From an optimization exercise on the open Yosys and OpenROAD flow, aimed at small area, a short achievable clock period and few clock cycles; shortcuts taken in it are not production practice.
The RTL was checked by simulation tests, not by an equivalence proof against the original design.
Not every run is shown, and edits may drop behaviour that the tests do not exercise.
Power is estimated from default activity; no workload was simulated.

==> flow/config.mk <==
export PLATFORM = sky130hd
export DESIGN_NAME = DATAPATH
export DESIGN_NICKNAME = DATAPATH
export VERILOG_FILES = /design/flow/design.v
export SDC_FILE = /design/flow/constraint.sdc
export NUM_CORES = 4
export LEC_CHECK = 0
export ABC_AREA = 1
export CAP_MARGIN = 20
export CORE_MARGIN = 2
export CORE_UTILIZATION = 60
export SETUP_SLACK_MARGIN = 0.3
export SLEW_MARGIN = 20
export SYNTH_HIERARCHICAL = 1
export SYNTH_MINIMUM_KEEP_SIZE = 0
==> flow/constraint.sdc <==
create_clock -name core_clock -period 4.0 [get_ports {clk}]
set_input_delay 0.8000 -clock core_clock [delete_from_list [all_inputs] [get_ports {clk}]]
set_output_delay 0.8000 -clock core_clock [all_outputs]
set_load 0.01 [all_outputs]
==> flow/design.v <==
`timescale 1ns / 1ps
module DATAPATH(Product, done, clk, multiplicand, multiplier, start, rst);
output [31:0] Product;
output reg done;
input [16:0] multiplicand;
input [16:0] multiplier;
input clk, start, rst;
wire one1 = multiplier[0] ^ 1'b0;
wire two2 = (multiplier[1] & ~multiplier[0] & ~1'b0) | (~multiplier[1] & multiplier[0] & 1'b0);
wire pp3 = ((one1 & multiplicand[0])) ^ multiplier[1];
wire pp4 = ((one1 & multiplicand[1]) | (two2 & multiplicand[0])) ^ multiplier[1];
wire pp5 = ((one1 & multiplicand[2]) | (two2 & multiplicand[1])) ^ multiplier[1];
wire pp6 = ((one1 & multiplicand[3]) | (two2 & multiplicand[2])) ^ multiplier[1];
wire pp7 = ((one1 & multiplicand[4]) | (two2 & multiplicand[3])) ^ multiplier[1];
wire pp8 = ((one1 & multiplicand[5]) | (two2 & multiplicand[4])) ^ multiplier[1];
wire pp9 = ((one1 & multiplicand[6]) | (two2 & multiplicand[5])) ^ multiplier[1];
wire pp10 = ((one1 & multiplicand[7]) | (two2 & multiplicand[6])) ^ multiplier[1];
wire pp11 = ((one1 & multiplicand[8]) | (two2 & multiplicand[7])) ^ multiplier[1];
wire pp12 = ((one1 & multiplicand[9]) | (two2 & multiplicand[8])) ^ multiplier[1];
wire pp13 = ((one1 & multiplicand[10]) | (two2 & multiplicand[9])) ^ multiplier[1];
wire pp14 = ((one1 & multiplicand[11]) | (two2 & multiplicand[10])) ^ multiplier[1];
wire pp15 = ((one1 & multiplicand[12]) | (two2 & multiplicand[11])) ^ multiplier[1];
wire pp16 = ((one1 & multiplicand[13]) | (two2 & multiplicand[12])) ^ multiplier[1];
wire pp17 = ((one1 & multiplicand[14]) | (two2 & multiplicand[13])) ^ multiplier[1];
wire pp18 = ((one1 & multiplicand[15]) | (two2 & multiplicand[14])) ^ multiplier[1];
wire pp19 = ((two2 & multiplicand[15])) ^ multiplier[1];
wire sn20 = ~multiplier[1];
wire one21 = multiplier[2] ^ multiplier[1];
wire two22 = (multiplier[3] & ~multiplier[2] & ~multiplier[1]) | (~multiplier[3] & multiplier[2] & multiplier[1]);
wire pp23 = ((one21 & multiplicand[0])) ^ multiplier[3];
wire pp24 = ((one21 & multiplicand[1]) | (two22 & multiplicand[0])) ^ multiplier[3];
wire pp25 = ((one21 & multiplicand[2]) | (two22 & multiplicand[1])) ^ multiplier[3];
wire pp26 = ((one21 & multiplicand[3]) | (two22 & multiplicand[2])) ^ multiplier[3];
wire pp27 = ((one21 & multiplicand[4]) | (two22 & multiplicand[3])) ^ multiplier[3];
wire pp28 = ((one21 & multiplicand[5]) | (two22 & multiplicand[4])) ^ multiplier[3];
wire pp29 = ((one21 & multiplicand[6]) | (two22 & multiplicand[5])) ^ multiplier[3];
wire pp30 = ((one21 & multiplicand[7]) | (two22 & multiplicand[6])) ^ multiplier[3];
wire pp31 = ((one21 & multiplicand[8]) | (two22 & multiplicand[7])) ^ multiplier[3];
wire pp32 = ((one21 & multiplicand[9]) | (two22 & multiplicand[8])) ^ multiplier[3];
wire pp33 = ((one21 & multiplicand[10]) | (two22 & multiplicand[9])) ^ multiplier[3];
wire pp34 = ((one21 & multiplicand[11]) | (two22 & multiplicand[10])) ^ multiplier[3];
wire pp35 = ((one21 & multiplicand[12]) | (two22 & multiplicand[11])) ^ multiplier[3];
wire pp36 = ((one21 & multiplicand[13]) | (two22 & multiplicand[12])) ^ multiplier[3];
wire pp37 = ((one21 & multiplicand[14]) | (two22 & multiplicand[13])) ^ multiplier[3];
wire pp38 = ((one21 & multiplicand[15]) | (two22 & multiplicand[14])) ^ multiplier[3];
wire pp39 = ((two22 & multiplicand[15])) ^ multiplier[3];
wire sn40 = ~multiplier[3];
wire one41 = multiplier[4] ^ multiplier[3];
wire two42 = (multiplier[5] & ~multiplier[4] & ~multiplier[3]) | (~multiplier[5] & multiplier[4] & multiplier[3]);
wire pp43 = ((one41 & multiplicand[0])) ^ multiplier[5];
wire pp44 = ((one41 & multiplicand[1]) | (two42 & multiplicand[0])) ^ multiplier[5];
wire pp45 = ((one41 & multiplicand[2]) | (two42 & multiplicand[1])) ^ multiplier[5];
wire pp46 = ((one41 & multiplicand[3]) | (two42 & multiplicand[2])) ^ multiplier[5];
wire pp47 = ((one41 & multiplicand[4]) | (two42 & multiplicand[3])) ^ multiplier[5];
wire pp48 = ((one41 & multiplicand[5]) | (two42 & multiplicand[4])) ^ multiplier[5];
wire pp49 = ((one41 & multiplicand[6]) | (two42 & multiplicand[5])) ^ multiplier[5];
wire pp50 = ((one41 & multiplicand[7]) | (two42 & multiplicand[6])) ^ multiplier[5];
wire pp51 = ((one41 & multiplicand[8]) | (two42 & multiplicand[7])) ^ multiplier[5];
wire pp52 = ((one41 & multiplicand[9]) | (two42 & multiplicand[8])) ^ multiplier[5];
wire pp53 = ((one41 & multiplicand[10]) | (two42 & multiplicand[9])) ^ multiplier[5];
wire pp54 = ((one41 & multiplicand[11]) | (two42 & multiplicand[10])) ^ multiplier[5];
wire pp55 = ((one41 & multiplicand[12]) | (two42 & multiplicand[11])) ^ multiplier[5];
wire pp56 = ((one41 & multiplicand[13]) | (two42 & multiplicand[12])) ^ multiplier[5];
wire pp57 = ((one41 & multiplicand[14]) | (two42 & multiplicand[13])) ^ multiplier[5];
wire pp58 = ((one41 & multiplicand[15]) | (two42 & multiplicand[14])) ^ multiplier[5];
wire pp59 = ((two42 & multiplicand[15])) ^ multiplier[5];
wire sn60 = ~multiplier[5];
wire one61 = multiplier[6] ^ multiplier[5];
wire two62 = (multiplier[7] & ~multiplier[6] & ~multiplier[5]) | (~multiplier[7] & multiplier[6] & multiplier[5]);
wire pp63 = ((one61 & multiplicand[0])) ^ multiplier[7];
wire pp64 = ((one61 & multiplicand[1]) | (two62 & multiplicand[0])) ^ multiplier[7];
wire pp65 = ((one61 & multiplicand[2]) | (two62 & multiplicand[1])) ^ multiplier[7];
wire pp66 = ((one61 & multiplicand[3]) | (two62 & multiplicand[2])) ^ multiplier[7];
wire pp67 = ((one61 & multiplicand[4]) | (two62 & multiplicand[3])) ^ multiplier[7];
wire pp68 = ((one61 & multiplicand[5]) | (two62 & multiplicand[4])) ^ multiplier[7];
wire pp69 = ((one61 & multiplicand[6]) | (two62 & multiplicand[5])) ^ multiplier[7];
wire pp70 = ((one61 & multiplicand[7]) | (two62 & multiplicand[6])) ^ multiplier[7];
wire pp71 = ((one61 & multiplicand[8]) | (two62 & multiplicand[7])) ^ multiplier[7];
wire pp72 = ((one61 & multiplicand[9]) | (two62 & multiplicand[8])) ^ multiplier[7];
wire pp73 = ((one61 & multiplicand[10]) | (two62 & multiplicand[9])) ^ multiplier[7];
wire pp74 = ((one61 & multiplicand[11]) | (two62 & multiplicand[10])) ^ multiplier[7];
wire pp75 = ((one61 & multiplicand[12]) | (two62 & multiplicand[11])) ^ multiplier[7];
wire pp76 = ((one61 & multiplicand[13]) | (two62 & multiplicand[12])) ^ multiplier[7];
wire pp77 = ((one61 & multiplicand[14]) | (two62 & multiplicand[13])) ^ multiplier[7];
wire pp78 = ((one61 & multiplicand[15]) | (two62 & multiplicand[14])) ^ multiplier[7];
wire pp79 = ((two62 & multiplicand[15])) ^ multiplier[7];
wire sn80 = ~multiplier[7];
wire one81 = multiplier[8] ^ multiplier[7];
wire two82 = (multiplier[9] & ~multiplier[8] & ~multiplier[7]) | (~multiplier[9] & multiplier[8] & multiplier[7]);
wire pp83 = ((one81 & multiplicand[0])) ^ multiplier[9];
wire pp84 = ((one81 & multiplicand[1]) | (two82 & multiplicand[0])) ^ multiplier[9];
wire pp85 = ((one81 & multiplicand[2]) | (two82 & multiplicand[1])) ^ multiplier[9];
wire pp86 = ((one81 & multiplicand[3]) | (two82 & multiplicand[2])) ^ multiplier[9];
wire pp87 = ((one81 & multiplicand[4]) | (two82 & multiplicand[3])) ^ multiplier[9];
wire pp88 = ((one81 & multiplicand[5]) | (two82 & multiplicand[4])) ^ multiplier[9];
wire pp89 = ((one81 & multiplicand[6]) | (two82 & multiplicand[5])) ^ multiplier[9];
wire pp90 = ((one81 & multiplicand[7]) | (two82 & multiplicand[6])) ^ multiplier[9];
wire pp91 = ((one81 & multiplicand[8]) | (two82 & multiplicand[7])) ^ multiplier[9];
wire pp92 = ((one81 & multiplicand[9]) | (two82 & multiplicand[8])) ^ multiplier[9];
wire pp93 = ((one81 & multiplicand[10]) | (two82 & multiplicand[9])) ^ multiplier[9];
wire pp94 = ((one81 & multiplicand[11]) | (two82 & multiplicand[10])) ^ multiplier[9];
wire pp95 = ((one81 & multiplicand[12]) | (two82 & multiplicand[11])) ^ multiplier[9];
wire pp96 = ((one81 & multiplicand[13]) | (two82 & multiplicand[12])) ^ multiplier[9];
wire pp97 = ((one81 & multiplicand[14]) | (two82 & multiplicand[13])) ^ multiplier[9];
wire pp98 = ((one81 & multiplicand[15]) | (two82 & multiplicand[14])) ^ multiplier[9];
wire pp99 = ((two82 & multiplicand[15])) ^ multiplier[9];
wire sn100 = ~multiplier[9];
wire one101 = multiplier[10] ^ multiplier[9];
wire two102 = (multiplier[11] & ~multiplier[10] & ~multiplier[9]) | (~multiplier[11] & multiplier[10] & multiplier[9]);
wire pp103 = ((one101 & multiplicand[0])) ^ multiplier[11];
wire pp104 = ((one101 & multiplicand[1]) | (two102 & multiplicand[0])) ^ multiplier[11];
wire pp105 = ((one101 & multiplicand[2]) | (two102 & multiplicand[1])) ^ multiplier[11];
wire pp106 = ((one101 & multiplicand[3]) | (two102 & multiplicand[2])) ^ multiplier[11];
wire pp107 = ((one101 & multiplicand[4]) | (two102 & multiplicand[3])) ^ multiplier[11];
wire pp108 = ((one101 & multiplicand[5]) | (two102 & multiplicand[4])) ^ multiplier[11];
wire pp109 = ((one101 & multiplicand[6]) | (two102 & multiplicand[5])) ^ multiplier[11];
wire pp110 = ((one101 & multiplicand[7]) | (two102 & multiplicand[6])) ^ multiplier[11];
wire pp111 = ((one101 & multiplicand[8]) | (two102 & multiplicand[7])) ^ multiplier[11];
wire pp112 = ((one101 & multiplicand[9]) | (two102 & multiplicand[8])) ^ multiplier[11];
wire pp113 = ((one101 & multiplicand[10]) | (two102 & multiplicand[9])) ^ multiplier[11];
wire pp114 = ((one101 & multiplicand[11]) | (two102 & multiplicand[10])) ^ multiplier[11];
wire pp115 = ((one101 & multiplicand[12]) | (two102 & multiplicand[11])) ^ multiplier[11];
wire pp116 = ((one101 & multiplicand[13]) | (two102 & multiplicand[12])) ^ multiplier[11];
wire pp117 = ((one101 & multiplicand[14]) | (two102 & multiplicand[13])) ^ multiplier[11];
wire pp118 = ((one101 & multiplicand[15]) | (two102 & multiplicand[14])) ^ multiplier[11];
wire pp119 = ((two102 & multiplicand[15])) ^ multiplier[11];
wire sn120 = ~multiplier[11];
wire one121 = multiplier[12] ^ multiplier[11];
wire two122 = (multiplier[13] & ~multiplier[12] & ~multiplier[11]) | (~multiplier[13] & multiplier[12] & multiplier[11]);
wire pp123 = ((one121 & multiplicand[0])) ^ multiplier[13];
wire pp124 = ((one121 & multiplicand[1]) | (two122 & multiplicand[0])) ^ multiplier[13];
wire pp125 = ((one121 & multiplicand[2]) | (two122 & multiplicand[1])) ^ multiplier[13];
wire pp126 = ((one121 & multiplicand[3]) | (two122 & multiplicand[2])) ^ multiplier[13];
wire pp127 = ((one121 & multiplicand[4]) | (two122 & multiplicand[3])) ^ multiplier[13];
wire pp128 = ((one121 & multiplicand[5]) | (two122 & multiplicand[4])) ^ multiplier[13];
wire pp129 = ((one121 & multiplicand[6]) | (two122 & multiplicand[5])) ^ multiplier[13];
wire pp130 = ((one121 & multiplicand[7]) | (two122 & multiplicand[6])) ^ multiplier[13];
wire pp131 = ((one121 & multiplicand[8]) | (two122 & multiplicand[7])) ^ multiplier[13];
wire pp132 = ((one121 & multiplicand[9]) | (two122 & multiplicand[8])) ^ multiplier[13];
wire pp133 = ((one121 & multiplicand[10]) | (two122 & multiplicand[9])) ^ multiplier[13];
wire pp134 = ((one121 & multiplicand[11]) | (two122 & multiplicand[10])) ^ multiplier[13];
wire pp135 = ((one121 & multiplicand[12]) | (two122 & multiplicand[11])) ^ multiplier[13];
wire pp136 = ((one121 & multiplicand[13]) | (two122 & multiplicand[12])) ^ multiplier[13];
wire pp137 = ((one121 & multiplicand[14]) | (two122 & multiplicand[13])) ^ multiplier[13];
wire pp138 = ((one121 & multiplicand[15]) | (two122 & multiplicand[14])) ^ multiplier[13];
wire pp139 = ((two122 & multiplicand[15])) ^ multiplier[13];
wire sn140 = ~multiplier[13];
wire one141 = multiplier[14] ^ multiplier[13];
wire two142 = (multiplier[15] & ~multiplier[14] & ~multiplier[13]) | (~multiplier[15] & multiplier[14] & multiplier[13]);
wire pp143 = ((one141 & multiplicand[0])) ^ multiplier[15];
wire pp144 = ((one141 & multiplicand[1]) | (two142 & multiplicand[0])) ^ multiplier[15];
wire pp145 = ((one141 & multiplicand[2]) | (two142 & multiplicand[1])) ^ multiplier[15];
wire pp146 = ((one141 & multiplicand[3]) | (two142 & multiplicand[2])) ^ multiplier[15];
wire pp147 = ((one141 & multiplicand[4]) | (two142 & multiplicand[3])) ^ multiplier[15];
wire pp148 = ((one141 & multiplicand[5]) | (two142 & multiplicand[4])) ^ multiplier[15];
wire pp149 = ((one141 & multiplicand[6]) | (two142 & multiplicand[5])) ^ multiplier[15];
wire pp150 = ((one141 & multiplicand[7]) | (two142 & multiplicand[6])) ^ multiplier[15];
wire pp151 = ((one141 & multiplicand[8]) | (two142 & multiplicand[7])) ^ multiplier[15];
wire pp152 = ((one141 & multiplicand[9]) | (two142 & multiplicand[8])) ^ multiplier[15];
wire pp153 = ((one141 & multiplicand[10]) | (two142 & multiplicand[9])) ^ multiplier[15];
wire pp154 = ((one141 & multiplicand[11]) | (two142 & multiplicand[10])) ^ multiplier[15];
wire pp155 = ((one141 & multiplicand[12]) | (two142 & multiplicand[11])) ^ multiplier[15];
wire pp156 = ((one141 & multiplicand[13]) | (two142 & multiplicand[12])) ^ multiplier[15];
wire pp157 = ((one141 & multiplicand[14]) | (two142 & multiplicand[13])) ^ multiplier[15];
wire pp158 = ((one141 & multiplicand[15]) | (two142 & multiplicand[14])) ^ multiplier[15];
wire pp159 = ((two142 & multiplicand[15])) ^ multiplier[15];
wire sn160 = ~multiplier[15];
wire pp161 = multiplicand[0] & multiplier[15];
wire pp162 = multiplicand[1] & multiplier[15];
wire pp163 = multiplicand[2] & multiplier[15];
wire pp164 = multiplicand[3] & multiplier[15];
wire pp165 = multiplicand[4] & multiplier[15];
wire pp166 = multiplicand[5] & multiplier[15];
wire pp167 = multiplicand[6] & multiplier[15];
wire pp168 = multiplicand[7] & multiplier[15];
wire pp169 = multiplicand[8] & multiplier[15];
wire pp170 = multiplicand[9] & multiplier[15];
wire pp171 = multiplicand[10] & multiplier[15];
wire pp172 = multiplicand[11] & multiplier[15];
wire pp173 = multiplicand[12] & multiplier[15];
wire pp174 = multiplicand[13] & multiplier[15];
wire pp175 = multiplicand[14] & multiplier[15];
wire pp176 = multiplicand[15] & multiplier[15];
wire s177, c178;
HA2 u_s177 (.a(multiplier[11]), .b(pp13), .s(s177), .co(c178));
wire s179, c180;
HA2 u_s179 (.a(pp14), .b(pp32), .s(s179), .co(c180));
wire s181, c182;
FA3 u_s181 (.a(multiplier[13]), .b(pp15), .c(pp33), .s(s181), .co(c182));
wire s183, c184;
FA3 u_s183 (.a(pp16), .b(pp34), .c(pp52), .s(s183), .co(c184));
wire s185, c186;
FA3 u_s185 (.a(multiplier[15]), .b(pp17), .c(pp35), .s(s185), .co(c186));
wire s187, c188;
HA2 u_s187 (.a(pp53), .b(pp71), .s(s187), .co(c188));
wire s189, c190;
FA3 u_s189 (.a(pp18), .b(pp36), .c(pp54), .s(s189), .co(c190));
wire s191, c192;
HA2 u_s191 (.a(pp72), .b(pp90), .s(s191), .co(c192));
wire s193, c194;
FA3 u_s193 (.a(pp161), .b(pp19), .c(pp37), .s(s193), .co(c194));
wire s195, c196;
FA3 u_s195 (.a(pp55), .b(pp73), .c(pp91), .s(s195), .co(c196));
wire s197, c198;
FA3 u_s197 (.a(multiplier[1]), .b(pp162), .c(pp38), .s(s197), .co(c198));
wire s199, c200;
FA3 u_s199 (.a(pp56), .b(pp74), .c(pp92), .s(s199), .co(c200));
wire s201, c202;
FA3 u_s201 (.a(multiplier[1]), .b(pp163), .c(pp39), .s(s201), .co(c202));
wire s203, c204;
FA3 u_s203 (.a(pp57), .b(pp75), .c(pp93), .s(s203), .co(c204));
wire s205, c206;
FA3 u_s205 (.a(sn20), .b(sn40), .c(pp164), .s(s205), .co(c206));
wire s207, c208;
FA3 u_s207 (.a(pp58), .b(pp76), .c(pp94), .s(s207), .co(c208));
wire s209 = ~(pp165 ^ pp59);
wire c210 = pp165 | pp59;
wire s211, c212;
HA2 u_s211 (.a(pp77), .b(pp95), .s(s211), .co(c212));
wire s213, c214;
FA3 u_s213 (.a(sn60), .b(pp166), .c(pp78), .s(s213), .co(c214));
wire s215 = ~(pp167 ^ pp79);
wire c216 = pp167 | pp79;
wire s217, c218;
HA2 u_s217 (.a(sn80), .b(pp168), .s(s217), .co(c218));
wire s219, c220;
HA2 u_s219 (.a(1'b1), .b(pp169), .s(s219), .co(c220));
wire s221, c222;
HA2 u_s221 (.a(multiplier[7]), .b(pp9), .s(s221), .co(c222));
wire s223, c224;
HA2 u_s223 (.a(pp10), .b(pp28), .s(s223), .co(c224));
wire s225, c226;
FA3 u_s225 (.a(multiplier[9]), .b(pp11), .c(pp29), .s(s225), .co(c226));
wire s227, c228;
FA3 u_s227 (.a(pp12), .b(pp30), .c(pp48), .s(s227), .co(c228));
wire s229, c230;
FA3 u_s229 (.a(pp31), .b(pp49), .c(pp67), .s(s229), .co(c230));
wire s231, c232;
FA3 u_s231 (.a(pp50), .b(pp68), .c(pp86), .s(s231), .co(c232));
wire s233, c234;
FA3 u_s233 (.a(pp51), .b(pp69), .c(pp87), .s(s233), .co(c234));
wire s235, c236;
HA2 u_s235 (.a(pp105), .b(pp123), .s(s235), .co(c236));
wire s237, c238;
FA3 u_s237 (.a(pp70), .b(pp88), .c(pp106), .s(s237), .co(c238));
wire s239, c240;
HA2 u_s239 (.a(pp124), .b(c182), .s(s239), .co(c240));
wire s241, c242;
FA3 u_s241 (.a(pp89), .b(pp107), .c(pp125), .s(s241), .co(c242));
wire s243, c244;
FA3 u_s243 (.a(pp143), .b(s187), .c(c184), .s(s243), .co(c244));
wire s245, c246;
FA3 u_s245 (.a(pp108), .b(pp126), .c(pp144), .s(s245), .co(c246));
wire s247, c248;
FA3 u_s247 (.a(c188), .b(s191), .c(c186), .s(s247), .co(c248));
wire s249, c250;
FA3 u_s249 (.a(pp109), .b(pp127), .c(pp145), .s(s249), .co(c250));
wire s251, c252;
FA3 u_s251 (.a(c192), .b(c190), .c(s193), .s(s251), .co(c252));
wire s253, c254;
FA3 u_s253 (.a(pp110), .b(pp128), .c(pp146), .s(s253), .co(c254));
wire s255, c256;
FA3 u_s255 (.a(c194), .b(c196), .c(s197), .s(s255), .co(c256));
wire s257, c258;
FA3 u_s257 (.a(pp111), .b(pp129), .c(pp147), .s(s257), .co(c258));
wire s259, c260;
FA3 u_s259 (.a(c198), .b(c200), .c(s201), .s(s259), .co(c260));
wire s261, c262;
FA3 u_s261 (.a(pp112), .b(pp130), .c(pp148), .s(s261), .co(c262));
wire s263, c264;
FA3 u_s263 (.a(s205), .b(c202), .c(c204), .s(s263), .co(c264));
wire s265, c266;
FA3 u_s265 (.a(pp113), .b(pp131), .c(pp149), .s(s265), .co(c266));
wire s267, c268;
FA3 u_s267 (.a(c206), .b(s211), .c(c208), .s(s267), .co(c268));
wire s269, c270;
FA3 u_s269 (.a(pp96), .b(pp114), .c(pp132), .s(s269), .co(c270));
wire s271, c272;
FA3 u_s271 (.a(pp150), .b(c212), .c(c210), .s(s271), .co(c272));
wire s273, c274;
FA3 u_s273 (.a(pp97), .b(pp115), .c(pp133), .s(s273), .co(c274));
wire s275, c276;
HA2 u_s275 (.a(pp151), .b(c214), .s(s275), .co(c276));
wire s277, c278;
FA3 u_s277 (.a(s217), .b(pp98), .c(pp116), .s(s277), .co(c278));
wire s279, c280;
HA2 u_s279 (.a(pp134), .b(pp152), .s(s279), .co(c280));
wire s281, c282;
FA3 u_s281 (.a(c218), .b(s219), .c(pp99), .s(s281), .co(c282));
wire s283, c284;
HA2 u_s283 (.a(pp117), .b(pp135), .s(s283), .co(c284));
wire s285, c286;
FA3 u_s285 (.a(sn100), .b(pp170), .c(c220), .s(s285), .co(c286));
wire s287, c288;
HA2 u_s287 (.a(pp118), .b(pp136), .s(s287), .co(c288));
wire s289 = ~(pp171 ^ pp119);
wire c290 = pp171 | pp119;
wire s291, c292;
HA2 u_s291 (.a(sn120), .b(pp172), .s(s291), .co(c292));
wire s293, c294;
HA2 u_s293 (.a(1'b1), .b(pp173), .s(s293), .co(c294));
wire s295, c296;
HA2 u_s295 (.a(multiplier[5]), .b(pp7), .s(s295), .co(c296));
wire s297, c298;
HA2 u_s297 (.a(pp8), .b(pp26), .s(s297), .co(c298));
wire s299, c300;
FA3 u_s299 (.a(pp27), .b(pp45), .c(pp63), .s(s299), .co(c300));
wire s301, c302;
FA3 u_s301 (.a(pp46), .b(pp64), .c(c222), .s(s301), .co(c302));
wire s303, c304;
FA3 u_s303 (.a(pp47), .b(pp65), .c(pp83), .s(s303), .co(c304));
wire s305, c306;
FA3 u_s305 (.a(pp66), .b(pp84), .c(c226), .s(s305), .co(c306));
wire s307, c308;
FA3 u_s307 (.a(pp85), .b(pp103), .c(s177), .s(s307), .co(c308));
wire s309, c310;
FA3 u_s309 (.a(pp104), .b(c178), .c(s179), .s(s309), .co(c310));
wire s311, c312;
FA3 u_s311 (.a(c180), .b(s235), .c(c232), .s(s311), .co(c312));
wire s313, c314;
FA3 u_s313 (.a(c236), .b(c234), .c(s237), .s(s313), .co(c314));
wire s315, c316;
FA3 u_s315 (.a(c238), .b(s241), .c(s185), .s(s315), .co(c316));
wire s317, c318;
FA3 u_s317 (.a(c242), .b(s245), .c(s189), .s(s317), .co(c318));
wire s319, c320;
FA3 u_s319 (.a(c246), .b(s249), .c(s195), .s(s319), .co(c320));
wire s321, c322;
FA3 u_s321 (.a(c250), .b(s253), .c(s199), .s(s321), .co(c322));
wire s323, c324;
FA3 u_s323 (.a(c254), .b(s257), .c(s203), .s(s323), .co(c324));
wire s325, c326;
FA3 u_s325 (.a(c258), .b(s261), .c(s207), .s(s325), .co(c326));
wire s327, c328;
FA3 u_s327 (.a(c262), .b(s265), .c(s209), .s(s327), .co(c328));
wire s329, c330;
FA3 u_s329 (.a(c266), .b(s269), .c(s213), .s(s329), .co(c330));
wire s331, c332;
FA3 u_s331 (.a(c270), .b(s273), .c(s215), .s(s331), .co(c332));
wire s333, c334;
FA3 u_s333 (.a(s279), .b(c216), .c(c274), .s(s333), .co(c334));
wire s335, c336;
FA3 u_s335 (.a(pp153), .b(c280), .c(s283), .s(s335), .co(c336));
wire s337, c338;
FA3 u_s337 (.a(pp154), .b(c284), .c(s287), .s(s337), .co(c338));
wire s339, c340;
FA3 u_s339 (.a(pp137), .b(pp155), .c(c288), .s(s339), .co(c340));
wire s341, c342;
FA3 u_s341 (.a(s291), .b(pp138), .c(pp156), .s(s341), .co(c342));
wire s343, c344;
FA3 u_s343 (.a(c292), .b(s293), .c(pp139), .s(s343), .co(c344));
wire s345, c346;
FA3 u_s345 (.a(sn140), .b(pp174), .c(c294), .s(s345), .co(c346));
wire s347, c348;
HA2 u_s347 (.a(1'b1), .b(pp175), .s(s347), .co(c348));
wire s349, c350;
HA2 u_s349 (.a(multiplier[3]), .b(pp5), .s(s349), .co(c350));
wire s351, c352;
HA2 u_s351 (.a(pp6), .b(pp24), .s(s351), .co(c352));
wire s353, c354;
FA3 u_s353 (.a(pp25), .b(pp43), .c(s295), .s(s353), .co(c354));
wire s355, c356;
FA3 u_s355 (.a(pp44), .b(c296), .c(s297), .s(s355), .co(c356));
wire s357, c358;
FA3 u_s357 (.a(c298), .b(s221), .c(s299), .s(s357), .co(c358));
wire s359, c360;
FA3 u_s359 (.a(s223), .b(c300), .c(s301), .s(s359), .co(c360));
wire s361, c362;
FA3 u_s361 (.a(c224), .b(s303), .c(s225), .s(s361), .co(c362));
wire s363, c364;
FA3 u_s363 (.a(c304), .b(s227), .c(s305), .s(s363), .co(c364));
wire s365, c366;
FA3 u_s365 (.a(c228), .b(s229), .c(s307), .s(s365), .co(c366));
wire s367, c368;
FA3 u_s367 (.a(c230), .b(s231), .c(c308), .s(s367), .co(c368));
wire s369, c370;
FA3 u_s369 (.a(s233), .b(s181), .c(c310), .s(s369), .co(c370));
wire s371, c372;
FA3 u_s371 (.a(s183), .b(s239), .c(c312), .s(s371), .co(c372));
wire s373, c374;
FA3 u_s373 (.a(c240), .b(c314), .c(s243), .s(s373), .co(c374));
wire s375, c376;
FA3 u_s375 (.a(c244), .b(c316), .c(s247), .s(s375), .co(c376));
wire s377, c378;
FA3 u_s377 (.a(c248), .b(c318), .c(s319), .s(s377), .co(c378));
wire s379, c380;
FA3 u_s379 (.a(c252), .b(c320), .c(s321), .s(s379), .co(c380));
wire s381, c382;
FA3 u_s381 (.a(c256), .b(c322), .c(s323), .s(s381), .co(c382));
wire s383, c384;
FA3 u_s383 (.a(c260), .b(c324), .c(s263), .s(s383), .co(c384));
wire s385, c386;
FA3 u_s385 (.a(c264), .b(c326), .c(s267), .s(s385), .co(c386));
wire s387, c388;
FA3 u_s387 (.a(c268), .b(c328), .c(s271), .s(s387), .co(c388));
wire s389, c390;
FA3 u_s389 (.a(s275), .b(c272), .c(c330), .s(s389), .co(c390));
wire s391, c392;
FA3 u_s391 (.a(s277), .b(c276), .c(c332), .s(s391), .co(c392));
wire s393, c394;
FA3 u_s393 (.a(c278), .b(s281), .c(s335), .s(s393), .co(c394));
wire s395, c396;
FA3 u_s395 (.a(s285), .b(c282), .c(c336), .s(s395), .co(c396));
wire s397, c398;
FA3 u_s397 (.a(c286), .b(s289), .c(c338), .s(s397), .co(c398));
wire s399, c400;
FA3 u_s399 (.a(c290), .b(s341), .c(c340), .s(s399), .co(c400));
wire s401, c402;
FA3 u_s401 (.a(pp157), .b(c342), .c(s343), .s(s401), .co(c402));
wire s403, c404;
FA3 u_s403 (.a(pp158), .b(s345), .c(c344), .s(s403), .co(c404));
wire s405, c406;
FA3 u_s405 (.a(s347), .b(pp159), .c(c346), .s(s405), .co(c406));
wire s407, c408;
FA3 u_s407 (.a(sn160), .b(pp176), .c(c348), .s(s407), .co(c408));
wire s409, c410;
HA2 u_s409 (.a(c302), .b(s361), .s(s409), .co(c410));
wire s411, c412;
HA2 u_s411 (.a(c362), .b(c410), .s(s411), .co(c412));
wire s413, c414;
FA3 u_s413 (.a(c306), .b(s365), .c(c364), .s(s413), .co(c414));
wire s415, c416;
FA3 u_s415 (.a(s309), .b(s367), .c(c366), .s(s415), .co(c416));
wire s417, c418;
FA3 u_s417 (.a(s311), .b(c368), .c(s369), .s(s417), .co(c418));
wire s419, c420;
FA3 u_s419 (.a(s313), .b(c370), .c(s371), .s(s419), .co(c420));
wire s421, c422;
FA3 u_s421 (.a(s315), .b(c372), .c(s373), .s(s421), .co(c422));
wire s423, c424;
FA3 u_s423 (.a(s317), .b(c374), .c(s375), .s(s423), .co(c424));
wire s425, c426;
FA3 u_s425 (.a(s251), .b(c376), .c(s377), .s(s425), .co(c426));
wire s427, c428;
FA3 u_s427 (.a(s255), .b(c378), .c(s379), .s(s427), .co(c428));
wire s429, c430;
FA3 u_s429 (.a(s259), .b(c380), .c(s381), .s(s429), .co(c430));
wire s431, c432;
FA3 u_s431 (.a(s325), .b(c382), .c(s383), .s(s431), .co(c432));
wire s433, c434;
FA3 u_s433 (.a(s327), .b(c384), .c(s385), .s(s433), .co(c434));
wire s435, c436;
FA3 u_s435 (.a(s329), .b(c386), .c(s387), .s(s435), .co(c436));
wire s437, c438;
FA3 u_s437 (.a(s331), .b(c388), .c(s389), .s(s437), .co(c438));
wire s439, c440;
FA3 u_s439 (.a(s333), .b(c390), .c(s391), .s(s439), .co(c440));
wire s441, c442;
FA3 u_s441 (.a(c334), .b(s393), .c(c392), .s(s441), .co(c442));
wire s443, c444;
FA3 u_s443 (.a(s337), .b(s395), .c(c394), .s(s443), .co(c444));
wire s445, c446;
FA3 u_s445 (.a(s339), .b(c396), .c(s397), .s(s445), .co(c446));
wire s447, c448;
HA2 u_s447 (.a(c398), .b(s399), .s(s447), .co(c448));
wire s449, c450;
HA2 u_s449 (.a(s401), .b(c400), .s(s449), .co(c450));
wire s451, c452;
HA2 u_s451 (.a(c402), .b(s403), .s(s451), .co(c452));
wire s453, c454;
HA2 u_s453 (.a(s405), .b(c404), .s(s453), .co(c454));
wire s455, c456;
HA2 u_s455 (.a(s407), .b(c406), .s(s455), .co(c456));
wire [31:0] row_s = {s455, s453, s451, s449, s447, c444, s443, s441, c438, c436, c434, c432, c430, c428, c426, c424, c422, c420, c418, c416, s415, c412, s363, c360, c358, c356, c354, c352, c350, pp23, pp4, multiplier[1]};
wire [31:0] row_c = {c454, c452, c450, c448, c446, s445, c442, c440, s439, s437, s435, s433, s431, s429, s427, s425, s423, s421, s419, s417, c414, s413, s411, s409, s359, s357, s355, s353, s351, s349, 1'b0, pp3};
reg [31:0] acc_s, acc_c;
always @(posedge clk)
 if (start) begin
  acc_s <= row_s;
  acc_c <= row_c;
 end
wire g457, p458;
HA2 u_g457 (.a(acc_s[0]), .b(acc_c[0]), .s(p458), .co(g457));
wire g459, p460;
HA2 u_g459 (.a(acc_s[2]), .b(acc_c[2]), .s(p460), .co(g459));
wire g461, p462;
HA2 u_g461 (.a(acc_s[3]), .b(acc_c[3]), .s(p462), .co(g461));
wire g463, p464;
HA2 u_g463 (.a(acc_s[4]), .b(acc_c[4]), .s(p464), .co(g463));
wire g465, p466;
HA2 u_g465 (.a(acc_s[5]), .b(acc_c[5]), .s(p466), .co(g465));
wire g467, p468;
HA2 u_g467 (.a(acc_s[6]), .b(acc_c[6]), .s(p468), .co(g467));
wire g469, p470;
HA2 u_g469 (.a(acc_s[7]), .b(acc_c[7]), .s(p470), .co(g469));
wire g471, p472;
HA2 u_g471 (.a(acc_s[8]), .b(acc_c[8]), .s(p472), .co(g471));
wire g473, p474;
HA2 u_g473 (.a(acc_s[9]), .b(acc_c[9]), .s(p474), .co(g473));
wire g475, p476;
HA2 u_g475 (.a(acc_s[10]), .b(acc_c[10]), .s(p476), .co(g475));
wire g477, p478;
HA2 u_g477 (.a(acc_s[11]), .b(acc_c[11]), .s(p478), .co(g477));
wire g479, p480;
HA2 u_g479 (.a(acc_s[12]), .b(acc_c[12]), .s(p480), .co(g479));
wire g481, p482;
HA2 u_g481 (.a(acc_s[13]), .b(acc_c[13]), .s(p482), .co(g481));
wire g483, p484;
HA2 u_g483 (.a(acc_s[14]), .b(acc_c[14]), .s(p484), .co(g483));
wire g485, p486;
HA2 u_g485 (.a(acc_s[15]), .b(acc_c[15]), .s(p486), .co(g485));
wire g487, p488;
HA2 u_g487 (.a(acc_s[16]), .b(acc_c[16]), .s(p488), .co(g487));
wire g489, p490;
HA2 u_g489 (.a(acc_s[17]), .b(acc_c[17]), .s(p490), .co(g489));
wire g491, p492;
HA2 u_g491 (.a(acc_s[18]), .b(acc_c[18]), .s(p492), .co(g491));
wire g493, p494;
HA2 u_g493 (.a(acc_s[19]), .b(acc_c[19]), .s(p494), .co(g493));
wire g495, p496;
HA2 u_g495 (.a(acc_s[20]), .b(acc_c[20]), .s(p496), .co(g495));
wire g497, p498;
HA2 u_g497 (.a(acc_s[21]), .b(acc_c[21]), .s(p498), .co(g497));
wire g499, p500;
HA2 u_g499 (.a(acc_s[22]), .b(acc_c[22]), .s(p500), .co(g499));
wire g501, p502;
HA2 u_g501 (.a(acc_s[23]), .b(acc_c[23]), .s(p502), .co(g501));
wire g503, p504;
HA2 u_g503 (.a(acc_s[24]), .b(acc_c[24]), .s(p504), .co(g503));
wire g505, p506;
HA2 u_g505 (.a(acc_s[25]), .b(acc_c[25]), .s(p506), .co(g505));
wire g507, p508;
HA2 u_g507 (.a(acc_s[26]), .b(acc_c[26]), .s(p508), .co(g507));
wire g509, p510;
HA2 u_g509 (.a(acc_s[27]), .b(acc_c[27]), .s(p510), .co(g509));
wire g511, p512;
HA2 u_g511 (.a(acc_s[28]), .b(acc_c[28]), .s(p512), .co(g511));
wire g513, p514;
HA2 u_g513 (.a(acc_s[29]), .b(acc_c[29]), .s(p514), .co(g513));
wire g515, p516;
HA2 u_g515 (.a(acc_s[30]), .b(acc_c[30]), .s(p516), .co(g515));
wire g517, p518;
HA2 u_g517 (.a(acc_s[31]), .b(acc_c[31]), .s(p518), .co(g517));
wire q519 = acc_s[1] & g457;
wire q520 = acc_s[1] & p458;
wire q521 = (p462 & g459) | g461;
wire q522 = p462 & p460;
wire q523 = (p466 & g463) | g465;
wire q524 = p466 & p464;
wire q525 = (p470 & g467) | g469;
wire q526 = p470 & p468;
wire q527 = (p474 & g471) | g473;
wire q528 = p474 & p472;
wire q529 = (p478 & g475) | g477;
wire q530 = p478 & p476;
wire q531 = (p482 & g479) | g481;
wire q532 = p482 & p480;
wire q533 = (p486 & g483) | g485;
wire q534 = p486 & p484;
wire q535 = (p490 & g487) | g489;
wire q536 = p490 & p488;
wire q537 = (p494 & g491) | g493;
wire q538 = p494 & p492;
wire q539 = (p498 & g495) | g497;
wire q540 = p498 & p496;
wire q541 = (p502 & g499) | g501;
wire q542 = p502 & p500;
wire q543 = (p506 & g503) | g505;
wire q544 = p506 & p504;
wire q545 = (p510 & g507) | g509;
wire q546 = p510 & p508;
wire q547 = (p514 & g511) | g513;
wire q548 = p514 & p512;
wire q549 = (p518 & g515) | g517;
wire q550 = p518 & p516;
wire q551 = (q522 & q519) | q521;
wire q552 = q522 & q520;
wire q553 = (q526 & q523) | q525;
wire q554 = q526 & q524;
wire q555 = (q530 & q527) | q529;
wire q556 = q530 & q528;
wire q557 = (q534 & q531) | q533;
wire q558 = q534 & q532;
wire q559 = (q538 & q535) | q537;
wire q560 = q538 & q536;
wire q561 = (q542 & q539) | q541;
wire q562 = q542 & q540;
wire q563 = (q546 & q543) | q545;
wire q564 = q546 & q544;
wire q565 = (q550 & q547) | q549;
wire q566 = q550 & q548;
wire q567 = (q554 & q551) | q553;
wire q568 = q554 & q552;
wire q569 = (q558 & q555) | q557;
wire q570 = q558 & q556;
wire q571 = (q562 & q559) | q561;
wire q572 = q562 & q560;
wire q573 = (q566 & q563) | q565;
wire q574 = q566 & q564;
wire q575 = (q570 & q567) | q569;
wire q576 = q570 & q568;
wire q577 = (q574 & q571) | q573;
wire q578 = q574 & q572;
wire q579 = (q578 & q575) | q577;
wire q580 = q578 & q576;
wire q581 = (q572 & q575) | q571;
wire q582 = q572 & q576;
wire q583 = (q556 & q567) | q555;
wire q584 = q556 & q568;
wire q585 = (q560 & q575) | q559;
wire q586 = q560 & q576;
wire q587 = (q564 & q581) | q563;
wire q588 = q564 & q582;
wire q589 = (q524 & q551) | q523;
wire q590 = q524 & q552;
wire q591 = (q528 & q567) | q527;
wire q592 = q528 & q568;
wire q593 = (q532 & q583) | q531;
wire q594 = q532 & q584;
wire q595 = (q536 & q575) | q535;
wire q596 = q536 & q576;
wire q597 = (q540 & q585) | q539;
wire q598 = q540 & q586;
wire q599 = (q544 & q581) | q543;
wire q600 = q544 & q582;
wire q601 = (q548 & q587) | q547;
wire q602 = q548 & q588;
wire q603 = (p460 & q519) | g459;
wire q604 = p460 & q520;
wire q605 = (p464 & q551) | g463;
wire q606 = p464 & q552;
wire q607 = (p468 & q589) | g467;
wire q608 = p468 & q590;
wire q609 = (p472 & q567) | g471;
wire q610 = p472 & q568;
wire q611 = (p476 & q591) | g475;
wire q612 = p476 & q592;
wire q613 = (p480 & q583) | g479;
wire q614 = p480 & q584;
wire q615 = (p484 & q593) | g483;
wire q616 = p484 & q594;
wire q617 = (p488 & q575) | g487;
wire q618 = p488 & q576;
wire q619 = (p492 & q595) | g491;
wire q620 = p492 & q596;
wire q621 = (p496 & q585) | g495;
wire q622 = p496 & q586;
wire q623 = (p500 & q597) | g499;
wire q624 = p500 & q598;
wire q625 = (p504 & q581) | g503;
wire q626 = p504 & q582;
wire q627 = (p508 & q599) | g507;
wire q628 = p508 & q600;
wire q629 = (p512 & q587) | g511;
wire q630 = p512 & q588;
wire q631 = (p516 & q601) | g515;
wire q632 = p516 & q602;
wire q633 = acc_s[1] ^ g457;
wire q634 = p460 ^ q519;
wire q635 = p462 ^ q603;
wire q636 = p464 ^ q551;
wire q637 = p466 ^ q605;
wire q638 = p468 ^ q589;
wire q639 = p470 ^ q607;
wire q640 = p472 ^ q567;
wire q641 = p474 ^ q609;
wire q642 = p476 ^ q591;
wire q643 = p478 ^ q611;
wire q644 = p480 ^ q583;
wire q645 = p482 ^ q613;
wire q646 = p484 ^ q593;
wire q647 = p486 ^ q615;
wire q648 = p488 ^ q575;
wire q649 = p490 ^ q617;
wire q650 = p492 ^ q595;
wire q651 = p494 ^ q619;
wire q652 = p496 ^ q585;
wire q653 = p498 ^ q621;
wire q654 = p500 ^ q597;
wire q655 = p502 ^ q623;
wire q656 = p504 ^ q581;
wire q657 = p506 ^ q625;
wire q658 = p508 ^ q599;
wire q659 = p510 ^ q627;
wire q660 = p512 ^ q587;
wire q661 = p514 ^ q629;
wire q662 = p516 ^ q601;
wire q663 = p518 ^ q631;
assign Product = {q663, q662, q661, q660, q659, q658, q657, q656, q655, q654, q653, q652, q651, q650, q649, q648, q647, q646, q645, q644, q643, q642, q641, q640, q639, q638, q637, q636, q635, q634, q633, p458};
always @(posedge clk)
 if (rst)
  done <= 1'b0;
 else
  done <= start;
endmodule
module FA3(a, b, c, s, co);
input a, b, c;
output s, co;
assign s = a ^ b ^ c;
assign co = (a & b) | (a & c) | (b & c);
endmodule
module BSEL(one, two, neg, a0, a1, pp);
input one, two, neg, a0, a1;
output pp;
assign pp = ((one & a0) | (two & a1)) ^ neg;
endmodule
module AO21(a, b, c, y);
input a, b, c;
output y;
assign y = (a & b) | c;
endmodule
module HA2(a, b, s, co);
input a, b;
output s, co;
assign s = a ^ b;
assign co = a & b;
endmodule
==> flow/flow/run.sh <==
#!/bin/bash
# Standard layout, with plain buffers (instead of delay buffers) on the ports.
set -euo pipefail
export BUFFER_PORTS_ARGS="-buffer_cell sky130_fd_sc_hd__buf_2"
bash standard.sh > standard.log 2>&1
==> flow/standard.sh <==
#!/bin/bash
# synth_recipe.tcl (not shown) runs the flow's synth.tcl, then flattens the netlist and writes it again
# the make line also repeats each setting of config.mk as NAME=value (left out here)
make -C /OpenROAD-flow-scripts/flow DESIGN_CONFIG=/design/flow/config.mk WORK_HOME=/design/flow/orfs CLKGATE_MAP_FILE= SYNTH_SCRIPT=/design/flow/synth_recipe.tcl "${@:-finish}"
Run 1, cell classes on the final placement:
(6 px per um)
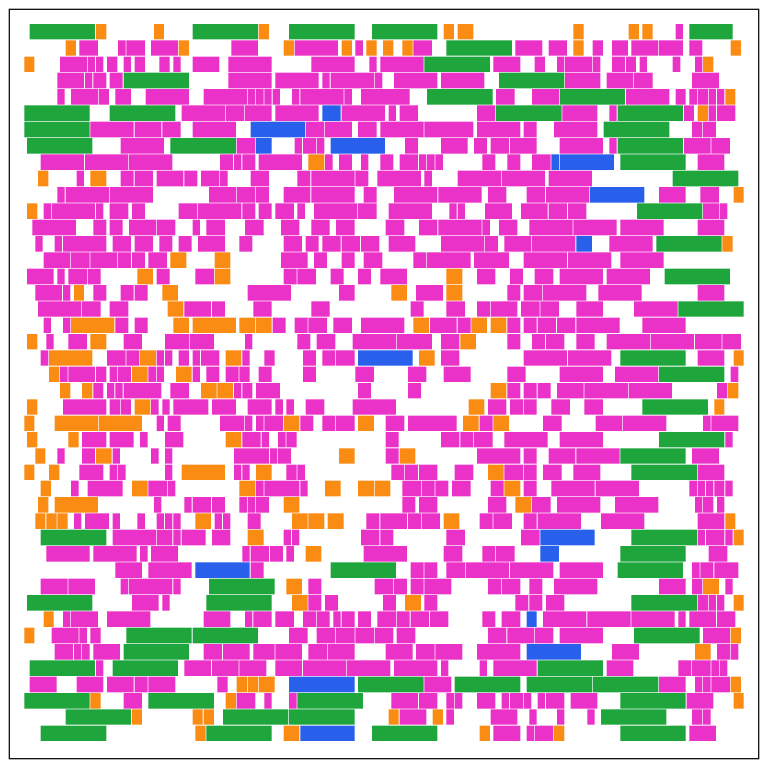
- blue: clock drivers and dummy loads (cells 16)
- magenta: remaining logic cells (cells 694)
- green: registers (cells 64)
- orange: remaining buffers and delay cells (cells 133)

Run 1, clock distribution:
(3 px per um)
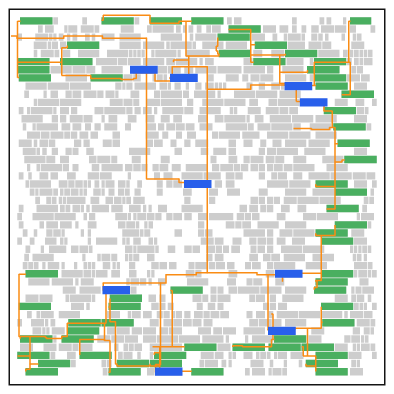
- green: flip-flops (count 64)
- orange: clock wires (length 1030 um)
- blue: clock-net drivers (count 9)
- routed clock nets: 10
- flops lie: spread over the die

==> flow_metrics.env, run 1 <==
export IMPL_drtIter0Drc=457
export IMPL_hold_depth=2
export IMPL_async_flop_share=0
export IMPL_synth_cell_type_count=36
export IMPL_drive_gt1_frac=0.2470
export IMPL_cp_arrival_ns=3.78
export IMPL_grt_ovfl_total=0
export IMPL_track_usage=0.2883
export IMPL_dp_cells=1068
export IMPL_status="finished clean"
export IMPL_viasPerCell=5.834
export IMPL_fmax_mhz=270.7
export IMPL_grt_pass1_wl_um=34880
export IMPL_die_area_mm2=0.01554
export IMPL_dominantRegCellSynth="edfxtp_1"
export IMPL_drv_cap=0
export IMPL_cp_end_kind="flop"
export IMPL_avgSynthCellArea_um2=10.42
export IMPL_fp_dieW_um=124.6
export IMPL_dr_pass1_iters=5
export IMPL_grt_pass1_vias=6877
export IMPL_core_mm2=0.01437
export IMPL_yosysTopAreaCellShare=0.2476
export IMPL_routedWlPerCell_um=19.75
export IMPL_p_leak_nw=4.462
export IMPL_hold_viol_final=0
export IMPL_hpwlAfterDp_um=16920
export IMPL_start_util=0.6078
export IMPL_worstHoldStart="rst"
export IMPL_setup_viol=0
export IMPL_max_slew_margin=0.4641
export IMPL_critical_path_class="in2reg"
export IMPL_hp_class="in2reg"
export IMPL_cts_tree="yes"
export IMPL_ir_worst_vdd_mv=0.5271
export IMPL_num_vias=6365
export IMPL_final_core_util=0.6897
export IMPL_slew_violations=0
export IMPL_nets=1126
export IMPL_startpoint_type="input port"
export IMPL_cts_hold_fix_buffers=0
export IMPL_area_growth_pct=13.48
export IMPL_antenna_found_initial=0
export IMPL_diodes=0
export IMPL_synthTopCellsByCount="129 x xor2_1, 116 x o22ai_1, 108 x fa_1, 79 x ha_1, 70 x nand2_1"
export IMPL_synth_edf_count=63
export IMPL_port_buffers=67
export IMPL_synth_seq_cells=64
export IMPL_crit_start="multiplier[7]"
export IMPL_instances_no_fill=1091
export IMPL_worstPathRequired_ns=4.08
export IMPL_critPathMaxFanout=10
export IMPL_ios=70
export IMPL_path_clk_slew_ns=0.06
export IMPL_grt_max_degree=34
export IMPL_power_mw=6.468
export IMPL_wl_um=21550
export IMPL_synth_area_leaders="fa_1 25%, edfxtp_1 22%, xor2_1 13%"
export IMPL_netlist_area_mm2=0.008733
Testbench counts for the RTL of run 1, summed over its fixed seeds: cycles 2,400.
Run 1, wires at chosen ports, followed through buffers:
(4 px per um)
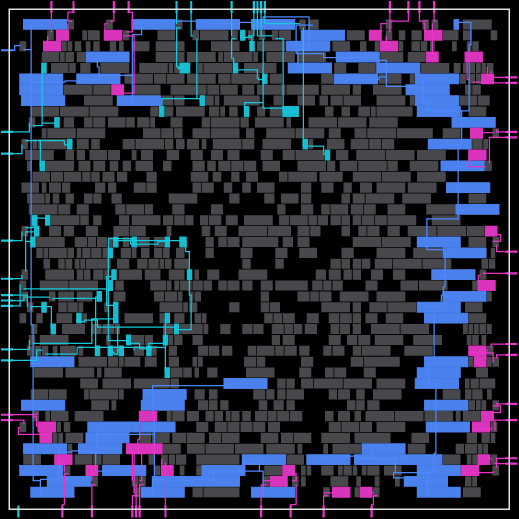
- magenta: Product (direction output; end cells 32; wire 354 um)
- cyan: multiplicand (direction input; end cells 45; wire 618 um)
- blue: start (direction input; end cells 64; wire 699 um)

Run 1, the clock network:
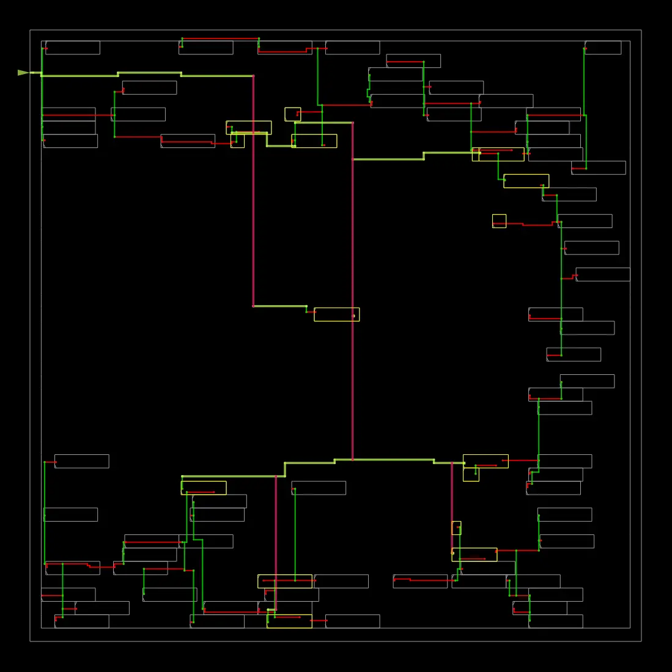
cts bufs inserted: 9
Clock net power: 792 uW
clkbuf count: 9
num sequential: 64

[run 1: layout make-up]
cell class | instances | area (um2)
Clock buffer | 9 | 225.2
Clock inverter | 7 | 71.32
Fill cell | 1128 | 4458
Inverter | 75 | 305.3
Multi-Input combinational cell | 618 | 6233
Sequential cell | 64 | 1912
Tap cell | 184 | 230.2
Timing Repair Buffer | 133 | 925.9
Timing Repair inverter | 1 | 7.507
[run 1: kinds of logic after synthesis]
| group | after synthesis | share of synthesized area |
|---|---|---|
| and+or+nand+nor | 131 | 0.06619 |
| buffers and inverters | 158 | 0.09441 |
| AOI/OAI and AO/OA | 154 | 0.1159 |
| other | 1 | 0.0004294 |
| xor gates and xnor gates | 143 | 0.1434 |
| DFF | 64 | 0.2189 |
| adders and majority gates | 187 | 0.3607 |
[run 1: layer usage]
metal	GRT usage	part of all wire	up-vias
li1	-	-	2933
met3	0.03694	0.049	36
met4	0.1091	0.027	0
met1	0.3883	0.43	3186
met2	0.4796	0.50	210
met5	0	0	-
[run 1: per-stage QoR]
stage                       TNS, ns  instance area (um2)  hold slack, ns  worst slack [ns]
after global placement    -0.004414                 9331          0.9562         -0.004414
after CTS                         0                 9628          0.5926            0.3014
after global routing              0                 9911          0.5995            0.2240
after detailed placement    -0.3844                 9331          0.9607          -0.09440
final                             0                 9911          0.6017            0.3056
after floorplan                   0                 8795          0.8712            0.2848
[run 1: sequential cells by signal, summed over array words and instances (netlist names)]
register  flops
acc_s        32
acc_c        31
done          1
[run 1: modules after synthesis (local to each module, per instance)]
module / flip-flops and latches / copies in the design / cells
DATAPATH: 64 / 1 / 670
FA3: 0 / 108 / 1
HA2: 0 / 60 / 1
[run 1: power by group]
part	total (mW)	internal [mW]	switching, mW
Sequential	1.33	1.24	0.0870
Clock	0.792	0.482	0.310
Combinational	4.35	1.96	2.38
Total	6.47	3.69	2.78
[run 1: worst max-delay path, cell delays in order]
cell and delay (ns):
clkbuf_4 0.17, nand2_2 0.11, inv_1 0.07, nor2_4 0.13, inv_4 0.09, o22ai_1 0.23
xor2_1 0.27, fa_1 0.49, fa_1 0.48, fa_1 0.51, fa_1 0.41
[run 1: repair_timing]
item / CTS / global route
setup endpoints to repair: 4 / 20
resized for setup: 3 / 53
gates cloned: 0 / 1
setup buffers: 0 / 6
pin swaps: 0 / 17
[run 1: cell usage in the layout (no fill, tap or decap), drive strengths merged]
master / instances
nand4: 2
a21oi: 17
inv: 73
xor2: 129
o21bai: 1
fa: 108
dfxtp: 1
nor3: 1
o21ai: 10
nand2: 77
nand3: 10
clkbuf: 10
xnor2: 14
ha: 79
a22oi: 1
or2: 1
a21o: 2
a31o: 3
buf: 132
clkinv: 5
clkinvlp: 3
edfxtp: 63
nor2: 40
bufinv: 2
o22ai: 120
conb: 3
[run 1: how the worst max path moves through the flow]
stage                        endpoint  slack [ns]
after floorplan             acc_c[18]        0.28
after global placement      acc_c[18]      -0.004
after detailed placement    acc_c[18]       -0.09
after CTS                 Product[31]        0.30
after global routing        acc_c[17]        0.22
final                       acc_c[17]        0.31
==> run 2: changes to the inputs <==
--- a/flow/config.mk
+++ b/flow/config.mk
@@ -9,7 +9,6 @@
 export CAP_MARGIN = 20
 export CORE_MARGIN = 2
 export CORE_UTILIZATION = 60
-export SETUP_SLACK_MARGIN = 0.3
 export SLEW_MARGIN = 20
 export SYNTH_HIERARCHICAL = 1
 export SYNTH_MINIMUM_KEEP_SIZE = 0
Run 2, wires at chosen ports, followed through buffers:
(4 px per um)
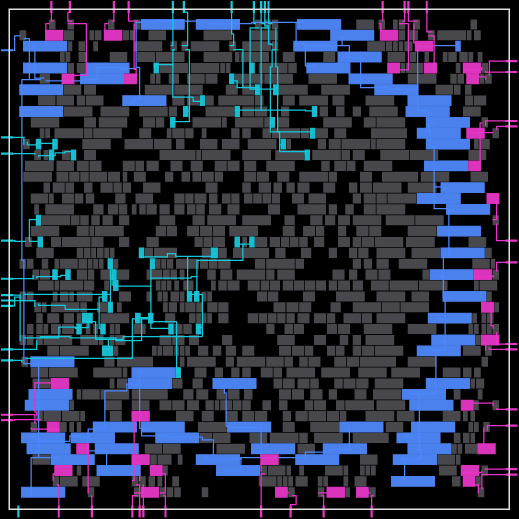
- blue: start (direction input; end cells 64; wire 663 um)
- magenta: Product (direction output; end cells 32; wire 375 um)
- cyan: multiplicand (direction input; end cells 45; wire 698 um)
PortBufs: 67
number of I/O pins: 70

Run 2, clock distribution:
(3 px per um)
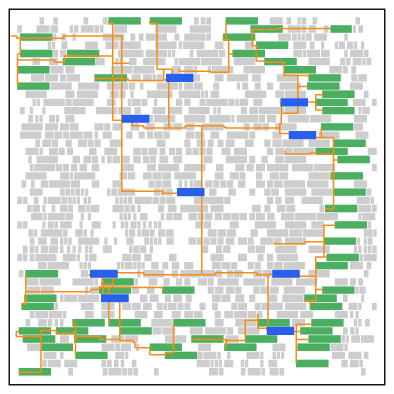
- green: flip-flops (count 64)
- orange: clock wires (length 1030 um)
- blue: clock-net drivers (count 9)
- flops lie: spread over the die
Clock net power: 729 uW
clock share of power: 0.116

==> flow_metrics.env, run 2 <==
export IMPL_status="finished clean"
export IMPL_dominantRegCellSynth="edfxtp_1"
export IMPL_dr_pass1_iters=6
export IMPL_critPathMaxFanout=13
export IMPL_max_stage_delay_ns=0.51
export IMPL_synth_seq_cells=64
export IMPL_worstPathRequired_ns=4.08
export IMPL_slew_violations=0
export IMPL_startpoint_type="input port"
export IMPL_hpwlAfterDp_um=16360
export IMPL_cp_num_cells=11
export IMPL_cp_arrival_ns=3.88
export IMPL_grt_pass1_wl_um=33970
export IMPL_setup_viol=0
export IMPL_netlist_area_mm2=0.008733
export IMPL_drtIter0Drc=563
export IMPL_ir_worst_vdd_mv=0.4971
export IMPL_diodes=0
export IMPL_dp_slack_ns=-0.06292
export IMPL_cp_common_cell="fa_1"
export IMPL_cts_buffers=9
export IMPL_drv_cap=0
export IMPL_critical_path_class="in2reg"
export IMPL_synth_area_leaders="fa_1 25%, edfxtp_1 22%, xor2_1 13%"
export IMPL_nets=1119
export IMPL_grtUsageMet1=0.3686
export IMPL_crit_chain="buf_2, nor2_1, nand2_1, o21ai_1, inv_1, o22ai_1, xor2_1, fa_1, fa_1, fa_1, fa_1"
export IMPL_crit_slowest_cell="fa_1"
export IMPL_final_cell_mix="129 x xor2_1, 116 x o22ai_1, 108 x fa_1, 79 x ha_1, 70 x nand2_1"
export IMPL_top_usage_layer="met2"
export IMPL_grtUsageMet2=0.4696
export IMPL_yosys_area_share_simple=0.06619
export IMPL_die_area_mm2=0.01554
export IMPL_synth_xor_area_share=0.1434
export IMPL_fmax_mhz=263.2
export IMPL_area_growth_pct=9.054
export IMPL_power_mw=6.258
export IMPL_synth_cell_type_count=36
export IMPL_track_usage=0.2784
export IMPL_hold_viol_final=0
export IMPL_grt_ovfl_total=0
export IMPL_wl_um=20600
export IMPL_p_leak_nw=4.339
export IMPL_num_vias=6287
export IMPL_max_slew_margin=0.5785
export IMPL_largest_register_ffs=32
export IMPL_crit_start="multiplier[9]"
export IMPL_antenna_found_initial=0
export IMPL_synth_mux_area_frac=0
export IMPL_top_register="acc_s"
export IMPL_core_mm2=0.01437
export IMPL_critPathBufInv=2
export IMPL_fp_dieW_um=124.6
export IMPL_cp_end_kind="flop"
export IMPL_drive_gt1_frac=0.1967
export IMPL_cts_hold_fix_buffers=0
export IMPL_endpoint="acc_c[17]"
export IMPL_post_cts_setup_buffer_count=0
export IMPL_synth_top_family_by_area="adder cells"
export IMPL_viasPerCell=5.800
export IMPL_use_met3=0.04424
export IMPL_synthTopCellsByCount="129 x xor2_1, 116 x o22ai_1, 108 x fa_1, 79 x ha_1, 70 x nand2_1"
Run 2, wire density map:
(3 px per um) 25 x 25 tiles, from white (low) to dark blue (high), scaled to the fullest tile. Values are wire area over tile area, all layers added.
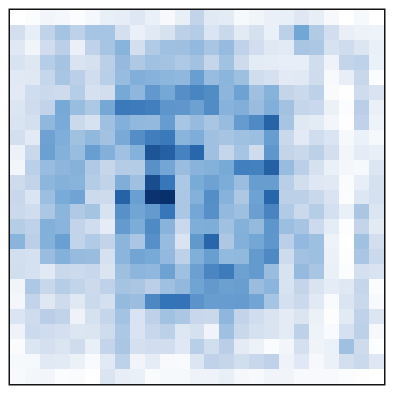
- tiles over half the peak: 15%
- emptiest ninth of the die: south-east
- nearly empty tiles: 3.0%
- fullest tile: 0.72
- mean over tiles: 0.21

Run 2, the clock network:
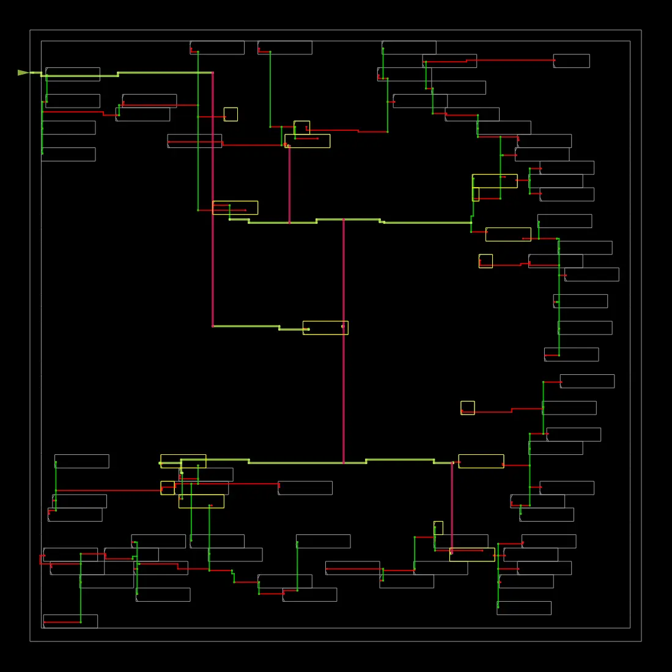
clk sinks: 64

[run 2: Yosys stat by module (local to each module, per instance)]
module | cells inside | times used
HA2 | 1 | 60
FA3 | 1 | 108
DATAPATH | 670 | 1
[run 2: cell type report]
class,instances,area (um2)
multi-input combinational,618,6005
fill,1141,4845
sequential,64,1912
timing repair buffer,127,823.3
inverter,75,281.5
tap,184,230.2
clock buffer,9,225.2
clock inverter,7,47.55
[run 2: cells by family after synthesis]
| group | after synthesis |
|---|---|
| fa+ha+maj | 187 |
| buf+inv | 158 |
| compound gates | 154 |
| xor+xnor | 143 |
| simple gates | 131 |
| flops | 64 |
| other cells | 1 |
[run 2: per-stage QoR]
| step | area (um2) | hold slack (ns) |
|---|---|---|
| after floorplan | 8741 | 0.8712 |
| after global placement | 9251 | 0.9566 |
| after detailed placement | 9251 | 0.9640 |
| after CTS | 9524 | 0.6023 |
| after global routing | 9524 | 0.6076 |
| final | 9524 | 0.6083 |
[run 2: worst min path at each step]
stage	startpoint	endpoint	slack, ns	depth (start not counted)
floorplan	rst	done	0.87	1
global placement	rst	done	0.96	2
detailed placement	rst	done	0.96	2
CTS	rst	done	0.60	2
global route	rst	done	0.61	2
finish	rst	done	0.61	2
[run 2: power by group]
part	internal (mW)	switching, mW
Combinational	1.89	2.32
Sequential	1.24	0.0828
Clock	0.417	0.311
[run 2: layer usage]
layer	vias up	share of wire
li1	2920	-
met1	3116	0.43
met2	206	0.49
met3	45	0.051
met4	0	0.026
met5	-	0
==> run 3: changes to the inputs <==
--- a/flow/config.mk
+++ b/flow/config.mk
@@ -5,7 +5,7 @@
 export SDC_FILE = /design/flow/constraint.sdc
 export NUM_CORES = 4
 export LEC_CHECK = 0
-export ABC_AREA = 1
+export ABC_AREA = 0
 export CAP_MARGIN = 20
 export CORE_MARGIN = 2
 export CORE_UTILIZATION = 60
Run 3, the clock network:
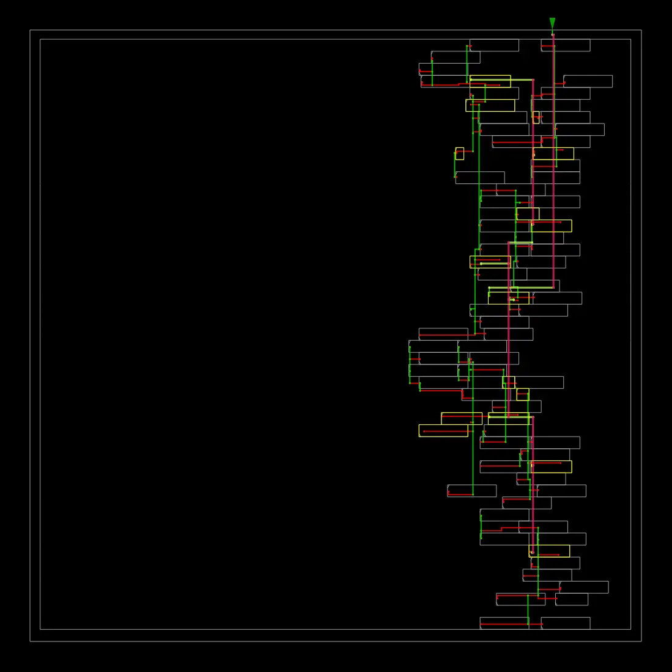
Clock net power: 835 uW
clkbuf count: 11

Run 3, wires at chosen ports, followed through buffers:
(3 px per um)
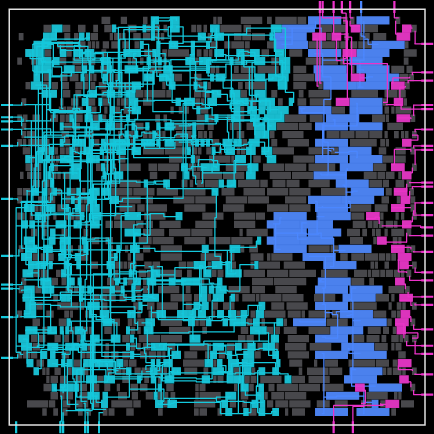
- blue: start (direction input; end cells 64; wire 502 um)
- cyan: multiplicand (direction input; end cells 446; wire 6500 um)
- magenta: Product (direction output; end cells 32; wire 491 um)

==> flow_metrics.env, run 3 <==
export IMPL_status="finished clean"
export IMPL_cp_end_kind="flop"
export IMPL_critical_path_class="in2reg"
export IMPL_nFillCells=1477
export IMPL_endpoint="acc_c[20]"
export IMPL_avgSynthCellArea_um2=8.428
export IMPL_critPathMaxFanout=10
export IMPL_cp_common_cell="fa_1"
export IMPL_yosysWarnings=7
export IMPL_drc=0
export IMPL_ant_nets=0
export IMPL_fp_dieW_um=138.1
export IMPL_die_h_um=138.1
export IMPL_hpwlAfterDp_um=23860
export IMPL_tns_ns=0
export IMPL_globalplace_congestion=0.9942
export IMPL_ir_worst_vdd_mv=0.7184
export IMPL_setup_viol=0
export IMPL_drv_cap=0
export IMPL_antenna_found_initial=0
export IMPL_area_growth_pct=14.28
export IMPL_cts_sinks=64
export IMPL_crit_chain="buf_2, buf_4, xor2_1, and2_1, a221oi_1, buf_4, fa_1, fa_1, fa_1, fa_1"
export IMPL_yosysSeqAreaShare=0.1772
export IMPL_final_common_cell="nand2_1"
export IMPL_synthTopCellsByCount="198 x nand2_1, 157 x a21oi_1, 108 x fa_1, 107 x nor2_1, 79 x ha_1"
export IMPL_grt_max_degree=66
export IMPL_cp_num_cells=10
export IMPL_grt_ovfl_total=0
export IMPL_dp_cells=1583
export IMPL_reg_top3="acc_s x32, acc_c x31, done x1"
export IMPL_fmax_mhz=255.7
export IMPL_largest_register_ffs=32
export IMPL_top_usage_layer="met1"
export IMPL_crit_start="multiplier[5]"
export IMPL_cp_top_family="adder cells"
export IMPL_synth_cell_type_count=51
export IMPL_synth_seq_cells=64
export IMPL_drive_gt1_frac=0.2051
export IMPL_instances_no_fill=1599
export IMPL_die_area_mm2=0.01907
export IMPL_max_stage_delay_ns=0.59
export IMPL_ios=70
export IMPL_power_mw=6.514
export IMPL_hp_class="in2reg"
export IMPL_fin_crit_ns=3.911
export IMPL_post_cts_setup_buffer_count=0
export IMPL_finalInstanceArea_mm2=0.01233
export IMPL_hold_viol_final=0
export IMPL_final_cell_mix="198 x nand2_1, 172 x buf_4, 157 x a21oi_1, 108 x fa_1, 105 x nor2_1"
export IMPL_cts_tree="yes"
export IMPL_critPathBufInv=3
export IMPL_grtUsageMet2=0.4758
export IMPL_cts_path_max_buffers=2
export IMPL_slew_violations=0
export IMPL_rsz0062_at_grt="no"
export IMPL_postSynthCellCount=1280
export IMPL_synth_area_leaders="fa_1 20%, edfxtp_1 18%, ha_1 9.2%"
export IMPL_fp_row_count=49
export IMPL_start_util=0.6068
export IMPL_power_density_mw_per_mm2=528.4
export IMPL_dominantRegCellSynth="edfxtp_1"
export IMPL_core_mm2=0.01778
export IMPL_async_flop_share=0
export IMPL_crit_slowest_cell="fa_1"
export IMPL_grt_pass1_wl_um=48070
export IMPL_p_leak_nw=5.147
export IMPL_synth_largest_area_cell="fa_1"
export IMPL_synth_most_common_cell="nand2_1"
export IMPL_drtIter0Drc=899
export IMPL_grtUsageMet1=0.4947
export IMPL_top_register="acc_s"
export IMPL_yosysTopAreaCellShare=0.2004
export IMPL_grt_pass1_vias=8741
export IMPL_finalCritPeriodShare=0.9777
export IMPL_max_slew_margin=0.3754
export IMPL_nets=1589
export IMPL_cts_buffers=9
export IMPL_cts_max_level=3
export IMPL_worstMarginPinSlew_ns=0.9369
export IMPL_synth_edf_count=63
export IMPL_worstPathRequired_ns=4.07
export IMPL_placed_cell_area_mm2=0.01199
export IMPL_use_met3=0.03810
export IMPL_dr_pass1_iters=7
export IMPL_viasPerCell=6.028
export IMPL_startpoint_type="input port"
export IMPL_netlist_area_mm2=0.01079
export IMPL_num_vias=9639
export IMPL_clockRootBuffer="clkbuf_16"
export IMPL_cp_arrival_ns=3.98
export IMPL_diodes=0
export IMPL_port_buffers=67
export IMPL_path_clk_slew_ns=0.05
Run 3, wire density map:
(3 px per um) 28 x 28 tiles, from white (low) to dark blue (high), scaled to the fullest tile. Values are wire area over tile area, all layers added.
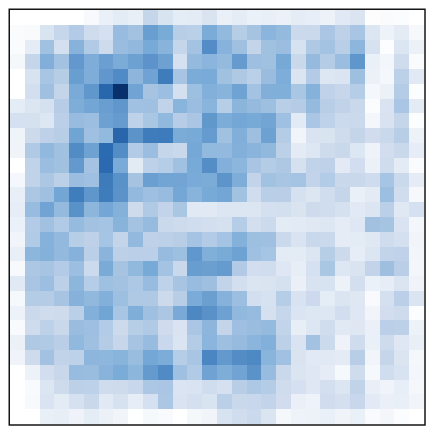
- fullest tile: 0.91
- emptiest ninth of the die: south-east
- nearly empty tiles: 3.1%
Tot GR Track Use: 0.3163
post-DR wirelength/cell: 19.03 um
Routed WL: 30430 um

Run 3, cell classes on the final placement:
(6 px per um)
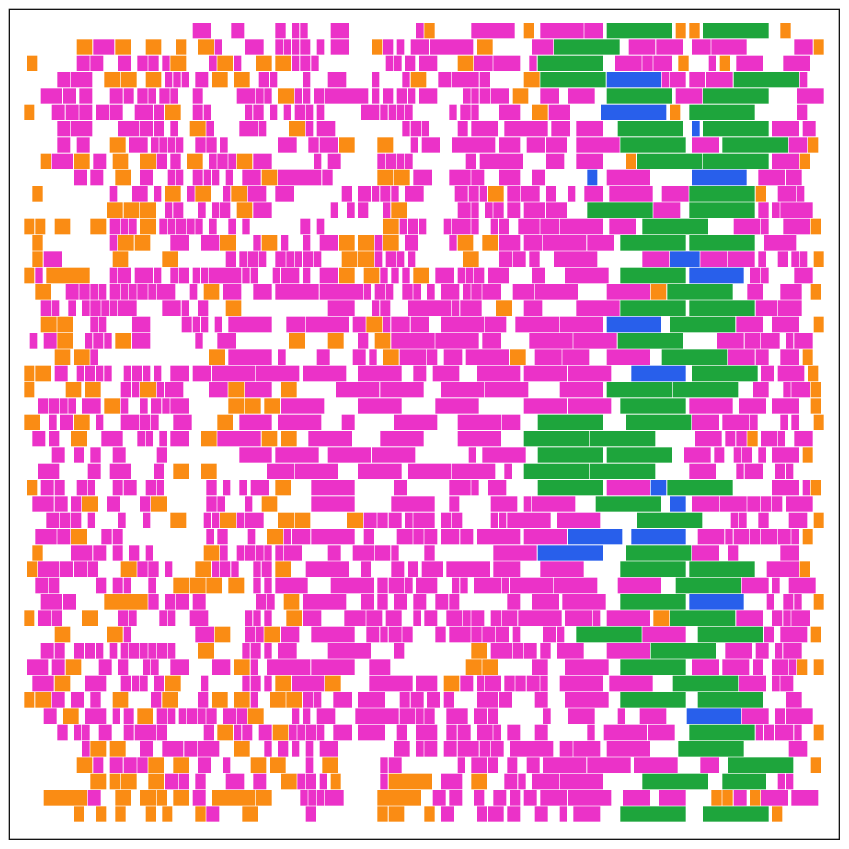
- orange: remaining buffers and delay cells (cells 245)
- magenta: remaining logic cells (cells 1045)
- green: registers (cells 64)
- blue: clock drivers and dummy loads (cells 16)

[run 3: layout make-up]
cell class                 count  area, um2  area share
multi-input combinational   1025       7985      0.6477
sequential                    64       1912      0.1551
timing repair buffer         245       1747      0.1417
tap                          229      286.5     0.02324
clock buffer                  11      242.7     0.01969
clock inverter                 5      80.08    0.006495
inverter                      20      75.07    0.006090
[run 3: modules after synthesis (local to each module, per instance)]
module	cells	copies in the design
DATAPATH	1112	1
FA3	1	108
HA2	1	60
[run 3: how the worst min path moves through the flow]
stage,startpoint,end,slack [ns],cells after the start
after floorplan,rst,done,0.87,1
after global placement,rst,done,0.95,2
after global routing,rst,done,0.63,2
after detailed placement,rst,done,0.96,2
final,rst,done,0.62,2
after CTS,rst,done,0.61,2
[run 3: kinds of logic after synthesis]
kind of cell    after synthesis  share of synthesized area
other cells                   1                  0.0003476
fa+ha+maj                   226                     0.3282
simple gates                392                     0.1559
mux                          12                    0.01113
flops                        64                     0.1772
buf+inv                     193                    0.08501
xor+xnor                     30                    0.02436
compound gates              362                     0.2178
[run 3: layer usage]
layer | up-vias | share of wire | wire length, um
met5 | - | 0 | 0
met4 | 0 | 0.017 | 531
met3 | 40 | 0.086 | 2632
met2 | 416 | 0.43 | 13210
met1 | 4547 | 0.46 | 14060
li1 | 4636 | - | -
[run 3: where the power goes]
part | switching (mW) | internal (mW) | total, mW
clock | 0.274 | 0.561 | 0.835
combinational | 2.42 | 1.99 | 4.41
sequential | 0.0856 | 1.18 | 1.27
total | 2.78 | 3.73 | 6.51
[run 3: what timing repair did]
item	4_1_cts	5_1_grt
setup endpoints to repair	0	17
resized for setup	0	4
hold buffers	0	0
[run 3: through the flow]
step	setup WS [ns]	utilization	hold WS, ns
2_1_floorplan	0.1053	-	0.8716
3_3_place_gp	-0.2354	0.6743	0.9541
3_5_place_dp	-0.3304	0.6743	0.9581
4_1_cts	0.003763	0.6925	0.6149
5_1_grt	0.01188	0.6934	0.6301
6_report	0.08901	0.6934	0.6232
--- run 4 (changed files replaced; the others as in run 3) ---
==> flow/design.v <==
`timescale 1ns / 1ps
module DATAPATH(Product, done, clk, multiplicand, multiplier, start, rst);
output [31:0] Product;
output reg done;
input [16:0] multiplicand;
input [16:0] multiplier;
input clk, start, rst;
wire one1 = multiplier[0] ^ 1'b0;
wire two2 = (multiplier[1] & ~multiplier[0] & ~1'b0) | (~multiplier[1] & multiplier[0] & 1'b0);
wire pp3 = ((one1 & multiplicand[0])) ^ multiplier[1];
wire pp4 = ((one1 & multiplicand[1]) | (two2 & multiplicand[0])) ^ multiplier[1];
wire pp5 = ((one1 & multiplicand[2]) | (two2 & multiplicand[1])) ^ multiplier[1];
wire pp6 = ((one1 & multiplicand[3]) | (two2 & multiplicand[2])) ^ multiplier[1];
wire pp7 = ((one1 & multiplicand[4]) | (two2 & multiplicand[3])) ^ multiplier[1];
wire pp8 = ((one1 & multiplicand[5]) | (two2 & multiplicand[4])) ^ multiplier[1];
wire pp9 = ((one1 & multiplicand[6]) | (two2 & multiplicand[5])) ^ multiplier[1];
wire pp10 = ((one1 & multiplicand[7]) | (two2 & multiplicand[6])) ^ multiplier[1];
wire pp11 = ((one1 & multiplicand[8]) | (two2 & multiplicand[7])) ^ multiplier[1];
wire pp12 = ((one1 & multiplicand[9]) | (two2 & multiplicand[8])) ^ multiplier[1];
wire pp13 = ((one1 & multiplicand[10]) | (two2 & multiplicand[9])) ^ multiplier[1];
wire pp14 = ((one1 & multiplicand[11]) | (two2 & multiplicand[10])) ^ multiplier[1];
wire pp15 = ((one1 & multiplicand[12]) | (two2 & multiplicand[11])) ^ multiplier[1];
wire pp16 = ((one1 & multiplicand[13]) | (two2 & multiplicand[12])) ^ multiplier[1];
wire pp17 = ((one1 & multiplicand[14]) | (two2 & multiplicand[13])) ^ multiplier[1];
wire pp18 = ((one1 & multiplicand[15]) | (two2 & multiplicand[14])) ^ multiplier[1];
wire pp19 = ((two2 & multiplicand[15])) ^ multiplier[1];
wire sn20 = ~multiplier[1];
wire one21 = multiplier[2] ^ multiplier[1];
wire two22 = (multiplier[3] & ~multiplier[2] & ~multiplier[1]) | (~multiplier[3] & multiplier[2] & multiplier[1]);
wire pp23 = ((one21 & multiplicand[0])) ^ multiplier[3];
wire pp24 = ((one21 & multiplicand[1]) | (two22 & multiplicand[0])) ^ multiplier[3];
wire pp25 = ((one21 & multiplicand[2]) | (two22 & multiplicand[1])) ^ multiplier[3];
wire pp26 = ((one21 & multiplicand[3]) | (two22 & multiplicand[2])) ^ multiplier[3];
wire pp27 = ((one21 & multiplicand[4]) | (two22 & multiplicand[3])) ^ multiplier[3];
wire pp28 = ((one21 & multiplicand[5]) | (two22 & multiplicand[4])) ^ multiplier[3];
wire pp29 = ((one21 & multiplicand[6]) | (two22 & multiplicand[5])) ^ multiplier[3];
wire pp30 = ((one21 & multiplicand[7]) | (two22 & multiplicand[6])) ^ multiplier[3];
wire pp31 = ((one21 & multiplicand[8]) | (two22 & multiplicand[7])) ^ multiplier[3];
wire pp32 = ((one21 & multiplicand[9]) | (two22 & multiplicand[8])) ^ multiplier[3];
wire pp33 = ((one21 & multiplicand[10]) | (two22 & multiplicand[9])) ^ multiplier[3];
wire pp34 = ((one21 & multiplicand[11]) | (two22 & multiplicand[10])) ^ multiplier[3];
wire pp35 = ((one21 & multiplicand[12]) | (two22 & multiplicand[11])) ^ multiplier[3];
wire pp36 = ((one21 & multiplicand[13]) | (two22 & multiplicand[12])) ^ multiplier[3];
wire pp37 = ((one21 & multiplicand[14]) | (two22 & multiplicand[13])) ^ multiplier[3];
wire pp38 = ((one21 & multiplicand[15]) | (two22 & multiplicand[14])) ^ multiplier[3];
wire pp39 = ((two22 & multiplicand[15])) ^ multiplier[3];
wire sn40 = ~multiplier[3];
wire one41 = multiplier[4] ^ multiplier[3];
wire two42 = (multiplier[5] & ~multiplier[4] & ~multiplier[3]) | (~multiplier[5] & multiplier[4] & multiplier[3]);
wire pp43 = ((one41 & multiplicand[0])) ^ multiplier[5];
wire pp44 = ((one41 & multiplicand[1]) | (two42 & multiplicand[0])) ^ multiplier[5];
wire pp45 = ((one41 & multiplicand[2]) | (two42 & multiplicand[1])) ^ multiplier[5];
wire pp46 = ((one41 & multiplicand[3]) | (two42 & multiplicand[2])) ^ multiplier[5];
wire pp47 = ((one41 & multiplicand[4]) | (two42 & multiplicand[3])) ^ multiplier[5];
wire pp48 = ((one41 & multiplicand[5]) | (two42 & multiplicand[4])) ^ multiplier[5];
wire pp49 = ((one41 & multiplicand[6]) | (two42 & multiplicand[5])) ^ multiplier[5];
wire pp50 = ((one41 & multiplicand[7]) | (two42 & multiplicand[6])) ^ multiplier[5];
wire pp51 = ((one41 & multiplicand[8]) | (two42 & multiplicand[7])) ^ multiplier[5];
wire pp52 = ((one41 & multiplicand[9]) | (two42 & multiplicand[8])) ^ multiplier[5];
wire pp53 = ((one41 & multiplicand[10]) | (two42 & multiplicand[9])) ^ multiplier[5];
wire pp54 = ((one41 & multiplicand[11]) | (two42 & multiplicand[10])) ^ multiplier[5];
wire pp55 = ((one41 & multiplicand[12]) | (two42 & multiplicand[11])) ^ multiplier[5];
wire pp56 = ((one41 & multiplicand[13]) | (two42 & multiplicand[12])) ^ multiplier[5];
wire pp57 = ((one41 & multiplicand[14]) | (two42 & multiplicand[13])) ^ multiplier[5];
wire pp58 = ((one41 & multiplicand[15]) | (two42 & multiplicand[14])) ^ multiplier[5];
wire pp59 = ((two42 & multiplicand[15])) ^ multiplier[5];
wire sn60 = ~multiplier[5];
wire one61 = multiplier[6] ^ multiplier[5];
wire two62 = (multiplier[7] & ~multiplier[6] & ~multiplier[5]) | (~multiplier[7] & multiplier[6] & multiplier[5]);
wire pp63 = ((one61 & multiplicand[0])) ^ multiplier[7];
wire pp64 = ((one61 & multiplicand[1]) | (two62 & multiplicand[0])) ^ multiplier[7];
wire pp65 = ((one61 & multiplicand[2]) | (two62 & multiplicand[1])) ^ multiplier[7];
wire pp66 = ((one61 & multiplicand[3]) | (two62 & multiplicand[2])) ^ multiplier[7];
wire pp67 = ((one61 & multiplicand[4]) | (two62 & multiplicand[3])) ^ multiplier[7];
wire pp68 = ((one61 & multiplicand[5]) | (two62 & multiplicand[4])) ^ multiplier[7];
wire pp69 = ((one61 & multiplicand[6]) | (two62 & multiplicand[5])) ^ multiplier[7];
wire pp70 = ((one61 & multiplicand[7]) | (two62 & multiplicand[6])) ^ multiplier[7];
wire pp71 = ((one61 & multiplicand[8]) | (two62 & multiplicand[7])) ^ multiplier[7];
wire pp72 = ((one61 & multiplicand[9]) | (two62 & multiplicand[8])) ^ multiplier[7];
wire pp73 = ((one61 & multiplicand[10]) | (two62 & multiplicand[9])) ^ multiplier[7];
wire pp74 = ((one61 & multiplicand[11]) | (two62 & multiplicand[10])) ^ multiplier[7];
wire pp75 = ((one61 & multiplicand[12]) | (two62 & multiplicand[11])) ^ multiplier[7];
wire pp76 = ((one61 & multiplicand[13]) | (two62 & multiplicand[12])) ^ multiplier[7];
wire pp77 = ((one61 & multiplicand[14]) | (two62 & multiplicand[13])) ^ multiplier[7];
wire pp78 = ((one61 & multiplicand[15]) | (two62 & multiplicand[14])) ^ multiplier[7];
wire pp79 = ((two62 & multiplicand[15])) ^ multiplier[7];
wire sn80 = ~multiplier[7];
wire one81 = multiplier[8] ^ multiplier[7];
wire two82 = (multiplier[9] & ~multiplier[8] & ~multiplier[7]) | (~multiplier[9] & multiplier[8] & multiplier[7]);
wire pp83 = ((one81 & multiplicand[0])) ^ multiplier[9];
wire pp84 = ((one81 & multiplicand[1]) | (two82 & multiplicand[0])) ^ multiplier[9];
wire pp85 = ((one81 & multiplicand[2]) | (two82 & multiplicand[1])) ^ multiplier[9];
wire pp86 = ((one81 & multiplicand[3]) | (two82 & multiplicand[2])) ^ multiplier[9];
wire pp87 = ((one81 & multiplicand[4]) | (two82 & multiplicand[3])) ^ multiplier[9];
wire pp88 = ((one81 & multiplicand[5]) | (two82 & multiplicand[4])) ^ multiplier[9];
wire pp89 = ((one81 & multiplicand[6]) | (two82 & multiplicand[5])) ^ multiplier[9];
wire pp90 = ((one81 & multiplicand[7]) | (two82 & multiplicand[6])) ^ multiplier[9];
wire pp91 = ((one81 & multiplicand[8]) | (two82 & multiplicand[7])) ^ multiplier[9];
wire pp92 = ((one81 & multiplicand[9]) | (two82 & multiplicand[8])) ^ multiplier[9];
wire pp93 = ((one81 & multiplicand[10]) | (two82 & multiplicand[9])) ^ multiplier[9];
wire pp94 = ((one81 & multiplicand[11]) | (two82 & multiplicand[10])) ^ multiplier[9];
wire pp95 = ((one81 & multiplicand[12]) | (two82 & multiplicand[11])) ^ multiplier[9];
wire pp96 = ((one81 & multiplicand[13]) | (two82 & multiplicand[12])) ^ multiplier[9];
wire pp97 = ((one81 & multiplicand[14]) | (two82 & multiplicand[13])) ^ multiplier[9];
wire pp98 = ((one81 & multiplicand[15]) | (two82 & multiplicand[14])) ^ multiplier[9];
wire pp99 = ((two82 & multiplicand[15])) ^ multiplier[9];
wire sn100 = ~multiplier[9];
wire one101 = multiplier[10] ^ multiplier[9];
wire two102 = (multiplier[11] & ~multiplier[10] & ~multiplier[9]) | (~multiplier[11] & multiplier[10] & multiplier[9]);
wire pp103 = ((one101 & multiplicand[0])) ^ multiplier[11];
wire pp104 = ((one101 & multiplicand[1]) | (two102 & multiplicand[0])) ^ multiplier[11];
wire pp105 = ((one101 & multiplicand[2]) | (two102 & multiplicand[1])) ^ multiplier[11];
wire pp106 = ((one101 & multiplicand[3]) | (two102 & multiplicand[2])) ^ multiplier[11];
wire pp107 = ((one101 & multiplicand[4]) | (two102 & multiplicand[3])) ^ multiplier[11];
wire pp108 = ((one101 & multiplicand[5]) | (two102 & multiplicand[4])) ^ multiplier[11];
wire pp109 = ((one101 & multiplicand[6]) | (two102 & multiplicand[5])) ^ multiplier[11];
wire pp110 = ((one101 & multiplicand[7]) | (two102 & multiplicand[6])) ^ multiplier[11];
wire pp111 = ((one101 & multiplicand[8]) | (two102 & multiplicand[7])) ^ multiplier[11];
wire pp112 = ((one101 & multiplicand[9]) | (two102 & multiplicand[8])) ^ multiplier[11];
wire pp113 = ((one101 & multiplicand[10]) | (two102 & multiplicand[9])) ^ multiplier[11];
wire pp114 = ((one101 & multiplicand[11]) | (two102 & multiplicand[10])) ^ multiplier[11];
wire pp115 = ((one101 & multiplicand[12]) | (two102 & multiplicand[11])) ^ multiplier[11];
wire pp116 = ((one101 & multiplicand[13]) | (two102 & multiplicand[12])) ^ multiplier[11];
wire pp117 = ((one101 & multiplicand[14]) | (two102 & multiplicand[13])) ^ multiplier[11];
wire pp118 = ((one101 & multiplicand[15]) | (two102 & multiplicand[14])) ^ multiplier[11];
wire pp119 = ((two102 & multiplicand[15])) ^ multiplier[11];
wire sn120 = ~multiplier[11];
wire one121 = multiplier[12] ^ multiplier[11];
wire two122 = (multiplier[13] & ~multiplier[12] & ~multiplier[11]) | (~multiplier[13] & multiplier[12] & multiplier[11]);
wire pp123 = ((one121 & multiplicand[0])) ^ multiplier[13];
wire pp124 = ((one121 & multiplicand[1]) | (two122 & multiplicand[0])) ^ multiplier[13];
wire pp125 = ((one121 & multiplicand[2]) | (two122 & multiplicand[1])) ^ multiplier[13];
wire pp126 = ((one121 & multiplicand[3]) | (two122 & multiplicand[2])) ^ multiplier[13];
wire pp127 = ((one121 & multiplicand[4]) | (two122 & multiplicand[3])) ^ multiplier[13];
wire pp128 = ((one121 & multiplicand[5]) | (two122 & multiplicand[4])) ^ multiplier[13];
wire pp129 = ((one121 & multiplicand[6]) | (two122 & multiplicand[5])) ^ multiplier[13];
wire pp130 = ((one121 & multiplicand[7]) | (two122 & multiplicand[6])) ^ multiplier[13];
wire pp131 = ((one121 & multiplicand[8]) | (two122 & multiplicand[7])) ^ multiplier[13];
wire pp132 = ((one121 & multiplicand[9]) | (two122 & multiplicand[8])) ^ multiplier[13];
wire pp133 = ((one121 & multiplicand[10]) | (two122 & multiplicand[9])) ^ multiplier[13];
wire pp134 = ((one121 & multiplicand[11]) | (two122 & multiplicand[10])) ^ multiplier[13];
wire pp135 = ((one121 & multiplicand[12]) | (two122 & multiplicand[11])) ^ multiplier[13];
wire pp136 = ((one121 & multiplicand[13]) | (two122 & multiplicand[12])) ^ multiplier[13];
wire pp137 = ((one121 & multiplicand[14]) | (two122 & multiplicand[13])) ^ multiplier[13];
wire pp138 = ((one121 & multiplicand[15]) | (two122 & multiplicand[14])) ^ multiplier[13];
wire pp139 = ((two122 & multiplicand[15])) ^ multiplier[13];
wire sn140 = ~multiplier[13];
wire one141 = multiplier[14] ^ multiplier[13];
wire two142 = (multiplier[15] & ~multiplier[14] & ~multiplier[13]) | (~multiplier[15] & multiplier[14] & multiplier[13]);
wire pp143 = ((one141 & multiplicand[0])) ^ multiplier[15];
wire pp144 = ((one141 & multiplicand[1]) | (two142 & multiplicand[0])) ^ multiplier[15];
wire pp145 = ((one141 & multiplicand[2]) | (two142 & multiplicand[1])) ^ multiplier[15];
wire pp146 = ((one141 & multiplicand[3]) | (two142 & multiplicand[2])) ^ multiplier[15];
wire pp147 = ((one141 & multiplicand[4]) | (two142 & multiplicand[3])) ^ multiplier[15];
wire pp148 = ((one141 & multiplicand[5]) | (two142 & multiplicand[4])) ^ multiplier[15];
wire pp149 = ((one141 & multiplicand[6]) | (two142 & multiplicand[5])) ^ multiplier[15];
wire pp150 = ((one141 & multiplicand[7]) | (two142 & multiplicand[6])) ^ multiplier[15];
wire pp151 = ((one141 & multiplicand[8]) | (two142 & multiplicand[7])) ^ multiplier[15];
wire pp152 = ((one141 & multiplicand[9]) | (two142 & multiplicand[8])) ^ multiplier[15];
wire pp153 = ((one141 & multiplicand[10]) | (two142 & multiplicand[9])) ^ multiplier[15];
wire pp154 = ((one141 & multiplicand[11]) | (two142 & multiplicand[10])) ^ multiplier[15];
wire pp155 = ((one141 & multiplicand[12]) | (two142 & multiplicand[11])) ^ multiplier[15];
wire pp156 = ((one141 & multiplicand[13]) | (two142 & multiplicand[12])) ^ multiplier[15];
wire pp157 = ((one141 & multiplicand[14]) | (two142 & multiplicand[13])) ^ multiplier[15];
wire pp158 = ((one141 & multiplicand[15]) | (two142 & multiplicand[14])) ^ multiplier[15];
wire pp159 = ((two142 & multiplicand[15])) ^ multiplier[15];
wire sn160 = ~multiplier[15];
wire pp161 = multiplicand[0] & multiplier[15];
wire pp162 = multiplicand[1] & multiplier[15];
wire pp163 = multiplicand[2] & multiplier[15];
wire pp164 = multiplicand[3] & multiplier[15];
wire pp165 = multiplicand[4] & multiplier[15];
wire pp166 = multiplicand[5] & multiplier[15];
wire pp167 = multiplicand[6] & multiplier[15];
wire pp168 = multiplicand[7] & multiplier[15];
wire pp169 = multiplicand[8] & multiplier[15];
wire pp170 = multiplicand[9] & multiplier[15];
wire pp171 = multiplicand[10] & multiplier[15];
wire pp172 = multiplicand[11] & multiplier[15];
wire pp173 = multiplicand[12] & multiplier[15];
wire pp174 = multiplicand[13] & multiplier[15];
wire pp175 = multiplicand[14] & multiplier[15];
wire pp176 = multiplicand[15] & multiplier[15];
wire s177, c178;
HA2 u_s177 (.a(multiplier[11]), .b(pp13), .s(s177), .co(c178));
wire s179, c180;
HA2 u_s179 (.a(pp14), .b(pp32), .s(s179), .co(c180));
wire s181, c182;
FA3 u_s181 (.a(multiplier[13]), .b(pp15), .c(pp33), .s(s181), .co(c182));
wire s183, c184;
HA2 u_s183 (.a(pp51), .b(pp69), .s(s183), .co(c184));
wire s185, c186;
FA3 u_s185 (.a(pp16), .b(pp34), .c(pp52), .s(s185), .co(c186));
wire s187, c188;
HA2 u_s187 (.a(pp70), .b(pp88), .s(s187), .co(c188));
wire s189, c190;
FA3 u_s189 (.a(multiplier[15]), .b(pp17), .c(pp35), .s(s189), .co(c190));
wire s191, c192;
FA3 u_s191 (.a(pp53), .b(pp71), .c(pp89), .s(s191), .co(c192));
wire s193, c194;
HA2 u_s193 (.a(pp107), .b(pp125), .s(s193), .co(c194));
wire s195, c196;
FA3 u_s195 (.a(pp18), .b(pp36), .c(pp54), .s(s195), .co(c196));
wire s197, c198;
FA3 u_s197 (.a(pp72), .b(pp90), .c(pp108), .s(s197), .co(c198));
wire s199, c200;
HA2 u_s199 (.a(pp126), .b(pp144), .s(s199), .co(c200));
wire s201, c202;
FA3 u_s201 (.a(pp161), .b(pp19), .c(pp37), .s(s201), .co(c202));
wire s203, c204;
FA3 u_s203 (.a(pp55), .b(pp73), .c(pp91), .s(s203), .co(c204));
wire s205, c206;
FA3 u_s205 (.a(pp109), .b(pp127), .c(pp145), .s(s205), .co(c206));
wire s207, c208;
FA3 u_s207 (.a(multiplier[1]), .b(pp162), .c(pp38), .s(s207), .co(c208));
wire s209, c210;
FA3 u_s209 (.a(pp56), .b(pp74), .c(pp92), .s(s209), .co(c210));
wire s211, c212;
FA3 u_s211 (.a(pp110), .b(pp128), .c(pp146), .s(s211), .co(c212));
wire s213, c214;
FA3 u_s213 (.a(multiplier[1]), .b(pp163), .c(pp39), .s(s213), .co(c214));
wire s215, c216;
FA3 u_s215 (.a(pp57), .b(pp75), .c(pp93), .s(s215), .co(c216));
wire s217, c218;
FA3 u_s217 (.a(pp111), .b(pp129), .c(pp147), .s(s217), .co(c218));
wire s219, c220;
FA3 u_s219 (.a(sn20), .b(sn40), .c(pp164), .s(s219), .co(c220));
wire s221, c222;
FA3 u_s221 (.a(pp58), .b(pp76), .c(pp94), .s(s221), .co(c222));
wire s223, c224;
FA3 u_s223 (.a(pp112), .b(pp130), .c(pp148), .s(s223), .co(c224));
wire s225 = ~(pp165 ^ pp59);
wire c226 = pp165 | pp59;
wire s227, c228;
FA3 u_s227 (.a(pp77), .b(pp95), .c(pp113), .s(s227), .co(c228));
wire s229, c230;
HA2 u_s229 (.a(pp131), .b(pp149), .s(s229), .co(c230));
wire s231, c232;
FA3 u_s231 (.a(sn60), .b(pp166), .c(pp78), .s(s231), .co(c232));
wire s233, c234;
FA3 u_s233 (.a(pp96), .b(pp114), .c(pp132), .s(s233), .co(c234));
wire s235 = ~(pp167 ^ pp79);
wire c236 = pp167 | pp79;
wire s237, c238;
HA2 u_s237 (.a(pp97), .b(pp115), .s(s237), .co(c238));
wire s239, c240;
FA3 u_s239 (.a(sn80), .b(pp168), .c(pp98), .s(s239), .co(c240));
wire s241, c242;
HA2 u_s241 (.a(1'b1), .b(pp169), .s(s241), .co(c242));
wire s243, c244;
HA2 u_s243 (.a(multiplier[7]), .b(pp9), .s(s243), .co(c244));
wire s245, c246;
HA2 u_s245 (.a(pp10), .b(pp28), .s(s245), .co(c246));
wire s247, c248;
FA3 u_s247 (.a(multiplier[9]), .b(pp11), .c(pp29), .s(s247), .co(c248));
wire s249, c250;
HA2 u_s249 (.a(pp47), .b(pp65), .s(s249), .co(c250));
wire s251, c252;
FA3 u_s251 (.a(pp12), .b(pp30), .c(pp48), .s(s251), .co(c252));
wire s253, c254;
HA2 u_s253 (.a(pp66), .b(pp84), .s(s253), .co(c254));
wire s255, c256;
FA3 u_s255 (.a(pp31), .b(pp49), .c(pp67), .s(s255), .co(c256));
wire s257, c258;
FA3 u_s257 (.a(pp85), .b(pp103), .c(s177), .s(s257), .co(c258));
wire s259, c260;
FA3 u_s259 (.a(pp50), .b(pp68), .c(pp86), .s(s259), .co(c260));
wire s261, c262;
FA3 u_s261 (.a(pp104), .b(c178), .c(s179), .s(s261), .co(c262));
wire s263, c264;
FA3 u_s263 (.a(pp87), .b(pp105), .c(pp123), .s(s263), .co(c264));
wire s265, c266;
FA3 u_s265 (.a(c180), .b(s183), .c(s181), .s(s265), .co(c266));
wire s267, c268;
FA3 u_s267 (.a(pp106), .b(pp124), .c(c184), .s(s267), .co(c268));
wire s269, c270;
FA3 u_s269 (.a(s187), .b(c182), .c(s185), .s(s269), .co(c270));
wire s271, c272;
FA3 u_s271 (.a(pp143), .b(c188), .c(s193), .s(s271), .co(c272));
wire s273, c274;
FA3 u_s273 (.a(c186), .b(s189), .c(s191), .s(s273), .co(c274));
wire s275, c276;
FA3 u_s275 (.a(c194), .b(s199), .c(c190), .s(s275), .co(c276));
wire s277, c278;
FA3 u_s277 (.a(c192), .b(s195), .c(s197), .s(s277), .co(c278));
wire s279, c280;
FA3 u_s279 (.a(c200), .b(c196), .c(c198), .s(s279), .co(c280));
wire s281, c282;
FA3 u_s281 (.a(s201), .b(s203), .c(s205), .s(s281), .co(c282));
wire s283, c284;
FA3 u_s283 (.a(c202), .b(c204), .c(c206), .s(s283), .co(c284));
wire s285, c286;
FA3 u_s285 (.a(s207), .b(s209), .c(s211), .s(s285), .co(c286));
wire s287, c288;
FA3 u_s287 (.a(c208), .b(c210), .c(c212), .s(s287), .co(c288));
wire s289, c290;
FA3 u_s289 (.a(s213), .b(s215), .c(s217), .s(s289), .co(c290));
wire s291, c292;
FA3 u_s291 (.a(s219), .b(c214), .c(c216), .s(s291), .co(c292));
wire s293, c294;
FA3 u_s293 (.a(c218), .b(s221), .c(s223), .s(s293), .co(c294));
wire s295, c296;
FA3 u_s295 (.a(c220), .b(s229), .c(c222), .s(s295), .co(c296));
wire s297, c298;
FA3 u_s297 (.a(c224), .b(s225), .c(s227), .s(s297), .co(c298));
wire s299, c300;
FA3 u_s299 (.a(pp150), .b(c230), .c(c226), .s(s299), .co(c300));
wire s301, c302;
FA3 u_s301 (.a(c228), .b(s231), .c(s233), .s(s301), .co(c302));
wire s303, c304;
FA3 u_s303 (.a(pp133), .b(pp151), .c(s237), .s(s303), .co(c304));
wire s305, c306;
FA3 u_s305 (.a(c232), .b(c234), .c(s235), .s(s305), .co(c306));
wire s307, c308;
FA3 u_s307 (.a(pp116), .b(pp134), .c(pp152), .s(s307), .co(c308));
wire s309, c310;
FA3 u_s309 (.a(c238), .b(c236), .c(s239), .s(s309), .co(c310));
wire s311, c312;
FA3 u_s311 (.a(s241), .b(pp99), .c(pp117), .s(s311), .co(c312));
wire s313, c314;
FA3 u_s313 (.a(pp135), .b(pp153), .c(c240), .s(s313), .co(c314));
wire s315, c316;
FA3 u_s315 (.a(sn100), .b(pp170), .c(c242), .s(s315), .co(c316));
wire s317, c318;
FA3 u_s317 (.a(pp118), .b(pp136), .c(pp154), .s(s317), .co(c318));
wire s319 = ~(pp171 ^ pp119);
wire c320 = pp171 | pp119;
wire s321, c322;
HA2 u_s321 (.a(pp137), .b(pp155), .s(s321), .co(c322));
wire s323, c324;
FA3 u_s323 (.a(sn120), .b(pp172), .c(pp138), .s(s323), .co(c324));
wire s325, c326;
HA2 u_s325 (.a(1'b1), .b(pp173), .s(s325), .co(c326));
wire s327, c328;
HA2 u_s327 (.a(multiplier[5]), .b(pp7), .s(s327), .co(c328));
wire s329, c330;
HA2 u_s329 (.a(pp8), .b(pp26), .s(s329), .co(c330));
wire s331, c332;
FA3 u_s331 (.a(pp27), .b(pp45), .c(pp63), .s(s331), .co(c332));
wire s333, c334;
FA3 u_s333 (.a(pp46), .b(pp64), .c(c244), .s(s333), .co(c334));
wire s335, c336;
FA3 u_s335 (.a(pp83), .b(c246), .c(s249), .s(s335), .co(c336));
wire s337, c338;
FA3 u_s337 (.a(c250), .b(s253), .c(c248), .s(s337), .co(c338));
wire s339, c340;
FA3 u_s339 (.a(c254), .b(c252), .c(s255), .s(s339), .co(c340));
wire s341, c342;
FA3 u_s341 (.a(c256), .b(s259), .c(c258), .s(s341), .co(c342));
wire s343, c344;
FA3 u_s343 (.a(c260), .b(s263), .c(c262), .s(s343), .co(c344));
wire s345, c346;
FA3 u_s345 (.a(c264), .b(s267), .c(c266), .s(s345), .co(c346));
wire s347, c348;
FA3 u_s347 (.a(c268), .b(s271), .c(c270), .s(s347), .co(c348));
wire s349, c350;
FA3 u_s349 (.a(c272), .b(c274), .c(s275), .s(s349), .co(c350));
wire s351, c352;
FA3 u_s351 (.a(c276), .b(c278), .c(s279), .s(s351), .co(c352));
wire s353, c354;
FA3 u_s353 (.a(c280), .b(c282), .c(s283), .s(s353), .co(c354));
wire s355, c356;
FA3 u_s355 (.a(c284), .b(c286), .c(s287), .s(s355), .co(c356));
wire s357, c358;
FA3 u_s357 (.a(c288), .b(c290), .c(s291), .s(s357), .co(c358));
wire s359, c360;
FA3 u_s359 (.a(c292), .b(c294), .c(s295), .s(s359), .co(c360));
wire s361, c362;
FA3 u_s361 (.a(c296), .b(c298), .c(s299), .s(s361), .co(c362));
wire s363, c364;
FA3 u_s363 (.a(s303), .b(c300), .c(c302), .s(s363), .co(c364));
wire s365, c366;
FA3 u_s365 (.a(s307), .b(c304), .c(c306), .s(s365), .co(c366));
wire s367, c368;
FA3 u_s367 (.a(c308), .b(s311), .c(c310), .s(s367), .co(c368));
wire s369, c370;
FA3 u_s369 (.a(s315), .b(c312), .c(s317), .s(s369), .co(c370));
wire s371, c372;
FA3 u_s371 (.a(s321), .b(c316), .c(c318), .s(s371), .co(c372));
wire s373, c374;
FA3 u_s373 (.a(pp156), .b(c322), .c(c320), .s(s373), .co(c374));
wire s375, c376;
FA3 u_s375 (.a(s325), .b(pp139), .c(pp157), .s(s375), .co(c376));
wire s377, c378;
FA3 u_s377 (.a(sn140), .b(pp174), .c(c326), .s(s377), .co(c378));
wire s379, c380;
HA2 u_s379 (.a(1'b1), .b(pp175), .s(s379), .co(c380));
wire s381, c382;
HA2 u_s381 (.a(multiplier[3]), .b(pp5), .s(s381), .co(c382));
wire s383, c384;
HA2 u_s383 (.a(pp6), .b(pp24), .s(s383), .co(c384));
wire s385, c386;
FA3 u_s385 (.a(pp25), .b(pp43), .c(s327), .s(s385), .co(c386));
wire s387, c388;
FA3 u_s387 (.a(pp44), .b(c328), .c(s329), .s(s387), .co(c388));
wire s389, c390;
FA3 u_s389 (.a(c330), .b(s243), .c(s331), .s(s389), .co(c390));
wire s391, c392;
FA3 u_s391 (.a(s245), .b(c332), .c(s333), .s(s391), .co(c392));
wire s393, c394;
FA3 u_s393 (.a(s247), .b(c334), .c(s335), .s(s393), .co(c394));
wire s395, c396;
FA3 u_s395 (.a(s251), .b(c336), .c(s337), .s(s395), .co(c396));
wire s397, c398;
FA3 u_s397 (.a(s257), .b(c338), .c(s339), .s(s397), .co(c398));
wire s399, c400;
FA3 u_s399 (.a(s261), .b(c340), .c(s341), .s(s399), .co(c400));
wire s401, c402;
FA3 u_s401 (.a(s265), .b(c342), .c(s343), .s(s401), .co(c402));
wire s403, c404;
FA3 u_s403 (.a(s269), .b(c344), .c(s345), .s(s403), .co(c404));
wire s405, c406;
FA3 u_s405 (.a(s273), .b(c346), .c(s347), .s(s405), .co(c406));
wire s407, c408;
FA3 u_s407 (.a(s277), .b(c348), .c(s349), .s(s407), .co(c408));
wire s409, c410;
FA3 u_s409 (.a(s281), .b(c350), .c(s351), .s(s409), .co(c410));
wire s411, c412;
FA3 u_s411 (.a(s285), .b(c352), .c(s353), .s(s411), .co(c412));
wire s413, c414;
FA3 u_s413 (.a(s289), .b(c354), .c(s355), .s(s413), .co(c414));
wire s415, c416;
FA3 u_s415 (.a(s293), .b(c356), .c(s357), .s(s415), .co(c416));
wire s417, c418;
FA3 u_s417 (.a(s297), .b(c358), .c(s359), .s(s417), .co(c418));
wire s419, c420;
FA3 u_s419 (.a(s301), .b(c360), .c(s361), .s(s419), .co(c420));
wire s421, c422;
FA3 u_s421 (.a(s305), .b(c362), .c(s363), .s(s421), .co(c422));
wire s423, c424;
FA3 u_s423 (.a(s309), .b(c364), .c(s365), .s(s423), .co(c424));
wire s425, c426;
FA3 u_s425 (.a(s313), .b(c366), .c(s367), .s(s425), .co(c426));
wire s427, c428;
FA3 u_s427 (.a(c314), .b(s369), .c(c368), .s(s427), .co(c428));
wire s429, c430;
FA3 u_s429 (.a(s319), .b(c370), .c(s371), .s(s429), .co(c430));
wire s431, c432;
FA3 u_s431 (.a(s323), .b(c372), .c(s373), .s(s431), .co(c432));
wire s433, c434;
FA3 u_s433 (.a(c324), .b(s375), .c(c374), .s(s433), .co(c434));
wire s435, c436;
FA3 u_s435 (.a(pp158), .b(s377), .c(c376), .s(s435), .co(c436));
wire s437, c438;
FA3 u_s437 (.a(s379), .b(pp159), .c(c378), .s(s437), .co(c438));
wire s439, c440;
FA3 u_s439 (.a(sn160), .b(pp176), .c(c380), .s(s439), .co(c440));
wire [31:0] row_s = {s439, s437, s435, s433, c430, s429, s427, c424, c422, c420, c418, c416, c414, c412, c410, c408, c406, c404, c402, c400, c398, c396, c394, c392, c390, c388, c386, c384, c382, pp23, pp4, multiplier[1]};
wire [31:0] row_c = {c438, c436, c434, c432, s431, c428, c426, s425, s423, s421, s419, s417, s415, s413, s411, s409, s407, s405, s403, s401, s399, s397, s395, s393, s391, s389, s387, s385, s383, s381, 1'b0, pp3};
reg [31:0] acc_s, acc_c;
always @(posedge clk)
 if (start) begin
  acc_s <= row_s;
  acc_c <= row_c;
 end
wire g441, p442;
HA2 u_g441 (.a(acc_s[0]), .b(acc_c[0]), .s(p442), .co(g441));
wire g443, p444;
HA2 u_g443 (.a(acc_s[2]), .b(acc_c[2]), .s(p444), .co(g443));
wire g445, p446;
HA2 u_g445 (.a(acc_s[3]), .b(acc_c[3]), .s(p446), .co(g445));
wire g447, p448;
HA2 u_g447 (.a(acc_s[4]), .b(acc_c[4]), .s(p448), .co(g447));
wire g449, p450;
HA2 u_g449 (.a(acc_s[5]), .b(acc_c[5]), .s(p450), .co(g449));
wire g451, p452;
HA2 u_g451 (.a(acc_s[6]), .b(acc_c[6]), .s(p452), .co(g451));
wire g453, p454;
HA2 u_g453 (.a(acc_s[7]), .b(acc_c[7]), .s(p454), .co(g453));
wire g455, p456;
HA2 u_g455 (.a(acc_s[8]), .b(acc_c[8]), .s(p456), .co(g455));
wire g457, p458;
HA2 u_g457 (.a(acc_s[9]), .b(acc_c[9]), .s(p458), .co(g457));
wire g459, p460;
HA2 u_g459 (.a(acc_s[10]), .b(acc_c[10]), .s(p460), .co(g459));
wire g461, p462;
HA2 u_g461 (.a(acc_s[11]), .b(acc_c[11]), .s(p462), .co(g461));
wire g463, p464;
HA2 u_g463 (.a(acc_s[12]), .b(acc_c[12]), .s(p464), .co(g463));
wire g465, p466;
HA2 u_g465 (.a(acc_s[13]), .b(acc_c[13]), .s(p466), .co(g465));
wire g467, p468;
HA2 u_g467 (.a(acc_s[14]), .b(acc_c[14]), .s(p468), .co(g467));
wire g469, p470;
HA2 u_g469 (.a(acc_s[15]), .b(acc_c[15]), .s(p470), .co(g469));
wire g471, p472;
HA2 u_g471 (.a(acc_s[16]), .b(acc_c[16]), .s(p472), .co(g471));
wire g473, p474;
HA2 u_g473 (.a(acc_s[17]), .b(acc_c[17]), .s(p474), .co(g473));
wire g475, p476;
HA2 u_g475 (.a(acc_s[18]), .b(acc_c[18]), .s(p476), .co(g475));
wire g477, p478;
HA2 u_g477 (.a(acc_s[19]), .b(acc_c[19]), .s(p478), .co(g477));
wire g479, p480;
HA2 u_g479 (.a(acc_s[20]), .b(acc_c[20]), .s(p480), .co(g479));
wire g481, p482;
HA2 u_g481 (.a(acc_s[21]), .b(acc_c[21]), .s(p482), .co(g481));
wire g483, p484;
HA2 u_g483 (.a(acc_s[22]), .b(acc_c[22]), .s(p484), .co(g483));
wire g485, p486;
HA2 u_g485 (.a(acc_s[23]), .b(acc_c[23]), .s(p486), .co(g485));
wire g487, p488;
HA2 u_g487 (.a(acc_s[24]), .b(acc_c[24]), .s(p488), .co(g487));
wire g489, p490;
HA2 u_g489 (.a(acc_s[25]), .b(acc_c[25]), .s(p490), .co(g489));
wire g491, p492;
HA2 u_g491 (.a(acc_s[26]), .b(acc_c[26]), .s(p492), .co(g491));
wire g493, p494;
HA2 u_g493 (.a(acc_s[27]), .b(acc_c[27]), .s(p494), .co(g493));
wire g495, p496;
HA2 u_g495 (.a(acc_s[28]), .b(acc_c[28]), .s(p496), .co(g495));
wire g497, p498;
HA2 u_g497 (.a(acc_s[29]), .b(acc_c[29]), .s(p498), .co(g497));
wire g499, p500;
HA2 u_g499 (.a(acc_s[30]), .b(acc_c[30]), .s(p500), .co(g499));
wire g501, p502;
HA2 u_g501 (.a(acc_s[31]), .b(acc_c[31]), .s(p502), .co(g501));
wire q503 = acc_s[1] & g441;
wire q504 = acc_s[1] & p442;
wire q505 = (p446 & g443) | g445;
wire q506 = p446 & p444;
wire q507 = (p450 & g447) | g449;
wire q508 = p450 & p448;
wire q509 = (p454 & g451) | g453;
wire q510 = p454 & p452;
wire q511 = (p458 & g455) | g457;
wire q512 = p458 & p456;
wire q513 = (p462 & g459) | g461;
wire q514 = p462 & p460;
wire q515 = (p466 & g463) | g465;
wire q516 = p466 & p464;
wire q517 = (p470 & g467) | g469;
wire q518 = p470 & p468;
wire q519 = (p474 & g471) | g473;
wire q520 = p474 & p472;
wire q521 = (p478 & g475) | g477;
wire q522 = p478 & p476;
wire q523 = (p482 & g479) | g481;
wire q524 = p482 & p480;
wire q525 = (p486 & g483) | g485;
wire q526 = p486 & p484;
wire q527 = (p490 & g487) | g489;
wire q528 = p490 & p488;
wire q529 = (p494 & g491) | g493;
wire q530 = p494 & p492;
wire q531 = (p498 & g495) | g497;
wire q532 = p498 & p496;
wire q533 = (p502 & g499) | g501;
wire q534 = p502 & p500;
wire q535 = (q506 & q503) | q505;
wire q536 = q506 & q504;
wire q537 = (q510 & q507) | q509;
wire q538 = q510 & q508;
wire q539 = (q514 & q511) | q513;
wire q540 = q514 & q512;
wire q541 = (q518 & q515) | q517;
wire q542 = q518 & q516;
wire q543 = (q522 & q519) | q521;
wire q544 = q522 & q520;
wire q545 = (q526 & q523) | q525;
wire q546 = q526 & q524;
wire q547 = (q530 & q527) | q529;
wire q548 = q530 & q528;
wire q549 = (q534 & q531) | q533;
wire q550 = q534 & q532;
wire q551 = (q538 & q535) | q537;
wire q552 = q538 & q536;
wire q553 = (q542 & q539) | q541;
wire q554 = q542 & q540;
wire q555 = (q546 & q543) | q545;
wire q556 = q546 & q544;
wire q557 = (q550 & q547) | q549;
wire q558 = q550 & q548;
wire q559 = (q554 & q551) | q553;
wire q560 = q554 & q552;
wire q561 = (q558 & q555) | q557;
wire q562 = q558 & q556;
wire q563 = (q562 & q559) | q561;
wire q564 = q562 & q560;
wire q565 = (q556 & q559) | q555;
wire q566 = q556 & q560;
wire q567 = (q540 & q551) | q539;
wire q568 = q540 & q552;
wire q569 = (q544 & q559) | q543;
wire q570 = q544 & q560;
wire q571 = (q548 & q565) | q547;
wire q572 = q548 & q566;
wire q573 = (q508 & q535) | q507;
wire q574 = q508 & q536;
wire q575 = (q512 & q551) | q511;
wire q576 = q512 & q552;
wire q577 = (q516 & q567) | q515;
wire q578 = q516 & q568;
wire q579 = (q520 & q559) | q519;
wire q580 = q520 & q560;
wire q581 = (q524 & q569) | q523;
wire q582 = q524 & q570;
wire q583 = (q528 & q565) | q527;
wire q584 = q528 & q566;
wire q585 = (q532 & q571) | q531;
wire q586 = q532 & q572;
wire q587 = (p444 & q503) | g443;
wire q588 = p444 & q504;
wire q589 = (p448 & q535) | g447;
wire q590 = p448 & q536;
wire q591 = (p452 & q573) | g451;
wire q592 = p452 & q574;
wire q593 = (p456 & q551) | g455;
wire q594 = p456 & q552;
wire q595 = (p460 & q575) | g459;
wire q596 = p460 & q576;
wire q597 = (p464 & q567) | g463;
wire q598 = p464 & q568;
wire q599 = (p468 & q577) | g467;
wire q600 = p468 & q578;
wire q601 = (p472 & q559) | g471;
wire q602 = p472 & q560;
wire q603 = (p476 & q579) | g475;
wire q604 = p476 & q580;
wire q605 = (p480 & q569) | g479;
wire q606 = p480 & q570;
wire q607 = (p484 & q581) | g483;
wire q608 = p484 & q582;
wire q609 = (p488 & q565) | g487;
wire q610 = p488 & q566;
wire q611 = (p492 & q583) | g491;
wire q612 = p492 & q584;
wire q613 = (p496 & q571) | g495;
wire q614 = p496 & q572;
wire q615 = (p500 & q585) | g499;
wire q616 = p500 & q586;
wire q617 = acc_s[1] ^ g441;
wire q618 = p444 ^ q503;
wire q619 = p446 ^ q587;
wire q620 = p448 ^ q535;
wire q621 = p450 ^ q589;
wire q622 = p452 ^ q573;
wire q623 = p454 ^ q591;
wire q624 = p456 ^ q551;
wire q625 = p458 ^ q593;
wire q626 = p460 ^ q575;
wire q627 = p462 ^ q595;
wire q628 = p464 ^ q567;
wire q629 = p466 ^ q597;
wire q630 = p468 ^ q577;
wire q631 = p470 ^ q599;
wire q632 = p472 ^ q559;
wire q633 = p474 ^ q601;
wire q634 = p476 ^ q579;
wire q635 = p478 ^ q603;
wire q636 = p480 ^ q569;
wire q637 = p482 ^ q605;
wire q638 = p484 ^ q581;
wire q639 = p486 ^ q607;
wire q640 = p488 ^ q565;
wire q641 = p490 ^ q609;
wire q642 = p492 ^ q583;
wire q643 = p494 ^ q611;
wire q644 = p496 ^ q571;
wire q645 = p498 ^ q613;
wire q646 = p500 ^ q585;
wire q647 = p502 ^ q615;
assign Product = {q647, q646, q645, q644, q643, q642, q641, q640, q639, q638, q637, q636, q635, q634, q633, q632, q631, q630, q629, q628, q627, q626, q625, q624, q623, q622, q621, q620, q619, q618, q617, p442};
always @(posedge clk)
 if (rst)
  done <= 1'b0;
 else
  done <= start;
endmodule
module FA3(a, b, c, s, co);
input a, b, c;
output s, co;
assign s = a ^ b ^ c;
assign co = (a & b) | (a & c) | (b & c);
endmodule
module BSEL(one, two, neg, a0, a1, pp);
input one, two, neg, a0, a1;
output pp;
assign pp = ((one & a0) | (two & a1)) ^ neg;
endmodule
module AO21(a, b, c, y);
input a, b, c;
output y;
assign y = (a & b) | c;
endmodule
module HA2(a, b, s, co);
input a, b;
output s, co;
assign s = a ^ b;
assign co = a & b;
endmodule
==> flow/config.mk <==
export PLATFORM = sky130hd
export DESIGN_NAME = DATAPATH
export DESIGN_NICKNAME = DATAPATH
export VERILOG_FILES = /design/flow/design.v
export SDC_FILE = /design/flow/constraint.sdc
export NUM_CORES = 4
export LEC_CHECK = 0
export ABC_AREA = 1
export CAP_MARGIN = 20
export CORE_MARGIN = 2
export CORE_UTILIZATION = 60
export SLEW_MARGIN = 20
export SYNTH_HIERARCHICAL = 1
export SYNTH_MINIMUM_KEEP_SIZE = 0
Run 4, clock distribution:
(3 px per um)
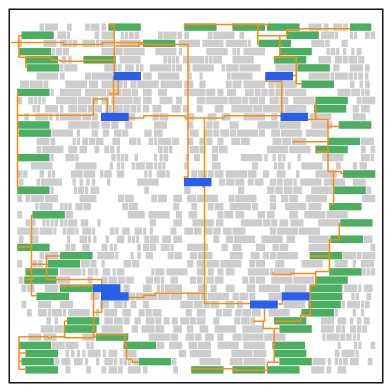
- green: flip-flops (count 64)
- orange: clock wires (length 1020 um)
- blue: clock-net drivers (count 9)
- flops lie: spread over the die
- routed clock nets: 10

Run 4, wire density map:
(3 px per um) 25 x 25 tiles, from white (low) to dark blue (high), scaled to the fullest tile. Values are wire area over tile area, all layers added.
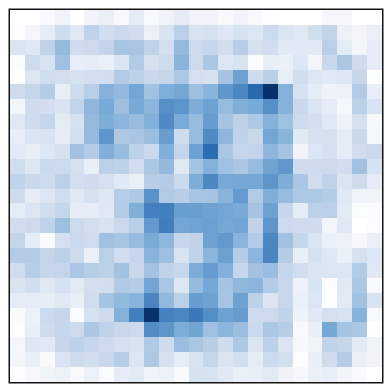
- fullest tile: 0.81
- nearly empty tiles: 3.4%
- tiles over half the peak: 11%
- mean over tiles: 0.21

==> flow_metrics.env, run 4 <==
export IMPL_p_sw_mw=2.627
export IMPL_routedWlPerCell_um=19.02
export IMPL_fin_crit_ns=3.781
export IMPL_hpwlAfterDp_um=16130
export IMPL_track_usage=0.2862
export IMPL_critPathMaxFanout=9
export IMPL_start_util=0.6179
export IMPL_multiInputGateArea_mm2=0.005919
export IMPL_cts_sinks=64
export IMPL_ff_latch_area_mm2=0.001912
export IMPL_cts_tree="yes"
export IMPL_yosysSeqAreaShare=0.2212
export IMPL_num_vias=6175
export IMPL_ant_nets=0
export IMPL_die_area_mm2=0.01538
export IMPL_power_density_mw_per_mm2=651.6
export IMPL_power_mw=6.116
export IMPL_power_frac_clock=0.118
export IMPL_drv_cap=0
export IMPL_worstMarginPinSlew_ns=0.9769
export IMPL_dp_slack_ns=-0.2705
export IMPL_area_growth_pct=8.584
export IMPL_fp_dieW_um=124.0
export IMPL_slew_violations=0
export IMPL_viasPerCell=5.793
export IMPL_cts_buffers=9
export IMPL_antenna_found_initial=0
export IMPL_synth_most_common_cell="xor2_1"
export IMPL_globalplace_congestion=0.9506
export IMPL_status="finished clean"
export IMPL_top_register="acc_s"
export IMPL_critical_path_class="in2reg"
export IMPL_core_mm2=0.01399
export IMPL_path_clk_slew_ns=0.05
export IMPL_dr_pass1_iters=7
export IMPL_finalCritPeriodShare=0.9453
export IMPL_synth_cell_type_count=36
export IMPL_reg_top3="acc_s x32, acc_c x31, done x1"
export IMPL_fmax_mhz=264.5
export IMPL_async_flop_share=0
export IMPL_diodes=0
export IMPL_yosysWarnings=7
export IMPL_cts_hold_fix_buffers=0
export IMPL_drive_gt1_frac=0.1919
export IMPL_final_cell_mix="129 x xor2_1, 116 x o22ai_1, 109 x fa_1, 70 x nand2_1, 70 x ha_1"
export IMPL_synth_edf_count=63
export IMPL_fp_row_count=43
export IMPL_synthTopCellsByCount="129 x xor2_1, 116 x o22ai_1, 109 x fa_1, 70 x ha_1, 70 x nand2_1"
export IMPL_nFillCells=1101
export IMPL_drc=0
export IMPL_cts_repair_resized=0
export IMPL_dominantRegCellSynth="edfxtp_1"
export IMPL_setup_viol=0
export IMPL_rsz0062_at_grt="no"
export IMPL_final_core_util=0.6709
export IMPL_ir_worst_vdd_mv=0.3588
export IMPL_synth_seq_cells=64
export IMPL_netlist_area_mm2=0.008643
export IMPL_final_common_cell="xor2_1"
export IMPL_cts_path_max_buffers=2
export IMPL_synth_area_leaders="fa_1 25%, edfxtp_1 22%, xor2_1 13%"
export IMPL_worstPathRequired_ns=4.08
export IMPL_switching_share=0.4296
export IMPL_avgSynthCellArea_um2=10.41
export IMPL_tns_ns=0
export IMPL_cp_arrival_ns=3.86
Testbench counts for the RTL of run 4, summed over its fixed seeds: cycles 2,400.
Run 4, wires at chosen ports, followed through buffers:
(4 px per um)
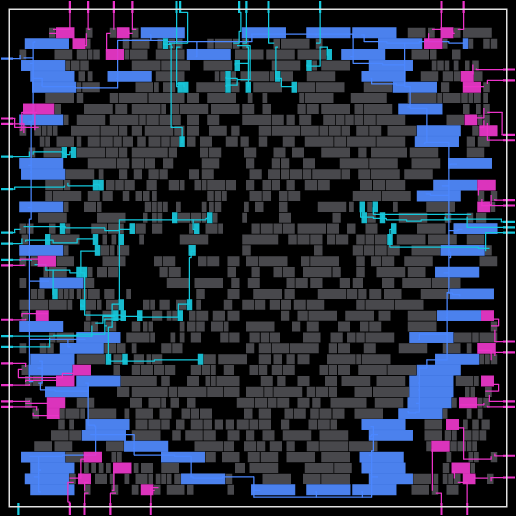
- blue: start (direction input; end cells 64; wire 615 um)
- magenta: Product (direction output; end cells 32; wire 351 um)
- cyan: multiplicand (direction input; end cells 45; wire 625 um)

Run 4, the clock network:
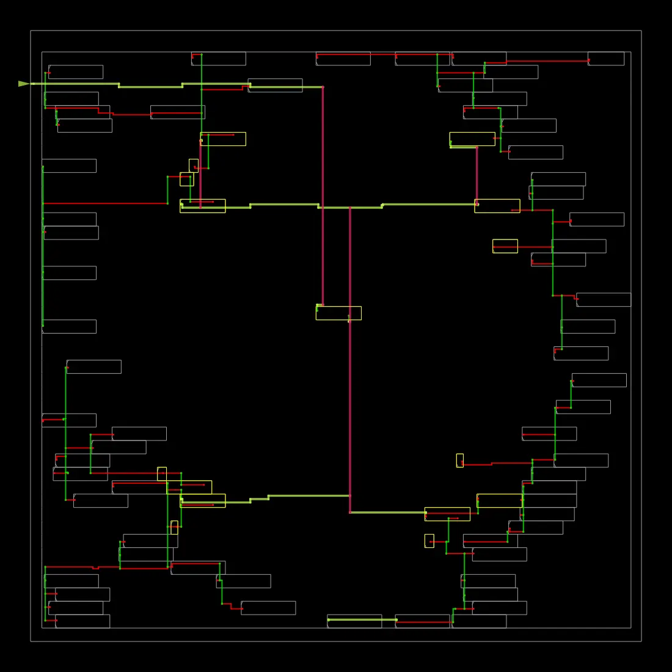
clkbuf count: 12
Clock net power: 720 uW

run 4: final cells by class:
cell class | count | area share
Multi-Input combinational cell | 610 | 0.6307
Sequential cell | 64 | 0.2037
Timing Repair Buffer | 121 | 0.08292
Inverter | 75 | 0.03000
Clock buffer | 12 | 0.02626
Tap cell | 180 | 0.02400
Clock inverter | 4 | 0.002400
run 4: routing by layer:
metal,vias to the layer above,routed length [um],global-route usage
met5,-,0,0
met4,0,315,0.06952
met1,3017,9194,0.4124
li1,2874,-,-
met2,247,9411,0.4523
met3,37,1350,0.05220
run 4: power groups by stage:
stage / combinational [mW] / sequential (mW) / clock, mW
CTS: 4.14 / 1.32 / 0.736
detailed placement: 4.11 / 1.33 / 0
global route: 4.73 / 1.34 / 0.763
global placement: 3.91 / 1.32 / 0
floorplan: 3.54 / 1.29 / 0
finish: 4.08 / 1.31 / 0.720
run 4: worst paths after layout:
path / cells after the start / startpoint / endpoint
hold / removal: 2 / rst / done
setup / recovery: 10 / multiplier[3] / acc_c[17]
run 4: cells by family after synthesis:
| kind of cell | share of synthesized area |
|---|---|
| adder cells (fa/ha/maj) | 0.3538 |
| buffers and inverters | 0.09569 |
| AO/OA/AOI/OAI | 0.1171 |
| XOR/XNOR | 0.1449 |
| AND/OR/NAND/NOR | 0.06688 |
| flip-flops | 0.2212 |
| other | 0.0004339 |
run 4: critical path, cell delays in order:
cell and delay (ns):
buf_2 0.13, nor2_1 0.25, inv_1 0.09, nand2_1 0.29, o22ai_1 0.14, xor2_1 0.30, fa_1 0.47, fa_1 0.43
fa_1 0.54, fa_1 0.41
run 4: metrics by stage:
stage | instance area, um2 | instances | hold WS, ns
floorplan | 8651 | 832 | 0.8712
global placement | 9109 | 1050 | 0.9564
detailed placement | 9109 | 1050 | 0.9601
CTS | 9378 | 1066 | 0.6014
global route | 9385 | 1066 | 0.6068
finish | 9385 | 1066 | 0.6068
run 4: Yosys stat by module (local to each module, per instance):
module / cell area, um2 / flip-flops and latches / times used / cells
HA2: 12.51 / 0 / 51 / 1
FA3: 20.02 / 0 / 109 / 1
DATAPATH: 5823 / 64 / 1 / 670
==> run 5: changes to the inputs <==
--- a/flow/config.mk
+++ b/flow/config.mk
@@ -12,3 +12,4 @@
 export SLEW_MARGIN = 20
 export SYNTH_HIERARCHICAL = 1
 export SYNTH_MINIMUM_KEEP_SIZE = 0
+export TNS_END_PERCENT = 0
Run 5, cell classes on the final placement:
(6 px per um)
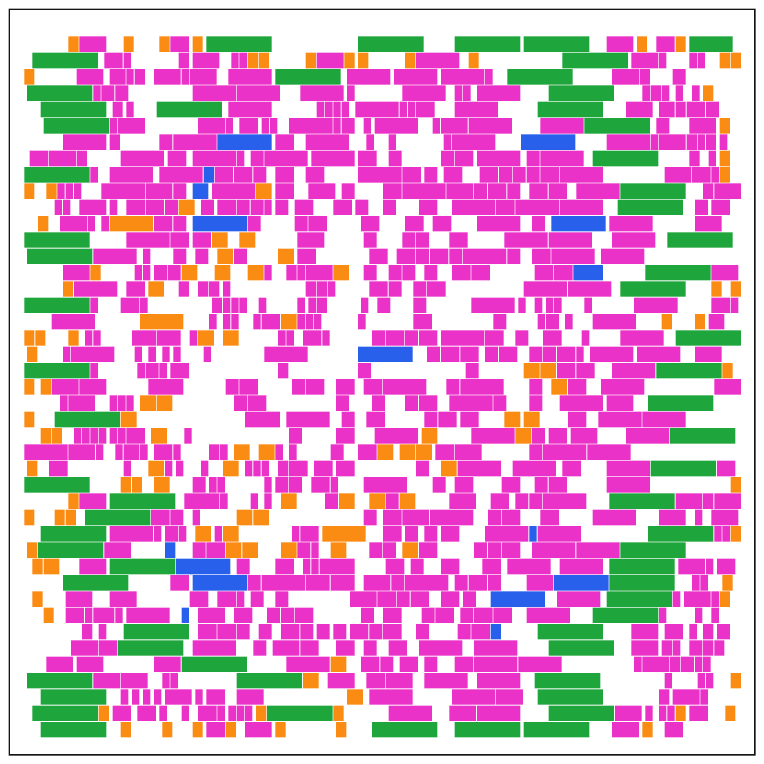
- blue: clock drivers and dummy loads (cells 16)
- orange: remaining buffers and delay cells (cells 121)
- magenta: remaining logic cells (cells 685)
- green: registers (cells 64)

==> flow_metrics.env, run 5 <==
export IMPL_synthTopCellsByCount="129 x xor2_1, 116 x o22ai_1, 109 x fa_1, 70 x ha_1, 70 x nand2_1"
export IMPL_drive_gt1_frac=0.1919
export IMPL_max_slew_margin=0.3487
export IMPL_diodes=0
export IMPL_nets=1097
export IMPL_drv_cap=0
export IMPL_start_util=0.6179
export IMPL_cts_sinks=64
export IMPL_ir_worst_vdd_mv=0.3588
export IMPL_hold_depth=2
export IMPL_area_growth_pct=8.584
export IMPL_fp_row_count=43
export IMPL_worst_hold_slack_ns=0.6068
export IMPL_cts_max_level=3
export IMPL_worstHoldStart="rst"
export IMPL_grt_pass1_vias=6168
export IMPL_drc=0
export IMPL_die_area_mm2=0.01538
export IMPL_clockRootBuffer="clkbuf_16"
export IMPL_track_usage=0.2862
export IMPL_dominantRegCellSynth="edfxtp_1"
export IMPL_postSynthCellCount=830
export IMPL_cp_common_cell="fa_1"
export IMPL_cts_path_max_buffers=2
export IMPL_viasPerCell=5.793
export IMPL_synth_seq_cells=64
export IMPL_finalCritPeriodShare=0.9453
export IMPL_top_register="acc_s"
export IMPL_routedWlPerCell_um=19.02
export IMPL_status="finished clean"
export IMPL_power_mw=6.116
export IMPL_synth_area_leaders="fa_1 25%, edfxtp_1 22%, xor2_1 13%"
export IMPL_synth_largest_area_cell="fa_1"
export IMPL_fin_crit_ns=3.781
export IMPL_ant_nets=0
export IMPL_fmax_mhz=264.5
export IMPL_critPathMaxFanout=9
export IMPL_hpwlAfterDp_um=16130
export IMPL_globalplace_congestion=0.9506
export IMPL_worstPathRequired_ns=4.08
export IMPL_die_h_um=124.0
export IMPL_avgSynthCellArea_um2=10.41
export IMPL_final_cell_mix="129 x xor2_1, 116 x o22ai_1, 109 x fa_1, 70 x nand2_1, 70 x ha_1"
export IMPL_yosysWarnings=7
export IMPL_hold_viol_final=0
export IMPL_cts_tree="yes"
export IMPL_p_leak_nw=4.257
export IMPL_dp_slack_ns=-0.2705
export IMPL_grt_ovfl_total=0
export IMPL_critPathBufInv=2
export IMPL_tns_ns=0
export IMPL_antenna_found_initial=0
export IMPL_synth_most_common_cell="xor2_1"
export IMPL_synth_edf_count=63
export IMPL_cp_top_family="adder cells"
export IMPL_cts_buffers=9
export IMPL_core_mm2=0.01399
export IMPL_ios=70
export IMPL_final_common_cell="xor2_1"
export IMPL_dr_pass1_iters=7
export IMPL_largest_register_ffs=32
export IMPL_grt_max_degree=45
export IMPL_netlist_area_mm2=0.008643
export IMPL_slew_violations=0
export IMPL_nFillCells=1101
export IMPL_crit_chain="buf_2, nor2_1, inv_1, nand2_1, o22ai_1, xor2_1, fa_1, fa_1, fa_1, fa_1"
export IMPL_setup_viol=0
export IMPL_synth_cell_type_count=36
export IMPL_power_density_mw_per_mm2=651.6
export IMPL_grt_pass1_wl_um=33020
export IMPL_max_stage_delay_ns=0.54
export IMPL_yosysTopAreaCellShare=0.2525
export IMPL_crit_slowest_cell="fa_1"
export IMPL_startpoint_type="input port"
export IMPL_reg_top3="acc_s x32, acc_c x31, done x1"
export IMPL_cp_arrival_ns=3.86
export IMPL_drtIter0Drc=395
export IMPL_port_buffers=67
export IMPL_setup_slack_ns=0.2188
export IMPL_hp_class="in2reg"
export IMPL_async_flop_share=0
export IMPL_critical_path_class="in2reg"
export IMPL_yosysSeqAreaShare=0.2212
export IMPL_wl_um=20270
export IMPL_cts_hold_fix_buffers=0
export IMPL_num_vias=6175
export IMPL_fp_dieW_um=124.0
export IMPL_cp_end_kind="flop"
export IMPL_rsz0062_at_grt="no"
export IMPL_hold_end="done"
export IMPL_worstMarginPinSlew_ns=0.9769
export IMPL_path_clk_slew_ns=0.05
## run 5: cell counts in the layout (fill, tap and decap cells not counted)
Identical to the previous run, type by type.
## run 5: power by group
group / internal (mW) / leakage [nW] / switching, mW / total (mW)
combinational: 1.83 / 3.50 / 2.25 / 4.08
clock: 0.433 / 0.132 / 0.288 / 0.720
sequential: 1.23 / 0.624 / 0.0851 / 1.31
## run 5: timing repair
action,CTS,global route
resized for setup,0,1
setup buffers,0,0
setup endpoints to repair,0,6
## run 5: per-layer routing
layer  wire length [um]  vias up  GRT usage
li1                   -     2874          -
met1               9194     3017     0.4124
met2               9411      247     0.4523
met3               1350       37    0.05220
met4                315        0    0.06952
met5                  0        -          0
## run 5: cell families (layout without fill, tap and decap cells)
| kind of cell | Yosys count | count (layout) | synth area share |
|---|---|---|---|
| other | 1 | 3 | 0.0004339 |
| buffers and inverters | 158 | 212 | 0.09569 |
| and+or+nand+nor | 131 | 131 | 0.06688 |
| AOI/OAI and AO/OA | 154 | 154 | 0.1171 |
| adders and majority gates | 179 | 179 | 0.3538 |
| DFF | 64 | 64 | 0.2212 |
| xor gates and xnor gates | 143 | 143 | 0.1449 |
## run 5: cell type report
cell class | instances | area (um2) | share of cell area
tap | 180 | 225.2 | 0.02400
inverter | 75 | 281.5 | 0.03000
sequential | 64 | 1912 | 0.2037
clock buffer | 12 | 246.5 | 0.02626
timing repair buffer | 121 | 778.2 | 0.08292
clock inverter | 4 | 22.52 | 0.002400
multi-input combinational | 610 | 5919 | 0.6307
## run 5: worst max path at each step
stage,start,end,cells after the start
CTS,multiplier[3],acc_c[17],10
floorplan,multiplier[6],acc_c[17],11
detailed placement,multiplier[3],acc_c[17],10
global route,multiplier[3],acc_c[17],10
global placement,multiplier[3],acc_c[20],10
finish,multiplier[3],acc_c[17],10
## run 5: per-module statistics from Yosys, one instance, submodules excluded
module / cell area, um2 / flops+latches / times used
FA3: 20.02 / 0 / 109
HA2: 12.51 / 0 / 51
DATAPATH: 5823 / 64 / 1
## run 5: through the flow
| stage | util | area [um2] | instances |
|---|---|---|---|
| CTS | 0.6704 | 9378 | 1066 |
| global placement | 0.6512 | 9109 | 1050 |
| floorplan | - | 8651 | 832 |
| detailed placement | 0.6512 | 9109 | 1050 |
| global route | 0.6709 | 9385 | 1066 |
| finish | 0.6709 | 9385 | 1066 |
==> run 6: changes to the inputs <==
--- a/flow/config.mk
+++ b/flow/config.mk
@@ -6,10 +6,9 @@
 export NUM_CORES = 4
 export LEC_CHECK = 0
 export ABC_AREA = 1
-export CAP_MARGIN = 20
+export CAP_MARGIN = 0
 export CORE_MARGIN = 2
 export CORE_UTILIZATION = 60
-export SLEW_MARGIN = 20
+export SLEW_MARGIN = 0
 export SYNTH_HIERARCHICAL = 1
 export SYNTH_MINIMUM_KEEP_SIZE = 0
-export TNS_END_PERCENT = 0
==> flow_metrics.env, run 6 <==
export IMPL_worstPathRequired_ns=4.08
export IMPL_cts_path_max_buffers=2
export IMPL_crit_slowest_cell="fa_1"
export IMPL_ff_latch_area_mm2=0.001912
export IMPL_fin_crit_ns=3.781
export IMPL_track_usage=0.2862
export IMPL_rsz0062_at_grt="no"
export IMPL_cts_buffers=9
export IMPL_drc=0
export IMPL_instances_no_fill=1066
export IMPL_start_util=0.6179
export IMPL_max_stage_delay_ns=0.54
export IMPL_startpoint_type="input port"
export IMPL_finalInstanceArea_mm2=0.009385
export IMPL_post_cts_setup_buffer_count=0
export IMPL_ios=70
export IMPL_nets=1097
export IMPL_cp_arrival_ns=3.86
export IMPL_globalplace_congestion=0.9506
export IMPL_synth_cell_type_count=36
export IMPL_critPathMaxFanout=9
export IMPL_hp_class="in2reg"
export IMPL_status="finished clean"
export IMPL_clockRootBuffer="clkbuf_16"
export IMPL_critical_path_class="in2reg"
export IMPL_postSynthCellCount=830
export IMPL_placed_cell_area_mm2=0.009109
export IMPL_nFillCells=1101
export IMPL_hold_depth=2
export IMPL_cts_sinks=64
export IMPL_final_core_util=0.6709
export IMPL_finalCritPeriodShare=0.9453
export IMPL_fmax_mhz=264.5
export IMPL_core_mm2=0.01399
export IMPL_cts_hold_fix_buffers=0
export IMPL_synth_area_leaders="fa_1 25%, edfxtp_1 22%, xor2_1 13%"
export IMPL_drtIter0Drc=395
export IMPL_netlist_area_mm2=0.008643
export IMPL_reg_top3="acc_s x32, acc_c x31, done x1"
export IMPL_grt_pass1_vias=6168
export IMPL_cts_max_level=3
export IMPL_grt_max_degree=45
export IMPL_largest_register_ffs=32
export IMPL_crit_chain="buf_2, nor2_1, inv_1, nand2_1, o22ai_1, xor2_1, fa_1, fa_1, fa_1, fa_1"
export IMPL_worstHoldStart="rst"
export IMPL_num_vias=6175
export IMPL_path_clk_slew_ns=0.05
export IMPL_final_cell_mix="129 x xor2_1, 116 x o22ai_1, 109 x fa_1, 70 x nand2_1, 70 x ha_1"
export IMPL_slew_violations=0
export IMPL_avgSynthCellArea_um2=10.41
export IMPL_yosysTopAreaCellShare=0.2525
export IMPL_grt_pass1_wl_um=33020
export IMPL_synth_most_common_cell="xor2_1"
export IMPL_drv_cap=0
export IMPL_cts_tree="yes"
export IMPL_setup_viol=0
export IMPL_yosysWarnings=7
export IMPL_ir_worst_vdd_mv=0.3588
export IMPL_synth_edf_count=63
export IMPL_cp_common_cell="fa_1"
export IMPL_power_density_mw_per_mm2=651.6
export IMPL_routedWlPerCell_um=19.02
export IMPL_cp_end_kind="flop"
export IMPL_area_growth_pct=8.584
export IMPL_hold_end="done"
export IMPL_antenna_found_initial=0
export IMPL_dominantRegCellSynth="edfxtp_1"
export IMPL_synthTopCellsByCount="129 x xor2_1, 116 x o22ai_1, 109 x fa_1, 70 x ha_1, 70 x nand2_1"
export IMPL_dp_cells=1050
export IMPL_dr_pass1_iters=7
-- run 6: cell counts after synthesis --
No cell type changed its count.
-- run 6: repair_timing --
action | 4_1_cts | 5_1_grt
endpoints found under the hold margin | 0 | 0
resized for setup | 0 | 1
endpoints found under the setup margin | 0 | 6
-- run 6: where the power goes --
| part | switching, mW | total [mW] | leakage, nW | internal [mW] |
|---|---|---|---|---|
| sequential | 0.0851 | 1.31 | 0.624 | 1.23 |
| combinational | 2.25 | 4.08 | 3.50 | 1.83 |
| clock | 0.288 | 0.720 | 0.132 | 0.433 |
| total | 2.63 | 6.12 | 4.26 | 3.49 |
-- run 6: layout make-up --
class                           count  share of cell area
Clock buffer                       12             0.02626
Clock inverter                      4            0.002400
Inverter                           75             0.03000
Multi-Input combinational cell    610              0.6307
Sequential cell                    64              0.2037
Tap cell                          180             0.02400
Timing Repair Buffer              121             0.08292
-- run 6: logic make-up (layout without fill, tap and decap cells) --
family                     Yosys count  count (layout)  share of synthesized area
adders and majority gates          179             179                     0.3538
buffers and inverters              158             212                    0.09569
AOI/OAI and AO/OA                  154             154                     0.1171
xor gates and xnor gates           143             143                     0.1449
and+or+nand+nor                    131             131                    0.06688
DFF                                 64              64                     0.2212
other                                1               3                  0.0004339
-- run 6: layer usage --
metal,vias up,global-route usage,part of all wire
met5,-,0,0
met4,0,0.06952,0.016
met1,3017,0.4124,0.45
met2,247,0.4523,0.46
met3,37,0.05220,0.067
li1,2874,-,-
-- run 6: worst max-delay path: cells and delay by family --
| family | cells | cell delay, ns |
|---|---|---|
| adders and majority gates | 4 | 1.85 |
| and+or+nand+nor | 2 | 0.54 |
| xor gates and xnor gates | 1 | 0.30 |
| buffers and inverters | 2 | 0.22 |
| AOI/OAI and AO/OA | 1 | 0.14 |
-- run 6: Yosys stat by module, one instance, submodules excluded --
module | flip-flops and latches | cells inside | cell area [um2] | times used
DATAPATH | 64 | 670 | 5823 | 1
FA3 | 0 | 1 | 20.02 | 109
HA2 | 0 | 1 | 12.51 | 51
-- run 6: how the worst max path moves through the flow --
stage / startpoint / to / slack (ns) / cells after the start
final: multiplier[3] / acc_c[17] / 0.22 / 10
after global routing: multiplier[3] / acc_c[17] / 0.03 / 10
after CTS: multiplier[3] / acc_c[17] / 0.11 / 10
after detailed placement: multiplier[3] / acc_c[17] / -0.27 / 10
after global placement: multiplier[3] / acc_c[20] / -0.19 / 10
after floorplan: multiplier[6] / acc_c[17] / 0.29 / 11
-- run 6: metrics by stage --
step                      setup TNS [ns]  power [mW]  setup slack (ns)  hold slack, ns
after global placement            -1.788       5.235           -0.1866          0.9564
final                                  0       6.116            0.2188          0.6068
after detailed placement          -3.188       5.436           -0.2705          0.9601
after CTS                              0       6.197            0.1116          0.6014
after global routing                   0       6.834           0.03260          0.6068
after floorplan                        0       4.834            0.2884          0.8712
==> run 7: changes to the inputs <==
--- a/flow/config.mk
+++ b/flow/config.mk
@@ -6,9 +6,11 @@
 export NUM_CORES = 4
 export LEC_CHECK = 0
 export ABC_AREA = 1
-export CAP_MARGIN = 0
+export CAP_MARGIN = 20
 export CORE_MARGIN = 2
 export CORE_UTILIZATION = 60
-export SLEW_MARGIN = 0
+export CTS_BUF_LIST = sky130_fd_sc_hd__clkbuf_4 sky130_fd_sc_hd__clkbuf_8
+export CTS_CLUSTER_SIZE = 30
+export SLEW_MARGIN = 20
 export SYNTH_HIERARCHICAL = 1
 export SYNTH_MINIMUM_KEEP_SIZE = 0
Run 7, wires at chosen ports, followed through buffers:
(4 px per um)
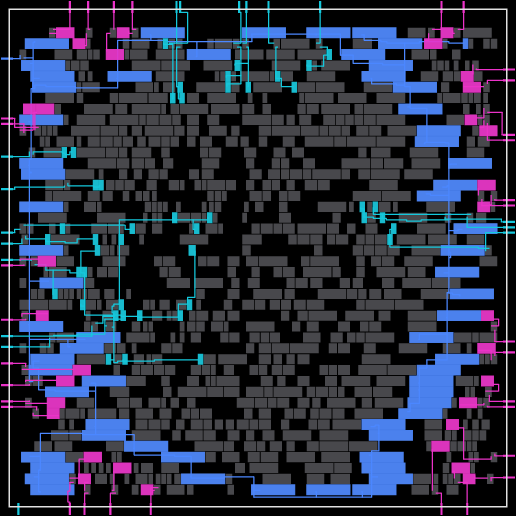
- cyan: multiplicand (direction input; end cells 45; wire 608 um)
- blue: start (direction input; end cells 64; wire 614 um)
- magenta: Product (direction output; end cells 32; wire 346 um)

Run 7, the clock network:
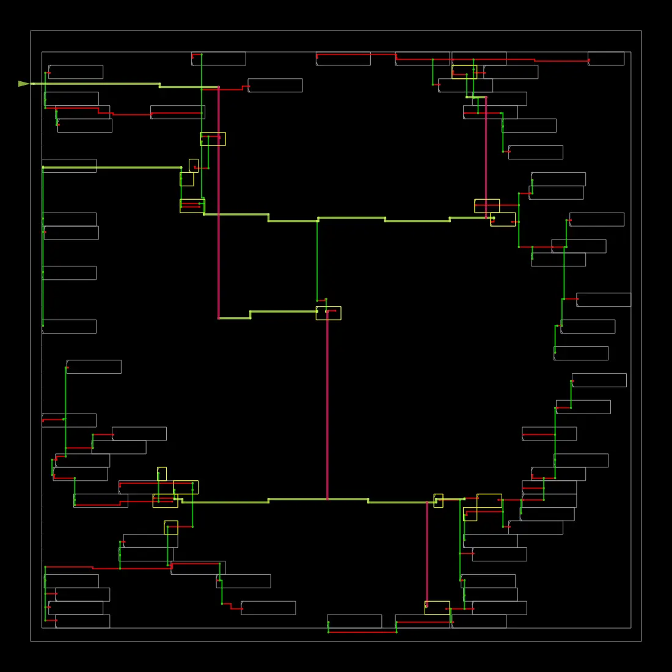
Clock net power: 516 uW

==> flow_metrics.env, run 7 <==
export IMPL_ios=70
export IMPL_area_growth_pct=7.499
export IMPL_globalplace_congestion=0.9506
export IMPL_cp_common_cell="fa_1"
export IMPL_startpoint_type="input port"
export IMPL_synth_compound_area_share=0.1171
export IMPL_nFillCells=1124
export IMPL_worstPathRequired_ns=4.11
export IMPL_fmax_mhz=265.3
export IMPL_ir_worst_vdd_mv=0.3589
export IMPL_synth_cell_type_count=36
export IMPL_avgSynthCellArea_um2=10.41
export IMPL_final_cell_mix="129 x xor2_1, 116 x o22ai_1, 109 x fa_1, 70 x nand2_1, 70 x ha_1"
export IMPL_cts_tree="yes"
export IMPL_hp_class="in2reg"
export IMPL_cts_path_max_buffers=2
export IMPL_cp_end_kind="flop"
export IMPL_grtUsageMet1=0.4042
export IMPL_core_mm2=0.01399
export IMPL_antenna_found_initial=0
export IMPL_synth_mux_area_frac=0
export IMPL_cp_top_family="adder cells"
export IMPL_setup_viol=0
export IMPL_power_density_mw_per_mm2=634.9
export IMPL_start_util=0.6179
export IMPL_use_met3=0.05678
export IMPL_crit_slowest_cell="fa_1"
export IMPL_yosys_area_share_adder=0.3538
export IMPL_finalInstanceArea_mm2=0.009291
export IMPL_reg_top3="acc_s x32, acc_c x31, done x1"
export IMPL_max_stage_delay_ns=0.54
export IMPL_drc=0
export IMPL_status="finished clean"
export IMPL_drv_cap=0
export IMPL_cts_buffers=9
export IMPL_synth_xor_area_share=0.1449
export IMPL_yosysWarnings=7
export IMPL_placed_cell_area_mm2=0.009109
export IMPL_dr_pass1_iters=5
export IMPL_crit_chain="buf_2, nor2_1, inv_1, nand2_1, o22ai_1, xor2_1, fa_1, fa_1, fa_1, fa_1"
export IMPL_critPathBufInv=2
export IMPL_grt_pass1_wl_um=32770
export IMPL_netlist_area_mm2=0.008643
export IMPL_track_usage=0.2850
export IMPL_synth_edf_count=63
export IMPL_critical_path_class="in2reg"
export IMPL_slew_violations=0
export IMPL_instances_no_fill=1066
export IMPL_finalCritPeriodShare=0.9423
export IMPL_cp_arrival_ns=3.88
export IMPL_nets=1097
export IMPL_clockRootBuffer="clkbuf_8"
export IMPL_dominantRegCellSynth="edfxtp_1"
export IMPL_postSynthCellCount=830
export IMPL_yosysTopAreaCellShare=0.2525
Run 7, cell classes on the final placement:
(6 px per um)
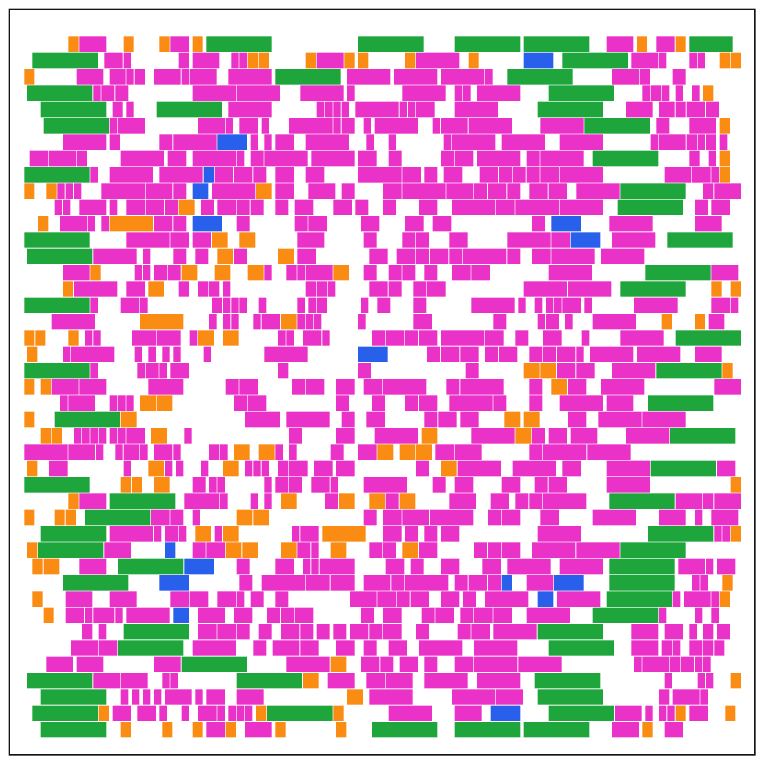
- magenta: remaining logic cells (cells 685)
- blue: clock drivers and dummy loads (cells 16)
- green: registers (cells 64)
- orange: remaining buffers and delay cells (cells 121)

Run 7, clock distribution:
(3 px per um)
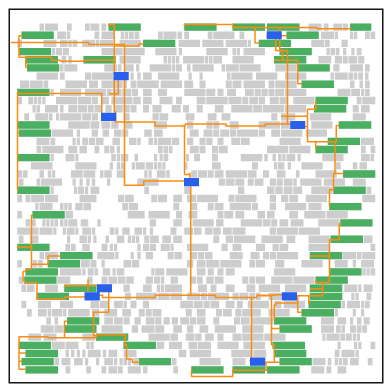
- green: flip-flops (count 64)
- orange: clock wires (length 1040 um)
- blue: clock-net drivers (count 9)
- routed clock nets: 10
- flops lie: spread over the die

==> run 7: changes by cell type in the layout (fill, tap and decap cells not counted) <==
cell / delta
clkbuf_8: +9
clkbuf_16: -9
clkbuf_1: -2
clkbuf_4: +2
==> run 7: metal layers <==
layer	share of wire	wire [um]	vias up
met5	0	0	-
met4	0.018	360	0
met3	0.058	1167	33
met2	0.47	9378	205
met1	0.46	9195	2988
li1	-	-	2883
==> run 7: area by class of cell <==
class / count / area, um2 / share of cell area
multi-input combinational: 610 / 5919 / 0.6371
tap: 180 / 225.2 / 0.02424
inverter: 75 / 281.5 / 0.03030
sequential: 64 / 1912 / 0.2058
clock inverter: 4 / 22.52 / 0.002424
clock buffer: 12 / 152.6 / 0.01643
timing repair buffer: 121 / 778.2 / 0.08376
==> run 7: worst paths after layout <==
kind	from	endpoint	slack, ns	depth (start not counted)
hold / removal	rst	done	0.57	2
setup / recovery	multiplier[3]	acc_c[17]	0.23	10
==> run 7: cell families (layout without fill, tap and decap cells) <==
group,Yosys count,after routing
buf+inv,158,212
xor+xnor,143,143
other cells,1,3
compound gates,154,154
fa+ha+maj,179,179
flops,64,64
simple gates,131,131
==> run 7: modules after synthesis (local to each module, per instance) <==
| module | cells inside | flops+latches | copies in the design | cell area (um2) |
|---|---|---|---|---|
| DATAPATH | 670 | 64 | 1 | 5823 |
| FA3 | 1 | 0 | 109 | 20.02 |
| HA2 | 1 | 0 | 51 | 12.51 |
==> run 7: metrics by stage <==
stage	hold WS [ns]	worst slack [ns]
3_3_place_gp	0.9564	-0.1866
3_5_place_dp	0.9601	-0.2705
5_1_grt	0.5596	0.05290
4_1_cts	0.5535	0.1592
2_1_floorplan	0.8712	0.2884
6_report	0.5732	0.2310
==> run 7: what timing repair did <==
action	4_1_cts	5_1_grt
setup endpoints to repair	0	2
hold endpoints to repair	0	0
gates resized for setup	0	1
hold buffers	0	0
buffers inserted	0	0
==> run 7: power by group <==
part / internal [mW] / switching [mW] / leakage [nW]
combinational: 1.83 / 2.25 / 3.50
clock: 0.252 / 0.263 / 0.0930
sequential: 1.23 / 0.0854 / 0.624
==> run 8: changes to the inputs <==
--- a/flow/config.mk
+++ b/flow/config.mk
@@ -11,6 +11,7 @@
 export CORE_UTILIZATION = 60
 export CTS_BUF_LIST = sky130_fd_sc_hd__clkbuf_4 sky130_fd_sc_hd__clkbuf_8
 export CTS_CLUSTER_SIZE = 30
+export PLACE_DENSITY = 0.75
 export SLEW_MARGIN = 20
 export SYNTH_HIERARCHICAL = 1
 export SYNTH_MINIMUM_KEEP_SIZE = 0
Run 8, wires at chosen ports, followed through buffers:
(4 px per um)
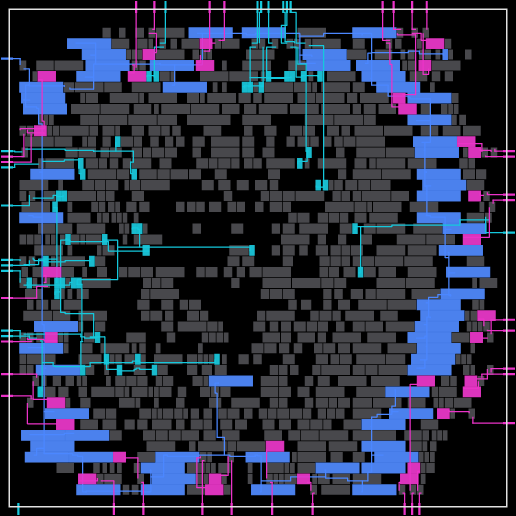
- magenta: Product (direction output; end cells 32; wire 479 um)
- blue: start (direction input; end cells 64; wire 609 um)
- cyan: multiplicand (direction input; end cells 45; wire 695 um)

Run 8, wire density map:
(3 px per um) 25 x 25 tiles, from white (low) to dark blue (high), scaled to the fullest tile. Values are wire area over tile area, all layers added.
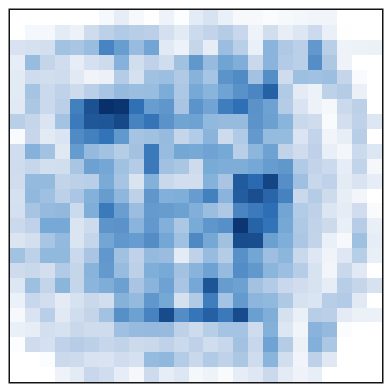
- mean over tiles: 0.22
- nearly empty tiles: 7.0%
- tiles over half the peak: 20%
- densest ninth of the die: centre
Routed WL: 21070 um
vias post-DR: 6274
Tot GR Track Use: 0.2931
post-DR wirelength/cell: 19.79 um

==> flow_metrics.env, run 8 <==
export IMPL_dominantRegCellSynth="edfxtp_1"
export IMPL_drtIter0Drc=383
export IMPL_dr_pass1_iters=5
export IMPL_tns_ns=0
export IMPL_slew_violations=0
export IMPL_cts_path_max_buffers=2
export IMPL_core_mm2=0.01399
export IMPL_clockRootBuffer="clkbuf_8"
export IMPL_ir_worst_vdd_mv=0.4052
export IMPL_synth_cell_type_count=36
export IMPL_largest_register_ffs=32
export IMPL_finalInstanceArea_mm2=0.009397
export IMPL_worstPathRequired_ns=4.11
export IMPL_dp_slack_ns=-0.01747
export IMPL_fp_row_count=43
export IMPL_drive_gt1_frac=0.1932
export IMPL_area_growth_pct=8.715
export IMPL_finalCritPeriodShare=0.9334
export IMPL_final_common_cell="xor2_1"
export IMPL_antenna_found_initial=0
export IMPL_top_usage_layer="met2"
export IMPL_cts_repair_resized=0
export IMPL_ios=70
export IMPL_crit_chain="buf_2, nor2_1, nand2_1, o21ai_1, inv_1, o22ai_1, xor2_1, fa_1, fa_1, fa_1, fa_1"
export IMPL_grt_ovfl_total=0
export IMPL_status="finished clean"
export IMPL_cp_end_kind="flop"
export IMPL_cts_buffers=9
export IMPL_critical_path_class="in2reg"
export IMPL_yosysTopAreaCellShare=0.2525
export IMPL_fp_dieW_um=124.0
export IMPL_critPathMaxFanout=12
export IMPL_grtUsageMet2=0.4921
export IMPL_power_density_mw_per_mm2=646.4
export IMPL_setup_viol=0
export IMPL_yosysWarnings=7
export IMPL_fin_crit_ns=3.733
export IMPL_fmax_mhz=267.9
export IMPL_globalplace_congestion=0.9604
export IMPL_path_clk_slew_ns=0.08
export IMPL_max_stage_delay_ns=0.54
export IMPL_setup_slack_ns=0.2666
export IMPL_synth_largest_area_cell="fa_1"
export IMPL_synthTopCellsByCount="129 x xor2_1, 116 x o22ai_1, 109 x fa_1, 70 x ha_1, 70 x nand2_1"
export IMPL_grtUsageMet1=0.3905
export IMPL_cp_common_cell="fa_1"
export IMPL_netlist_area_mm2=0.008643
export IMPL_die_h_um=124.0
export IMPL_yosysSeqAreaShare=0.2212
export IMPL_nets=1096
export IMPL_drc=0
export IMPL_cts_max_level=3
export IMPL_drv_cap=0
export IMPL_hpwlAfterDp_um=16800
export IMPL_diodes=0
export IMPL_postSynthCellCount=830
export IMPL_synth_area_leaders="fa_1 25%, edfxtp_1 22%, xor2_1 13%"
export IMPL_start_util=0.6179
export IMPL_cts_sinks=64
export IMPL_cp_arrival_ns=3.84
export IMPL_cts_hold_fix_buffers=0
export IMPL_cts_tree="yes"
export IMPL_p_leak_nw=4.257
export IMPL_use_met3=0.03663
export IMPL_reg_top3="acc_s x32, acc_c x31, done x1"
export IMPL_synth_most_common_cell="xor2_1"
export IMPL_grt_pass1_vias=6498
export IMPL_startpoint_type="input port"
export IMPL_viasPerCell=5.891
export IMPL_post_cts_setup_buffer_count=0
export IMPL_crit_slowest_cell="fa_1"
export IMPL_hold_viol_final=0
export IMPL_grt_max_degree=35
export IMPL_port_buffers=67
export IMPL_grt_pass1_wl_um=33440
export IMPL_synth_edf_count=63
export IMPL_ant_nets=0
export IMPL_async_flop_share=0
export IMPL_hp_class="in2reg"
export IMPL_rsz0062_at_grt="no"
export IMPL_top_register="acc_s"
export IMPL_worstMarginPinSlew_ns=0.7171
export IMPL_power_mw=6.074
export IMPL_final_cell_mix="129 x xor2_1, 116 x o22ai_1, 109 x fa_1, 70 x nand2_1, 70 x ha_1"
export IMPL_synth_seq_cells=64
export IMPL_avgSynthCellArea_um2=10.41
export IMPL_final_core_util=0.6717
export IMPL_die_area_mm2=0.01538
export IMPL_crit_start="multiplier[9]"
export IMPL_max_slew_margin=0.5219
export IMPL_endpoint="acc_c[19]"
export IMPL_placed_cell_area_mm2=0.009176
Run 8, clock distribution:
(3 px per um)
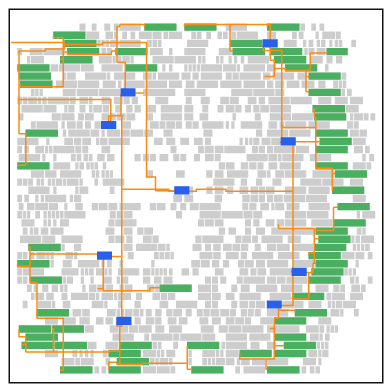
- orange: clock wires (length 1060 um)
- green: flip-flops (count 64)
- blue: clock-net drivers (count 9)
- routed clock nets: 10
clock share of power: 0.106
Clock net power: 647 uW

Run 8, the clock network:
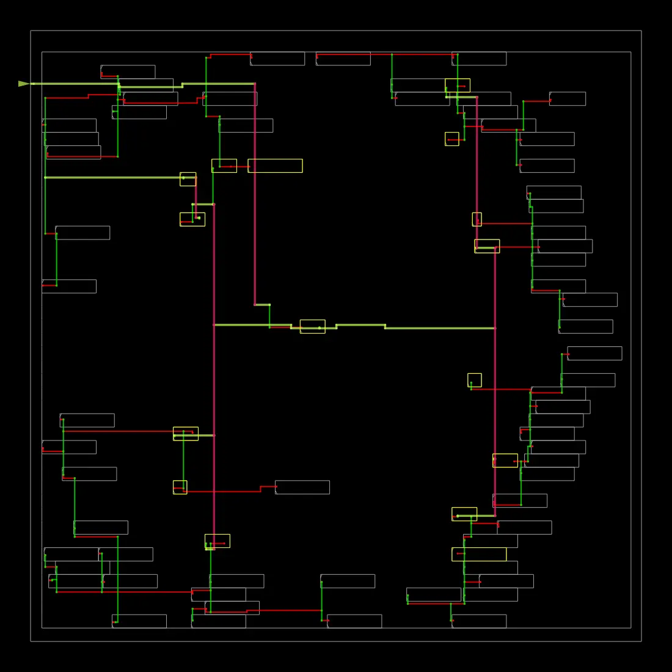
clkbuf count: 11

==> run 8: how the worst min path moves through the flow <==
| stage | from | slack, ns | to | cells after the start |
|---|---|---|---|---|
| after detailed placement | rst | 0.96 | done | 2 |
| after global routing | rst | 0.57 | done | 2 |
| after floorplan | rst | 0.87 | done | 1 |
| after CTS | rst | 0.55 | done | 2 |
| final | rst | 0.57 | done | 2 |
| after global placement | rst | 0.96 | done | 2 |
==> run 8: kinds of logic after synthesis <==
logic type / count (synthesis) / synth area share
compound gates: 154 / 0.1171
buf+inv: 158 / 0.09569
other cells: 1 / 0.0004339
flops: 64 / 0.2212
simple gates: 131 / 0.06688
fa+ha+maj: 179 / 0.3538
xor+xnor: 143 / 0.1449
==> run 8: final cells by class <==
cell class | instances | area (um2)
clock buffers | 11 | 138.9
clock inverters | 5 | 81.33
fillers | 1095 | 4592
inverters | 75 | 281.5
multi-input cells | 610 | 5912
flip-flops and latches | 64 | 1912
well taps | 180 | 225.2
repair buffers | 120 | 845.8
==> run 8: stage by stage <==
step | hold slack, ns | instances
floorplan | 0.8712 | 832
global route | 0.5750 | 1065
CTS | 0.5535 | 1065
finish | 0.5688 | 1065
global placement | 0.9560 | 1049
detailed placement | 0.9631 | 1049
==> run 8: per-module statistics from Yosys (local to each module, per instance) <==
module	flops+latches	cells inside
DATAPATH	64	670
FA3	0	1
HA2	0	1
==> run 8: critical path, delay by kind of cell <==
family | cells | cell delay (ns)
adder cells (fa/ha/maj) | 4 | 1.79
buffers and inverters | 2 | 0.37
AO/OA/AOI/OAI | 2 | 0.37
XOR/XNOR | 1 | 0.28
AND/OR/NAND/NOR | 2 | 0.23
==> run 8: metal layers <==
metal  wire length, um  vias to the layer above
met4               518                        0
li1                  -                     2868
met1              8740                     3095
met5                 0                        -
met2             10360                      272
met3              1452                       39
==> run 8: power by group <==
part | internal [mW] | switching [mW]
registers | 1.22 | 0.0838
clock network | 0.365 | 0.282
logic | 1.84 | 2.28
==> run 9: changes to the inputs <==
--- a/flow/config.mk
+++ b/flow/config.mk
@@ -8,7 +8,7 @@
 export ABC_AREA = 1
 export CAP_MARGIN = 20
 export CORE_MARGIN = 2
-export CORE_UTILIZATION = 60
+export CORE_UTILIZATION = 40
 export CTS_BUF_LIST = sky130_fd_sc_hd__clkbuf_4 sky130_fd_sc_hd__clkbuf_8
 export CTS_CLUSTER_SIZE = 30
 export PLACE_DENSITY = 0.75
Run 9, wires at chosen ports, followed through buffers:
(3 px per um)
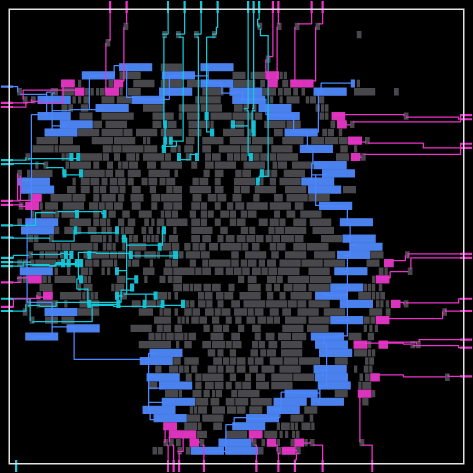
- blue: start (direction input; end cells 64; wire 640 um)
- cyan: multiplicand (direction input; end cells 45; wire 813 um)
- magenta: Product (direction output; end cells 32; wire 714 um)

Run 9, clock distribution:
(2 px per um)
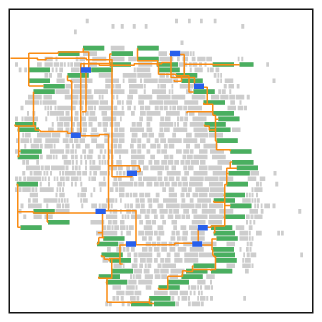
- orange: clock wires (length 1090 um)
- green: flip-flops (count 64)
- blue: clock-net drivers (count 9)
- flops lie: spread over the die

==> flow_metrics.env, run 9 <==
export IMPL_worstPathRequired_ns=4.11
export IMPL_fin_crit_ns=3.627
export IMPL_rsz0062_at_grt="no"
export IMPL_drtIter0Drc=459
export IMPL_tns_ns=0
export IMPL_hp_class="in2reg"
export IMPL_p_leak_nw=4.210
export IMPL_use_met3=0.03705
export IMPL_placed_cell_area_mm2=0.009198
export IMPL_cts_hold_fix_buffers=0
export IMPL_cts_buffers=9
export IMPL_hold_viol_final=0
export IMPL_area_growth_pct=8.801
export IMPL_multiInputGateArea_mm2=0.005912
export IMPL_finalCritPeriodShare=0.9069
export IMPL_nFillCells=2007
export IMPL_netlist_area_mm2=0.008643
export IMPL_antenna_found_initial=0
export IMPL_ant_nets=0
export IMPL_top_register="acc_s"
export IMPL_critPathMaxFanout=15
export IMPL_reg_top3="acc_s x32, acc_c x31, done x1"
export IMPL_cp_arrival_ns=3.74
export IMPL_drv_cap=0
export IMPL_setup_viol=0
export IMPL_drive_gt1_frac=0.1873
export IMPL_fp_row_count=53
export IMPL_grt_pass1_vias=6358
export IMPL_crit_chain="buf_2, nand2_1, inv_1, nor2_4, inv_2, o22ai_2, xor2_1, fa_1, fa_1, fa_1, fa_1"
export IMPL_core_mm2=0.02109
export IMPL_critical_path_class="in2reg"
export IMPL_hold_depth=2
export IMPL_max_stage_delay_ns=0.51
export IMPL_die_h_um=151.0
export IMPL_grt_pass1_wl_um=32260
export IMPL_yosysWarnings=7
export IMPL_globalplace_congestion=0.9366
export IMPL_startpoint_type="input port"
export IMPL_top_usage_layer="met2"
export IMPL_cp_top_family="adder cells"
export IMPL_status="finished clean"
export IMPL_cts_path_max_buffers=2
export IMPL_postSynthCellCount=830
export IMPL_yosysSeqAreaShare=0.2212
export IMPL_slew_violations=0
export IMPL_nets=1093
export IMPL_path_clk_slew_ns=0.07
export IMPL_hold_end="done"
export IMPL_routedWlPerCell_um=17.10
export IMPL_synth_cell_type_count=36
export IMPL_die_area_mm2=0.02280
export IMPL_final_cell_mix="129 x xor2_1, 116 x o22ai_1, 109 x fa_1, 70 x nand2_1, 70 x ha_1"
export IMPL_critPathBufInv=3
export IMPL_avgSynthCellArea_um2=10.41
export IMPL_ir_worst_vdd_mv=0.5073
export IMPL_dominantRegCellSynth="edfxtp_1"
export IMPL_synth_edf_count=63
export IMPL_crit_slowest_cell="fa_1"
export IMPL_cp_end_kind="flop"
export IMPL_async_flop_share=0
export IMPL_fmax_mhz=275.7
export IMPL_power_density_mw_per_mm2=639.0
export IMPL_clockRootBuffer="clkbuf_8"
export IMPL_post_cts_setup_buffer_count=0
export IMPL_worst_hold_slack_ns=0.5763
export IMPL_synth_most_common_cell="xor2_1"
export IMPL_grtUsageMet2=0.3000
export IMPL_yosysTopAreaCellShare=0.2525
export IMPL_cts_sinks=64
export IMPL_ios=70
export IMPL_synth_largest_area_cell="fa_1"
export IMPL_worstHoldStart="rst"
export IMPL_final_common_cell="xor2_1"
export IMPL_worstMarginPinSlew_ns=0.5973
export IMPL_grt_max_degree=48
export IMPL_grt_ovfl_total=0
export IMPL_fp_dieW_um=151.0
export IMPL_drc=0
export IMPL_dr_pass1_iters=5
export IMPL_synthTopCellsByCount="129 x xor2_1, 116 x o22ai_1, 109 x fa_1, 70 x ha_1, 70 x nand2_1"
export IMPL_port_buffers=67
export IMPL_num_vias=6130
export IMPL_synth_seq_cells=64
export IMPL_finalInstanceArea_mm2=0.009404
export IMPL_max_slew_margin=0.6018
export IMPL_cts_repair_resized=0
export IMPL_ff_latch_area_mm2=0.001912
export IMPL_start_util=0.4099
export IMPL_viasPerCell=5.298
export IMPL_hpwlAfterDp_um=15950
export IMPL_synth_area_leaders="fa_1 25%, edfxtp_1 22%, xor2_1 13%"
Run 9, wire density map:
(2 px per um) 30 x 30 tiles, from white (low) to dark blue (high), scaled to the fullest tile. Values are wire area over tile area, all layers added.
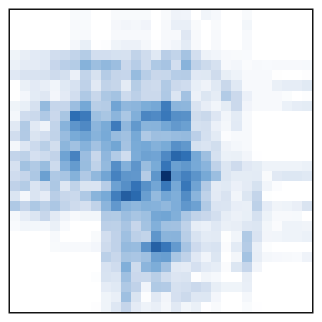
- tiles over half the peak: 8.6%
- densest ninth of the die: centre
- nearly empty tiles: 27%
- fullest tile: 0.78
- mean over tiles: 0.14
Routed WL: 19790 um
Tot GR Track Use: 0.1842

Run 9, cell classes on the final placement:
(4 px per um)
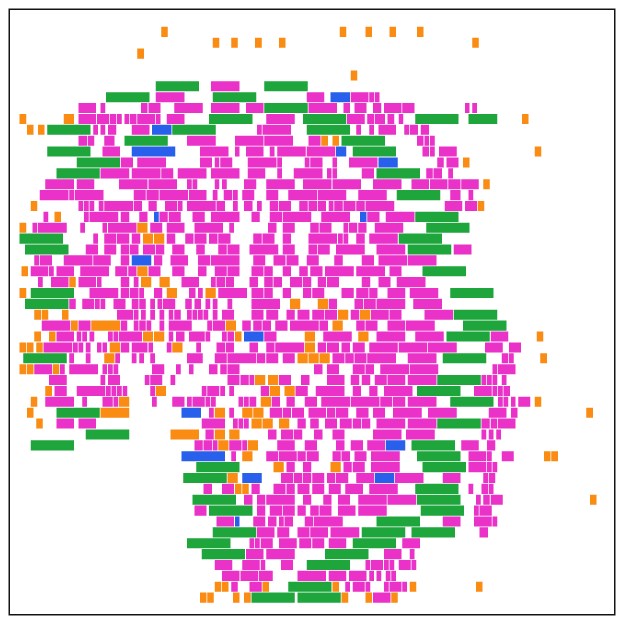
- green: registers (cells 64)
- magenta: remaining logic cells (cells 685)
- blue: clock drivers and dummy loads (cells 15)
- orange: remaining buffers and delay cells (cells 117)

[run 9: cell counts after synthesis]
No cell type changed its count.
[run 9: per-stage QoR]
stage	worst slack, ns	power (mW)	util	cells
after floorplan	0.2884	4.834	-	832
after global placement	0.06288	5.331	0.4362	1141
after detailed placement	0.01024	5.500	0.4362	1141
after global routing	0.1321	6.699	0.4458	1156
after CTS	0.3225	6.136	0.4458	1156
final	0.3726	6.009	0.4459	1157
[run 9: cell families after synthesis]
| group | Yosys count | share of synthesized area |
|---|---|---|
| and+or+nand+nor | 131 | 0.06688 |
| xor gates and xnor gates | 143 | 0.1449 |
| adders and majority gates | 179 | 0.3538 |
| AOI/OAI and AO/OA | 154 | 0.1171 |
| buffers and inverters | 158 | 0.09569 |
| DFF | 64 | 0.2212 |
| other | 1 | 0.0004339 |
[run 9: where the power goes]
part           switching [mW]  leakage (nW)  internal (mW)
clock                   0.266         0.105          0.349
combinational            2.27          3.48           1.82
sequential             0.0769         0.624           1.22
[run 9: layout make-up]
cell class | instances | area share
Antenna cell | 1 | 0.0002661
Tap cell | 275 | 0.03659
Sequential cell | 64 | 0.2033
Multi-Input combinational cell | 610 | 0.6287
Inverter | 75 | 0.02994
Timing Repair Buffer | 117 | 0.07956
Clock buffer | 10 | 0.01397
Clock inverter | 5 | 0.007717
[run 9: worst max path at each step]
stage / from / to / slack, ns / cells after the start
detailed placement: multiplier[9] / acc_c[19] / 0.01 / 11
floorplan: multiplier[6] / acc_c[17] / 0.29 / 11
finish: multiplier[7] / acc_c[24] / 0.37 / 11
CTS: acc_c[0] / Product[31] / 0.32 / 18
global route: acc_s[5] / Product[31] / 0.13 / 17
global placement: multiplier[7] / acc_c[20] / 0.06 / 11
[run 9: modules after synthesis (local to each module, per instance)]
module	cell area, um2	flops+latches	times used	cells inside
HA2	12.51	0	51	1
DATAPATH	5823	64	1	670
FA3	20.02	0	109	1
[run 9: per-layer routing]
layer	up-vias	routed length, um
li1	2875	-
met1	3008	8255
met2	211	9545
met3	36	1520
met4	0	468
met5	-	0
==> run 10: changes to the inputs <==
--- a/flow/config.mk
+++ b/flow/config.mk
@@ -11,7 +11,6 @@
 export CORE_UTILIZATION = 40
 export CTS_BUF_LIST = sky130_fd_sc_hd__clkbuf_4 sky130_fd_sc_hd__clkbuf_8
 export CTS_CLUSTER_SIZE = 30
-export PLACE_DENSITY = 0.75
 export SLEW_MARGIN = 20
 export SYNTH_HIERARCHICAL = 1
 export SYNTH_MINIMUM_KEEP_SIZE = 0
Run 10, the clock network:
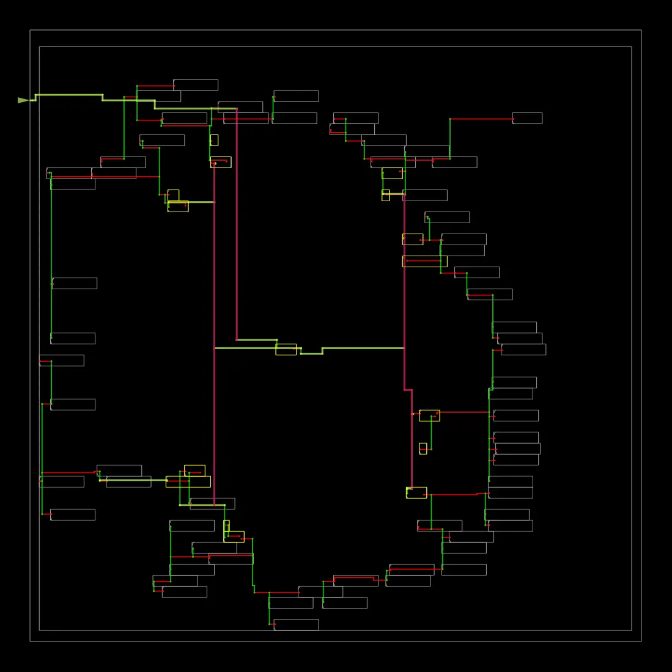
Clock net power: 616 uW
clkbuf count: 9

Run 10, wire density map:
(2 px per um) 30 x 30 tiles, from white (low) to dark blue (high), scaled to the fullest tile. Values are wire area over tile area, all layers added.
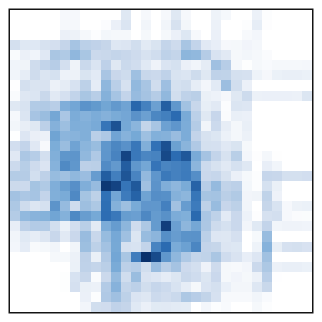
- mean over tiles: 0.14
- emptiest ninth of the die: north-east
- fullest tile: 0.61
post-DR wirelength/cell: 17.35 um
Tot GR Track Use: 0.1934

==> flow_metrics.env, run 10 <==
export IMPL_synth_seq_cells=64
export IMPL_critical_path_class="reg2out"
export IMPL_yosysSeqAreaShare=0.2212
export IMPL_clockRootBuffer="clkbuf_8"
export IMPL_fp_dieW_um=151.0
export IMPL_max_stage_delay_ns=0.37
export IMPL_path_clk_slew_ns=0.07
export IMPL_top_register="acc_s"
export IMPL_ant_nets=0
export IMPL_dp_cells=1149
export IMPL_p_leak_nw=4.248
export IMPL_ir_worst_vdd_mv=0.4105
export IMPL_max_slew_margin=0.5482
export IMPL_cts_hold_fix_buffers=0
export IMPL_worstPathRequired_ns=3.20
export IMPL_synth_edf_count=63
export IMPL_crit_slowest_cell="edfxtp_1"
export IMPL_finalCritPeriodShare=0.9135
export IMPL_num_vias=6030
export IMPL_cts_path_max_buffers=2
export IMPL_post_cts_setup_buffer_count=0
export IMPL_synth_cell_type_count=36
export IMPL_antenna_found_initial=0
export IMPL_drive_gt1_frac=0.1966
export IMPL_synth_most_common_cell="xor2_1"
export IMPL_grt_ovfl_total=0
export IMPL_yosysWarnings=7
export IMPL_diodes=0
export IMPL_globalplace_congestion=0.9163
export IMPL_netlist_area_mm2=0.008643
export IMPL_synth_area_leaders="fa_1 25%, edfxtp_1 22%, xor2_1 13%"
export IMPL_worstMarginPinSlew_ns=0.6778
export IMPL_hold_viol_final=0
export IMPL_final_common_cell="xor2_1"
export IMPL_grt_pass1_vias=6382
export IMPL_fp_row_count=53
export IMPL_crit_chain="ha_1, ha_1, nand3_1, nand3_2, nand2_1, nand2_2, nand2_1, nand2_2, nand2_2, nand2_2, nand2_2, nand2_2, nand2_1, nand2_1, ha_1, nor2_1, xnor2_1, buf_2"
export IMPL_area_growth_pct=9.540
export IMPL_cp_arrival_ns=2.85
export IMPL_ios=70
export IMPL_largest_register_ffs=32
export IMPL_finalInstanceArea_mm2=0.009468
export IMPL_cts_buffers=9
export IMPL_cts_sinks=64
export IMPL_nets=1101
export IMPL_cp_common_cell="nand2_2"
export IMPL_hold_depth=2
export IMPL_cts_max_level=3
export IMPL_fin_crit_ns=3.654
export IMPL_hp_class="in2reg"
export IMPL_dr_pass1_iters=5
export IMPL_async_flop_share=0
export IMPL_critPathMaxFanout=4
export IMPL_die_area_mm2=0.02280
export IMPL_yosysTopAreaCellShare=0.2525
export IMPL_wl_um=20220
export IMPL_status="finished clean"
export IMPL_grt_pass1_wl_um=33600
export IMPL_power_mw=5.973
export IMPL_fmax_mhz=273.7
export IMPL_power_density_mw_per_mm2=630.9
export IMPL_cp_end_kind="output pin"
export IMPL_avgSynthCellArea_um2=10.41
export IMPL_dominantRegCellSynth="edfxtp_1"
export IMPL_hold_end="done"
export IMPL_worstHoldStart="rst"
export IMPL_core_mm2=0.02109
export IMPL_slew_violations=0
export IMPL_rsz0062_at_grt="no"
export IMPL_viasPerCell=5.176
export IMPL_cts_tree="yes"
export IMPL_synthTopCellsByCount="129 x xor2_1, 116 x o22ai_1, 109 x fa_1, 70 x ha_1, 70 x nand2_1"
export IMPL_setup_viol=0
export IMPL_instances_no_fill=1165
export IMPL_postSynthCellCount=830
export IMPL_crit_start="acc_s[0]"
export IMPL_placed_cell_area_mm2=0.009258
export IMPL_synth_largest_area_cell="fa_1"
export IMPL_hpwlAfterDp_um=16410
export IMPL_reg_top3="acc_s x32, acc_c x31, done x1"
export IMPL_drv_cap=0
export IMPL_grt_max_degree=38
export IMPL_startpoint_type="flop"
export IMPL_final_cell_mix="129 x xor2_1, 116 x o22ai_1, 109 x fa_1, 70 x nand2_1, 70 x ha_1"
export IMPL_cts_repair_resized=0
export IMPL_drc=0
export IMPL_port_buffers=67
export IMPL_start_util=0.4099
export IMPL_die_h_um=151.0
export IMPL_drtIter0Drc=396
Run 10, wires at chosen ports, followed through buffers:
(3 px per um)
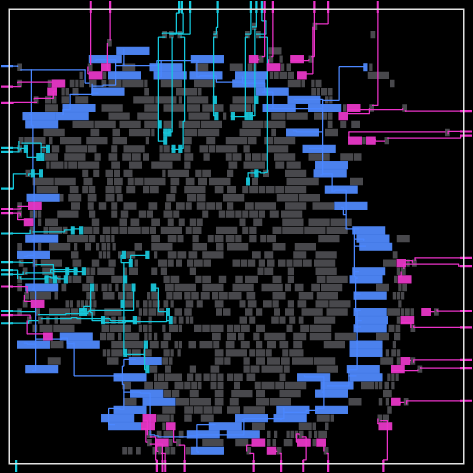
- magenta: Product (direction output; end cells 32; wire 598 um)
- blue: start (direction input; end cells 64; wire 693 um)
- cyan: multiplicand (direction input; end cells 45; wire 695 um)

Run 10, clock distribution:
(2 px per um)
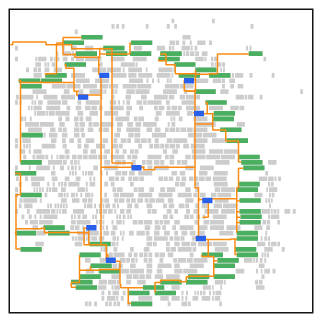
- orange: clock wires (length 1080 um)
- blue: clock-net drivers (count 9)
- green: flip-flops (count 64)
- routed clock nets: 10
- flops lie: spread over the die
clock share of power: 0.103

==> run 10: critical path: cells and delay by family, from the launching register on <==
kind / cells / cell delay, ns
buffers and inverters: 1 / 0.15
XOR/XNOR: 1 / 0.13
AND/OR/NAND/NOR: 13 / 1.24
flip-flops: 1 / 0.37
adder cells (fa/ha/maj): 3 / 0.58
==> run 10: report_power, final <==
| part | total [mW] | switching (mW) | leakage (nW) | internal (mW) |
|---|---|---|---|---|
| Combinational | 4.06 | 2.24 | 3.52 | 1.82 |
| Sequential | 1.30 | 0.0760 | 0.624 | 1.22 |
| Clock | 0.616 | 0.271 | 0.106 | 0.345 |
==> run 10: through the flow <==
step	setup WS, ns	TNS, ns	utilization	hold WS [ns]
after global routing	0.09811	0	0.4490	0.5678
after global placement	0.01152	0	0.4390	0.9711
final	0.3461	0	0.4490	0.5789
after detailed placement	-0.007289	-0.007289	0.4390	0.9685
after CTS	0.2787	0	0.4490	0.5618
after floorplan	0.2884	0	-	0.8712
==> run 10: worst max path at each step <==
| stage | end | slack [ns] | depth (start not counted) |
|---|---|---|---|
| 2_1_floorplan | acc_c[17] | 0.29 | 11 |
| 3_3_place_gp | acc_c[20] | 0.01 | 11 |
| 3_5_place_dp | acc_c[20] | -0.007 | 11 |
| 4_1_cts | Product[31] | 0.28 | 17 |
| 5_1_grt | Product[31] | 0.1 | 18 |
| 6_report | Product[31] | 0.35 | 18 |
==> run 10: metal layers <==
layer / global-route usage / share of wire
met5: 0 / 0
met4: 0.06589 / 0.021
met3: 0.02620 / 0.057
met2: 0.3227 / 0.49
met1: 0.2602 / 0.44
==> run 10: layout make-up <==
type / instances / area (um2)
fillers: 2068 / 11620
repair buffers: 125 / 808.3
clock inverters: 7 / 86.33
well taps: 275 / 344.1
flip-flops and latches: 64 / 1912
clock buffers: 9 / 123.9
inverters: 75 / 281.5
multi-input cells: 610 / 5912
==> run 10: Yosys stat by module, one instance, submodules excluded <==
module | cells inside | cell area, um2 | copies in the design
DATAPATH | 670 | 5823 | 1
HA2 | 1 | 12.51 | 51
FA3 | 1 | 20.02 | 109
==> run 10: cells by family after synthesis <==
family	after synthesis	share of synthesized area
adder cells (fa/ha/maj)	179	0.3538
buffers and inverters	158	0.09569
AO/OA/AOI/OAI	154	0.1171
XOR/XNOR	143	0.1449
AND/OR/NAND/NOR	131	0.06688
flip-flops	64	0.2212
other	1	0.0004339
==> run 11: changes to the inputs <==
--- a/flow/config.mk
+++ b/flow/config.mk
@@ -11,6 +11,7 @@
 export CORE_UTILIZATION = 40
 export CTS_BUF_LIST = sky130_fd_sc_hd__clkbuf_4 sky130_fd_sc_hd__clkbuf_8
 export CTS_CLUSTER_SIZE = 30
+export PLACE_DENSITY = 0.9
 export SLEW_MARGIN = 20
 export SYNTH_HIERARCHICAL = 1
 export SYNTH_MINIMUM_KEEP_SIZE = 0
Run 11, the clock network:
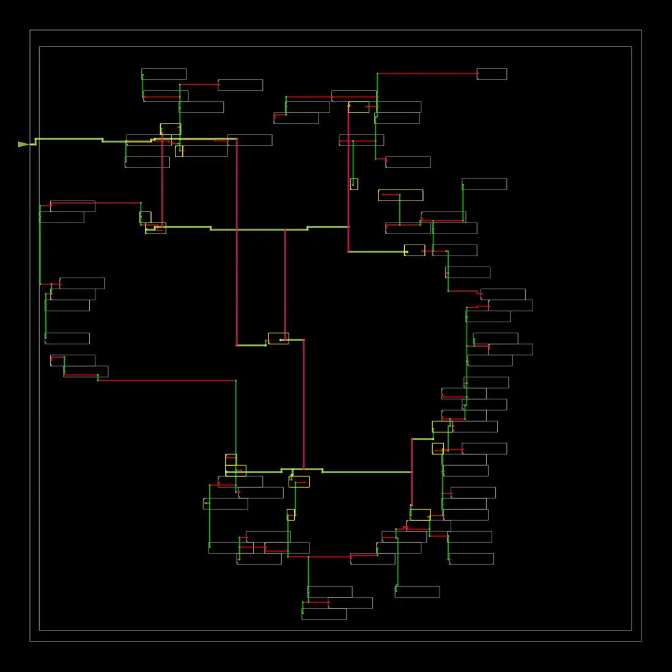
Clock net power: 565 uW
clkbuf count: 10

Run 11, clock distribution:
(2 px per um)
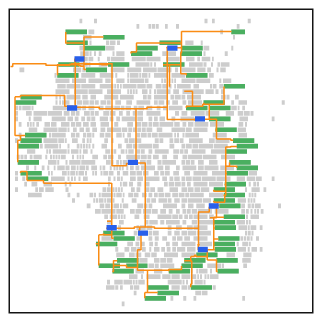
- orange: clock wires (length 1050 um)
- blue: clock-net drivers (count 9)
- green: flip-flops (count 64)
- flops lie: spread over the die
- routed clock nets: 10

==> flow_metrics.env, run 11 <==
export IMPL_setup_viol=0
export IMPL_cts_hold_fix_buffers=0
export IMPL_placed_cell_area_mm2=0.009198
export IMPL_fp_dieW_um=151.0
export IMPL_post_cts_setup_buffer_count=0
export IMPL_postSynthCellCount=830
export IMPL_max_slew_margin=0.5474
export IMPL_top_register="acc_s"
export IMPL_startpoint_type="input port"
export IMPL_cp_top_family="adder cells"
export IMPL_final_cell_mix="129 x xor2_1, 116 x o22ai_1, 109 x fa_1, 70 x nand2_1, 70 x ha_1"
export IMPL_dp_cells=1141
export IMPL_worstMarginPinSlew_ns=0.6789
export IMPL_slew_violations=0
export IMPL_cts_repair_resized=0
export IMPL_grt_pass1_wl_um=33290
export IMPL_yosysSeqAreaShare=0.2212
export IMPL_cp_end_kind="flop"
export IMPL_port_buffers=67
export IMPL_synthTopCellsByCount="129 x xor2_1, 116 x o22ai_1, 109 x fa_1, 70 x ha_1, 70 x nand2_1"
export IMPL_die_area_mm2=0.02280
export IMPL_clockRootBuffer="clkbuf_8"
export IMPL_core_mm2=0.02109
export IMPL_viasPerCell=5.471
export IMPL_diodes=0
export IMPL_status="finished clean"
export IMPL_critPathBufInv=2
export IMPL_hold_viol_final=0
export IMPL_synth_cell_type_count=36
export IMPL_start_util=0.4099
export IMPL_critPathMaxFanout=15
export IMPL_antenna_found_initial=0
export IMPL_synth_area_leaders="fa_1 25%, edfxtp_1 22%, xor2_1 13%"
export IMPL_dominantRegCellSynth="edfxtp_1"
export IMPL_synth_edf_count=63
export IMPL_reg_top3="acc_s x32, acc_c x31, done x1"
export IMPL_rsz0062_at_grt="no"
export IMPL_synth_most_common_cell="xor2_1"
export IMPL_die_h_um=151.0
export IMPL_drv_cap=0
export IMPL_instances_no_fill=1157
export IMPL_async_flop_share=0
export IMPL_grt_ovfl_total=0
export IMPL_path_clk_slew_ns=0.07
export IMPL_critical_path_class="in2reg"
export IMPL_fp_row_count=53
export IMPL_fmax_mhz=267.6
export IMPL_drive_gt1_frac=0.1905
export IMPL_grt_pass1_vias=6488
export IMPL_ant_nets=0
export IMPL_cts_max_level=3
export IMPL_grt_max_degree=51
export IMPL_max_stage_delay_ns=0.53
export IMPL_ios=70
export IMPL_drc=0
export IMPL_power_density_mw_per_mm2=641.3
export IMPL_avgSynthCellArea_um2=10.41
export IMPL_area_growth_pct=8.657
export IMPL_crit_chain="buf_2, nor2_1, nand2_1, o21ai_1, inv_1, o22ai_1, xor2_1, fa_1, fa_1, fa_1, fa_1"
export IMPL_nets=1093
export IMPL_hp_class="in2reg"
export IMPL_cp_common_cell="fa_1"
export IMPL_drtIter0Drc=494
export IMPL_worstPathRequired_ns=4.12
export IMPL_synth_largest_area_cell="fa_1"
export IMPL_dr_pass1_iters=5
export IMPL_cts_sinks=64
export IMPL_power_mw=6.023
export IMPL_largest_register_ffs=32
export IMPL_crit_slowest_cell="fa_1"
export IMPL_ir_worst_vdd_mv=0.3706
export IMPL_cp_arrival_ns=3.86
export IMPL_hpwlAfterDp_um=16380
export IMPL_finalCritPeriodShare=0.9344
export IMPL_final_common_cell="xor2_1"
export IMPL_cts_buffers=9
export IMPL_synth_seq_cells=64
export IMPL_yosysWarnings=7
export IMPL_cts_path_max_buffers=2
export IMPL_fin_crit_ns=3.738
export IMPL_p_leak_nw=4.201
export IMPL_yosysTopAreaCellShare=0.2525
export IMPL_finalInstanceArea_mm2=0.009392
export IMPL_netlist_area_mm2=0.008643
export IMPL_globalplace_congestion=1.024
export IMPL_cts_tree="yes"
Run 11, wires at chosen ports, followed through buffers:
(3 px per um)
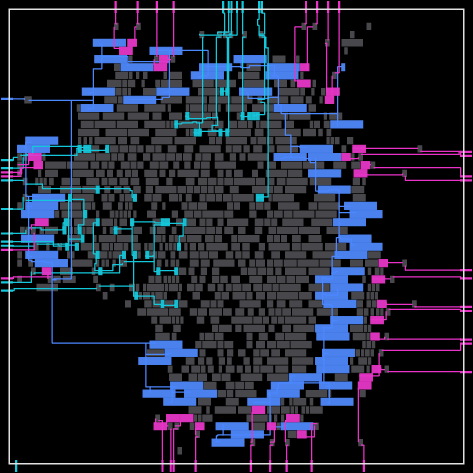
- blue: start (direction input; end cells 64; wire 734 um)
- cyan: multiplicand (direction input; end cells 45; wire 831 um)
- magenta: Product (direction output; end cells 32; wire 718 um)

Run 11, wire density map:
(2 px per um) 30 x 30 tiles, from white (low) to dark blue (high), scaled to the fullest tile. Values are wire area over tile area, all layers added.
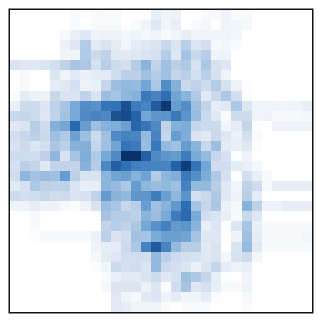
- mean over tiles: 0.15
- tiles over half the peak: 11%
- fullest tile: 0.79
Tot GR Track Use: 0.1895
vias post-DR: 6330
Routed WL: 20470 um
post-DR wirelength/cell: 17.69 um

## run 11: cell counts after synthesis
No cell type changed its count.
## run 11: final cells by class
type	instances	area (um2)
Tap cell	275	344.1
Clock buffer	10	131.4
Sequential cell	64	1912
Inverter	75	281.5
Timing Repair Buffer	117	750.7
Fill cell	1961	11700
Clock inverter	6	60.06
Multi-Input combinational cell	610	5912
## run 11: final timing paths
| path | startpoint | end | slack, ns | depth (start not counted) |
|---|---|---|---|---|
| worst max-delay path | multiplier[9] | acc_c[16] | 0.26 | 11 |
| worst min-delay path | rst | done | 0.57 | 2 |
## run 11: cells by family after synthesis
logic type                 after synthesis  synth area share
other                                    1         0.0004339
and+or+nand+nor                        131           0.06688
AOI/OAI and AO/OA                      154            0.1171
buffers and inverters                  158           0.09569
DFF                                     64            0.2212
xor gates and xnor gates               143            0.1449
adders and majority gates              179            0.3538
## run 11: routing by layer
layer,routed length [um],GRT usage
met4,563,0.06636
met2,10060,0.3216
met1,8284,0.2408
met3,1569,0.03886
met5,0,0
## run 11: through the flow
step / setup WS [ns] / hold slack [ns] / util / TNS (ns)
2_1_floorplan: 0.2884 / 0.8712 / - / 0
3_3_place_gp: 0.03388 / 0.9688 / 0.4362 / 0
3_5_place_dp: -0.06459 / 0.9635 / 0.4362 / -0.2499
4_1_cts: 0.3218 / 0.5498 / 0.4452 / 0
5_1_grt: 0.1318 / 0.5640 / 0.4454 / 0
6_report: 0.2625 / 0.5678 / 0.4454 / 0
## run 11: where the power goes
part | internal (mW) | switching, mW
combinational | 1.84 | 2.31
clock | 0.291 | 0.275
sequential | 1.22 | 0.0811
## run 11: per-module statistics from Yosys (local to each module, per instance)
module / times used / flip-flops and latches
DATAPATH: 1 / 64
FA3: 109 / 0
HA2: 51 / 0
==> run 12: changes to the inputs <==
--- a/flow/config.mk
+++ b/flow/config.mk
@@ -11,7 +11,7 @@
 export CORE_UTILIZATION = 40
 export CTS_BUF_LIST = sky130_fd_sc_hd__clkbuf_4 sky130_fd_sc_hd__clkbuf_8
 export CTS_CLUSTER_SIZE = 30
-export PLACE_DENSITY = 0.9
+export PLACE_DENSITY = 0.7
 export SLEW_MARGIN = 20
 export SYNTH_HIERARCHICAL = 1
 export SYNTH_MINIMUM_KEEP_SIZE = 0
Run 12, wire density map:
(2 px per um) 30 x 30 tiles, from white (low) to dark blue (high), scaled to the fullest tile. Values are wire area over tile area, all layers added.
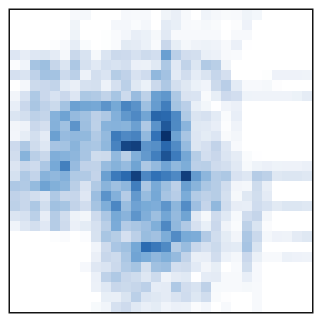
- densest ninth of the die: centre
- tiles over half the peak: 8.8%
- nearly empty tiles: 28%
- emptiest ninth of the die: north-east

Run 12, wires at chosen ports, followed through buffers:
(3 px per um)
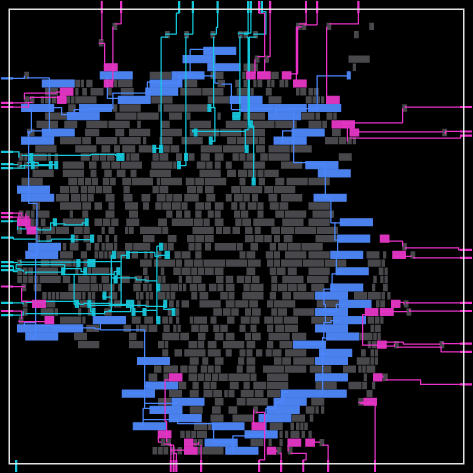
- magenta: Product (direction output; end cells 32; wire 729 um)
- cyan: multiplicand (direction input; end cells 45; wire 808 um)
- blue: start (direction input; end cells 64; wire 652 um)

==> flow_metrics.env, run 12 <==
export IMPL_track_usage=0.1857
export IMPL_drc=0
export IMPL_cts_sinks=64
export IMPL_wl_um=19970
export IMPL_grt_ovfl_total=0
export IMPL_drtIter0Drc=386
export IMPL_slew_violations=0
export IMPL_critPathMaxFanout=4
export IMPL_synth_edf_count=63
export IMPL_max_stage_delay_ns=0.39
export IMPL_die_h_um=151.0
export IMPL_drv_cap=0
export IMPL_post_cts_setup_buffer_count=0
export IMPL_power_density_mw_per_mm2=631.2
export IMPL_worstPathRequired_ns=3.20
export IMPL_cp_top_family="simple AND/OR/NAND/NOR gates"
export IMPL_num_vias=6101
export IMPL_final_cell_mix="129 x xor2_1, 116 x o22ai_1, 109 x fa_1, 70 x nand2_1, 70 x ha_1"
export IMPL_final_common_cell="xor2_1"
export IMPL_async_flop_share=0
export IMPL_hp_class="in2reg"
export IMPL_synth_cell_type_count=36
export IMPL_cp_arrival_ns=2.87
export IMPL_cts_buffers=9
export IMPL_final_core_util=0.4451
export IMPL_grt_pass1_vias=6224
export IMPL_fin_crit_ns=3.674
export IMPL_p_leak_nw=4.198
export IMPL_synth_most_common_cell="xor2_1"
export IMPL_setup_viol=0
export IMPL_setup_slack_ns=0.3262
export IMPL_die_area_mm2=0.02280
export IMPL_ir_worst_vdd_mv=0.5979
export IMPL_synth_area_leaders="fa_1 25%, edfxtp_1 22%, xor2_1 13%"
export IMPL_fp_row_count=53
export IMPL_port_buffers=67
export IMPL_nets=1097
export IMPL_drive_gt1_frac=0.1930
export IMPL_crit_slowest_cell="edfxtp_1"
export IMPL_clockRootBuffer="clkbuf_8"
export IMPL_yosysSeqAreaShare=0.2212
export IMPL_cts_tree="yes"
export IMPL_startpoint_type="flop"
export IMPL_postSynthCellCount=830
export IMPL_area_growth_pct=8.584
export IMPL_core_mm2=0.02109
export IMPL_hpwlAfterDp_um=16200
export IMPL_finalCritPeriodShare=0.9184
export IMPL_top_register="acc_s"
export IMPL_synthTopCellsByCount="129 x xor2_1, 116 x o22ai_1, 109 x fa_1, 70 x ha_1, 70 x nand2_1"
export IMPL_fmax_mhz=272.2
export IMPL_avgSynthCellArea_um2=10.41
export IMPL_status="finished clean"
export IMPL_antenna_found_initial=1
export IMPL_netlist_area_mm2=0.008643
export IMPL_grt_pass1_wl_um=32350
export IMPL_cp_common_cell="nand2_2"
export IMPL_dr_pass1_iters=4
Run 12, clock distribution:
(2 px per um)
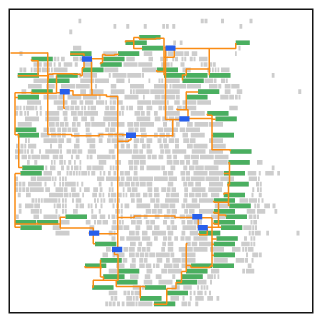
- green: flip-flops (count 64)
- blue: clock-net drivers (count 9)
- orange: clock wires (length 1100 um)
- routed clock nets: 10
Clock net power: 504 uW
clock share of power: 0.085

Run 12, the clock network:
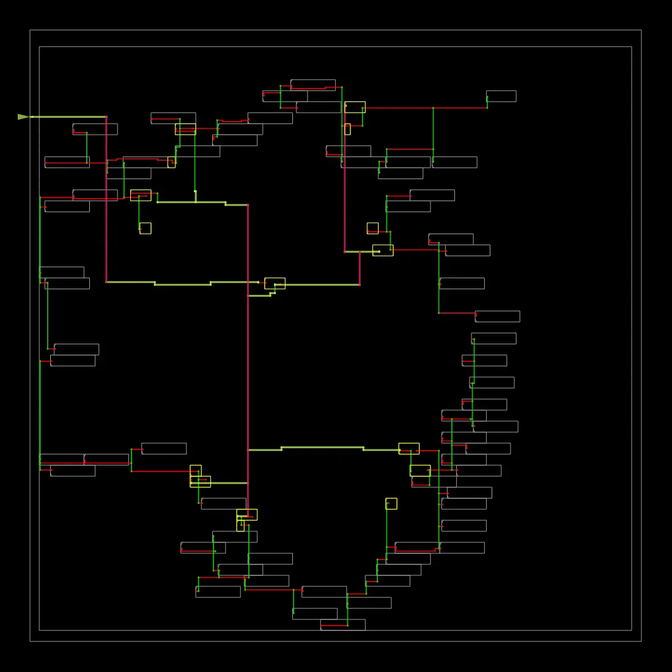

==> run 12: area by class of cell <==
cell class	instances	area, um2
fillers	2032	11700
multi-input cells	610	5912
flip-flops and latches	64	1912
repair buffers	121	765.7
well taps	275	344.1
inverters	75	281.5
clock buffers	10	131.4
clock inverters	6	36.28
diodes	1	2.502
==> run 12: cell families after synthesis <==
family / count (synthesis) / share of synthesized area
AOI/OAI and AO/OA: 154 / 0.1171
xor gates and xnor gates: 143 / 0.1449
adders and majority gates: 179 / 0.3538
buffers and inverters: 158 / 0.09569
DFF: 64 / 0.2212
other: 1 / 0.0004339
and+or+nand+nor: 131 / 0.06688
==> run 12: per-stage QoR <==
step / hold slack [ns] / power, mW / instances / instance area, um2 / setup TNS, ns
after global routing: 0.5609 / 6.633 / 1161 / 9383 / 0
after detailed placement: 0.9681 / 5.515 / 1145 / 9215 / -0.02785
after CTS: 0.5490 / 6.051 / 1161 / 9383 / 0
final: 0.5688 / 5.924 / 1162 / 9385 / 0
after global placement: 0.9688 / 5.340 / 1145 / 9215 / 0
after floorplan: 0.8712 / 4.834 / 832 / 8651 / 0
==> run 12: where the power goes <==
group	total (mW)	internal, mW	switching, mW	leakage (nW)
Clock	0.504	0.227	0.277	0.0791
Sequential	1.30	1.22	0.0793	0.624
Combinational	4.12	1.83	2.29	3.49
==> run 12: worst paths after layout <==
check,startpoint,cells after the start,end,slack (ns)
max,acc_s[0],18,Product[31],0.33
min,rst,2,done,0.57
==> run 12: per-module statistics from Yosys, one instance, submodules excluded <==
| module | flops+latches | area, um2 | cells inside | copies in the design |
|---|---|---|---|---|
| DATAPATH | 64 | 5823 | 670 | 1 |
| HA2 | 0 | 12.51 | 1 | 51 |
| FA3 | 0 | 20.02 | 1 | 109 |
==> run 12: routing by layer <==
metal	vias to the layer above	global-route usage	wire [um]
met4	0	0.06449	497
met5	-	0	0
met1	2979	0.2453	8279
met2	214	0.3073	9771
met3	31	0.03494	1418
li1	2877	-	-
==> run 13: changes to the inputs <==
--- a/flow/config.mk
+++ b/flow/config.mk
@@ -11,7 +11,7 @@
 export CORE_UTILIZATION = 40
 export CTS_BUF_LIST = sky130_fd_sc_hd__clkbuf_4 sky130_fd_sc_hd__clkbuf_8
 export CTS_CLUSTER_SIZE = 30
-export PLACE_DENSITY = 0.7
+export PLACE_DENSITY = 0.45
 export SLEW_MARGIN = 20
 export SYNTH_HIERARCHICAL = 1
 export SYNTH_MINIMUM_KEEP_SIZE = 0
Run 13, clock distribution:
(2 px per um)
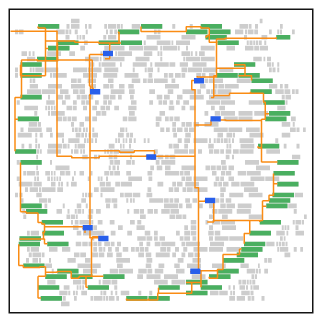
- orange: clock wires (length 1290 um)
- blue: clock-net drivers (count 9)
- green: flip-flops (count 64)
- flops lie: spread over the die
clock share of power: 0.117
Clock net power: 710 uW

Run 13, wires at chosen ports, followed through buffers:
(3 px per um)
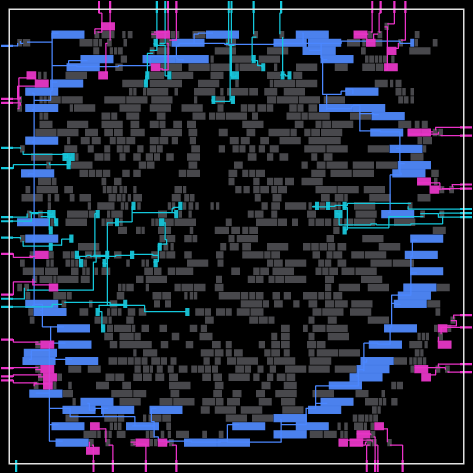
- cyan: multiplicand (direction input; end cells 45; wire 679 um)
- blue: start (direction input; end cells 64; wire 738 um)
- magenta: Product (direction output; end cells 32; wire 452 um)

==> flow_metrics.env, run 13 <==
export IMPL_power_density_mw_per_mm2=635.9
export IMPL_dr_pass1_iters=5
export IMPL_grt_pass1_vias=6342
export IMPL_drc=0
export IMPL_setup_viol=0
export IMPL_yosysTopAreaCellShare=0.2525
export IMPL_crit_start="multiplier[3]"
export IMPL_final_common_cell="xor2_1"
export IMPL_routed_wl_met2_um=9768
export IMPL_grt_ovfl_total=0
export IMPL_nets=1103
export IMPL_fmax_mhz=255.9
export IMPL_p_leak_nw=4.298
export IMPL_critPathMaxFanout=15
export IMPL_endpoint="acc_c[17]"
export IMPL_yosysSeqAreaShare=0.2212
export IMPL_finalCritPeriodShare=0.9771
export IMPL_synth_largest_area_cell="fa_1"
export IMPL_cts_tree="yes"
export IMPL_cts_path_max_buffers=2
export IMPL_hpwlAfterDp_um=17380
export IMPL_final_cell_mix="129 x xor2_1, 116 x o22ai_1, 109 x fa_1, 70 x ha_1"
export IMPL_area_growth_pct=10.80
export IMPL_nFillCells=2028
export IMPL_cp_top_family="adder cells"
export IMPL_wl_um=21780
export IMPL_postSynthCellCount=830
export IMPL_cp_num_cells=10
export IMPL_fin_crit_ns=3.908
export IMPL_startpoint_type="input port"
export IMPL_reg_top3="acc_s x32, acc_c x31, done x1"
export IMPL_top_register="acc_s"
export IMPL_worstPathRequired_ns=4.12
export IMPL_synth_area_leaders="fa_1 25%, edfxtp_1 22%, xor2_1 13%"
export IMPL_hp_class="in2reg"
export IMPL_status="finished clean"
export IMPL_path_clk_slew_ns=0.09
export IMPL_die_area_mm2=0.02280
export IMPL_routed_wl_met3_um=1151
export IMPL_critical_path_class="in2reg"
export IMPL_ir_worst_vdd_mv=0.3897
export IMPL_ios=70
export IMPL_cp_common_cell="fa_1"
export IMPL_cp_arrival_ns=4.03
export IMPL_post_cts_setup_buffer_count=0
export IMPL_async_flop_share=0
export IMPL_port_buffers=67
export IMPL_wl_met1_um=10450
export IMPL_die_h_um=151.0
export IMPL_max_slew_margin=0.4190
export IMPL_drtIter0Drc=380
export IMPL_drv_cap=0
export IMPL_synth_most_common_cell="xor2_1"
export IMPL_diodes=0
export IMPL_max_stage_delay_ns=0.64
export IMPL_synth_edf_count=63
export IMPL_synthTopCellsByCount="129 x xor2_1, 116 x o22ai_1, 109 x fa_1, 70 x ha_1, 70 x nand2_1"
export IMPL_final_core_util=0.4541
export IMPL_slew_violations=0
export IMPL_antenna_found_initial=0
export IMPL_cts_max_level=3
export IMPL_fp_row_count=53
export IMPL_core_mm2=0.02109
export IMPL_synth_cell_type_count=36
export IMPL_netlist_area_mm2=0.008643
export IMPL_cts_buffers=9
export IMPL_crit_slowest_cell="a21oi_2"
export IMPL_grt_pass1_wl_um=35380
export IMPL_maxUsedRoutingLayer="met4"
export IMPL_worst_hold_slack_ns=0.5576
export IMPL_avgSynthCellArea_um2=10.41
export IMPL_drive_gt1_frac=0.1996
export IMPL_tns_ns=0
export IMPL_clockRootBuffer="clkbuf_8"
export IMPL_cts_sinks=64
Run 13, wire density map:
(2 px per um) 30 x 30 tiles, from white (low) to dark blue (high), scaled to the fullest tile. Values are wire area over tile area, all layers added.
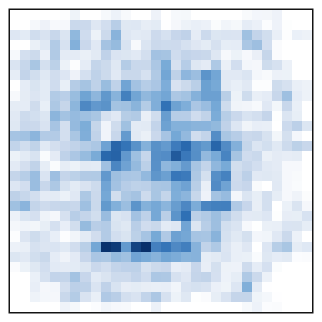
- tiles over half the peak: 9.9%
- densest ninth of the die: centre
- nearly empty tiles: 12%
Tot GR Track Use: 0.2057
vias post-DR: 6064

Run 13, the clock network:
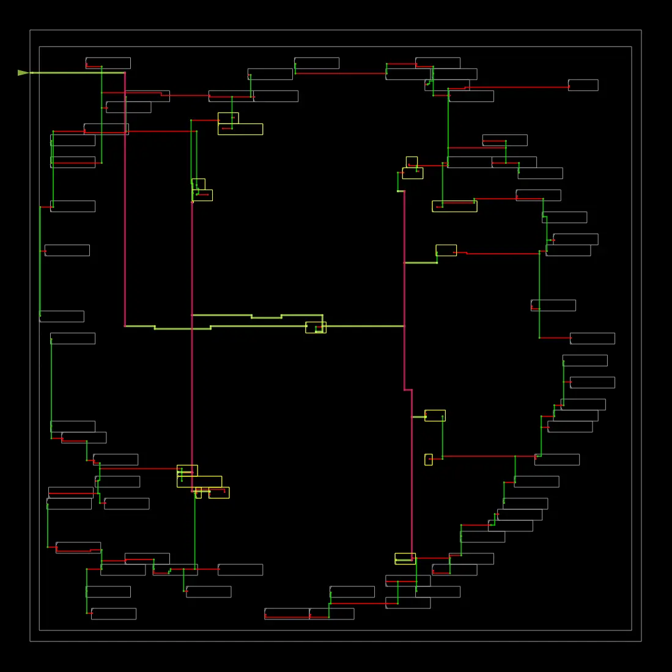

[run 13: per-layer routing]
metal  track usage  vias to the layer above
met5             0                        -
met4       0.06822                        0
met3       0.03464                       23
met2        0.3184                      172
met1        0.2941                     2986
li1              -                     2883
[run 13: worst min-delay path by stage]
stage                     start  endpoint  slack (ns)  cells past startpoint
after floorplan             rst      done        0.87                      1
after global placement      rst      done        0.96                      2
after detailed placement    rst      done        0.96                      2
after CTS                   rst      done        0.53                      2
after global routing        rst      done        0.54                      2
final                       rst      done        0.56                      2
[run 13: power by group]
group / leakage, nW / internal (mW) / switching, mW
Sequential: 0.624 / 1.22 / 0.0810
Clock: 0.121 / 0.419 / 0.291
Combinational: 3.55 / 1.82 / 2.25
[run 13: timing repair]
| item | 4_1_cts | 5_1_grt |
|---|---|---|
| gates resized for setup | 0 | 1 |
| endpoints found under the setup margin | 0 | 1 |
| endpoints found under the hold margin | 0 | 0 |
[run 13: metrics by stage]
stage,setup WS [ns],total power [mW],instance area [um2],instances
final,0.09178,6.090,9577,1167
after global routing,0.03411,6.833,9577,1167
after CTS,0.1375,6.219,9574,1167
after detailed placement,-0.2711,5.469,9335,1151
after global placement,-0.2473,5.378,9335,1151
after floorplan,0.2884,4.834,8651,832
[run 13: Yosys stat by module, one instance, submodules excluded]
module / cells inside / copies in the design / flip-flops and latches / area, um2
FA3: 1 / 109 / 0 / 20.02
DATAPATH: 670 / 1 / 64 / 5823
HA2: 1 / 51 / 0 / 12.51
[run 13: cells by family (layout without fill, tap and decap cells)]
group,after synthesis,count (layout),synth area share
buf+inv,158,218,0.09569
other cells,1,3,0.0004339
compound gates,154,154,0.1171
fa+ha+maj,179,179,0.3538
flops,64,64,0.2212
simple gates,131,131,0.06688
xor+xnor,143,143,0.1449
[run 13: layout make-up]
cell class,instances,area [um2],share of cell area
Clock buffer,10,131.4,0.01372
Clock inverter,6,107.6,0.01124
Inverter,75,281.5,0.02940
Multi-Input combinational cell,610,5914,0.6176
Sequential cell,64,1912,0.1996
Tap cell,275,344.1,0.03593
Timing Repair Buffer,127,885.9,0.09250
==> run 14: changes to the inputs <==
--- a/flow/config.mk
+++ b/flow/config.mk
@@ -11,7 +11,7 @@
 export CORE_UTILIZATION = 40
 export CTS_BUF_LIST = sky130_fd_sc_hd__clkbuf_4 sky130_fd_sc_hd__clkbuf_8
 export CTS_CLUSTER_SIZE = 30
-export PLACE_DENSITY = 0.45
+export GPL_ROUTABILITY_DRIVEN = 0
 export SLEW_MARGIN = 20
 export SYNTH_HIERARCHICAL = 1
 export SYNTH_MINIMUM_KEEP_SIZE = 0
Run 14, cell classes on the final placement:
(4 px per um)
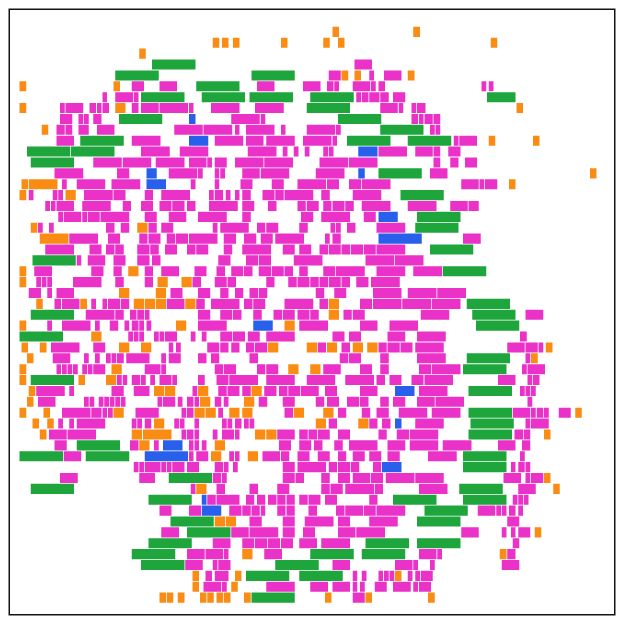
- green: registers (cells 64)
- magenta: remaining logic cells (cells 685)
- blue: clock drivers and dummy loads (cells 16)
- orange: remaining buffers and delay cells (cells 125)

==> flow_metrics.env, run 14 <==
export IMPL_grt_pass1_wl_um=33600
export IMPL_final_cell_mix="129 x xor2_1, 116 x o22ai_1, 109 x fa_1, 70 x nand2_1, 70 x ha_1"
export IMPL_finalInstanceArea_mm2=0.009468
export IMPL_dr_pass1_iters=5
export IMPL_status="finished clean"
export IMPL_hold_depth=2
export IMPL_worstHoldStart="rst"
export IMPL_crit_slowest_cell="edfxtp_1"
export IMPL_placed_cell_area_mm2=0.009258
export IMPL_p_sw_mw=2.587
export IMPL_cts_buffers=9
export IMPL_core_mm2=0.02109
export IMPL_p_leak_nw=4.248
export IMPL_cp_top_family="simple AND/OR/NAND/NOR gates"
export IMPL_worst_hold_slack_ns=0.5789
export IMPL_cts_repair_resized=0
export IMPL_routed_wl_met2_um=9840
export IMPL_setup_slack_ns=0.3461
export IMPL_yosysSeqAreaShare=0.2212
export IMPL_die_h_um=151.0
export IMPL_wl_met1_um=8818
export IMPL_avgSynthCellArea_um2=10.41
export IMPL_drv_cap=0
export IMPL_synth_cell_type_count=36
export IMPL_drive_gt1_frac=0.1966
export IMPL_ir_worst_vdd_mv=0.4105
export IMPL_ff_latch_area_mm2=0.001912
export IMPL_dp_slack_ns=-0.007289
export IMPL_hold_end="done"
export IMPL_synthTopCellsByCount="129 x xor2_1, 116 x o22ai_1, 109 x fa_1, 70 x ha_1, 70 x nand2_1"
export IMPL_synth_most_common_cell="xor2_1"
export IMPL_max_stage_delay_ns=0.37
export IMPL_setup_viol=0
export IMPL_fp_row_count=53
export IMPL_power_frac_clock=0.103
export IMPL_max_slew_margin=0.5482
export IMPL_maxUsedRoutingLayer="met4"
export IMPL_routed_wl_met3_um=1143
export IMPL_critical_path_class="reg2out"
export IMPL_hpwlAfterDp_um=16410
export IMPL_multiInputGateArea_mm2=0.005912
export IMPL_path_clk_slew_ns=0.07
export IMPL_power_mw=5.973
export IMPL_final_common_cell="xor2_1"
export IMPL_power_density_mw_per_mm2=630.9
export IMPL_worstPathRequired_ns=3.20
export IMPL_hp_class="in2reg"
export IMPL_num_vias=6030
export IMPL_netlist_area_mm2=0.008643
export IMPL_grt_ovfl_total=0
export IMPL_combPwrFrac=0.679
export IMPL_nFillCells=2068
export IMPL_diodes=0
export IMPL_synth_edf_count=63
export IMPL_cp_num_cells=18
export IMPL_internal_power_mw=3.386
export IMPL_critPathMaxFanout=4
export IMPL_grt_pass1_vias=6382
export IMPL_cts_max_level=3
export IMPL_cts_path_max_buffers=2
-- run 14: cell counts after synthesis --
No cell type changed its count.
-- run 14: per-stage QoR --
step	utilization	setup TNS, ns
CTS	0.4490	0
finish	0.4490	0
global route	0.4490	0
detailed placement	0.4390	-0.007289
global placement	0.4390	0
floorplan	-	0
-- run 14: worst max path at each step --
stage                  start     endpoint  slack [ns]
3_5_place_dp   multiplier[5]    acc_c[20]      -0.007
2_1_floorplan  multiplier[6]    acc_c[17]        0.29
5_1_grt             acc_s[0]  Product[31]         0.1
6_report            acc_s[0]  Product[31]        0.35
4_1_cts             acc_s[5]  Product[31]        0.28
3_3_place_gp   multiplier[5]    acc_c[20]        0.01
-- run 14: metal layers --
metal / track usage / up-vias
met1: 0.2602 / 2955
met2: 0.3227 / 170
met4: 0.06589 / 0
li1: - / 2884
met5: 0 / -
met3: 0.02620 / 21
-- run 14: kinds of logic (layout without fill, tap and decap cells) --
| logic type | Yosys count | after routing | share of synthesized area |
|---|---|---|---|
| AO/OA/AOI/OAI | 154 | 154 | 0.1171 |
| XOR/XNOR | 143 | 143 | 0.1449 |
| adder cells (fa/ha/maj) | 179 | 179 | 0.3538 |
| buffers and inverters | 158 | 216 | 0.09569 |
| flip-flops | 64 | 64 | 0.2212 |
| other | 1 | 3 | 0.0004339 |
| AND/OR/NAND/NOR | 131 | 131 | 0.06688 |
-- run 14: layout make-up --
| cell class | count | share of cell area |
|---|---|---|
| Multi-Input combinational cell | 610 | 0.6244 |
| Clock buffer | 9 | 0.01308 |
| Sequential cell | 64 | 0.2019 |
| Timing Repair Buffer | 125 | 0.08537 |
| Clock inverter | 7 | 0.009119 |
| Tap cell | 275 | 0.03634 |
| Inverter | 75 | 0.02973 |
-- run 14: Yosys stat by module, one instance, submodules excluded --
module	times used	cells	flops+latches	area [um2]
DATAPATH	1	670	64	5823
FA3	109	1	0	20.02
HA2	51	1	0	12.51
-- run 14: power by group through the flow --
stage | Combinational (mW) | Sequential, mW | Clock [mW]
floorplan | 3.54 | 1.29 | 0
global placement | 4.06 | 1.31 | 0
detailed placement | 4.16 | 1.32 | 0
CTS | 4.18 | 1.30 | 0.639
global route | 4.71 | 1.33 | 0.668
finish | 4.06 | 1.30 | 0.616
==> run 15: changes to the inputs <==
--- a/flow/config.mk
+++ b/flow/config.mk
@@ -8,10 +8,9 @@
 export ABC_AREA = 1
 export CAP_MARGIN = 20
 export CORE_MARGIN = 2
-export CORE_UTILIZATION = 40
+export CORE_UTILIZATION = 50
 export CTS_BUF_LIST = sky130_fd_sc_hd__clkbuf_4 sky130_fd_sc_hd__clkbuf_8
 export CTS_CLUSTER_SIZE = 30
-export GPL_ROUTABILITY_DRIVEN = 0
 export SLEW_MARGIN = 20
 export SYNTH_HIERARCHICAL = 1
 export SYNTH_MINIMUM_KEEP_SIZE = 0
Run 15, clock distribution:
(3 px per um)
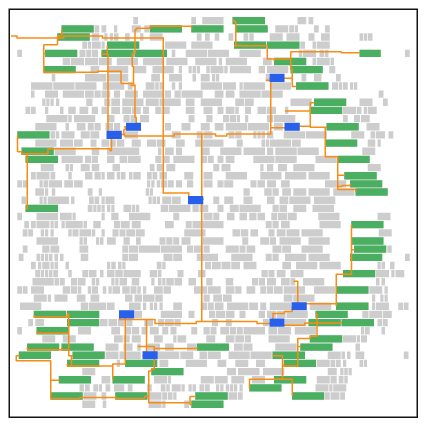
- green: flip-flops (count 64)
- blue: clock-net drivers (count 9)
- orange: clock wires (length 1070 um)
- flops lie: spread over the die
- routed clock nets: 10
Clock net power: 538 uW
clock share of power: 0.091

Run 15, wire density map:
(3 px per um) 27 x 27 tiles, from white (low) to dark blue (high), scaled to the fullest tile. Values are wire area over tile area, all layers added.
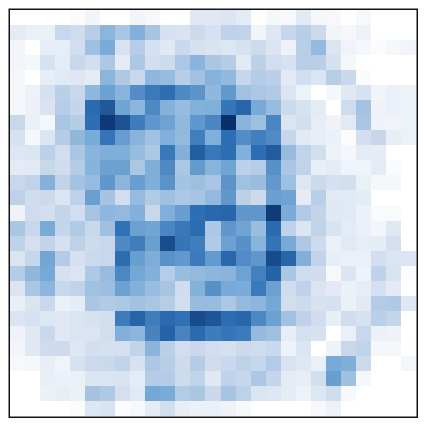
- fullest tile: 0.64
- nearly empty tiles: 10%
- tiles over half the peak: 17%

==> flow_metrics.env, run 15 <==
export IMPL_status="finished clean"
export IMPL_dp_slack_ns=-0.03333
export IMPL_setup_viol=0
export IMPL_grt_pass1_wl_um=33260
export IMPL_avgSynthCellArea_um2=10.41
export IMPL_routedWlPerCell_um=18.38
export IMPL_cp_common_cell="nand2_2"
export IMPL_yosys_area_share_simple=0.06688
export IMPL_path_clk_slew_ns=0.08
export IMPL_netlist_area_mm2=0.008643
export IMPL_largest_register_ffs=32
export IMPL_critPathMaxFanout=4
export IMPL_port_buffers=67
export IMPL_multiInputGateArea_mm2=0.005912
export IMPL_worst_hold_slack_ns=0.5861
export IMPL_grt_max_degree=35
export IMPL_setup_slack_ns=0.3307
export IMPL_p_sw_mw=2.586
export IMPL_synth_most_common_cell="xor2_1"
export IMPL_crit_chain="ha_1, nand2_1, nand2_1, a21oi_2, nand2_2, nand2_1, nand2_2, nand2_2, nand2_2, nand2_2, nand2_2, nand2_1, nand2_1, ha_1, nor2_1, xnor2_1, buf_2"
export IMPL_max_stage_delay_ns=0.38
export IMPL_fp_dieW_um=135.5
export IMPL_drtIter0Drc=349
export IMPL_pwr_share_seq=0.221
export IMPL_synth_top_family_by_area="adder cells"
export IMPL_worstHoldStart="rst"
export IMPL_dp_cells=1101
export IMPL_synth_area_leaders="fa_1 25%, edfxtp_1 22%, xor2_1 13%"
export IMPL_synth_compound_area_share=0.1171
export IMPL_crit_start="acc_s[5]"
export IMPL_switching_share=0.4377
export IMPL_power_density_mw_per_mm2=630.3
export IMPL_p_leak_nw=4.238
export IMPL_core_mm2=0.01712
export IMPL_cts_max_level=3
export IMPL_final_cell_mix="129 x xor2_1, 116 x o22ai_1, 109 x fa_1, 70 x nand2_1, 70 x ha_1"
export IMPL_cts_tree="yes"
export IMPL_synth_mux_area_frac=0
export IMPL_ant_nets=0
export IMPL_async_flop_share=0
export IMPL_worstMarginPinSlew_ns=0.7102
export IMPL_fin_crit_ns=3.669
export IMPL_die_area_mm2=0.01835
export IMPL_fmax_mhz=272.5
export IMPL_hpwlAfterDp_um=16710
export IMPL_synth_largest_area_cell="fa_1"
export IMPL_diodes=0
export IMPL_cts_buffers=9
export IMPL_hold_viol_final=0
export IMPL_cp_end_kind="output pin"
export IMPL_drc=0
export IMPL_critical_path_class="reg2out"
export IMPL_yosysTopAreaCellShare=0.2525
export IMPL_internal_power_mw=3.322
export IMPL_combPwrFrac=0.688
export IMPL_area_growth_pct=8.439
export IMPL_max_slew_margin=0.5265
export IMPL_synth_xor_area_share=0.1449
export IMPL_hp_class="in2reg"
export IMPL_cts_repair_resized=0
export IMPL_wl_um=20510
export IMPL_yosysSeqAreaShare=0.2212
export IMPL_cts_sinks=64
export IMPL_reg_top3="acc_s x32, acc_c x31, done x1"
export IMPL_cts_path_max_buffers=2
export IMPL_yosys_area_share_adder=0.3538
export IMPL_cp_arrival_ns=2.87
export IMPL_drv_cap=0
export IMPL_viasPerCell=5.492
export IMPL_nFillCells=1518
export IMPL_ff_latch_area_mm2=0.001912
export IMPL_dominantRegCellSynth="edfxtp_1"
export IMPL_cts_hold_fix_buffers=0
export IMPL_finalCritPeriodShare=0.9173
export IMPL_finalInstanceArea_mm2=0.009373
export IMPL_die_h_um=135.5
export IMPL_grt_pass1_vias=6362
export IMPL_crit_slowest_cell="edfxtp_1"
export IMPL_postSynthCellCount=830
export IMPL_synthTopCellsByCount="129 x xor2_1, 116 x o22ai_1, 109 x fa_1, 70 x ha_1, 70 x nand2_1"
export IMPL_clockRootBuffer="clkbuf_8"
export IMPL_drive_gt1_frac=0.1953
export IMPL_track_usage=0.2367
export IMPL_top_register="acc_s"
export IMPL_ir_worst_vdd_mv=0.4316
export IMPL_final_common_cell="xor2_1"
export IMPL_synth_cell_type_count=36
export IMPL_post_cts_setup_buffer_count=0
export IMPL_start_util=0.5050
export IMPL_synth_edf_count=63
export IMPL_worstPathRequired_ns=3.20
export IMPL_dr_pass1_iters=5
export IMPL_slew_violations=0
export IMPL_yosysWarnings=7
export IMPL_placed_cell_area_mm2=0.009198
export IMPL_num_vias=6129
export IMPL_grt_ovfl_total=0
export IMPL_fp_row_count=48
export IMPL_synth_seq_cells=64
export IMPL_startpoint_type="flop"
Run 15, the clock network:
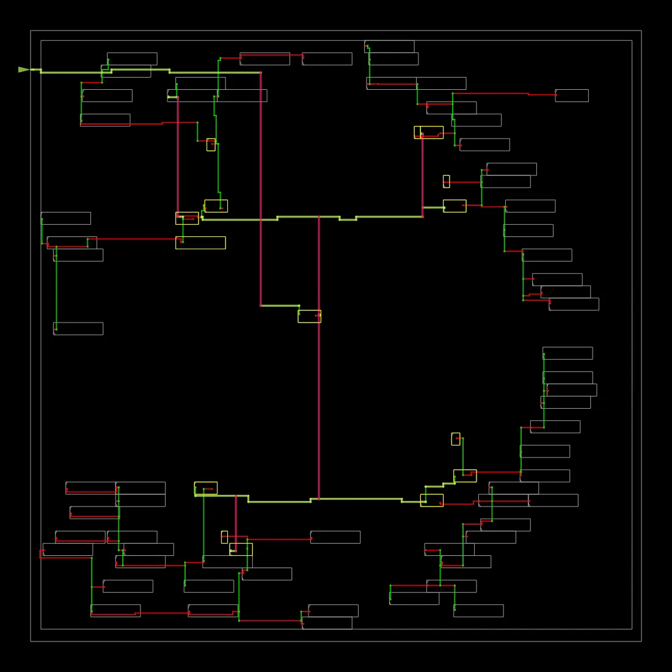
clkbuf count: 9

Run 15, wires at chosen ports, followed through buffers:
(3 px per um)
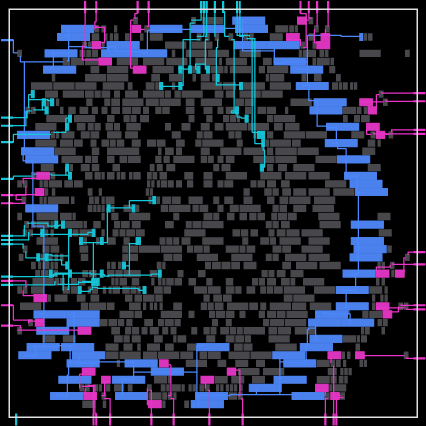
- blue: start (direction input; end cells 64; wire 652 um)
- magenta: Product (direction output; end cells 32; wire 472 um)
- cyan: multiplicand (direction input; end cells 45; wire 664 um)

[run 15: cell types whose count changed in the layout (fill, tap and decap cells not counted), sizes merged]
cell,before,now
clkinvlp,1,0
buf,125,127
bufinv,2,1
clkinv,6,7
[run 15: metrics by stage]
step,power (mW),utilization,setup TNS [ns]
floorplan,4.834,-,0
global placement,5.291,0.5374,-0.01155
detailed placement,5.447,0.5374,-0.03544
CTS,6.009,0.5476,0
global route,6.580,0.5476,0
finish,5.908,0.5476,0
[run 15: cell families (layout without fill, tap and decap cells)]
| group | count (synthesis) | in the layout |
|---|---|---|
| compound gates | 154 | 154 |
| xor+xnor | 143 | 143 |
| fa+ha+maj | 179 | 179 |
| buf+inv | 158 | 217 |
| flops | 64 | 64 |
| other cells | 1 | 3 |
| simple gates | 131 | 131 |
[run 15: per-module statistics from Yosys (local to each module, per instance)]
module    copies in the design  flops+latches
HA2                         51              0
FA3                        109              0
DATAPATH                     1             64
[run 15: worst max-delay path: cells and delay by family, from the launching register on]
kind	cells	cell delay, ns
and+or+nand+nor	12	1.08
adders and majority gates	2	0.55
DFF	1	0.38
AOI/OAI and AO/OA	1	0.21
buffers and inverters	1	0.15
xor gates and xnor gates	1	0.13
[run 15: layout make-up]
cell class | instances | area share
Multi-Input combinational cell | 610 | 0.6308
Inverter | 75 | 0.03004
Clock buffer | 9 | 0.01322
Tap cell | 225 | 0.03004
Sequential cell | 64 | 0.2040
Timing Repair Buffer | 127 | 0.08650
Clock inverter | 6 | 0.005473
[run 15: power by group through the flow]
stage / Sequential [mW] / Combinational [mW] / Clock [mW]
after global placement: 1.31 / 3.98 / 0
after global routing: 1.33 / 4.67 / 0.581
final: 1.30 / 4.06 / 0.538
after CTS: 1.31 / 4.15 / 0.553
after floorplan: 1.29 / 3.54 / 0
after detailed placement: 1.32 / 4.13 / 0
[run 15: final timing paths]
| path | to | depth (start not counted) | slack [ns] |
|---|---|---|---|
| max | Product[31] | 17 | 0.33 |
| min | done | 2 | 0.59 |
[run 15: routing by layer]
metal,global-route usage,vias to the layer above,routed length [um]
li1,-,2888,-
met1,0.3222,3032,8997
met2,0.3847,182,9880
met3,0.04938,27,1251
met4,0.07002,0,379
met5,0,-,0
==> run 16: changes to the inputs <==
--- a/flow/config.mk
+++ b/flow/config.mk
@@ -8,7 +8,7 @@
 export ABC_AREA = 1
 export CAP_MARGIN = 20
 export CORE_MARGIN = 2
-export CORE_UTILIZATION = 50
+export CORE_UTILIZATION = 30
 export CTS_BUF_LIST = sky130_fd_sc_hd__clkbuf_4 sky130_fd_sc_hd__clkbuf_8
 export CTS_CLUSTER_SIZE = 30
 export SLEW_MARGIN = 20
Run 16, clock distribution:
(2 px per um)
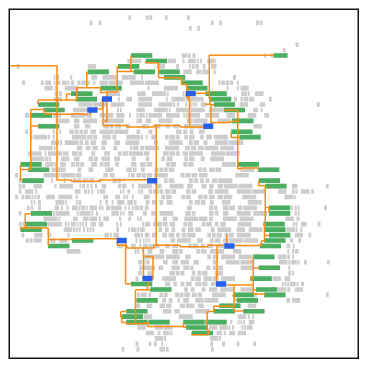
- blue: clock-net drivers (count 9)
- green: flip-flops (count 64)
- orange: clock wires (length 1130 um)
- routed clock nets: 10
- flops lie: spread over the die

Run 16, wire density map:
(2 px per um) 35 x 35 tiles, from white (low) to dark blue (high), scaled to the fullest tile. Values are wire area over tile area, all layers added.
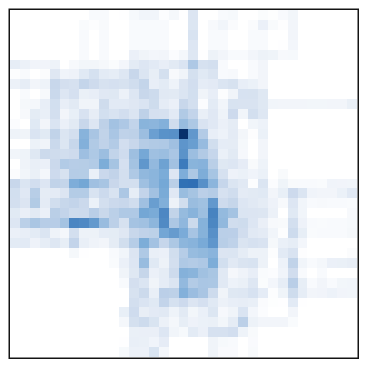
- fullest tile: 0.92
- densest ninth of the die: centre
- tiles over half the peak: 2.5%
- mean over tiles: 0.11

==> flow_metrics.env, run 16 <==
export IMPL_status="finished clean"
export IMPL_synth_cell_type_count=36
export IMPL_hpwlAfterDp_um=16900
export IMPL_clockRootBuffer="clkbuf_8"
export IMPL_reg_top3="acc_s x32, acc_c x31, done x1"
export IMPL_power_density_mw_per_mm2=631.0
export IMPL_worstMarginPinSlew_ns=0.5350
export IMPL_synth_area_leaders="fa_1 25%, edfxtp_1 22%, xor2_1 13%"
export IMPL_max_slew_margin=0.6433
export IMPL_drc=0
export IMPL_top_register="acc_s"
export IMPL_slew_violations=0
export IMPL_finalCritPeriodShare=0.9102
export IMPL_grt_max_degree=31
export IMPL_synth_seq_cells=64
export IMPL_die_area_mm2=0.03018
export IMPL_yosysTopAreaCellShare=0.2525
export IMPL_cts_tree="yes"
export IMPL_area_growth_pct=10.91
export IMPL_num_vias=6092
export IMPL_setup_slack_ns=0.3593
export IMPL_yosys_area_share_simple=0.06688
export IMPL_p_leak_nw=4.239
export IMPL_grt_ovfl_total=0
export IMPL_critPathBufInv=1
export IMPL_ant_nets=0
export IMPL_async_flop_share=0
export IMPL_drive_gt1_frac=0.1959
export IMPL_startpoint_type="input port"
export IMPL_crit_chain="buf_2, nand2_1, nor2_2, a21oi_4, o22ai_1, xor2_1, fa_1, fa_1, fa_1, fa_1"
export IMPL_critPathMaxFanout=15
export IMPL_synth_xor_area_share=0.1449
export IMPL_yosysSeqAreaShare=0.2212
export IMPL_cp_common_cell="fa_1"
export IMPL_synth_most_common_cell="xor2_1"
export IMPL_cts_buffers=9
export IMPL_track_usage=0.1419
export IMPL_crit_slowest_cell="fa_1"
export IMPL_cp_top_family="adder cells"
export IMPL_routedWlPerCell_um=16.21
export IMPL_final_common_cell="xor2_1"
export IMPL_yosysWarnings=7
export IMPL_power_mw=6.049
export IMPL_dominantRegCellSynth="edfxtp_1"
Run 16, cell classes on the final placement:
(4 px per um)
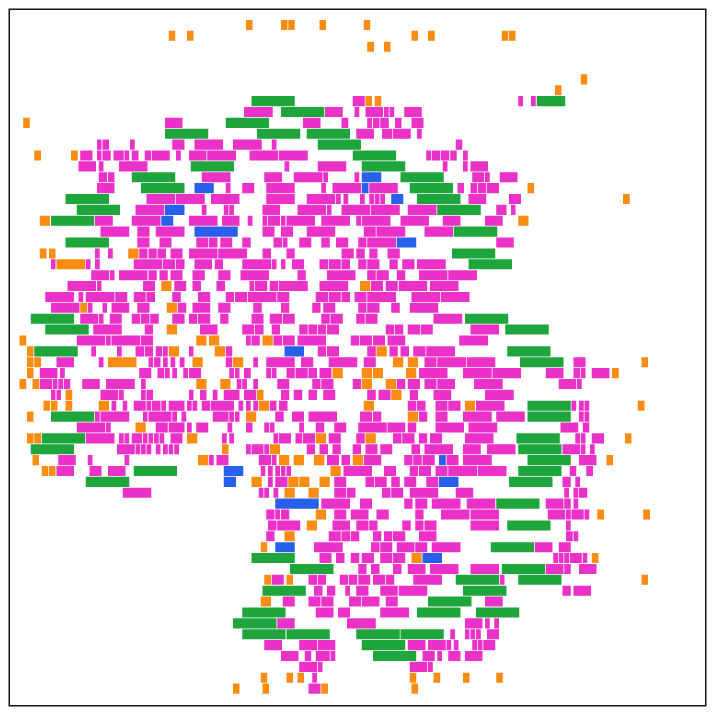
- green: registers (cells 64)
- blue: clock drivers and dummy loads (cells 16)
- magenta: remaining logic cells (cells 685)
- orange: remaining buffers and delay cells (cells 123)
sequential share of cell area: 0.1994
post-route cell area: 0.009587 mm2
core area: 0.02855 mm2
Final Util: 0.3358

Run 16, the clock network:
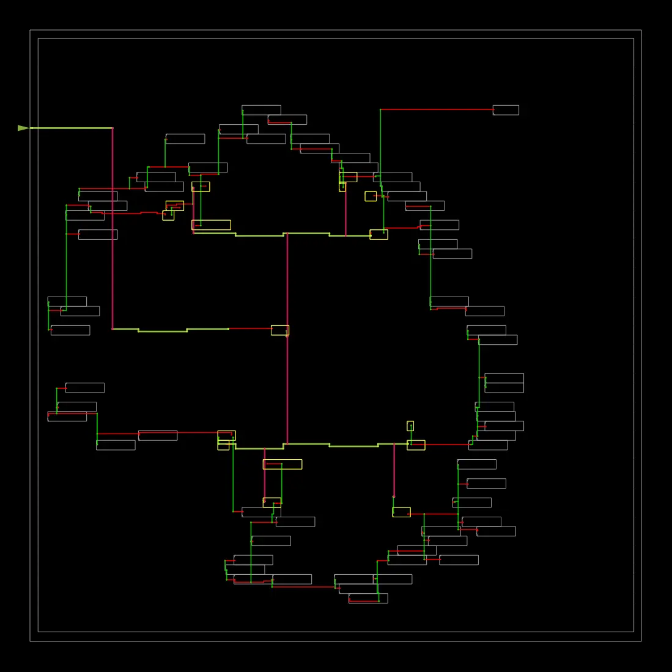
Clock net power: 637 uW

[run 16: cell counts after synthesis]
Identical to the previous run, type by type.
[run 16: layout make-up]
type,count,area [um2]
Fill cell,2991,18960
Multi-Input combinational cell,610,5912
Sequential cell,64,1912
Timing Repair Buffer,123,780.7
Tap cell,384,480.5
Inverter,75,281.5
Clock buffer,9,123.9
Clock inverter,7,96.34
[run 16: where the power goes]
part	leakage [nW]	switching [mW]	internal (mW)
sequential	0.624	0.0766	1.22
combinational	3.50	2.30	1.82
clock	0.113	0.286	0.351
[run 16: logic make-up (layout without fill, tap and decap cells)]
family | count (synthesis) | in the layout
AOI/OAI and AO/OA | 154 | 154
xor gates and xnor gates | 143 | 143
adders and majority gates | 179 | 179
buffers and inverters | 158 | 214
DFF | 64 | 64
other | 1 | 3
and+or+nand+nor | 131 | 131
[run 16: path summary, 6_finish.rpt]
path,startpoint,endpoint,depth (start not counted),slack (ns)
worst max-delay path,multiplier[11],acc_c[18],10,0.36
worst min-delay path,rst,done,2,0.57
[run 16: Yosys stat by module (local to each module, per instance)]
| module | area [um2] | cells inside | flops+latches |
|---|---|---|---|
| DATAPATH | 5823 | 670 | 64 |
| FA3 | 20.02 | 1 | 0 |
| HA2 | 12.51 | 1 | 0 |
[run 16: layer usage]
layer | vias to the layer above | routed length [um] | global-route usage
li1 | 2893 | - | -
met1 | 2980 | 9267 | 0.1932
met2 | 181 | 9855 | 0.2301
met3 | 36 | 1010 | 0.02368
met4 | 2 | 473 | 0.04657
met5 | - | 13 | 0
[run 16: metrics by stage]
stage          setup TNS (ns)  hold slack (ns)
2_1_floorplan               0           0.8712
3_3_place_gp                0           0.9607
3_5_place_dp         -0.01230           0.9653
4_1_cts                     0           0.5531
5_1_grt                     0           0.5668
6_report                    0           0.5747
==> run 17: changes to the inputs <==
--- a/flow/config.mk
+++ b/flow/config.mk
@@ -7,10 +7,12 @@
 export LEC_CHECK = 0
 export ABC_AREA = 1
 export CAP_MARGIN = 20
+export CORE_ASPECT_RATIO = 0.5
 export CORE_MARGIN = 2
-export CORE_UTILIZATION = 30
+export CORE_UTILIZATION = 40
 export CTS_BUF_LIST = sky130_fd_sc_hd__clkbuf_4 sky130_fd_sc_hd__clkbuf_8
 export CTS_CLUSTER_SIZE = 30
+export PLACE_DENSITY = 0.75
 export SLEW_MARGIN = 20
 export SYNTH_HIERARCHICAL = 1
 export SYNTH_MINIMUM_KEEP_SIZE = 0
Run 17, the clock network:
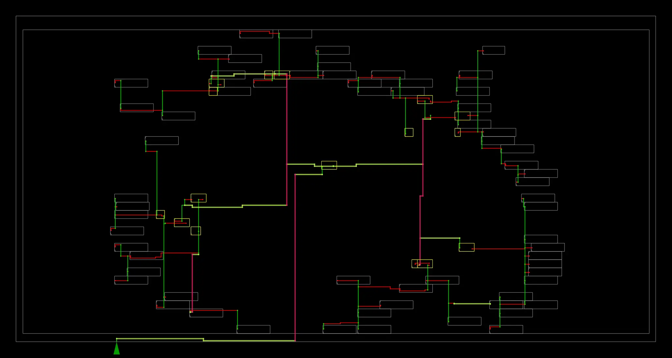
Clock net power: 512 uW

Run 17, cell classes on the final placement:
(4 px per um)
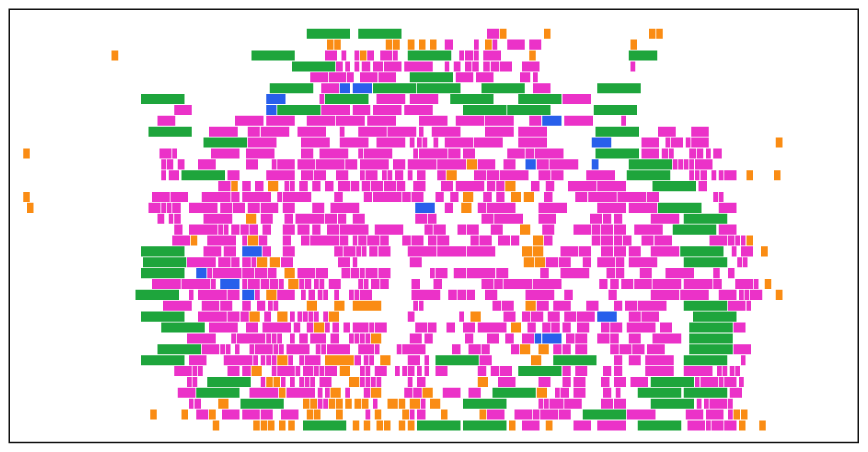
- magenta: remaining logic cells (cells 685)
- orange: remaining buffers and delay cells (cells 117)
- blue: clock drivers and dummy loads (cells 16)
- green: registers (cells 64)
Final Util: 0.4492
post-route cell area: 0.009379 mm2
Row Count: 37
sequential share of cell area: 0.2038
core area: 0.02088 mm2

==> flow_metrics.env, run 17 <==
export IMPL_worst_hold_slack_ns=0.5811
export IMPL_top_register="acc_s"
export IMPL_maxUsedRoutingLayer="met5"
export IMPL_fin_crit_ns=3.689
export IMPL_p_sw_mw=2.667
export IMPL_internal_power_mw=3.285
export IMPL_crit_slowest_cell="fa_1"
export IMPL_status="finished clean"
export IMPL_die_area_mm2=0.02287
export IMPL_grt_ovfl_total=0
export IMPL_routed_wl_met3_um=979
export IMPL_synth_compound_area_share=0.1171
export IMPL_power_frac_clock=0.086
export IMPL_grt_max_degree=37
export IMPL_critPathMaxFanout=9
export IMPL_crit_chain="buf_2, nor2_1, nand2_1, o21ai_1, inv_1, o22ai_1, xor2_1, fa_1, fa_1, fa_1, fa_1"
export IMPL_reg_top3="acc_s x32, acc_c x31, done x1"
export IMPL_ant_nets=0
export IMPL_power_density_mw_per_mm2=634.6
export IMPL_synth_seq_cells=64
export IMPL_viasPerCell=5.279
export IMPL_track_usage=0.1888
export IMPL_max_slew_margin=0.5549
export IMPL_wl_met1_um=8495
export IMPL_routedWlPerCell_um=16.99
export IMPL_slew_violations=0
export IMPL_drc=0
export IMPL_cts_buffers=9
export IMPL_clockRootBuffer="clkbuf_8"
export IMPL_setup_slack_ns=0.3110
export IMPL_dominantRegCellSynth="edfxtp_1"
export IMPL_p_leak_nw=4.177
export IMPL_yosysWarnings=7
export IMPL_startpoint_type="input port"
export IMPL_critPathBufInv=2
export IMPL_synth_most_common_cell="xor2_1"
export IMPL_synth_cell_type_count=36
export IMPL_drive_gt1_frac=0.1905
export IMPL_worstMarginPinSlew_ns=0.6677
export IMPL_routed_wl_met2_um=9925
export IMPL_yosysTopAreaCellShare=0.2525
export IMPL_cp_top_family="adder cells"
export IMPL_synth_area_leaders="fa_1 25%, edfxtp_1 22%, xor2_1 13%"
export IMPL_combPwrFrac=0.694
export IMPL_async_flop_share=0
export IMPL_finalCritPeriodShare=0.9223
Run 17, clock distribution:
(2 px per um)
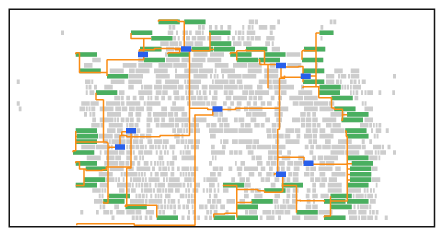
- blue: clock-net drivers (count 9)
- green: flip-flops (count 64)
- orange: clock wires (length 1100 um)
- flops lie: spread over the die
- routed clock nets: 10

Run 17, wires at chosen ports, followed through buffers:
(3 px per um)
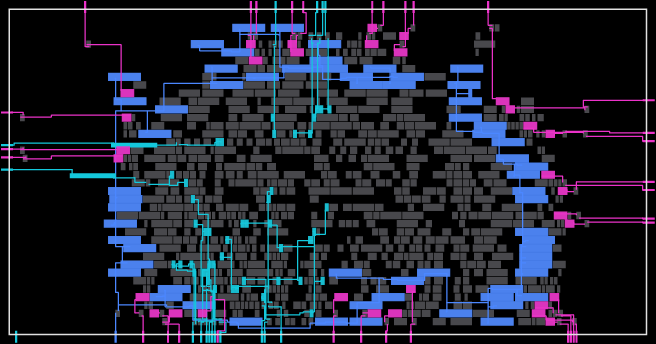
- cyan: multiplicand (direction input; end cells 45; wire 809 um)
- blue: start (direction input; end cells 64; wire 644 um)
- magenta: Product (direction output; end cells 32; wire 681 um)

==> run 17: layer usage <==
metal	up-vias	global-route usage
li1	2870	-
met5	-	0
met4	4	0.06388
met2	195	0.3275
met3	38	0.03253
met1	3090	0.2414
==> run 17: stage by stage <==
stage | total power [mW] | util | cell area (um2)
after floorplan | 4.834 | - | 8651
after global placement | 5.362 | 0.4409 | 9206
after detailed placement | 5.539 | 0.4409 | 9206
after CTS | 6.091 | 0.4492 | 9379
after global routing | 6.626 | 0.4492 | 9379
final | 5.952 | 0.4492 | 9379
==> run 17: kinds of logic after synthesis <==
| family | count (synthesis) |
|---|---|
| buffers and inverters | 158 |
| AO/OA/AOI/OAI | 154 |
| other | 1 |
| AND/OR/NAND/NOR | 131 |
| flip-flops | 64 |
| XOR/XNOR | 143 |
| adder cells (fa/ha/maj) | 179 |
==> run 17: Yosys stat by module, one instance, submodules excluded <==
module | flip-flops and latches | times used
DATAPATH | 64 | 1
FA3 | 0 | 109
HA2 | 0 | 51
==> run 17: power by group through the flow <==
stage / Sequential (mW) / Combinational (mW) / Clock [mW]
floorplan: 1.29 / 3.54 / 0
detailed placement: 1.33 / 4.21 / 0
global route: 1.34 / 4.73 / 0.556
finish: 1.31 / 4.13 / 0.512
CTS: 1.31 / 4.25 / 0.528
global placement: 1.31 / 4.05 / 0
==> run 17: layout make-up <==
class | count | area (um2)
Sequential cell | 64 | 1912
Inverter | 75 | 281.5
Timing Repair Buffer | 117 | 735.7
Tap cell | 292 | 365.4
Multi-Input combinational cell | 610 | 5912
Fill cell | 1930 | 11500
Clock buffer | 9 | 123.9
Clock inverter | 7 | 48.80
==> run 17: final timing paths <==
check | endpoint | depth (start not counted) | slack, ns | startpoint
min | done | 2 | 0.58 | rst
max | acc_c[20] | 11 | 0.31 | multiplier[5]
==> run 18: changes to the inputs <==
--- a/flow/config.mk
+++ b/flow/config.mk
@@ -7,12 +7,12 @@
 export LEC_CHECK = 0
 export ABC_AREA = 1
 export CAP_MARGIN = 20
-export CORE_ASPECT_RATIO = 0.5
 export CORE_MARGIN = 2
 export CORE_UTILIZATION = 40
 export CTS_BUF_LIST = sky130_fd_sc_hd__clkbuf_4 sky130_fd_sc_hd__clkbuf_8
 export CTS_CLUSTER_SIZE = 30
 export PLACE_DENSITY = 0.75
+export SETUP_SLACK_MARGIN = 0.5
 export SLEW_MARGIN = 20
 export SYNTH_HIERARCHICAL = 1
 export SYNTH_MINIMUM_KEEP_SIZE = 0
Run 18, cell classes on the final placement:
(4 px per um)
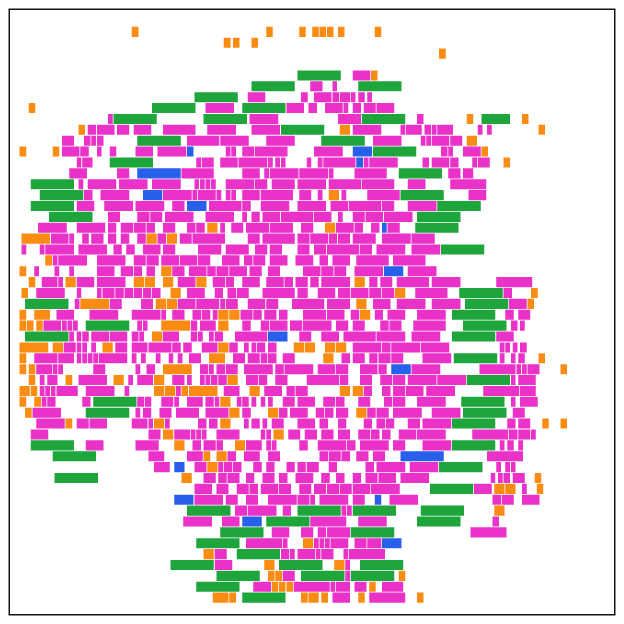
- blue: clock drivers and dummy loads (cells 16)
- magenta: remaining logic cells (cells 686)
- orange: remaining buffers and delay cells (cells 133)
- green: registers (cells 64)
post-route cell area: 0.01032 mm2
sequential share of cell area: 0.1852
Final Util: 0.4895

Run 18, the clock network:
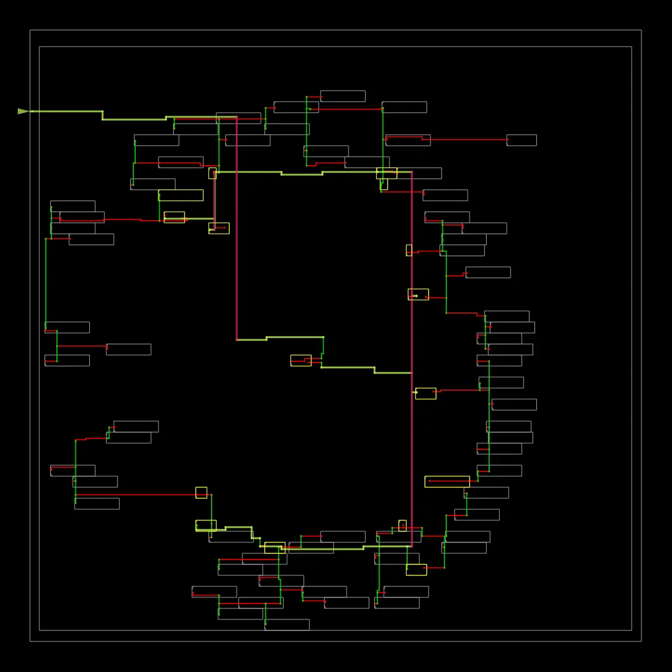
Clock net power: 624 uW

==> flow_metrics.env, run 18 <==
export IMPL_cts_max_level=3
export IMPL_setup_viol=0
export IMPL_status="finished clean"
export IMPL_synth_area_leaders="fa_1 25%, edfxtp_1 22%, xor2_1 13%"
export IMPL_netlist_area_mm2=0.008643
export IMPL_avgSynthCellArea_um2=10.41
export IMPL_cts_buffers=9
export IMPL_max_slew_margin=0.4757
export IMPL_hold_viol_final=0
export IMPL_slew_violations=0
export IMPL_critical_path_class="in2reg"
export IMPL_reg_top3="acc_s x32, acc_c x31, done x1"
export IMPL_synth_edf_count=63
export IMPL_cp_common_cell="fa_1"
export IMPL_postSynthCellCount=830
export IMPL_clockRootBuffer="clkbuf_8"
export IMPL_yosysTopAreaCellShare=0.2525
export IMPL_drive_gt1_frac=0.3348
export IMPL_synth_cell_type_count=36
export IMPL_grt_ovfl_total=0
export IMPL_fp_row_count=53
export IMPL_p_leak_nw=4.402
export IMPL_top_register="acc_s"
export IMPL_track_usage=0.1914
export IMPL_hp_class="in2reg"
export IMPL_rsz0062_at_grt="yes"
export IMPL_async_flop_share=0
export IMPL_area_growth_pct=19.43
export IMPL_fin_crit_ns=3.497
export IMPL_power_density_mw_per_mm2=629.0
export IMPL_finalCritPeriodShare=0.8743
export IMPL_antenna_found_initial=0
export IMPL_dr_pass1_iters=7
export IMPL_critPathMaxFanout=15
export IMPL_yosysWarnings=7
export IMPL_cts_tree="yes"
export IMPL_wl_um=21630
export IMPL_worstMarginPinSlew_ns=0.7864
export IMPL_nets=1110
export IMPL_crit_chain="clkbuf_4, nor2_4, buf_4, nor2_4, inv_6, o22ai_2, xor2_1, fa_1, fa_2, fa_1, fa_1"
export IMPL_critPathBufInv=3
export IMPL_grt_max_degree=37
export IMPL_dominantRegCellSynth="edfxtp_1"
export IMPL_drc=0
export IMPL_grt_pass1_wl_um=33220
export IMPL_synth_most_common_cell="xor2_1"
export IMPL_synth_seq_cells=64
export IMPL_cp_top_family="adder cells"
export IMPL_globalplace_congestion=0.9243
export IMPL_routedWlPerCell_um=18.42
export IMPL_crit_slowest_cell="fa_1"
export IMPL_viasPerCell=5.356
export IMPL_cts_sinks=64
export IMPL_core_mm2=0.02109
export IMPL_ant_nets=0
export IMPL_startpoint_type="input port"
export IMPL_die_area_mm2=0.02280
Run 18, wires at chosen ports, followed through buffers:
(3 px per um)
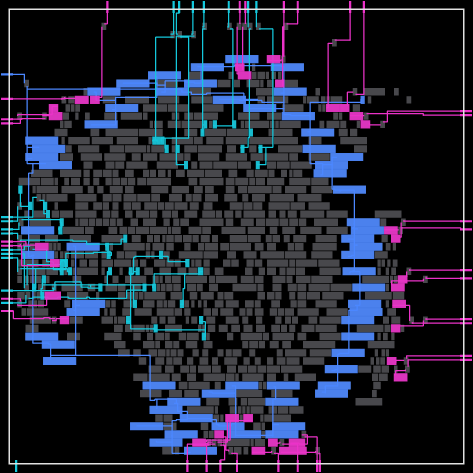
- magenta: Product (direction output; end cells 32; wire 727 um)
- blue: start (direction input; end cells 64; wire 785 um)
- cyan: multiplicand (direction input; end cells 45; wire 845 um)

Run 18, clock distribution:
(2 px per um)
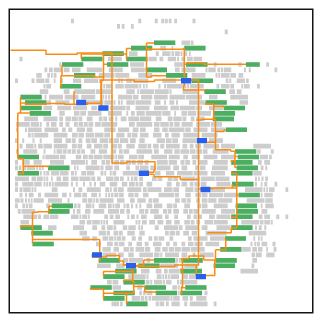
- green: flip-flops (count 64)
- orange: clock wires (length 1130 um)
- blue: clock-net drivers (count 9)
- flops lie: spread over the die
- routed clock nets: 10
clock share of power: 0.096

run 18: per-layer routing:
layer / routed length [um] / global-route usage
met3: 1667 / 0.04127
met1: 8762 / 0.2518
met4: 541 / 0.05748
met5: 0 / 0
met2: 10660 / 0.3182
run 18: kinds of logic (layout without fill, tap and decap cells):
family	after synthesis	after routing	share of synthesized area
AOI/OAI and AO/OA	154	154	0.1171
xor gates and xnor gates	143	143	0.1449
adders and majority gates	179	179	0.3538
buffers and inverters	158	225	0.09569
DFF	64	64	0.2212
other	1	3	0.0004339
and+or+nand+nor	131	131	0.06688
run 18: area by class of cell:
class | count | area (um2)
fill | 1883 | 10770
inverter | 75 | 301.5
timing repair inverter | 1 | 7.507
clock buffer | 9 | 123.9
sequential | 64 | 1912
tap | 275 | 344.1
timing repair buffer | 133 | 929.6
clock inverter | 7 | 86.33
multi-input combinational | 610 | 6618
run 18: power by group:
group          internal (mW)  switching (mW)  total (mW)
registers               1.23           0.125        1.35
logic                   2.09            2.43        4.51
clock network          0.345           0.279       0.624
total                   3.66            2.83        6.49
run 18: final timing paths:
kind,to,from,cells past startpoint,slack [ns]
setup / recovery,acc_c[19],multiplier[9],11,0.50
hold / removal,done,rst,2,0.57
run 18: through the flow:
stage | setup WS, ns | hold WS [ns] | instance area (um2) | instances | power [mW]
after CTS | 0.4931 | 0.5557 | 9694 | 1159 | 6.289
after floorplan | 0.3857 | 0.8712 | 8939 | 832 | 4.899
after detailed placement | -0.008854 | 0.9696 | 9374 | 1139 | 5.535
final | 0.5027 | 0.5727 | 10320 | 1174 | 6.493
after global routing | 0.4100 | 0.5534 | 10320 | 1174 | 7.176
after global placement | 0.06326 | 0.9820 | 9374 | 1139 | 5.399
run 18: timing repair:
action	in CTS	in global routing
setup buffers	4	14
gates resized for setup	16	96
endpoints found under the setup margin	14	27
cloned	0	1
pin swaps	8	35
run 18: per-module statistics from Yosys, one instance, submodules excluded:
module | flip-flops and latches | cells | copies in the design | area, um2
FA3 | 0 | 1 | 109 | 20.02
HA2 | 0 | 1 | 51 | 12.51
DATAPATH | 64 | 670 | 1 | 5823
==> run 19: changes to the inputs <==
--- a/flow/config.mk
+++ b/flow/config.mk
@@ -12,7 +12,7 @@
 export CTS_BUF_LIST = sky130_fd_sc_hd__clkbuf_4 sky130_fd_sc_hd__clkbuf_8
 export CTS_CLUSTER_SIZE = 30
 export PLACE_DENSITY = 0.75
-export SETUP_SLACK_MARGIN = 0.5
+export SETUP_SLACK_MARGIN = -0.3
 export SLEW_MARGIN = 20
 export SYNTH_HIERARCHICAL = 1
 export SYNTH_MINIMUM_KEEP_SIZE = 0
Run 19, the clock network:
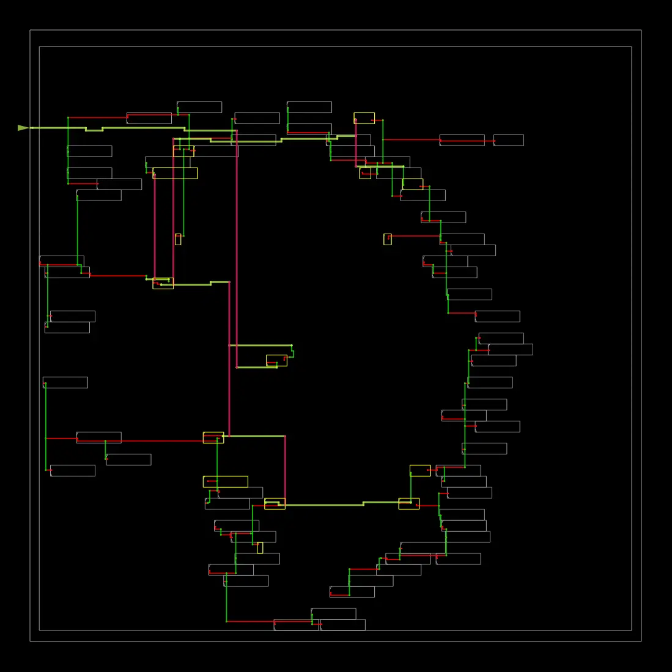
Clock net power: 615 uW
clkbuf count: 10

==> flow_metrics.env, run 19 <==
export IMPL_nets=1093
export IMPL_hp_class="in2reg"
export IMPL_yosysTopAreaCellShare=0.2525
export IMPL_yosys_area_share_simple=0.06688
export IMPL_synth_compound_area_share=0.1171
export IMPL_setup_viol=0
export IMPL_synth_edf_count=63
export IMPL_synth_top_family_by_area="adder cells"
export IMPL_power_mw=6.009
export IMPL_post_cts_setup_buffer_count=0
export IMPL_p_leak_nw=4.210
export IMPL_dp_slack_ns=0.01024
export IMPL_grt_pass1_wl_um=32260
export IMPL_hold_viol_final=0
export IMPL_netlist_area_mm2=0.008643
export IMPL_async_flop_share=0
export IMPL_instances_no_fill=1157
export IMPL_top_register="acc_s"
export IMPL_slew_violations=0
export IMPL_wl_um=19790
export IMPL_nFillCells=2007
export IMPL_grt_max_degree=48
export IMPL_critPathMaxFanout=15
export IMPL_finalCritPeriodShare=0.9069
export IMPL_routedWlPerCell_um=17.10
export IMPL_area_growth_pct=8.801
export IMPL_antenna_found_initial=0
export IMPL_yosysWarnings=7
export IMPL_fmax_mhz=275.7
export IMPL_status="finished clean"
export IMPL_setup_slack_ns=0.3726
export IMPL_postSynthCellCount=830
export IMPL_synth_seq_cells=64
export IMPL_grt_ovfl_total=0
export IMPL_power_density_mw_per_mm2=639.0
export IMPL_cts_repair_resized=0
export IMPL_cts_sinks=64
export IMPL_drive_gt1_frac=0.1873
export IMPL_globalplace_congestion=0.9366
export IMPL_yosys_area_share_adder=0.3538
export IMPL_rsz0062_at_grt="no"
export IMPL_synth_mux_area_frac=0
export IMPL_clockRootBuffer="clkbuf_8"
export IMPL_cts_max_level=3
export IMPL_worstMarginPinSlew_ns=0.5973
export IMPL_synth_most_common_cell="xor2_1"
export IMPL_tns_ns=0
export IMPL_critical_path_class="in2reg"
export IMPL_drc=0
export IMPL_die_area_mm2=0.02280
export IMPL_startpoint_type="input port"
export IMPL_dp_cells=1141
export IMPL_viasPerCell=5.298
export IMPL_synth_xor_area_share=0.1449
export IMPL_core_mm2=0.02109
export IMPL_avgSynthCellArea_um2=10.41
export IMPL_synth_cell_type_count=36
export IMPL_worst_hold_slack_ns=0.5763
export IMPL_ant_nets=0
export IMPL_max_slew_margin=0.6018
export IMPL_fin_crit_ns=3.627
export IMPL_reg_top3="acc_s x32, acc_c x31, done x1"
export IMPL_fp_row_count=53
export IMPL_cts_buffers=9
export IMPL_cts_tree="yes"
## run 19: final timing paths
path	from	to	cells after the start	slack (ns)
min	rst	done	2	0.58
max	multiplier[7]	acc_c[24]	11	0.37
## run 19: logic make-up (layout without fill, tap and decap cells)
kind of cell             after synthesis  count (layout)
adder cells (fa/ha/maj)              179             179
AO/OA/AOI/OAI                        154             154
flip-flops                            64              64
XOR/XNOR                             143             143
buffers and inverters                158             207
other                                  1               4
AND/OR/NAND/NOR                      131             131
## run 19: Yosys stat by module (local to each module, per instance)
module,cells,copies in the design,flip-flops and latches
HA2,1,51,0
DATAPATH,670,1,64
FA3,1,109,0
## run 19: final cells by class
class,instances,area [um2],share of cell area
antenna,1,2.502,0.0002661
clock buffer,10,131.4,0.01397
clock inverter,5,72.57,0.007717
inverter,75,281.5,0.02994
multi-input combinational,610,5912,0.6287
sequential,64,1912,0.2033
tap,275,344.1,0.03659
timing repair buffer,117,748.2,0.07956
## run 19: metrics by stage
| step | cell area, um2 | utilization |
|---|---|---|
| 2_1_floorplan | 8651 | - |
| 3_3_place_gp | 9198 | 0.4362 |
| 3_5_place_dp | 9198 | 0.4362 |
| 4_1_cts | 9402 | 0.4458 |
| 5_1_grt | 9402 | 0.4458 |
| 6_report | 9404 | 0.4459 |
## run 19: report_power, final
part	leakage (nW)	total, mW	switching, mW	internal, mW
sequential	0.624	1.30	0.0769	1.22
combinational	3.48	4.09	2.27	1.82
clock	0.105	0.615	0.266	0.349
total	4.21	6.01	2.61	3.40
## run 19: critical path: stages
cell     delay [ns]
buf_2          0.20
nand2_1        0.11
inv_1          0.11
nor2_4         0.04
inv_2          0.24
o22ai_2        0.12
xor2_1         0.28
fa_1           0.50
fa_1           0.40
fa_1           0.51
fa_1           0.42
## run 19: routing by layer
metal	share of wire	vias up	track usage	wire, um
met4	0.024	0	0.07477	468
met1	0.42	3008	0.2413	8255
li1	-	2875	-	-
met3	0.077	36	0.03705	1520
met5	0	-	0	0
met2	0.48	211	0.3000	9545
==> run 20: changes to the inputs <==
--- a/flow/config.mk
+++ b/flow/config.mk
@@ -10,9 +10,9 @@
 export CORE_MARGIN = 2
 export CORE_UTILIZATION = 40
 export CTS_BUF_LIST = sky130_fd_sc_hd__clkbuf_4 sky130_fd_sc_hd__clkbuf_8
-export CTS_CLUSTER_SIZE = 30
+export CTS_CLUSTER_DIAMETER = 60
+export CTS_CLUSTER_SIZE = 50
 export PLACE_DENSITY = 0.75
-export SETUP_SLACK_MARGIN = -0.3
 export SLEW_MARGIN = 20
 export SYNTH_HIERARCHICAL = 1
 export SYNTH_MINIMUM_KEEP_SIZE = 0
==> flow_metrics.env, run 20 <==
export IMPL_status="finished clean"
export IMPL_synth_cell_type_count=36
export IMPL_avgSynthCellArea_um2=10.41
export IMPL_dominantRegCellSynth="edfxtp_1"
export IMPL_synth_largest_area_cell="fa_1"
export IMPL_cp_arrival_ns=3.74
export IMPL_reg_top3="acc_s x32, acc_c x31, done x1"
export IMPL_top_register="acc_s"
export IMPL_post_cts_setup_buffer_count=0
export IMPL_largest_register_ffs=32
export IMPL_routedWlPerCell_um=17.10
export IMPL_ir_worst_vdd_mv=0.5073
export IMPL_cts_path_max_buffers=2
export IMPL_cp_end_kind="flop"
export IMPL_port_buffers=67
export IMPL_nets=1093
export IMPL_cts_tree="yes"
export IMPL_netlist_area_mm2=0.008643
export IMPL_cts_max_level=3
export IMPL_tns_ns=0
export IMPL_power_density_mw_per_mm2=639.0
export IMPL_drv_cap=0
export IMPL_p_leak_nw=4.210
export IMPL_core_mm2=0.02109
export IMPL_pwr_share_seq=0.216
export IMPL_hold_viol_final=0
export IMPL_start_util=0.4099
export IMPL_fin_crit_ns=3.627
export IMPL_yosysSeqAreaShare=0.2212
export IMPL_instances_no_fill=1157
export IMPL_cts_hold_fix_buffers=0
export IMPL_startpoint_type="input port"
export IMPL_globalplace_congestion=0.9366
export IMPL_wl_um=19790
export IMPL_fmax_mhz=275.7
export IMPL_rsz0062_at_grt="no"
export IMPL_fp_dieW_um=151.0
export IMPL_ios=70
export IMPL_nFillCells=2007
export IMPL_worstPathRequired_ns=4.11
export IMPL_power_frac_clock=0.102
export IMPL_critical_path_class="in2reg"
export IMPL_final_cell_mix="129 x xor2_1, 116 x o22ai_1, 109 x fa_1, 70 x nand2_1, 70 x ha_1"
export IMPL_grt_max_degree=48
export IMPL_grt_pass1_vias=6358
export IMPL_cts_sinks=64
export IMPL_grt_ovfl_total=0
export IMPL_yosysTopAreaCellShare=0.2525
export IMPL_ant_nets=0
export IMPL_hpwlAfterDp_um=15950
export IMPL_drtIter0Drc=459
export IMPL_multiInputGateArea_mm2=0.005912
export IMPL_synthTopCellsByCount="129 x xor2_1, 116 x o22ai_1, 109 x fa_1, 70 x ha_1, 70 x nand2_1"
export IMPL_ff_latch_area_mm2=0.001912
export IMPL_finalCritPeriodShare=0.9069
export IMPL_antenna_found_initial=0
export IMPL_drc=0
export IMPL_switching_share=0.4349
export IMPL_worstMarginPinSlew_ns=0.5973
export IMPL_dp_cells=1141
export IMPL_cts_buffers=9
export IMPL_setup_viol=0
export IMPL_drive_gt1_frac=0.1873
export IMPL_combPwrFrac=0.681
export IMPL_synth_seq_cells=64
export IMPL_synth_edf_count=63
export IMPL_fp_row_count=53
export IMPL_die_area_mm2=0.02280
export IMPL_grt_pass1_wl_um=32260
export IMPL_critPathMaxFanout=15
export IMPL_hp_class="in2reg"
export IMPL_cts_repair_resized=0
export IMPL_internal_power_mw=3.396
export IMPL_yosysWarnings=7
export IMPL_final_common_cell="xor2_1"
export IMPL_dr_pass1_iters=5
export IMPL_track_usage=0.1842
export IMPL_area_growth_pct=8.801
export IMPL_viasPerCell=5.298
export IMPL_synth_area_leaders="fa_1 25%, edfxtp_1 22%, xor2_1 13%"
export IMPL_num_vias=6130
export IMPL_max_slew_margin=0.6018
export IMPL_die_h_um=151.0
export IMPL_slew_violations=0
export IMPL_p_sw_mw=2.614
export IMPL_synth_most_common_cell="xor2_1"
export IMPL_async_flop_share=0
export IMPL_clockRootBuffer="clkbuf_8"
export IMPL_final_core_util=0.4459
export IMPL_path_clk_slew_ns=0.07
export IMPL_postSynthCellCount=830
[run 20: cell counts after synthesis]
Identical to the previous run, type by type.
[run 20: final cells by class]
cell class / instances / area share
clock inverters: 5 / 0.007717
inverters: 75 / 0.02994
well taps: 275 / 0.03659
multi-input cells: 610 / 0.6287
diodes: 1 / 0.0002661
flip-flops and latches: 64 / 0.2033
clock buffers: 10 / 0.01397
repair buffers: 117 / 0.07956
[run 20: logic make-up after synthesis]
logic type / Yosys count / synth area share
flip-flops: 64 / 0.2212
AND/OR/NAND/NOR: 131 / 0.06688
XOR/XNOR: 143 / 0.1449
buffers and inverters: 158 / 0.09569
other: 1 / 0.0004339
adder cells (fa/ha/maj): 179 / 0.3538
AO/OA/AOI/OAI: 154 / 0.1171
[run 20: power groups by stage]
stage          registers, mW  logic, mW  clock network (mW)
4_1_cts                 1.31       4.20               0.631
3_3_place_gp            1.31       4.02                   0
5_1_grt                 1.33       4.72               0.656
3_5_place_dp            1.32       4.18                   0
2_1_floorplan           1.29       3.54                   0
6_report                1.30       4.09               0.615
[run 20: per-module statistics from Yosys (local to each module, per instance)]
module    cells inside  cell area, um2
FA3                  1           20.02
HA2                  1           12.51
DATAPATH           670            5823
[run 20: path summary, 6_finish.rpt]
check	startpoint	endpoint	slack [ns]	depth (start not counted)
worst min-delay path	rst	done	0.58	2
worst max-delay path	multiplier[7]	acc_c[24]	0.37	11
[run 20: through the flow]
step | setup slack, ns | area [um2] | power, mW | hold slack [ns]
6_report | 0.3726 | 9404 | 6.009 | 0.5763
5_1_grt | 0.1321 | 9402 | 6.699 | 0.5680
4_1_cts | 0.3225 | 9402 | 6.136 | 0.5677
3_5_place_dp | 0.01024 | 9198 | 5.500 | 0.9735
3_3_place_gp | 0.06288 | 9198 | 5.331 | 0.9749
2_1_floorplan | 0.2884 | 8651 | 4.834 | 0.8712
[run 20: routing by layer]
| metal | up-vias | global-route usage | part of all wire |
|---|---|---|---|
| met5 | - | 0 | 0 |
| met1 | 3008 | 0.2413 | 0.42 |
| met4 | 0 | 0.07477 | 0.024 |
| met2 | 211 | 0.3000 | 0.48 |
| met3 | 36 | 0.03705 | 0.077 |
| li1 | 2875 | - | - |
[run 20: critical path: stages]
cell and delay [ns]:
buf_2 0.20, nand2_1 0.11, inv_1 0.11, nor2_4 0.04, inv_2 0.24, o22ai_2 0.12, xor2_1 0.28, fa_1 0.50
fa_1 0.40, fa_1 0.51, fa_1 0.42

==> screenshots <==
Wire density map.
Plate I
(3 px per um) 25 x 25 tiles, from white (low) to dark blue (high), scaled to the fullest tile. Values are wire area over tile area, all layers added.
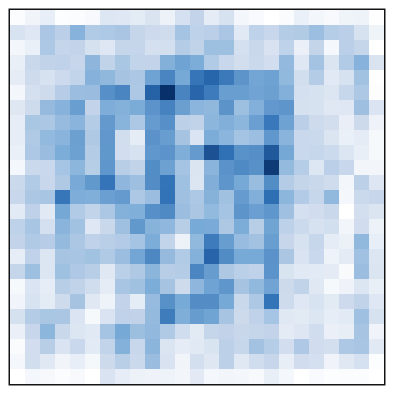
Plate II
(2 px per um) 21 x 11 tiles, from white (low) to dark blue (high), scaled to the fullest tile. Values are wire area over tile area, all layers added.
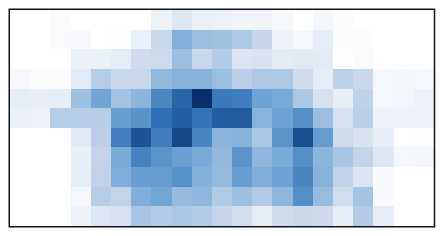
Plate III
(3 px per um) 25 x 25 tiles, from white (low) to dark blue (high), scaled to the fullest tile. Values are wire area over tile area, all layers added.
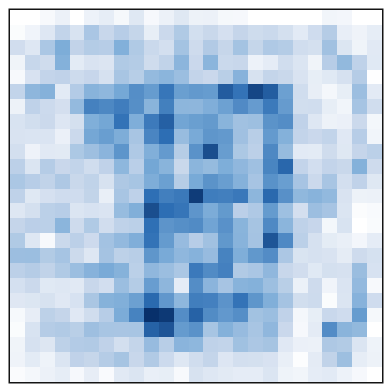
Plate IV
(2 px per um) 30 x 30 tiles, from white (low) to dark blue (high), scaled to the fullest tile. Values are wire area over tile area, all layers added.
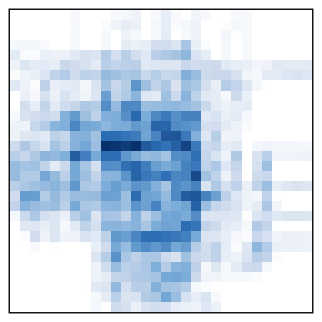
Plate III is run 7.
Plate I is run 1.
Plate IV is run 18.
Plate II is run 17.

Key to Plate I:
- tiles over half the peak: 16%
- nearly empty tiles: 2.7%
- fullest tile: 0.72


==> layout pictures side by side <==
Cell classes on the final placement.
panel A
(4 px per um)
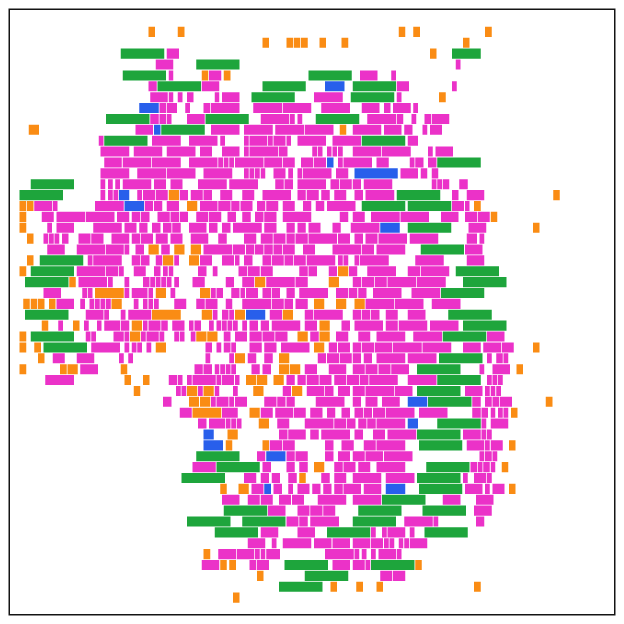
panel B
(6 px per um)
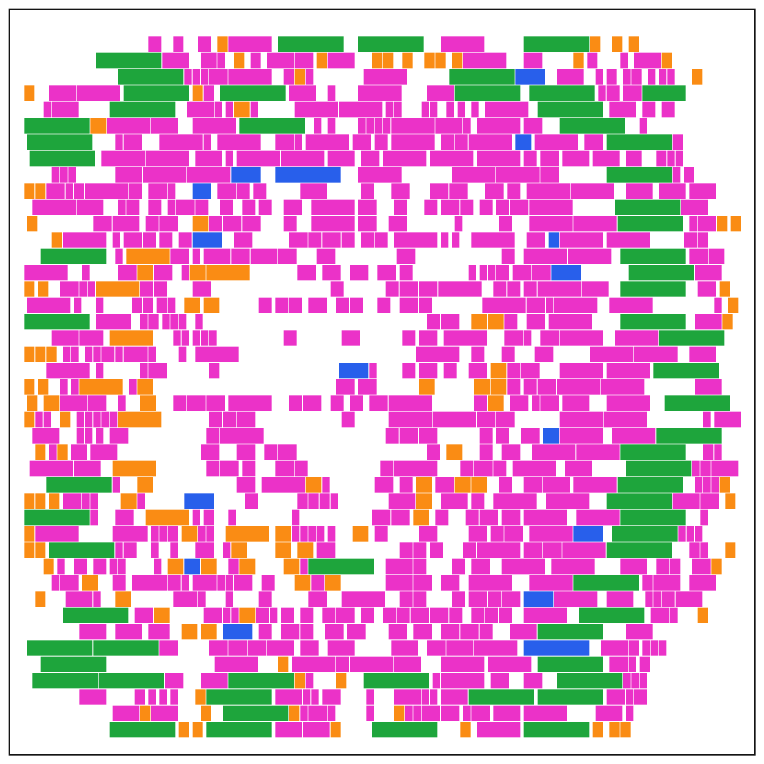
panel C
(6 px per um)
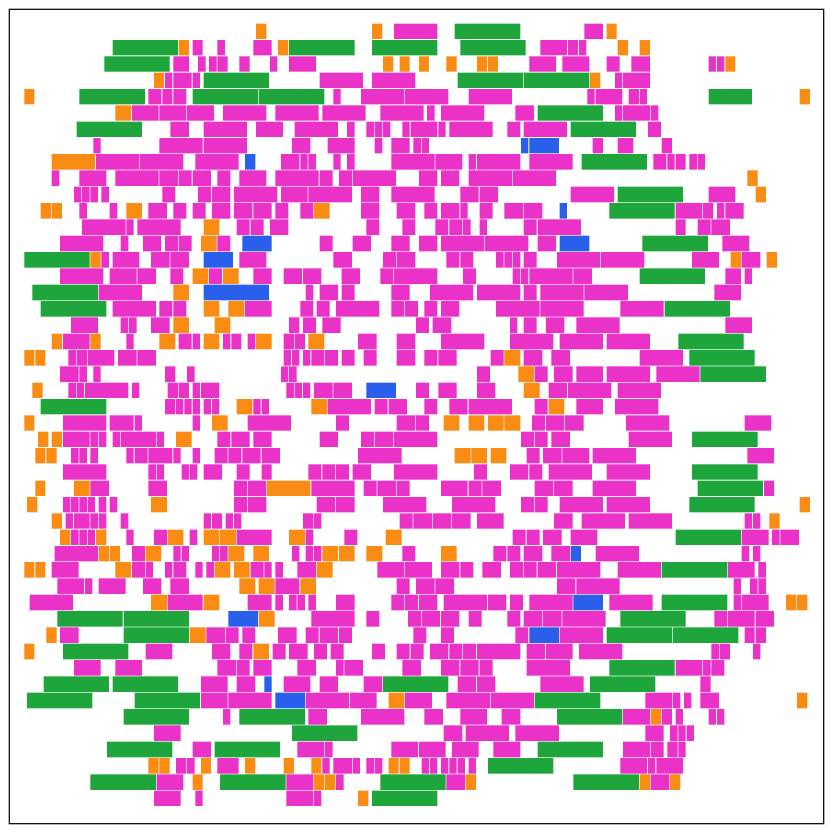
Panel C is run 15.
Panel A is run 11.
Panel B is run 8.
The one with the largest die is panel A.

Key to panel A:
- magenta: remaining logic cells (cells 685)
- orange: remaining buffers and delay cells (cells 117)
- blue: clock drivers and dummy loads (cells 16)
- green: registers (cells 64)

[port drivers added, routing unchanged]
The flow's constraints put no driver on any port. The routed layouts listed below were extracted and timed again, unchanged, in two steps. Step 1 assumes that a clkbuf_16 drives the clock port and a buf_2 every other input. Step 2, shift: input delay + t, output delay - t, t = (earliest + latest rising clock arrival at the registers) / 2. This alone moves slack from input paths to output paths. Three values: ideal ports, drivers, drivers and shift; two values: the first two.
run | shift t [ns] | slack for setup (ns) | worst data-port slew with drivers (ns)
run 1 | 0.385 | 0.306 / 0.313 / -0.072 | 0.04
run 2 | 0.382 | 0.201 / 0.223 / -0.159 | 0.04
run 3 | 0.355 | 0.089 / 0.086 / -0.269 | 0.04
run 4 | 0.381 | 0.219 / 0.243 / -0.138 | 0.04
run 5 | 0.381 | 0.219 / 0.243 / -0.138 | 0.04
run 6 | 0.381 | 0.219 / 0.243 / -0.138 | 0.04
run 7 | 0.407 | 0.231 / 0.226 / -0.158 | 0.04
run 8 | 0.406 | 0.267 / 0.253 / -0.127 | 0.05
run 9 | 0.410 | 0.373 / 0.346 / -0.018 | 0.10
run 10 | 0.405 | 0.346 / 0.307 / -0.003 | 0.07
run 11 | 0.414 | 0.262 / 0.262 / -0.152 | 0.06
run 12 | 0.407 | 0.326 / 0.291 / -0.050 | 0.11
run 13 | 0.414 | 0.092 / 0.104 / -0.310 | 0.04
run 14 | 0.405 | 0.346 / 0.307 / -0.003 | 0.07
run 15 | 0.398 | 0.331 / 0.292 / -0.013 | 0.05
run 16 | 0.408 | 0.359 / 0.338 / -0.036 | 0.11
run 17 | 0.406 | 0.311 / 0.303 / -0.079 | 0.05
run 18 | 0.411 | 0.503 / 0.503 / 0.092 | 0.06
run 19 | 0.410 | 0.373 / 0.346 / -0.018 | 0.10
run 20 | 0.410 | 0.373 / 0.346 / -0.018 | 0.10
Met with ideal ports but missed after step 2: setup timing in 19 of these runs. For run 11, which loses most, drivers alone change the setup slack by 0.000 ns; drivers and shift together by -0.414 ns.
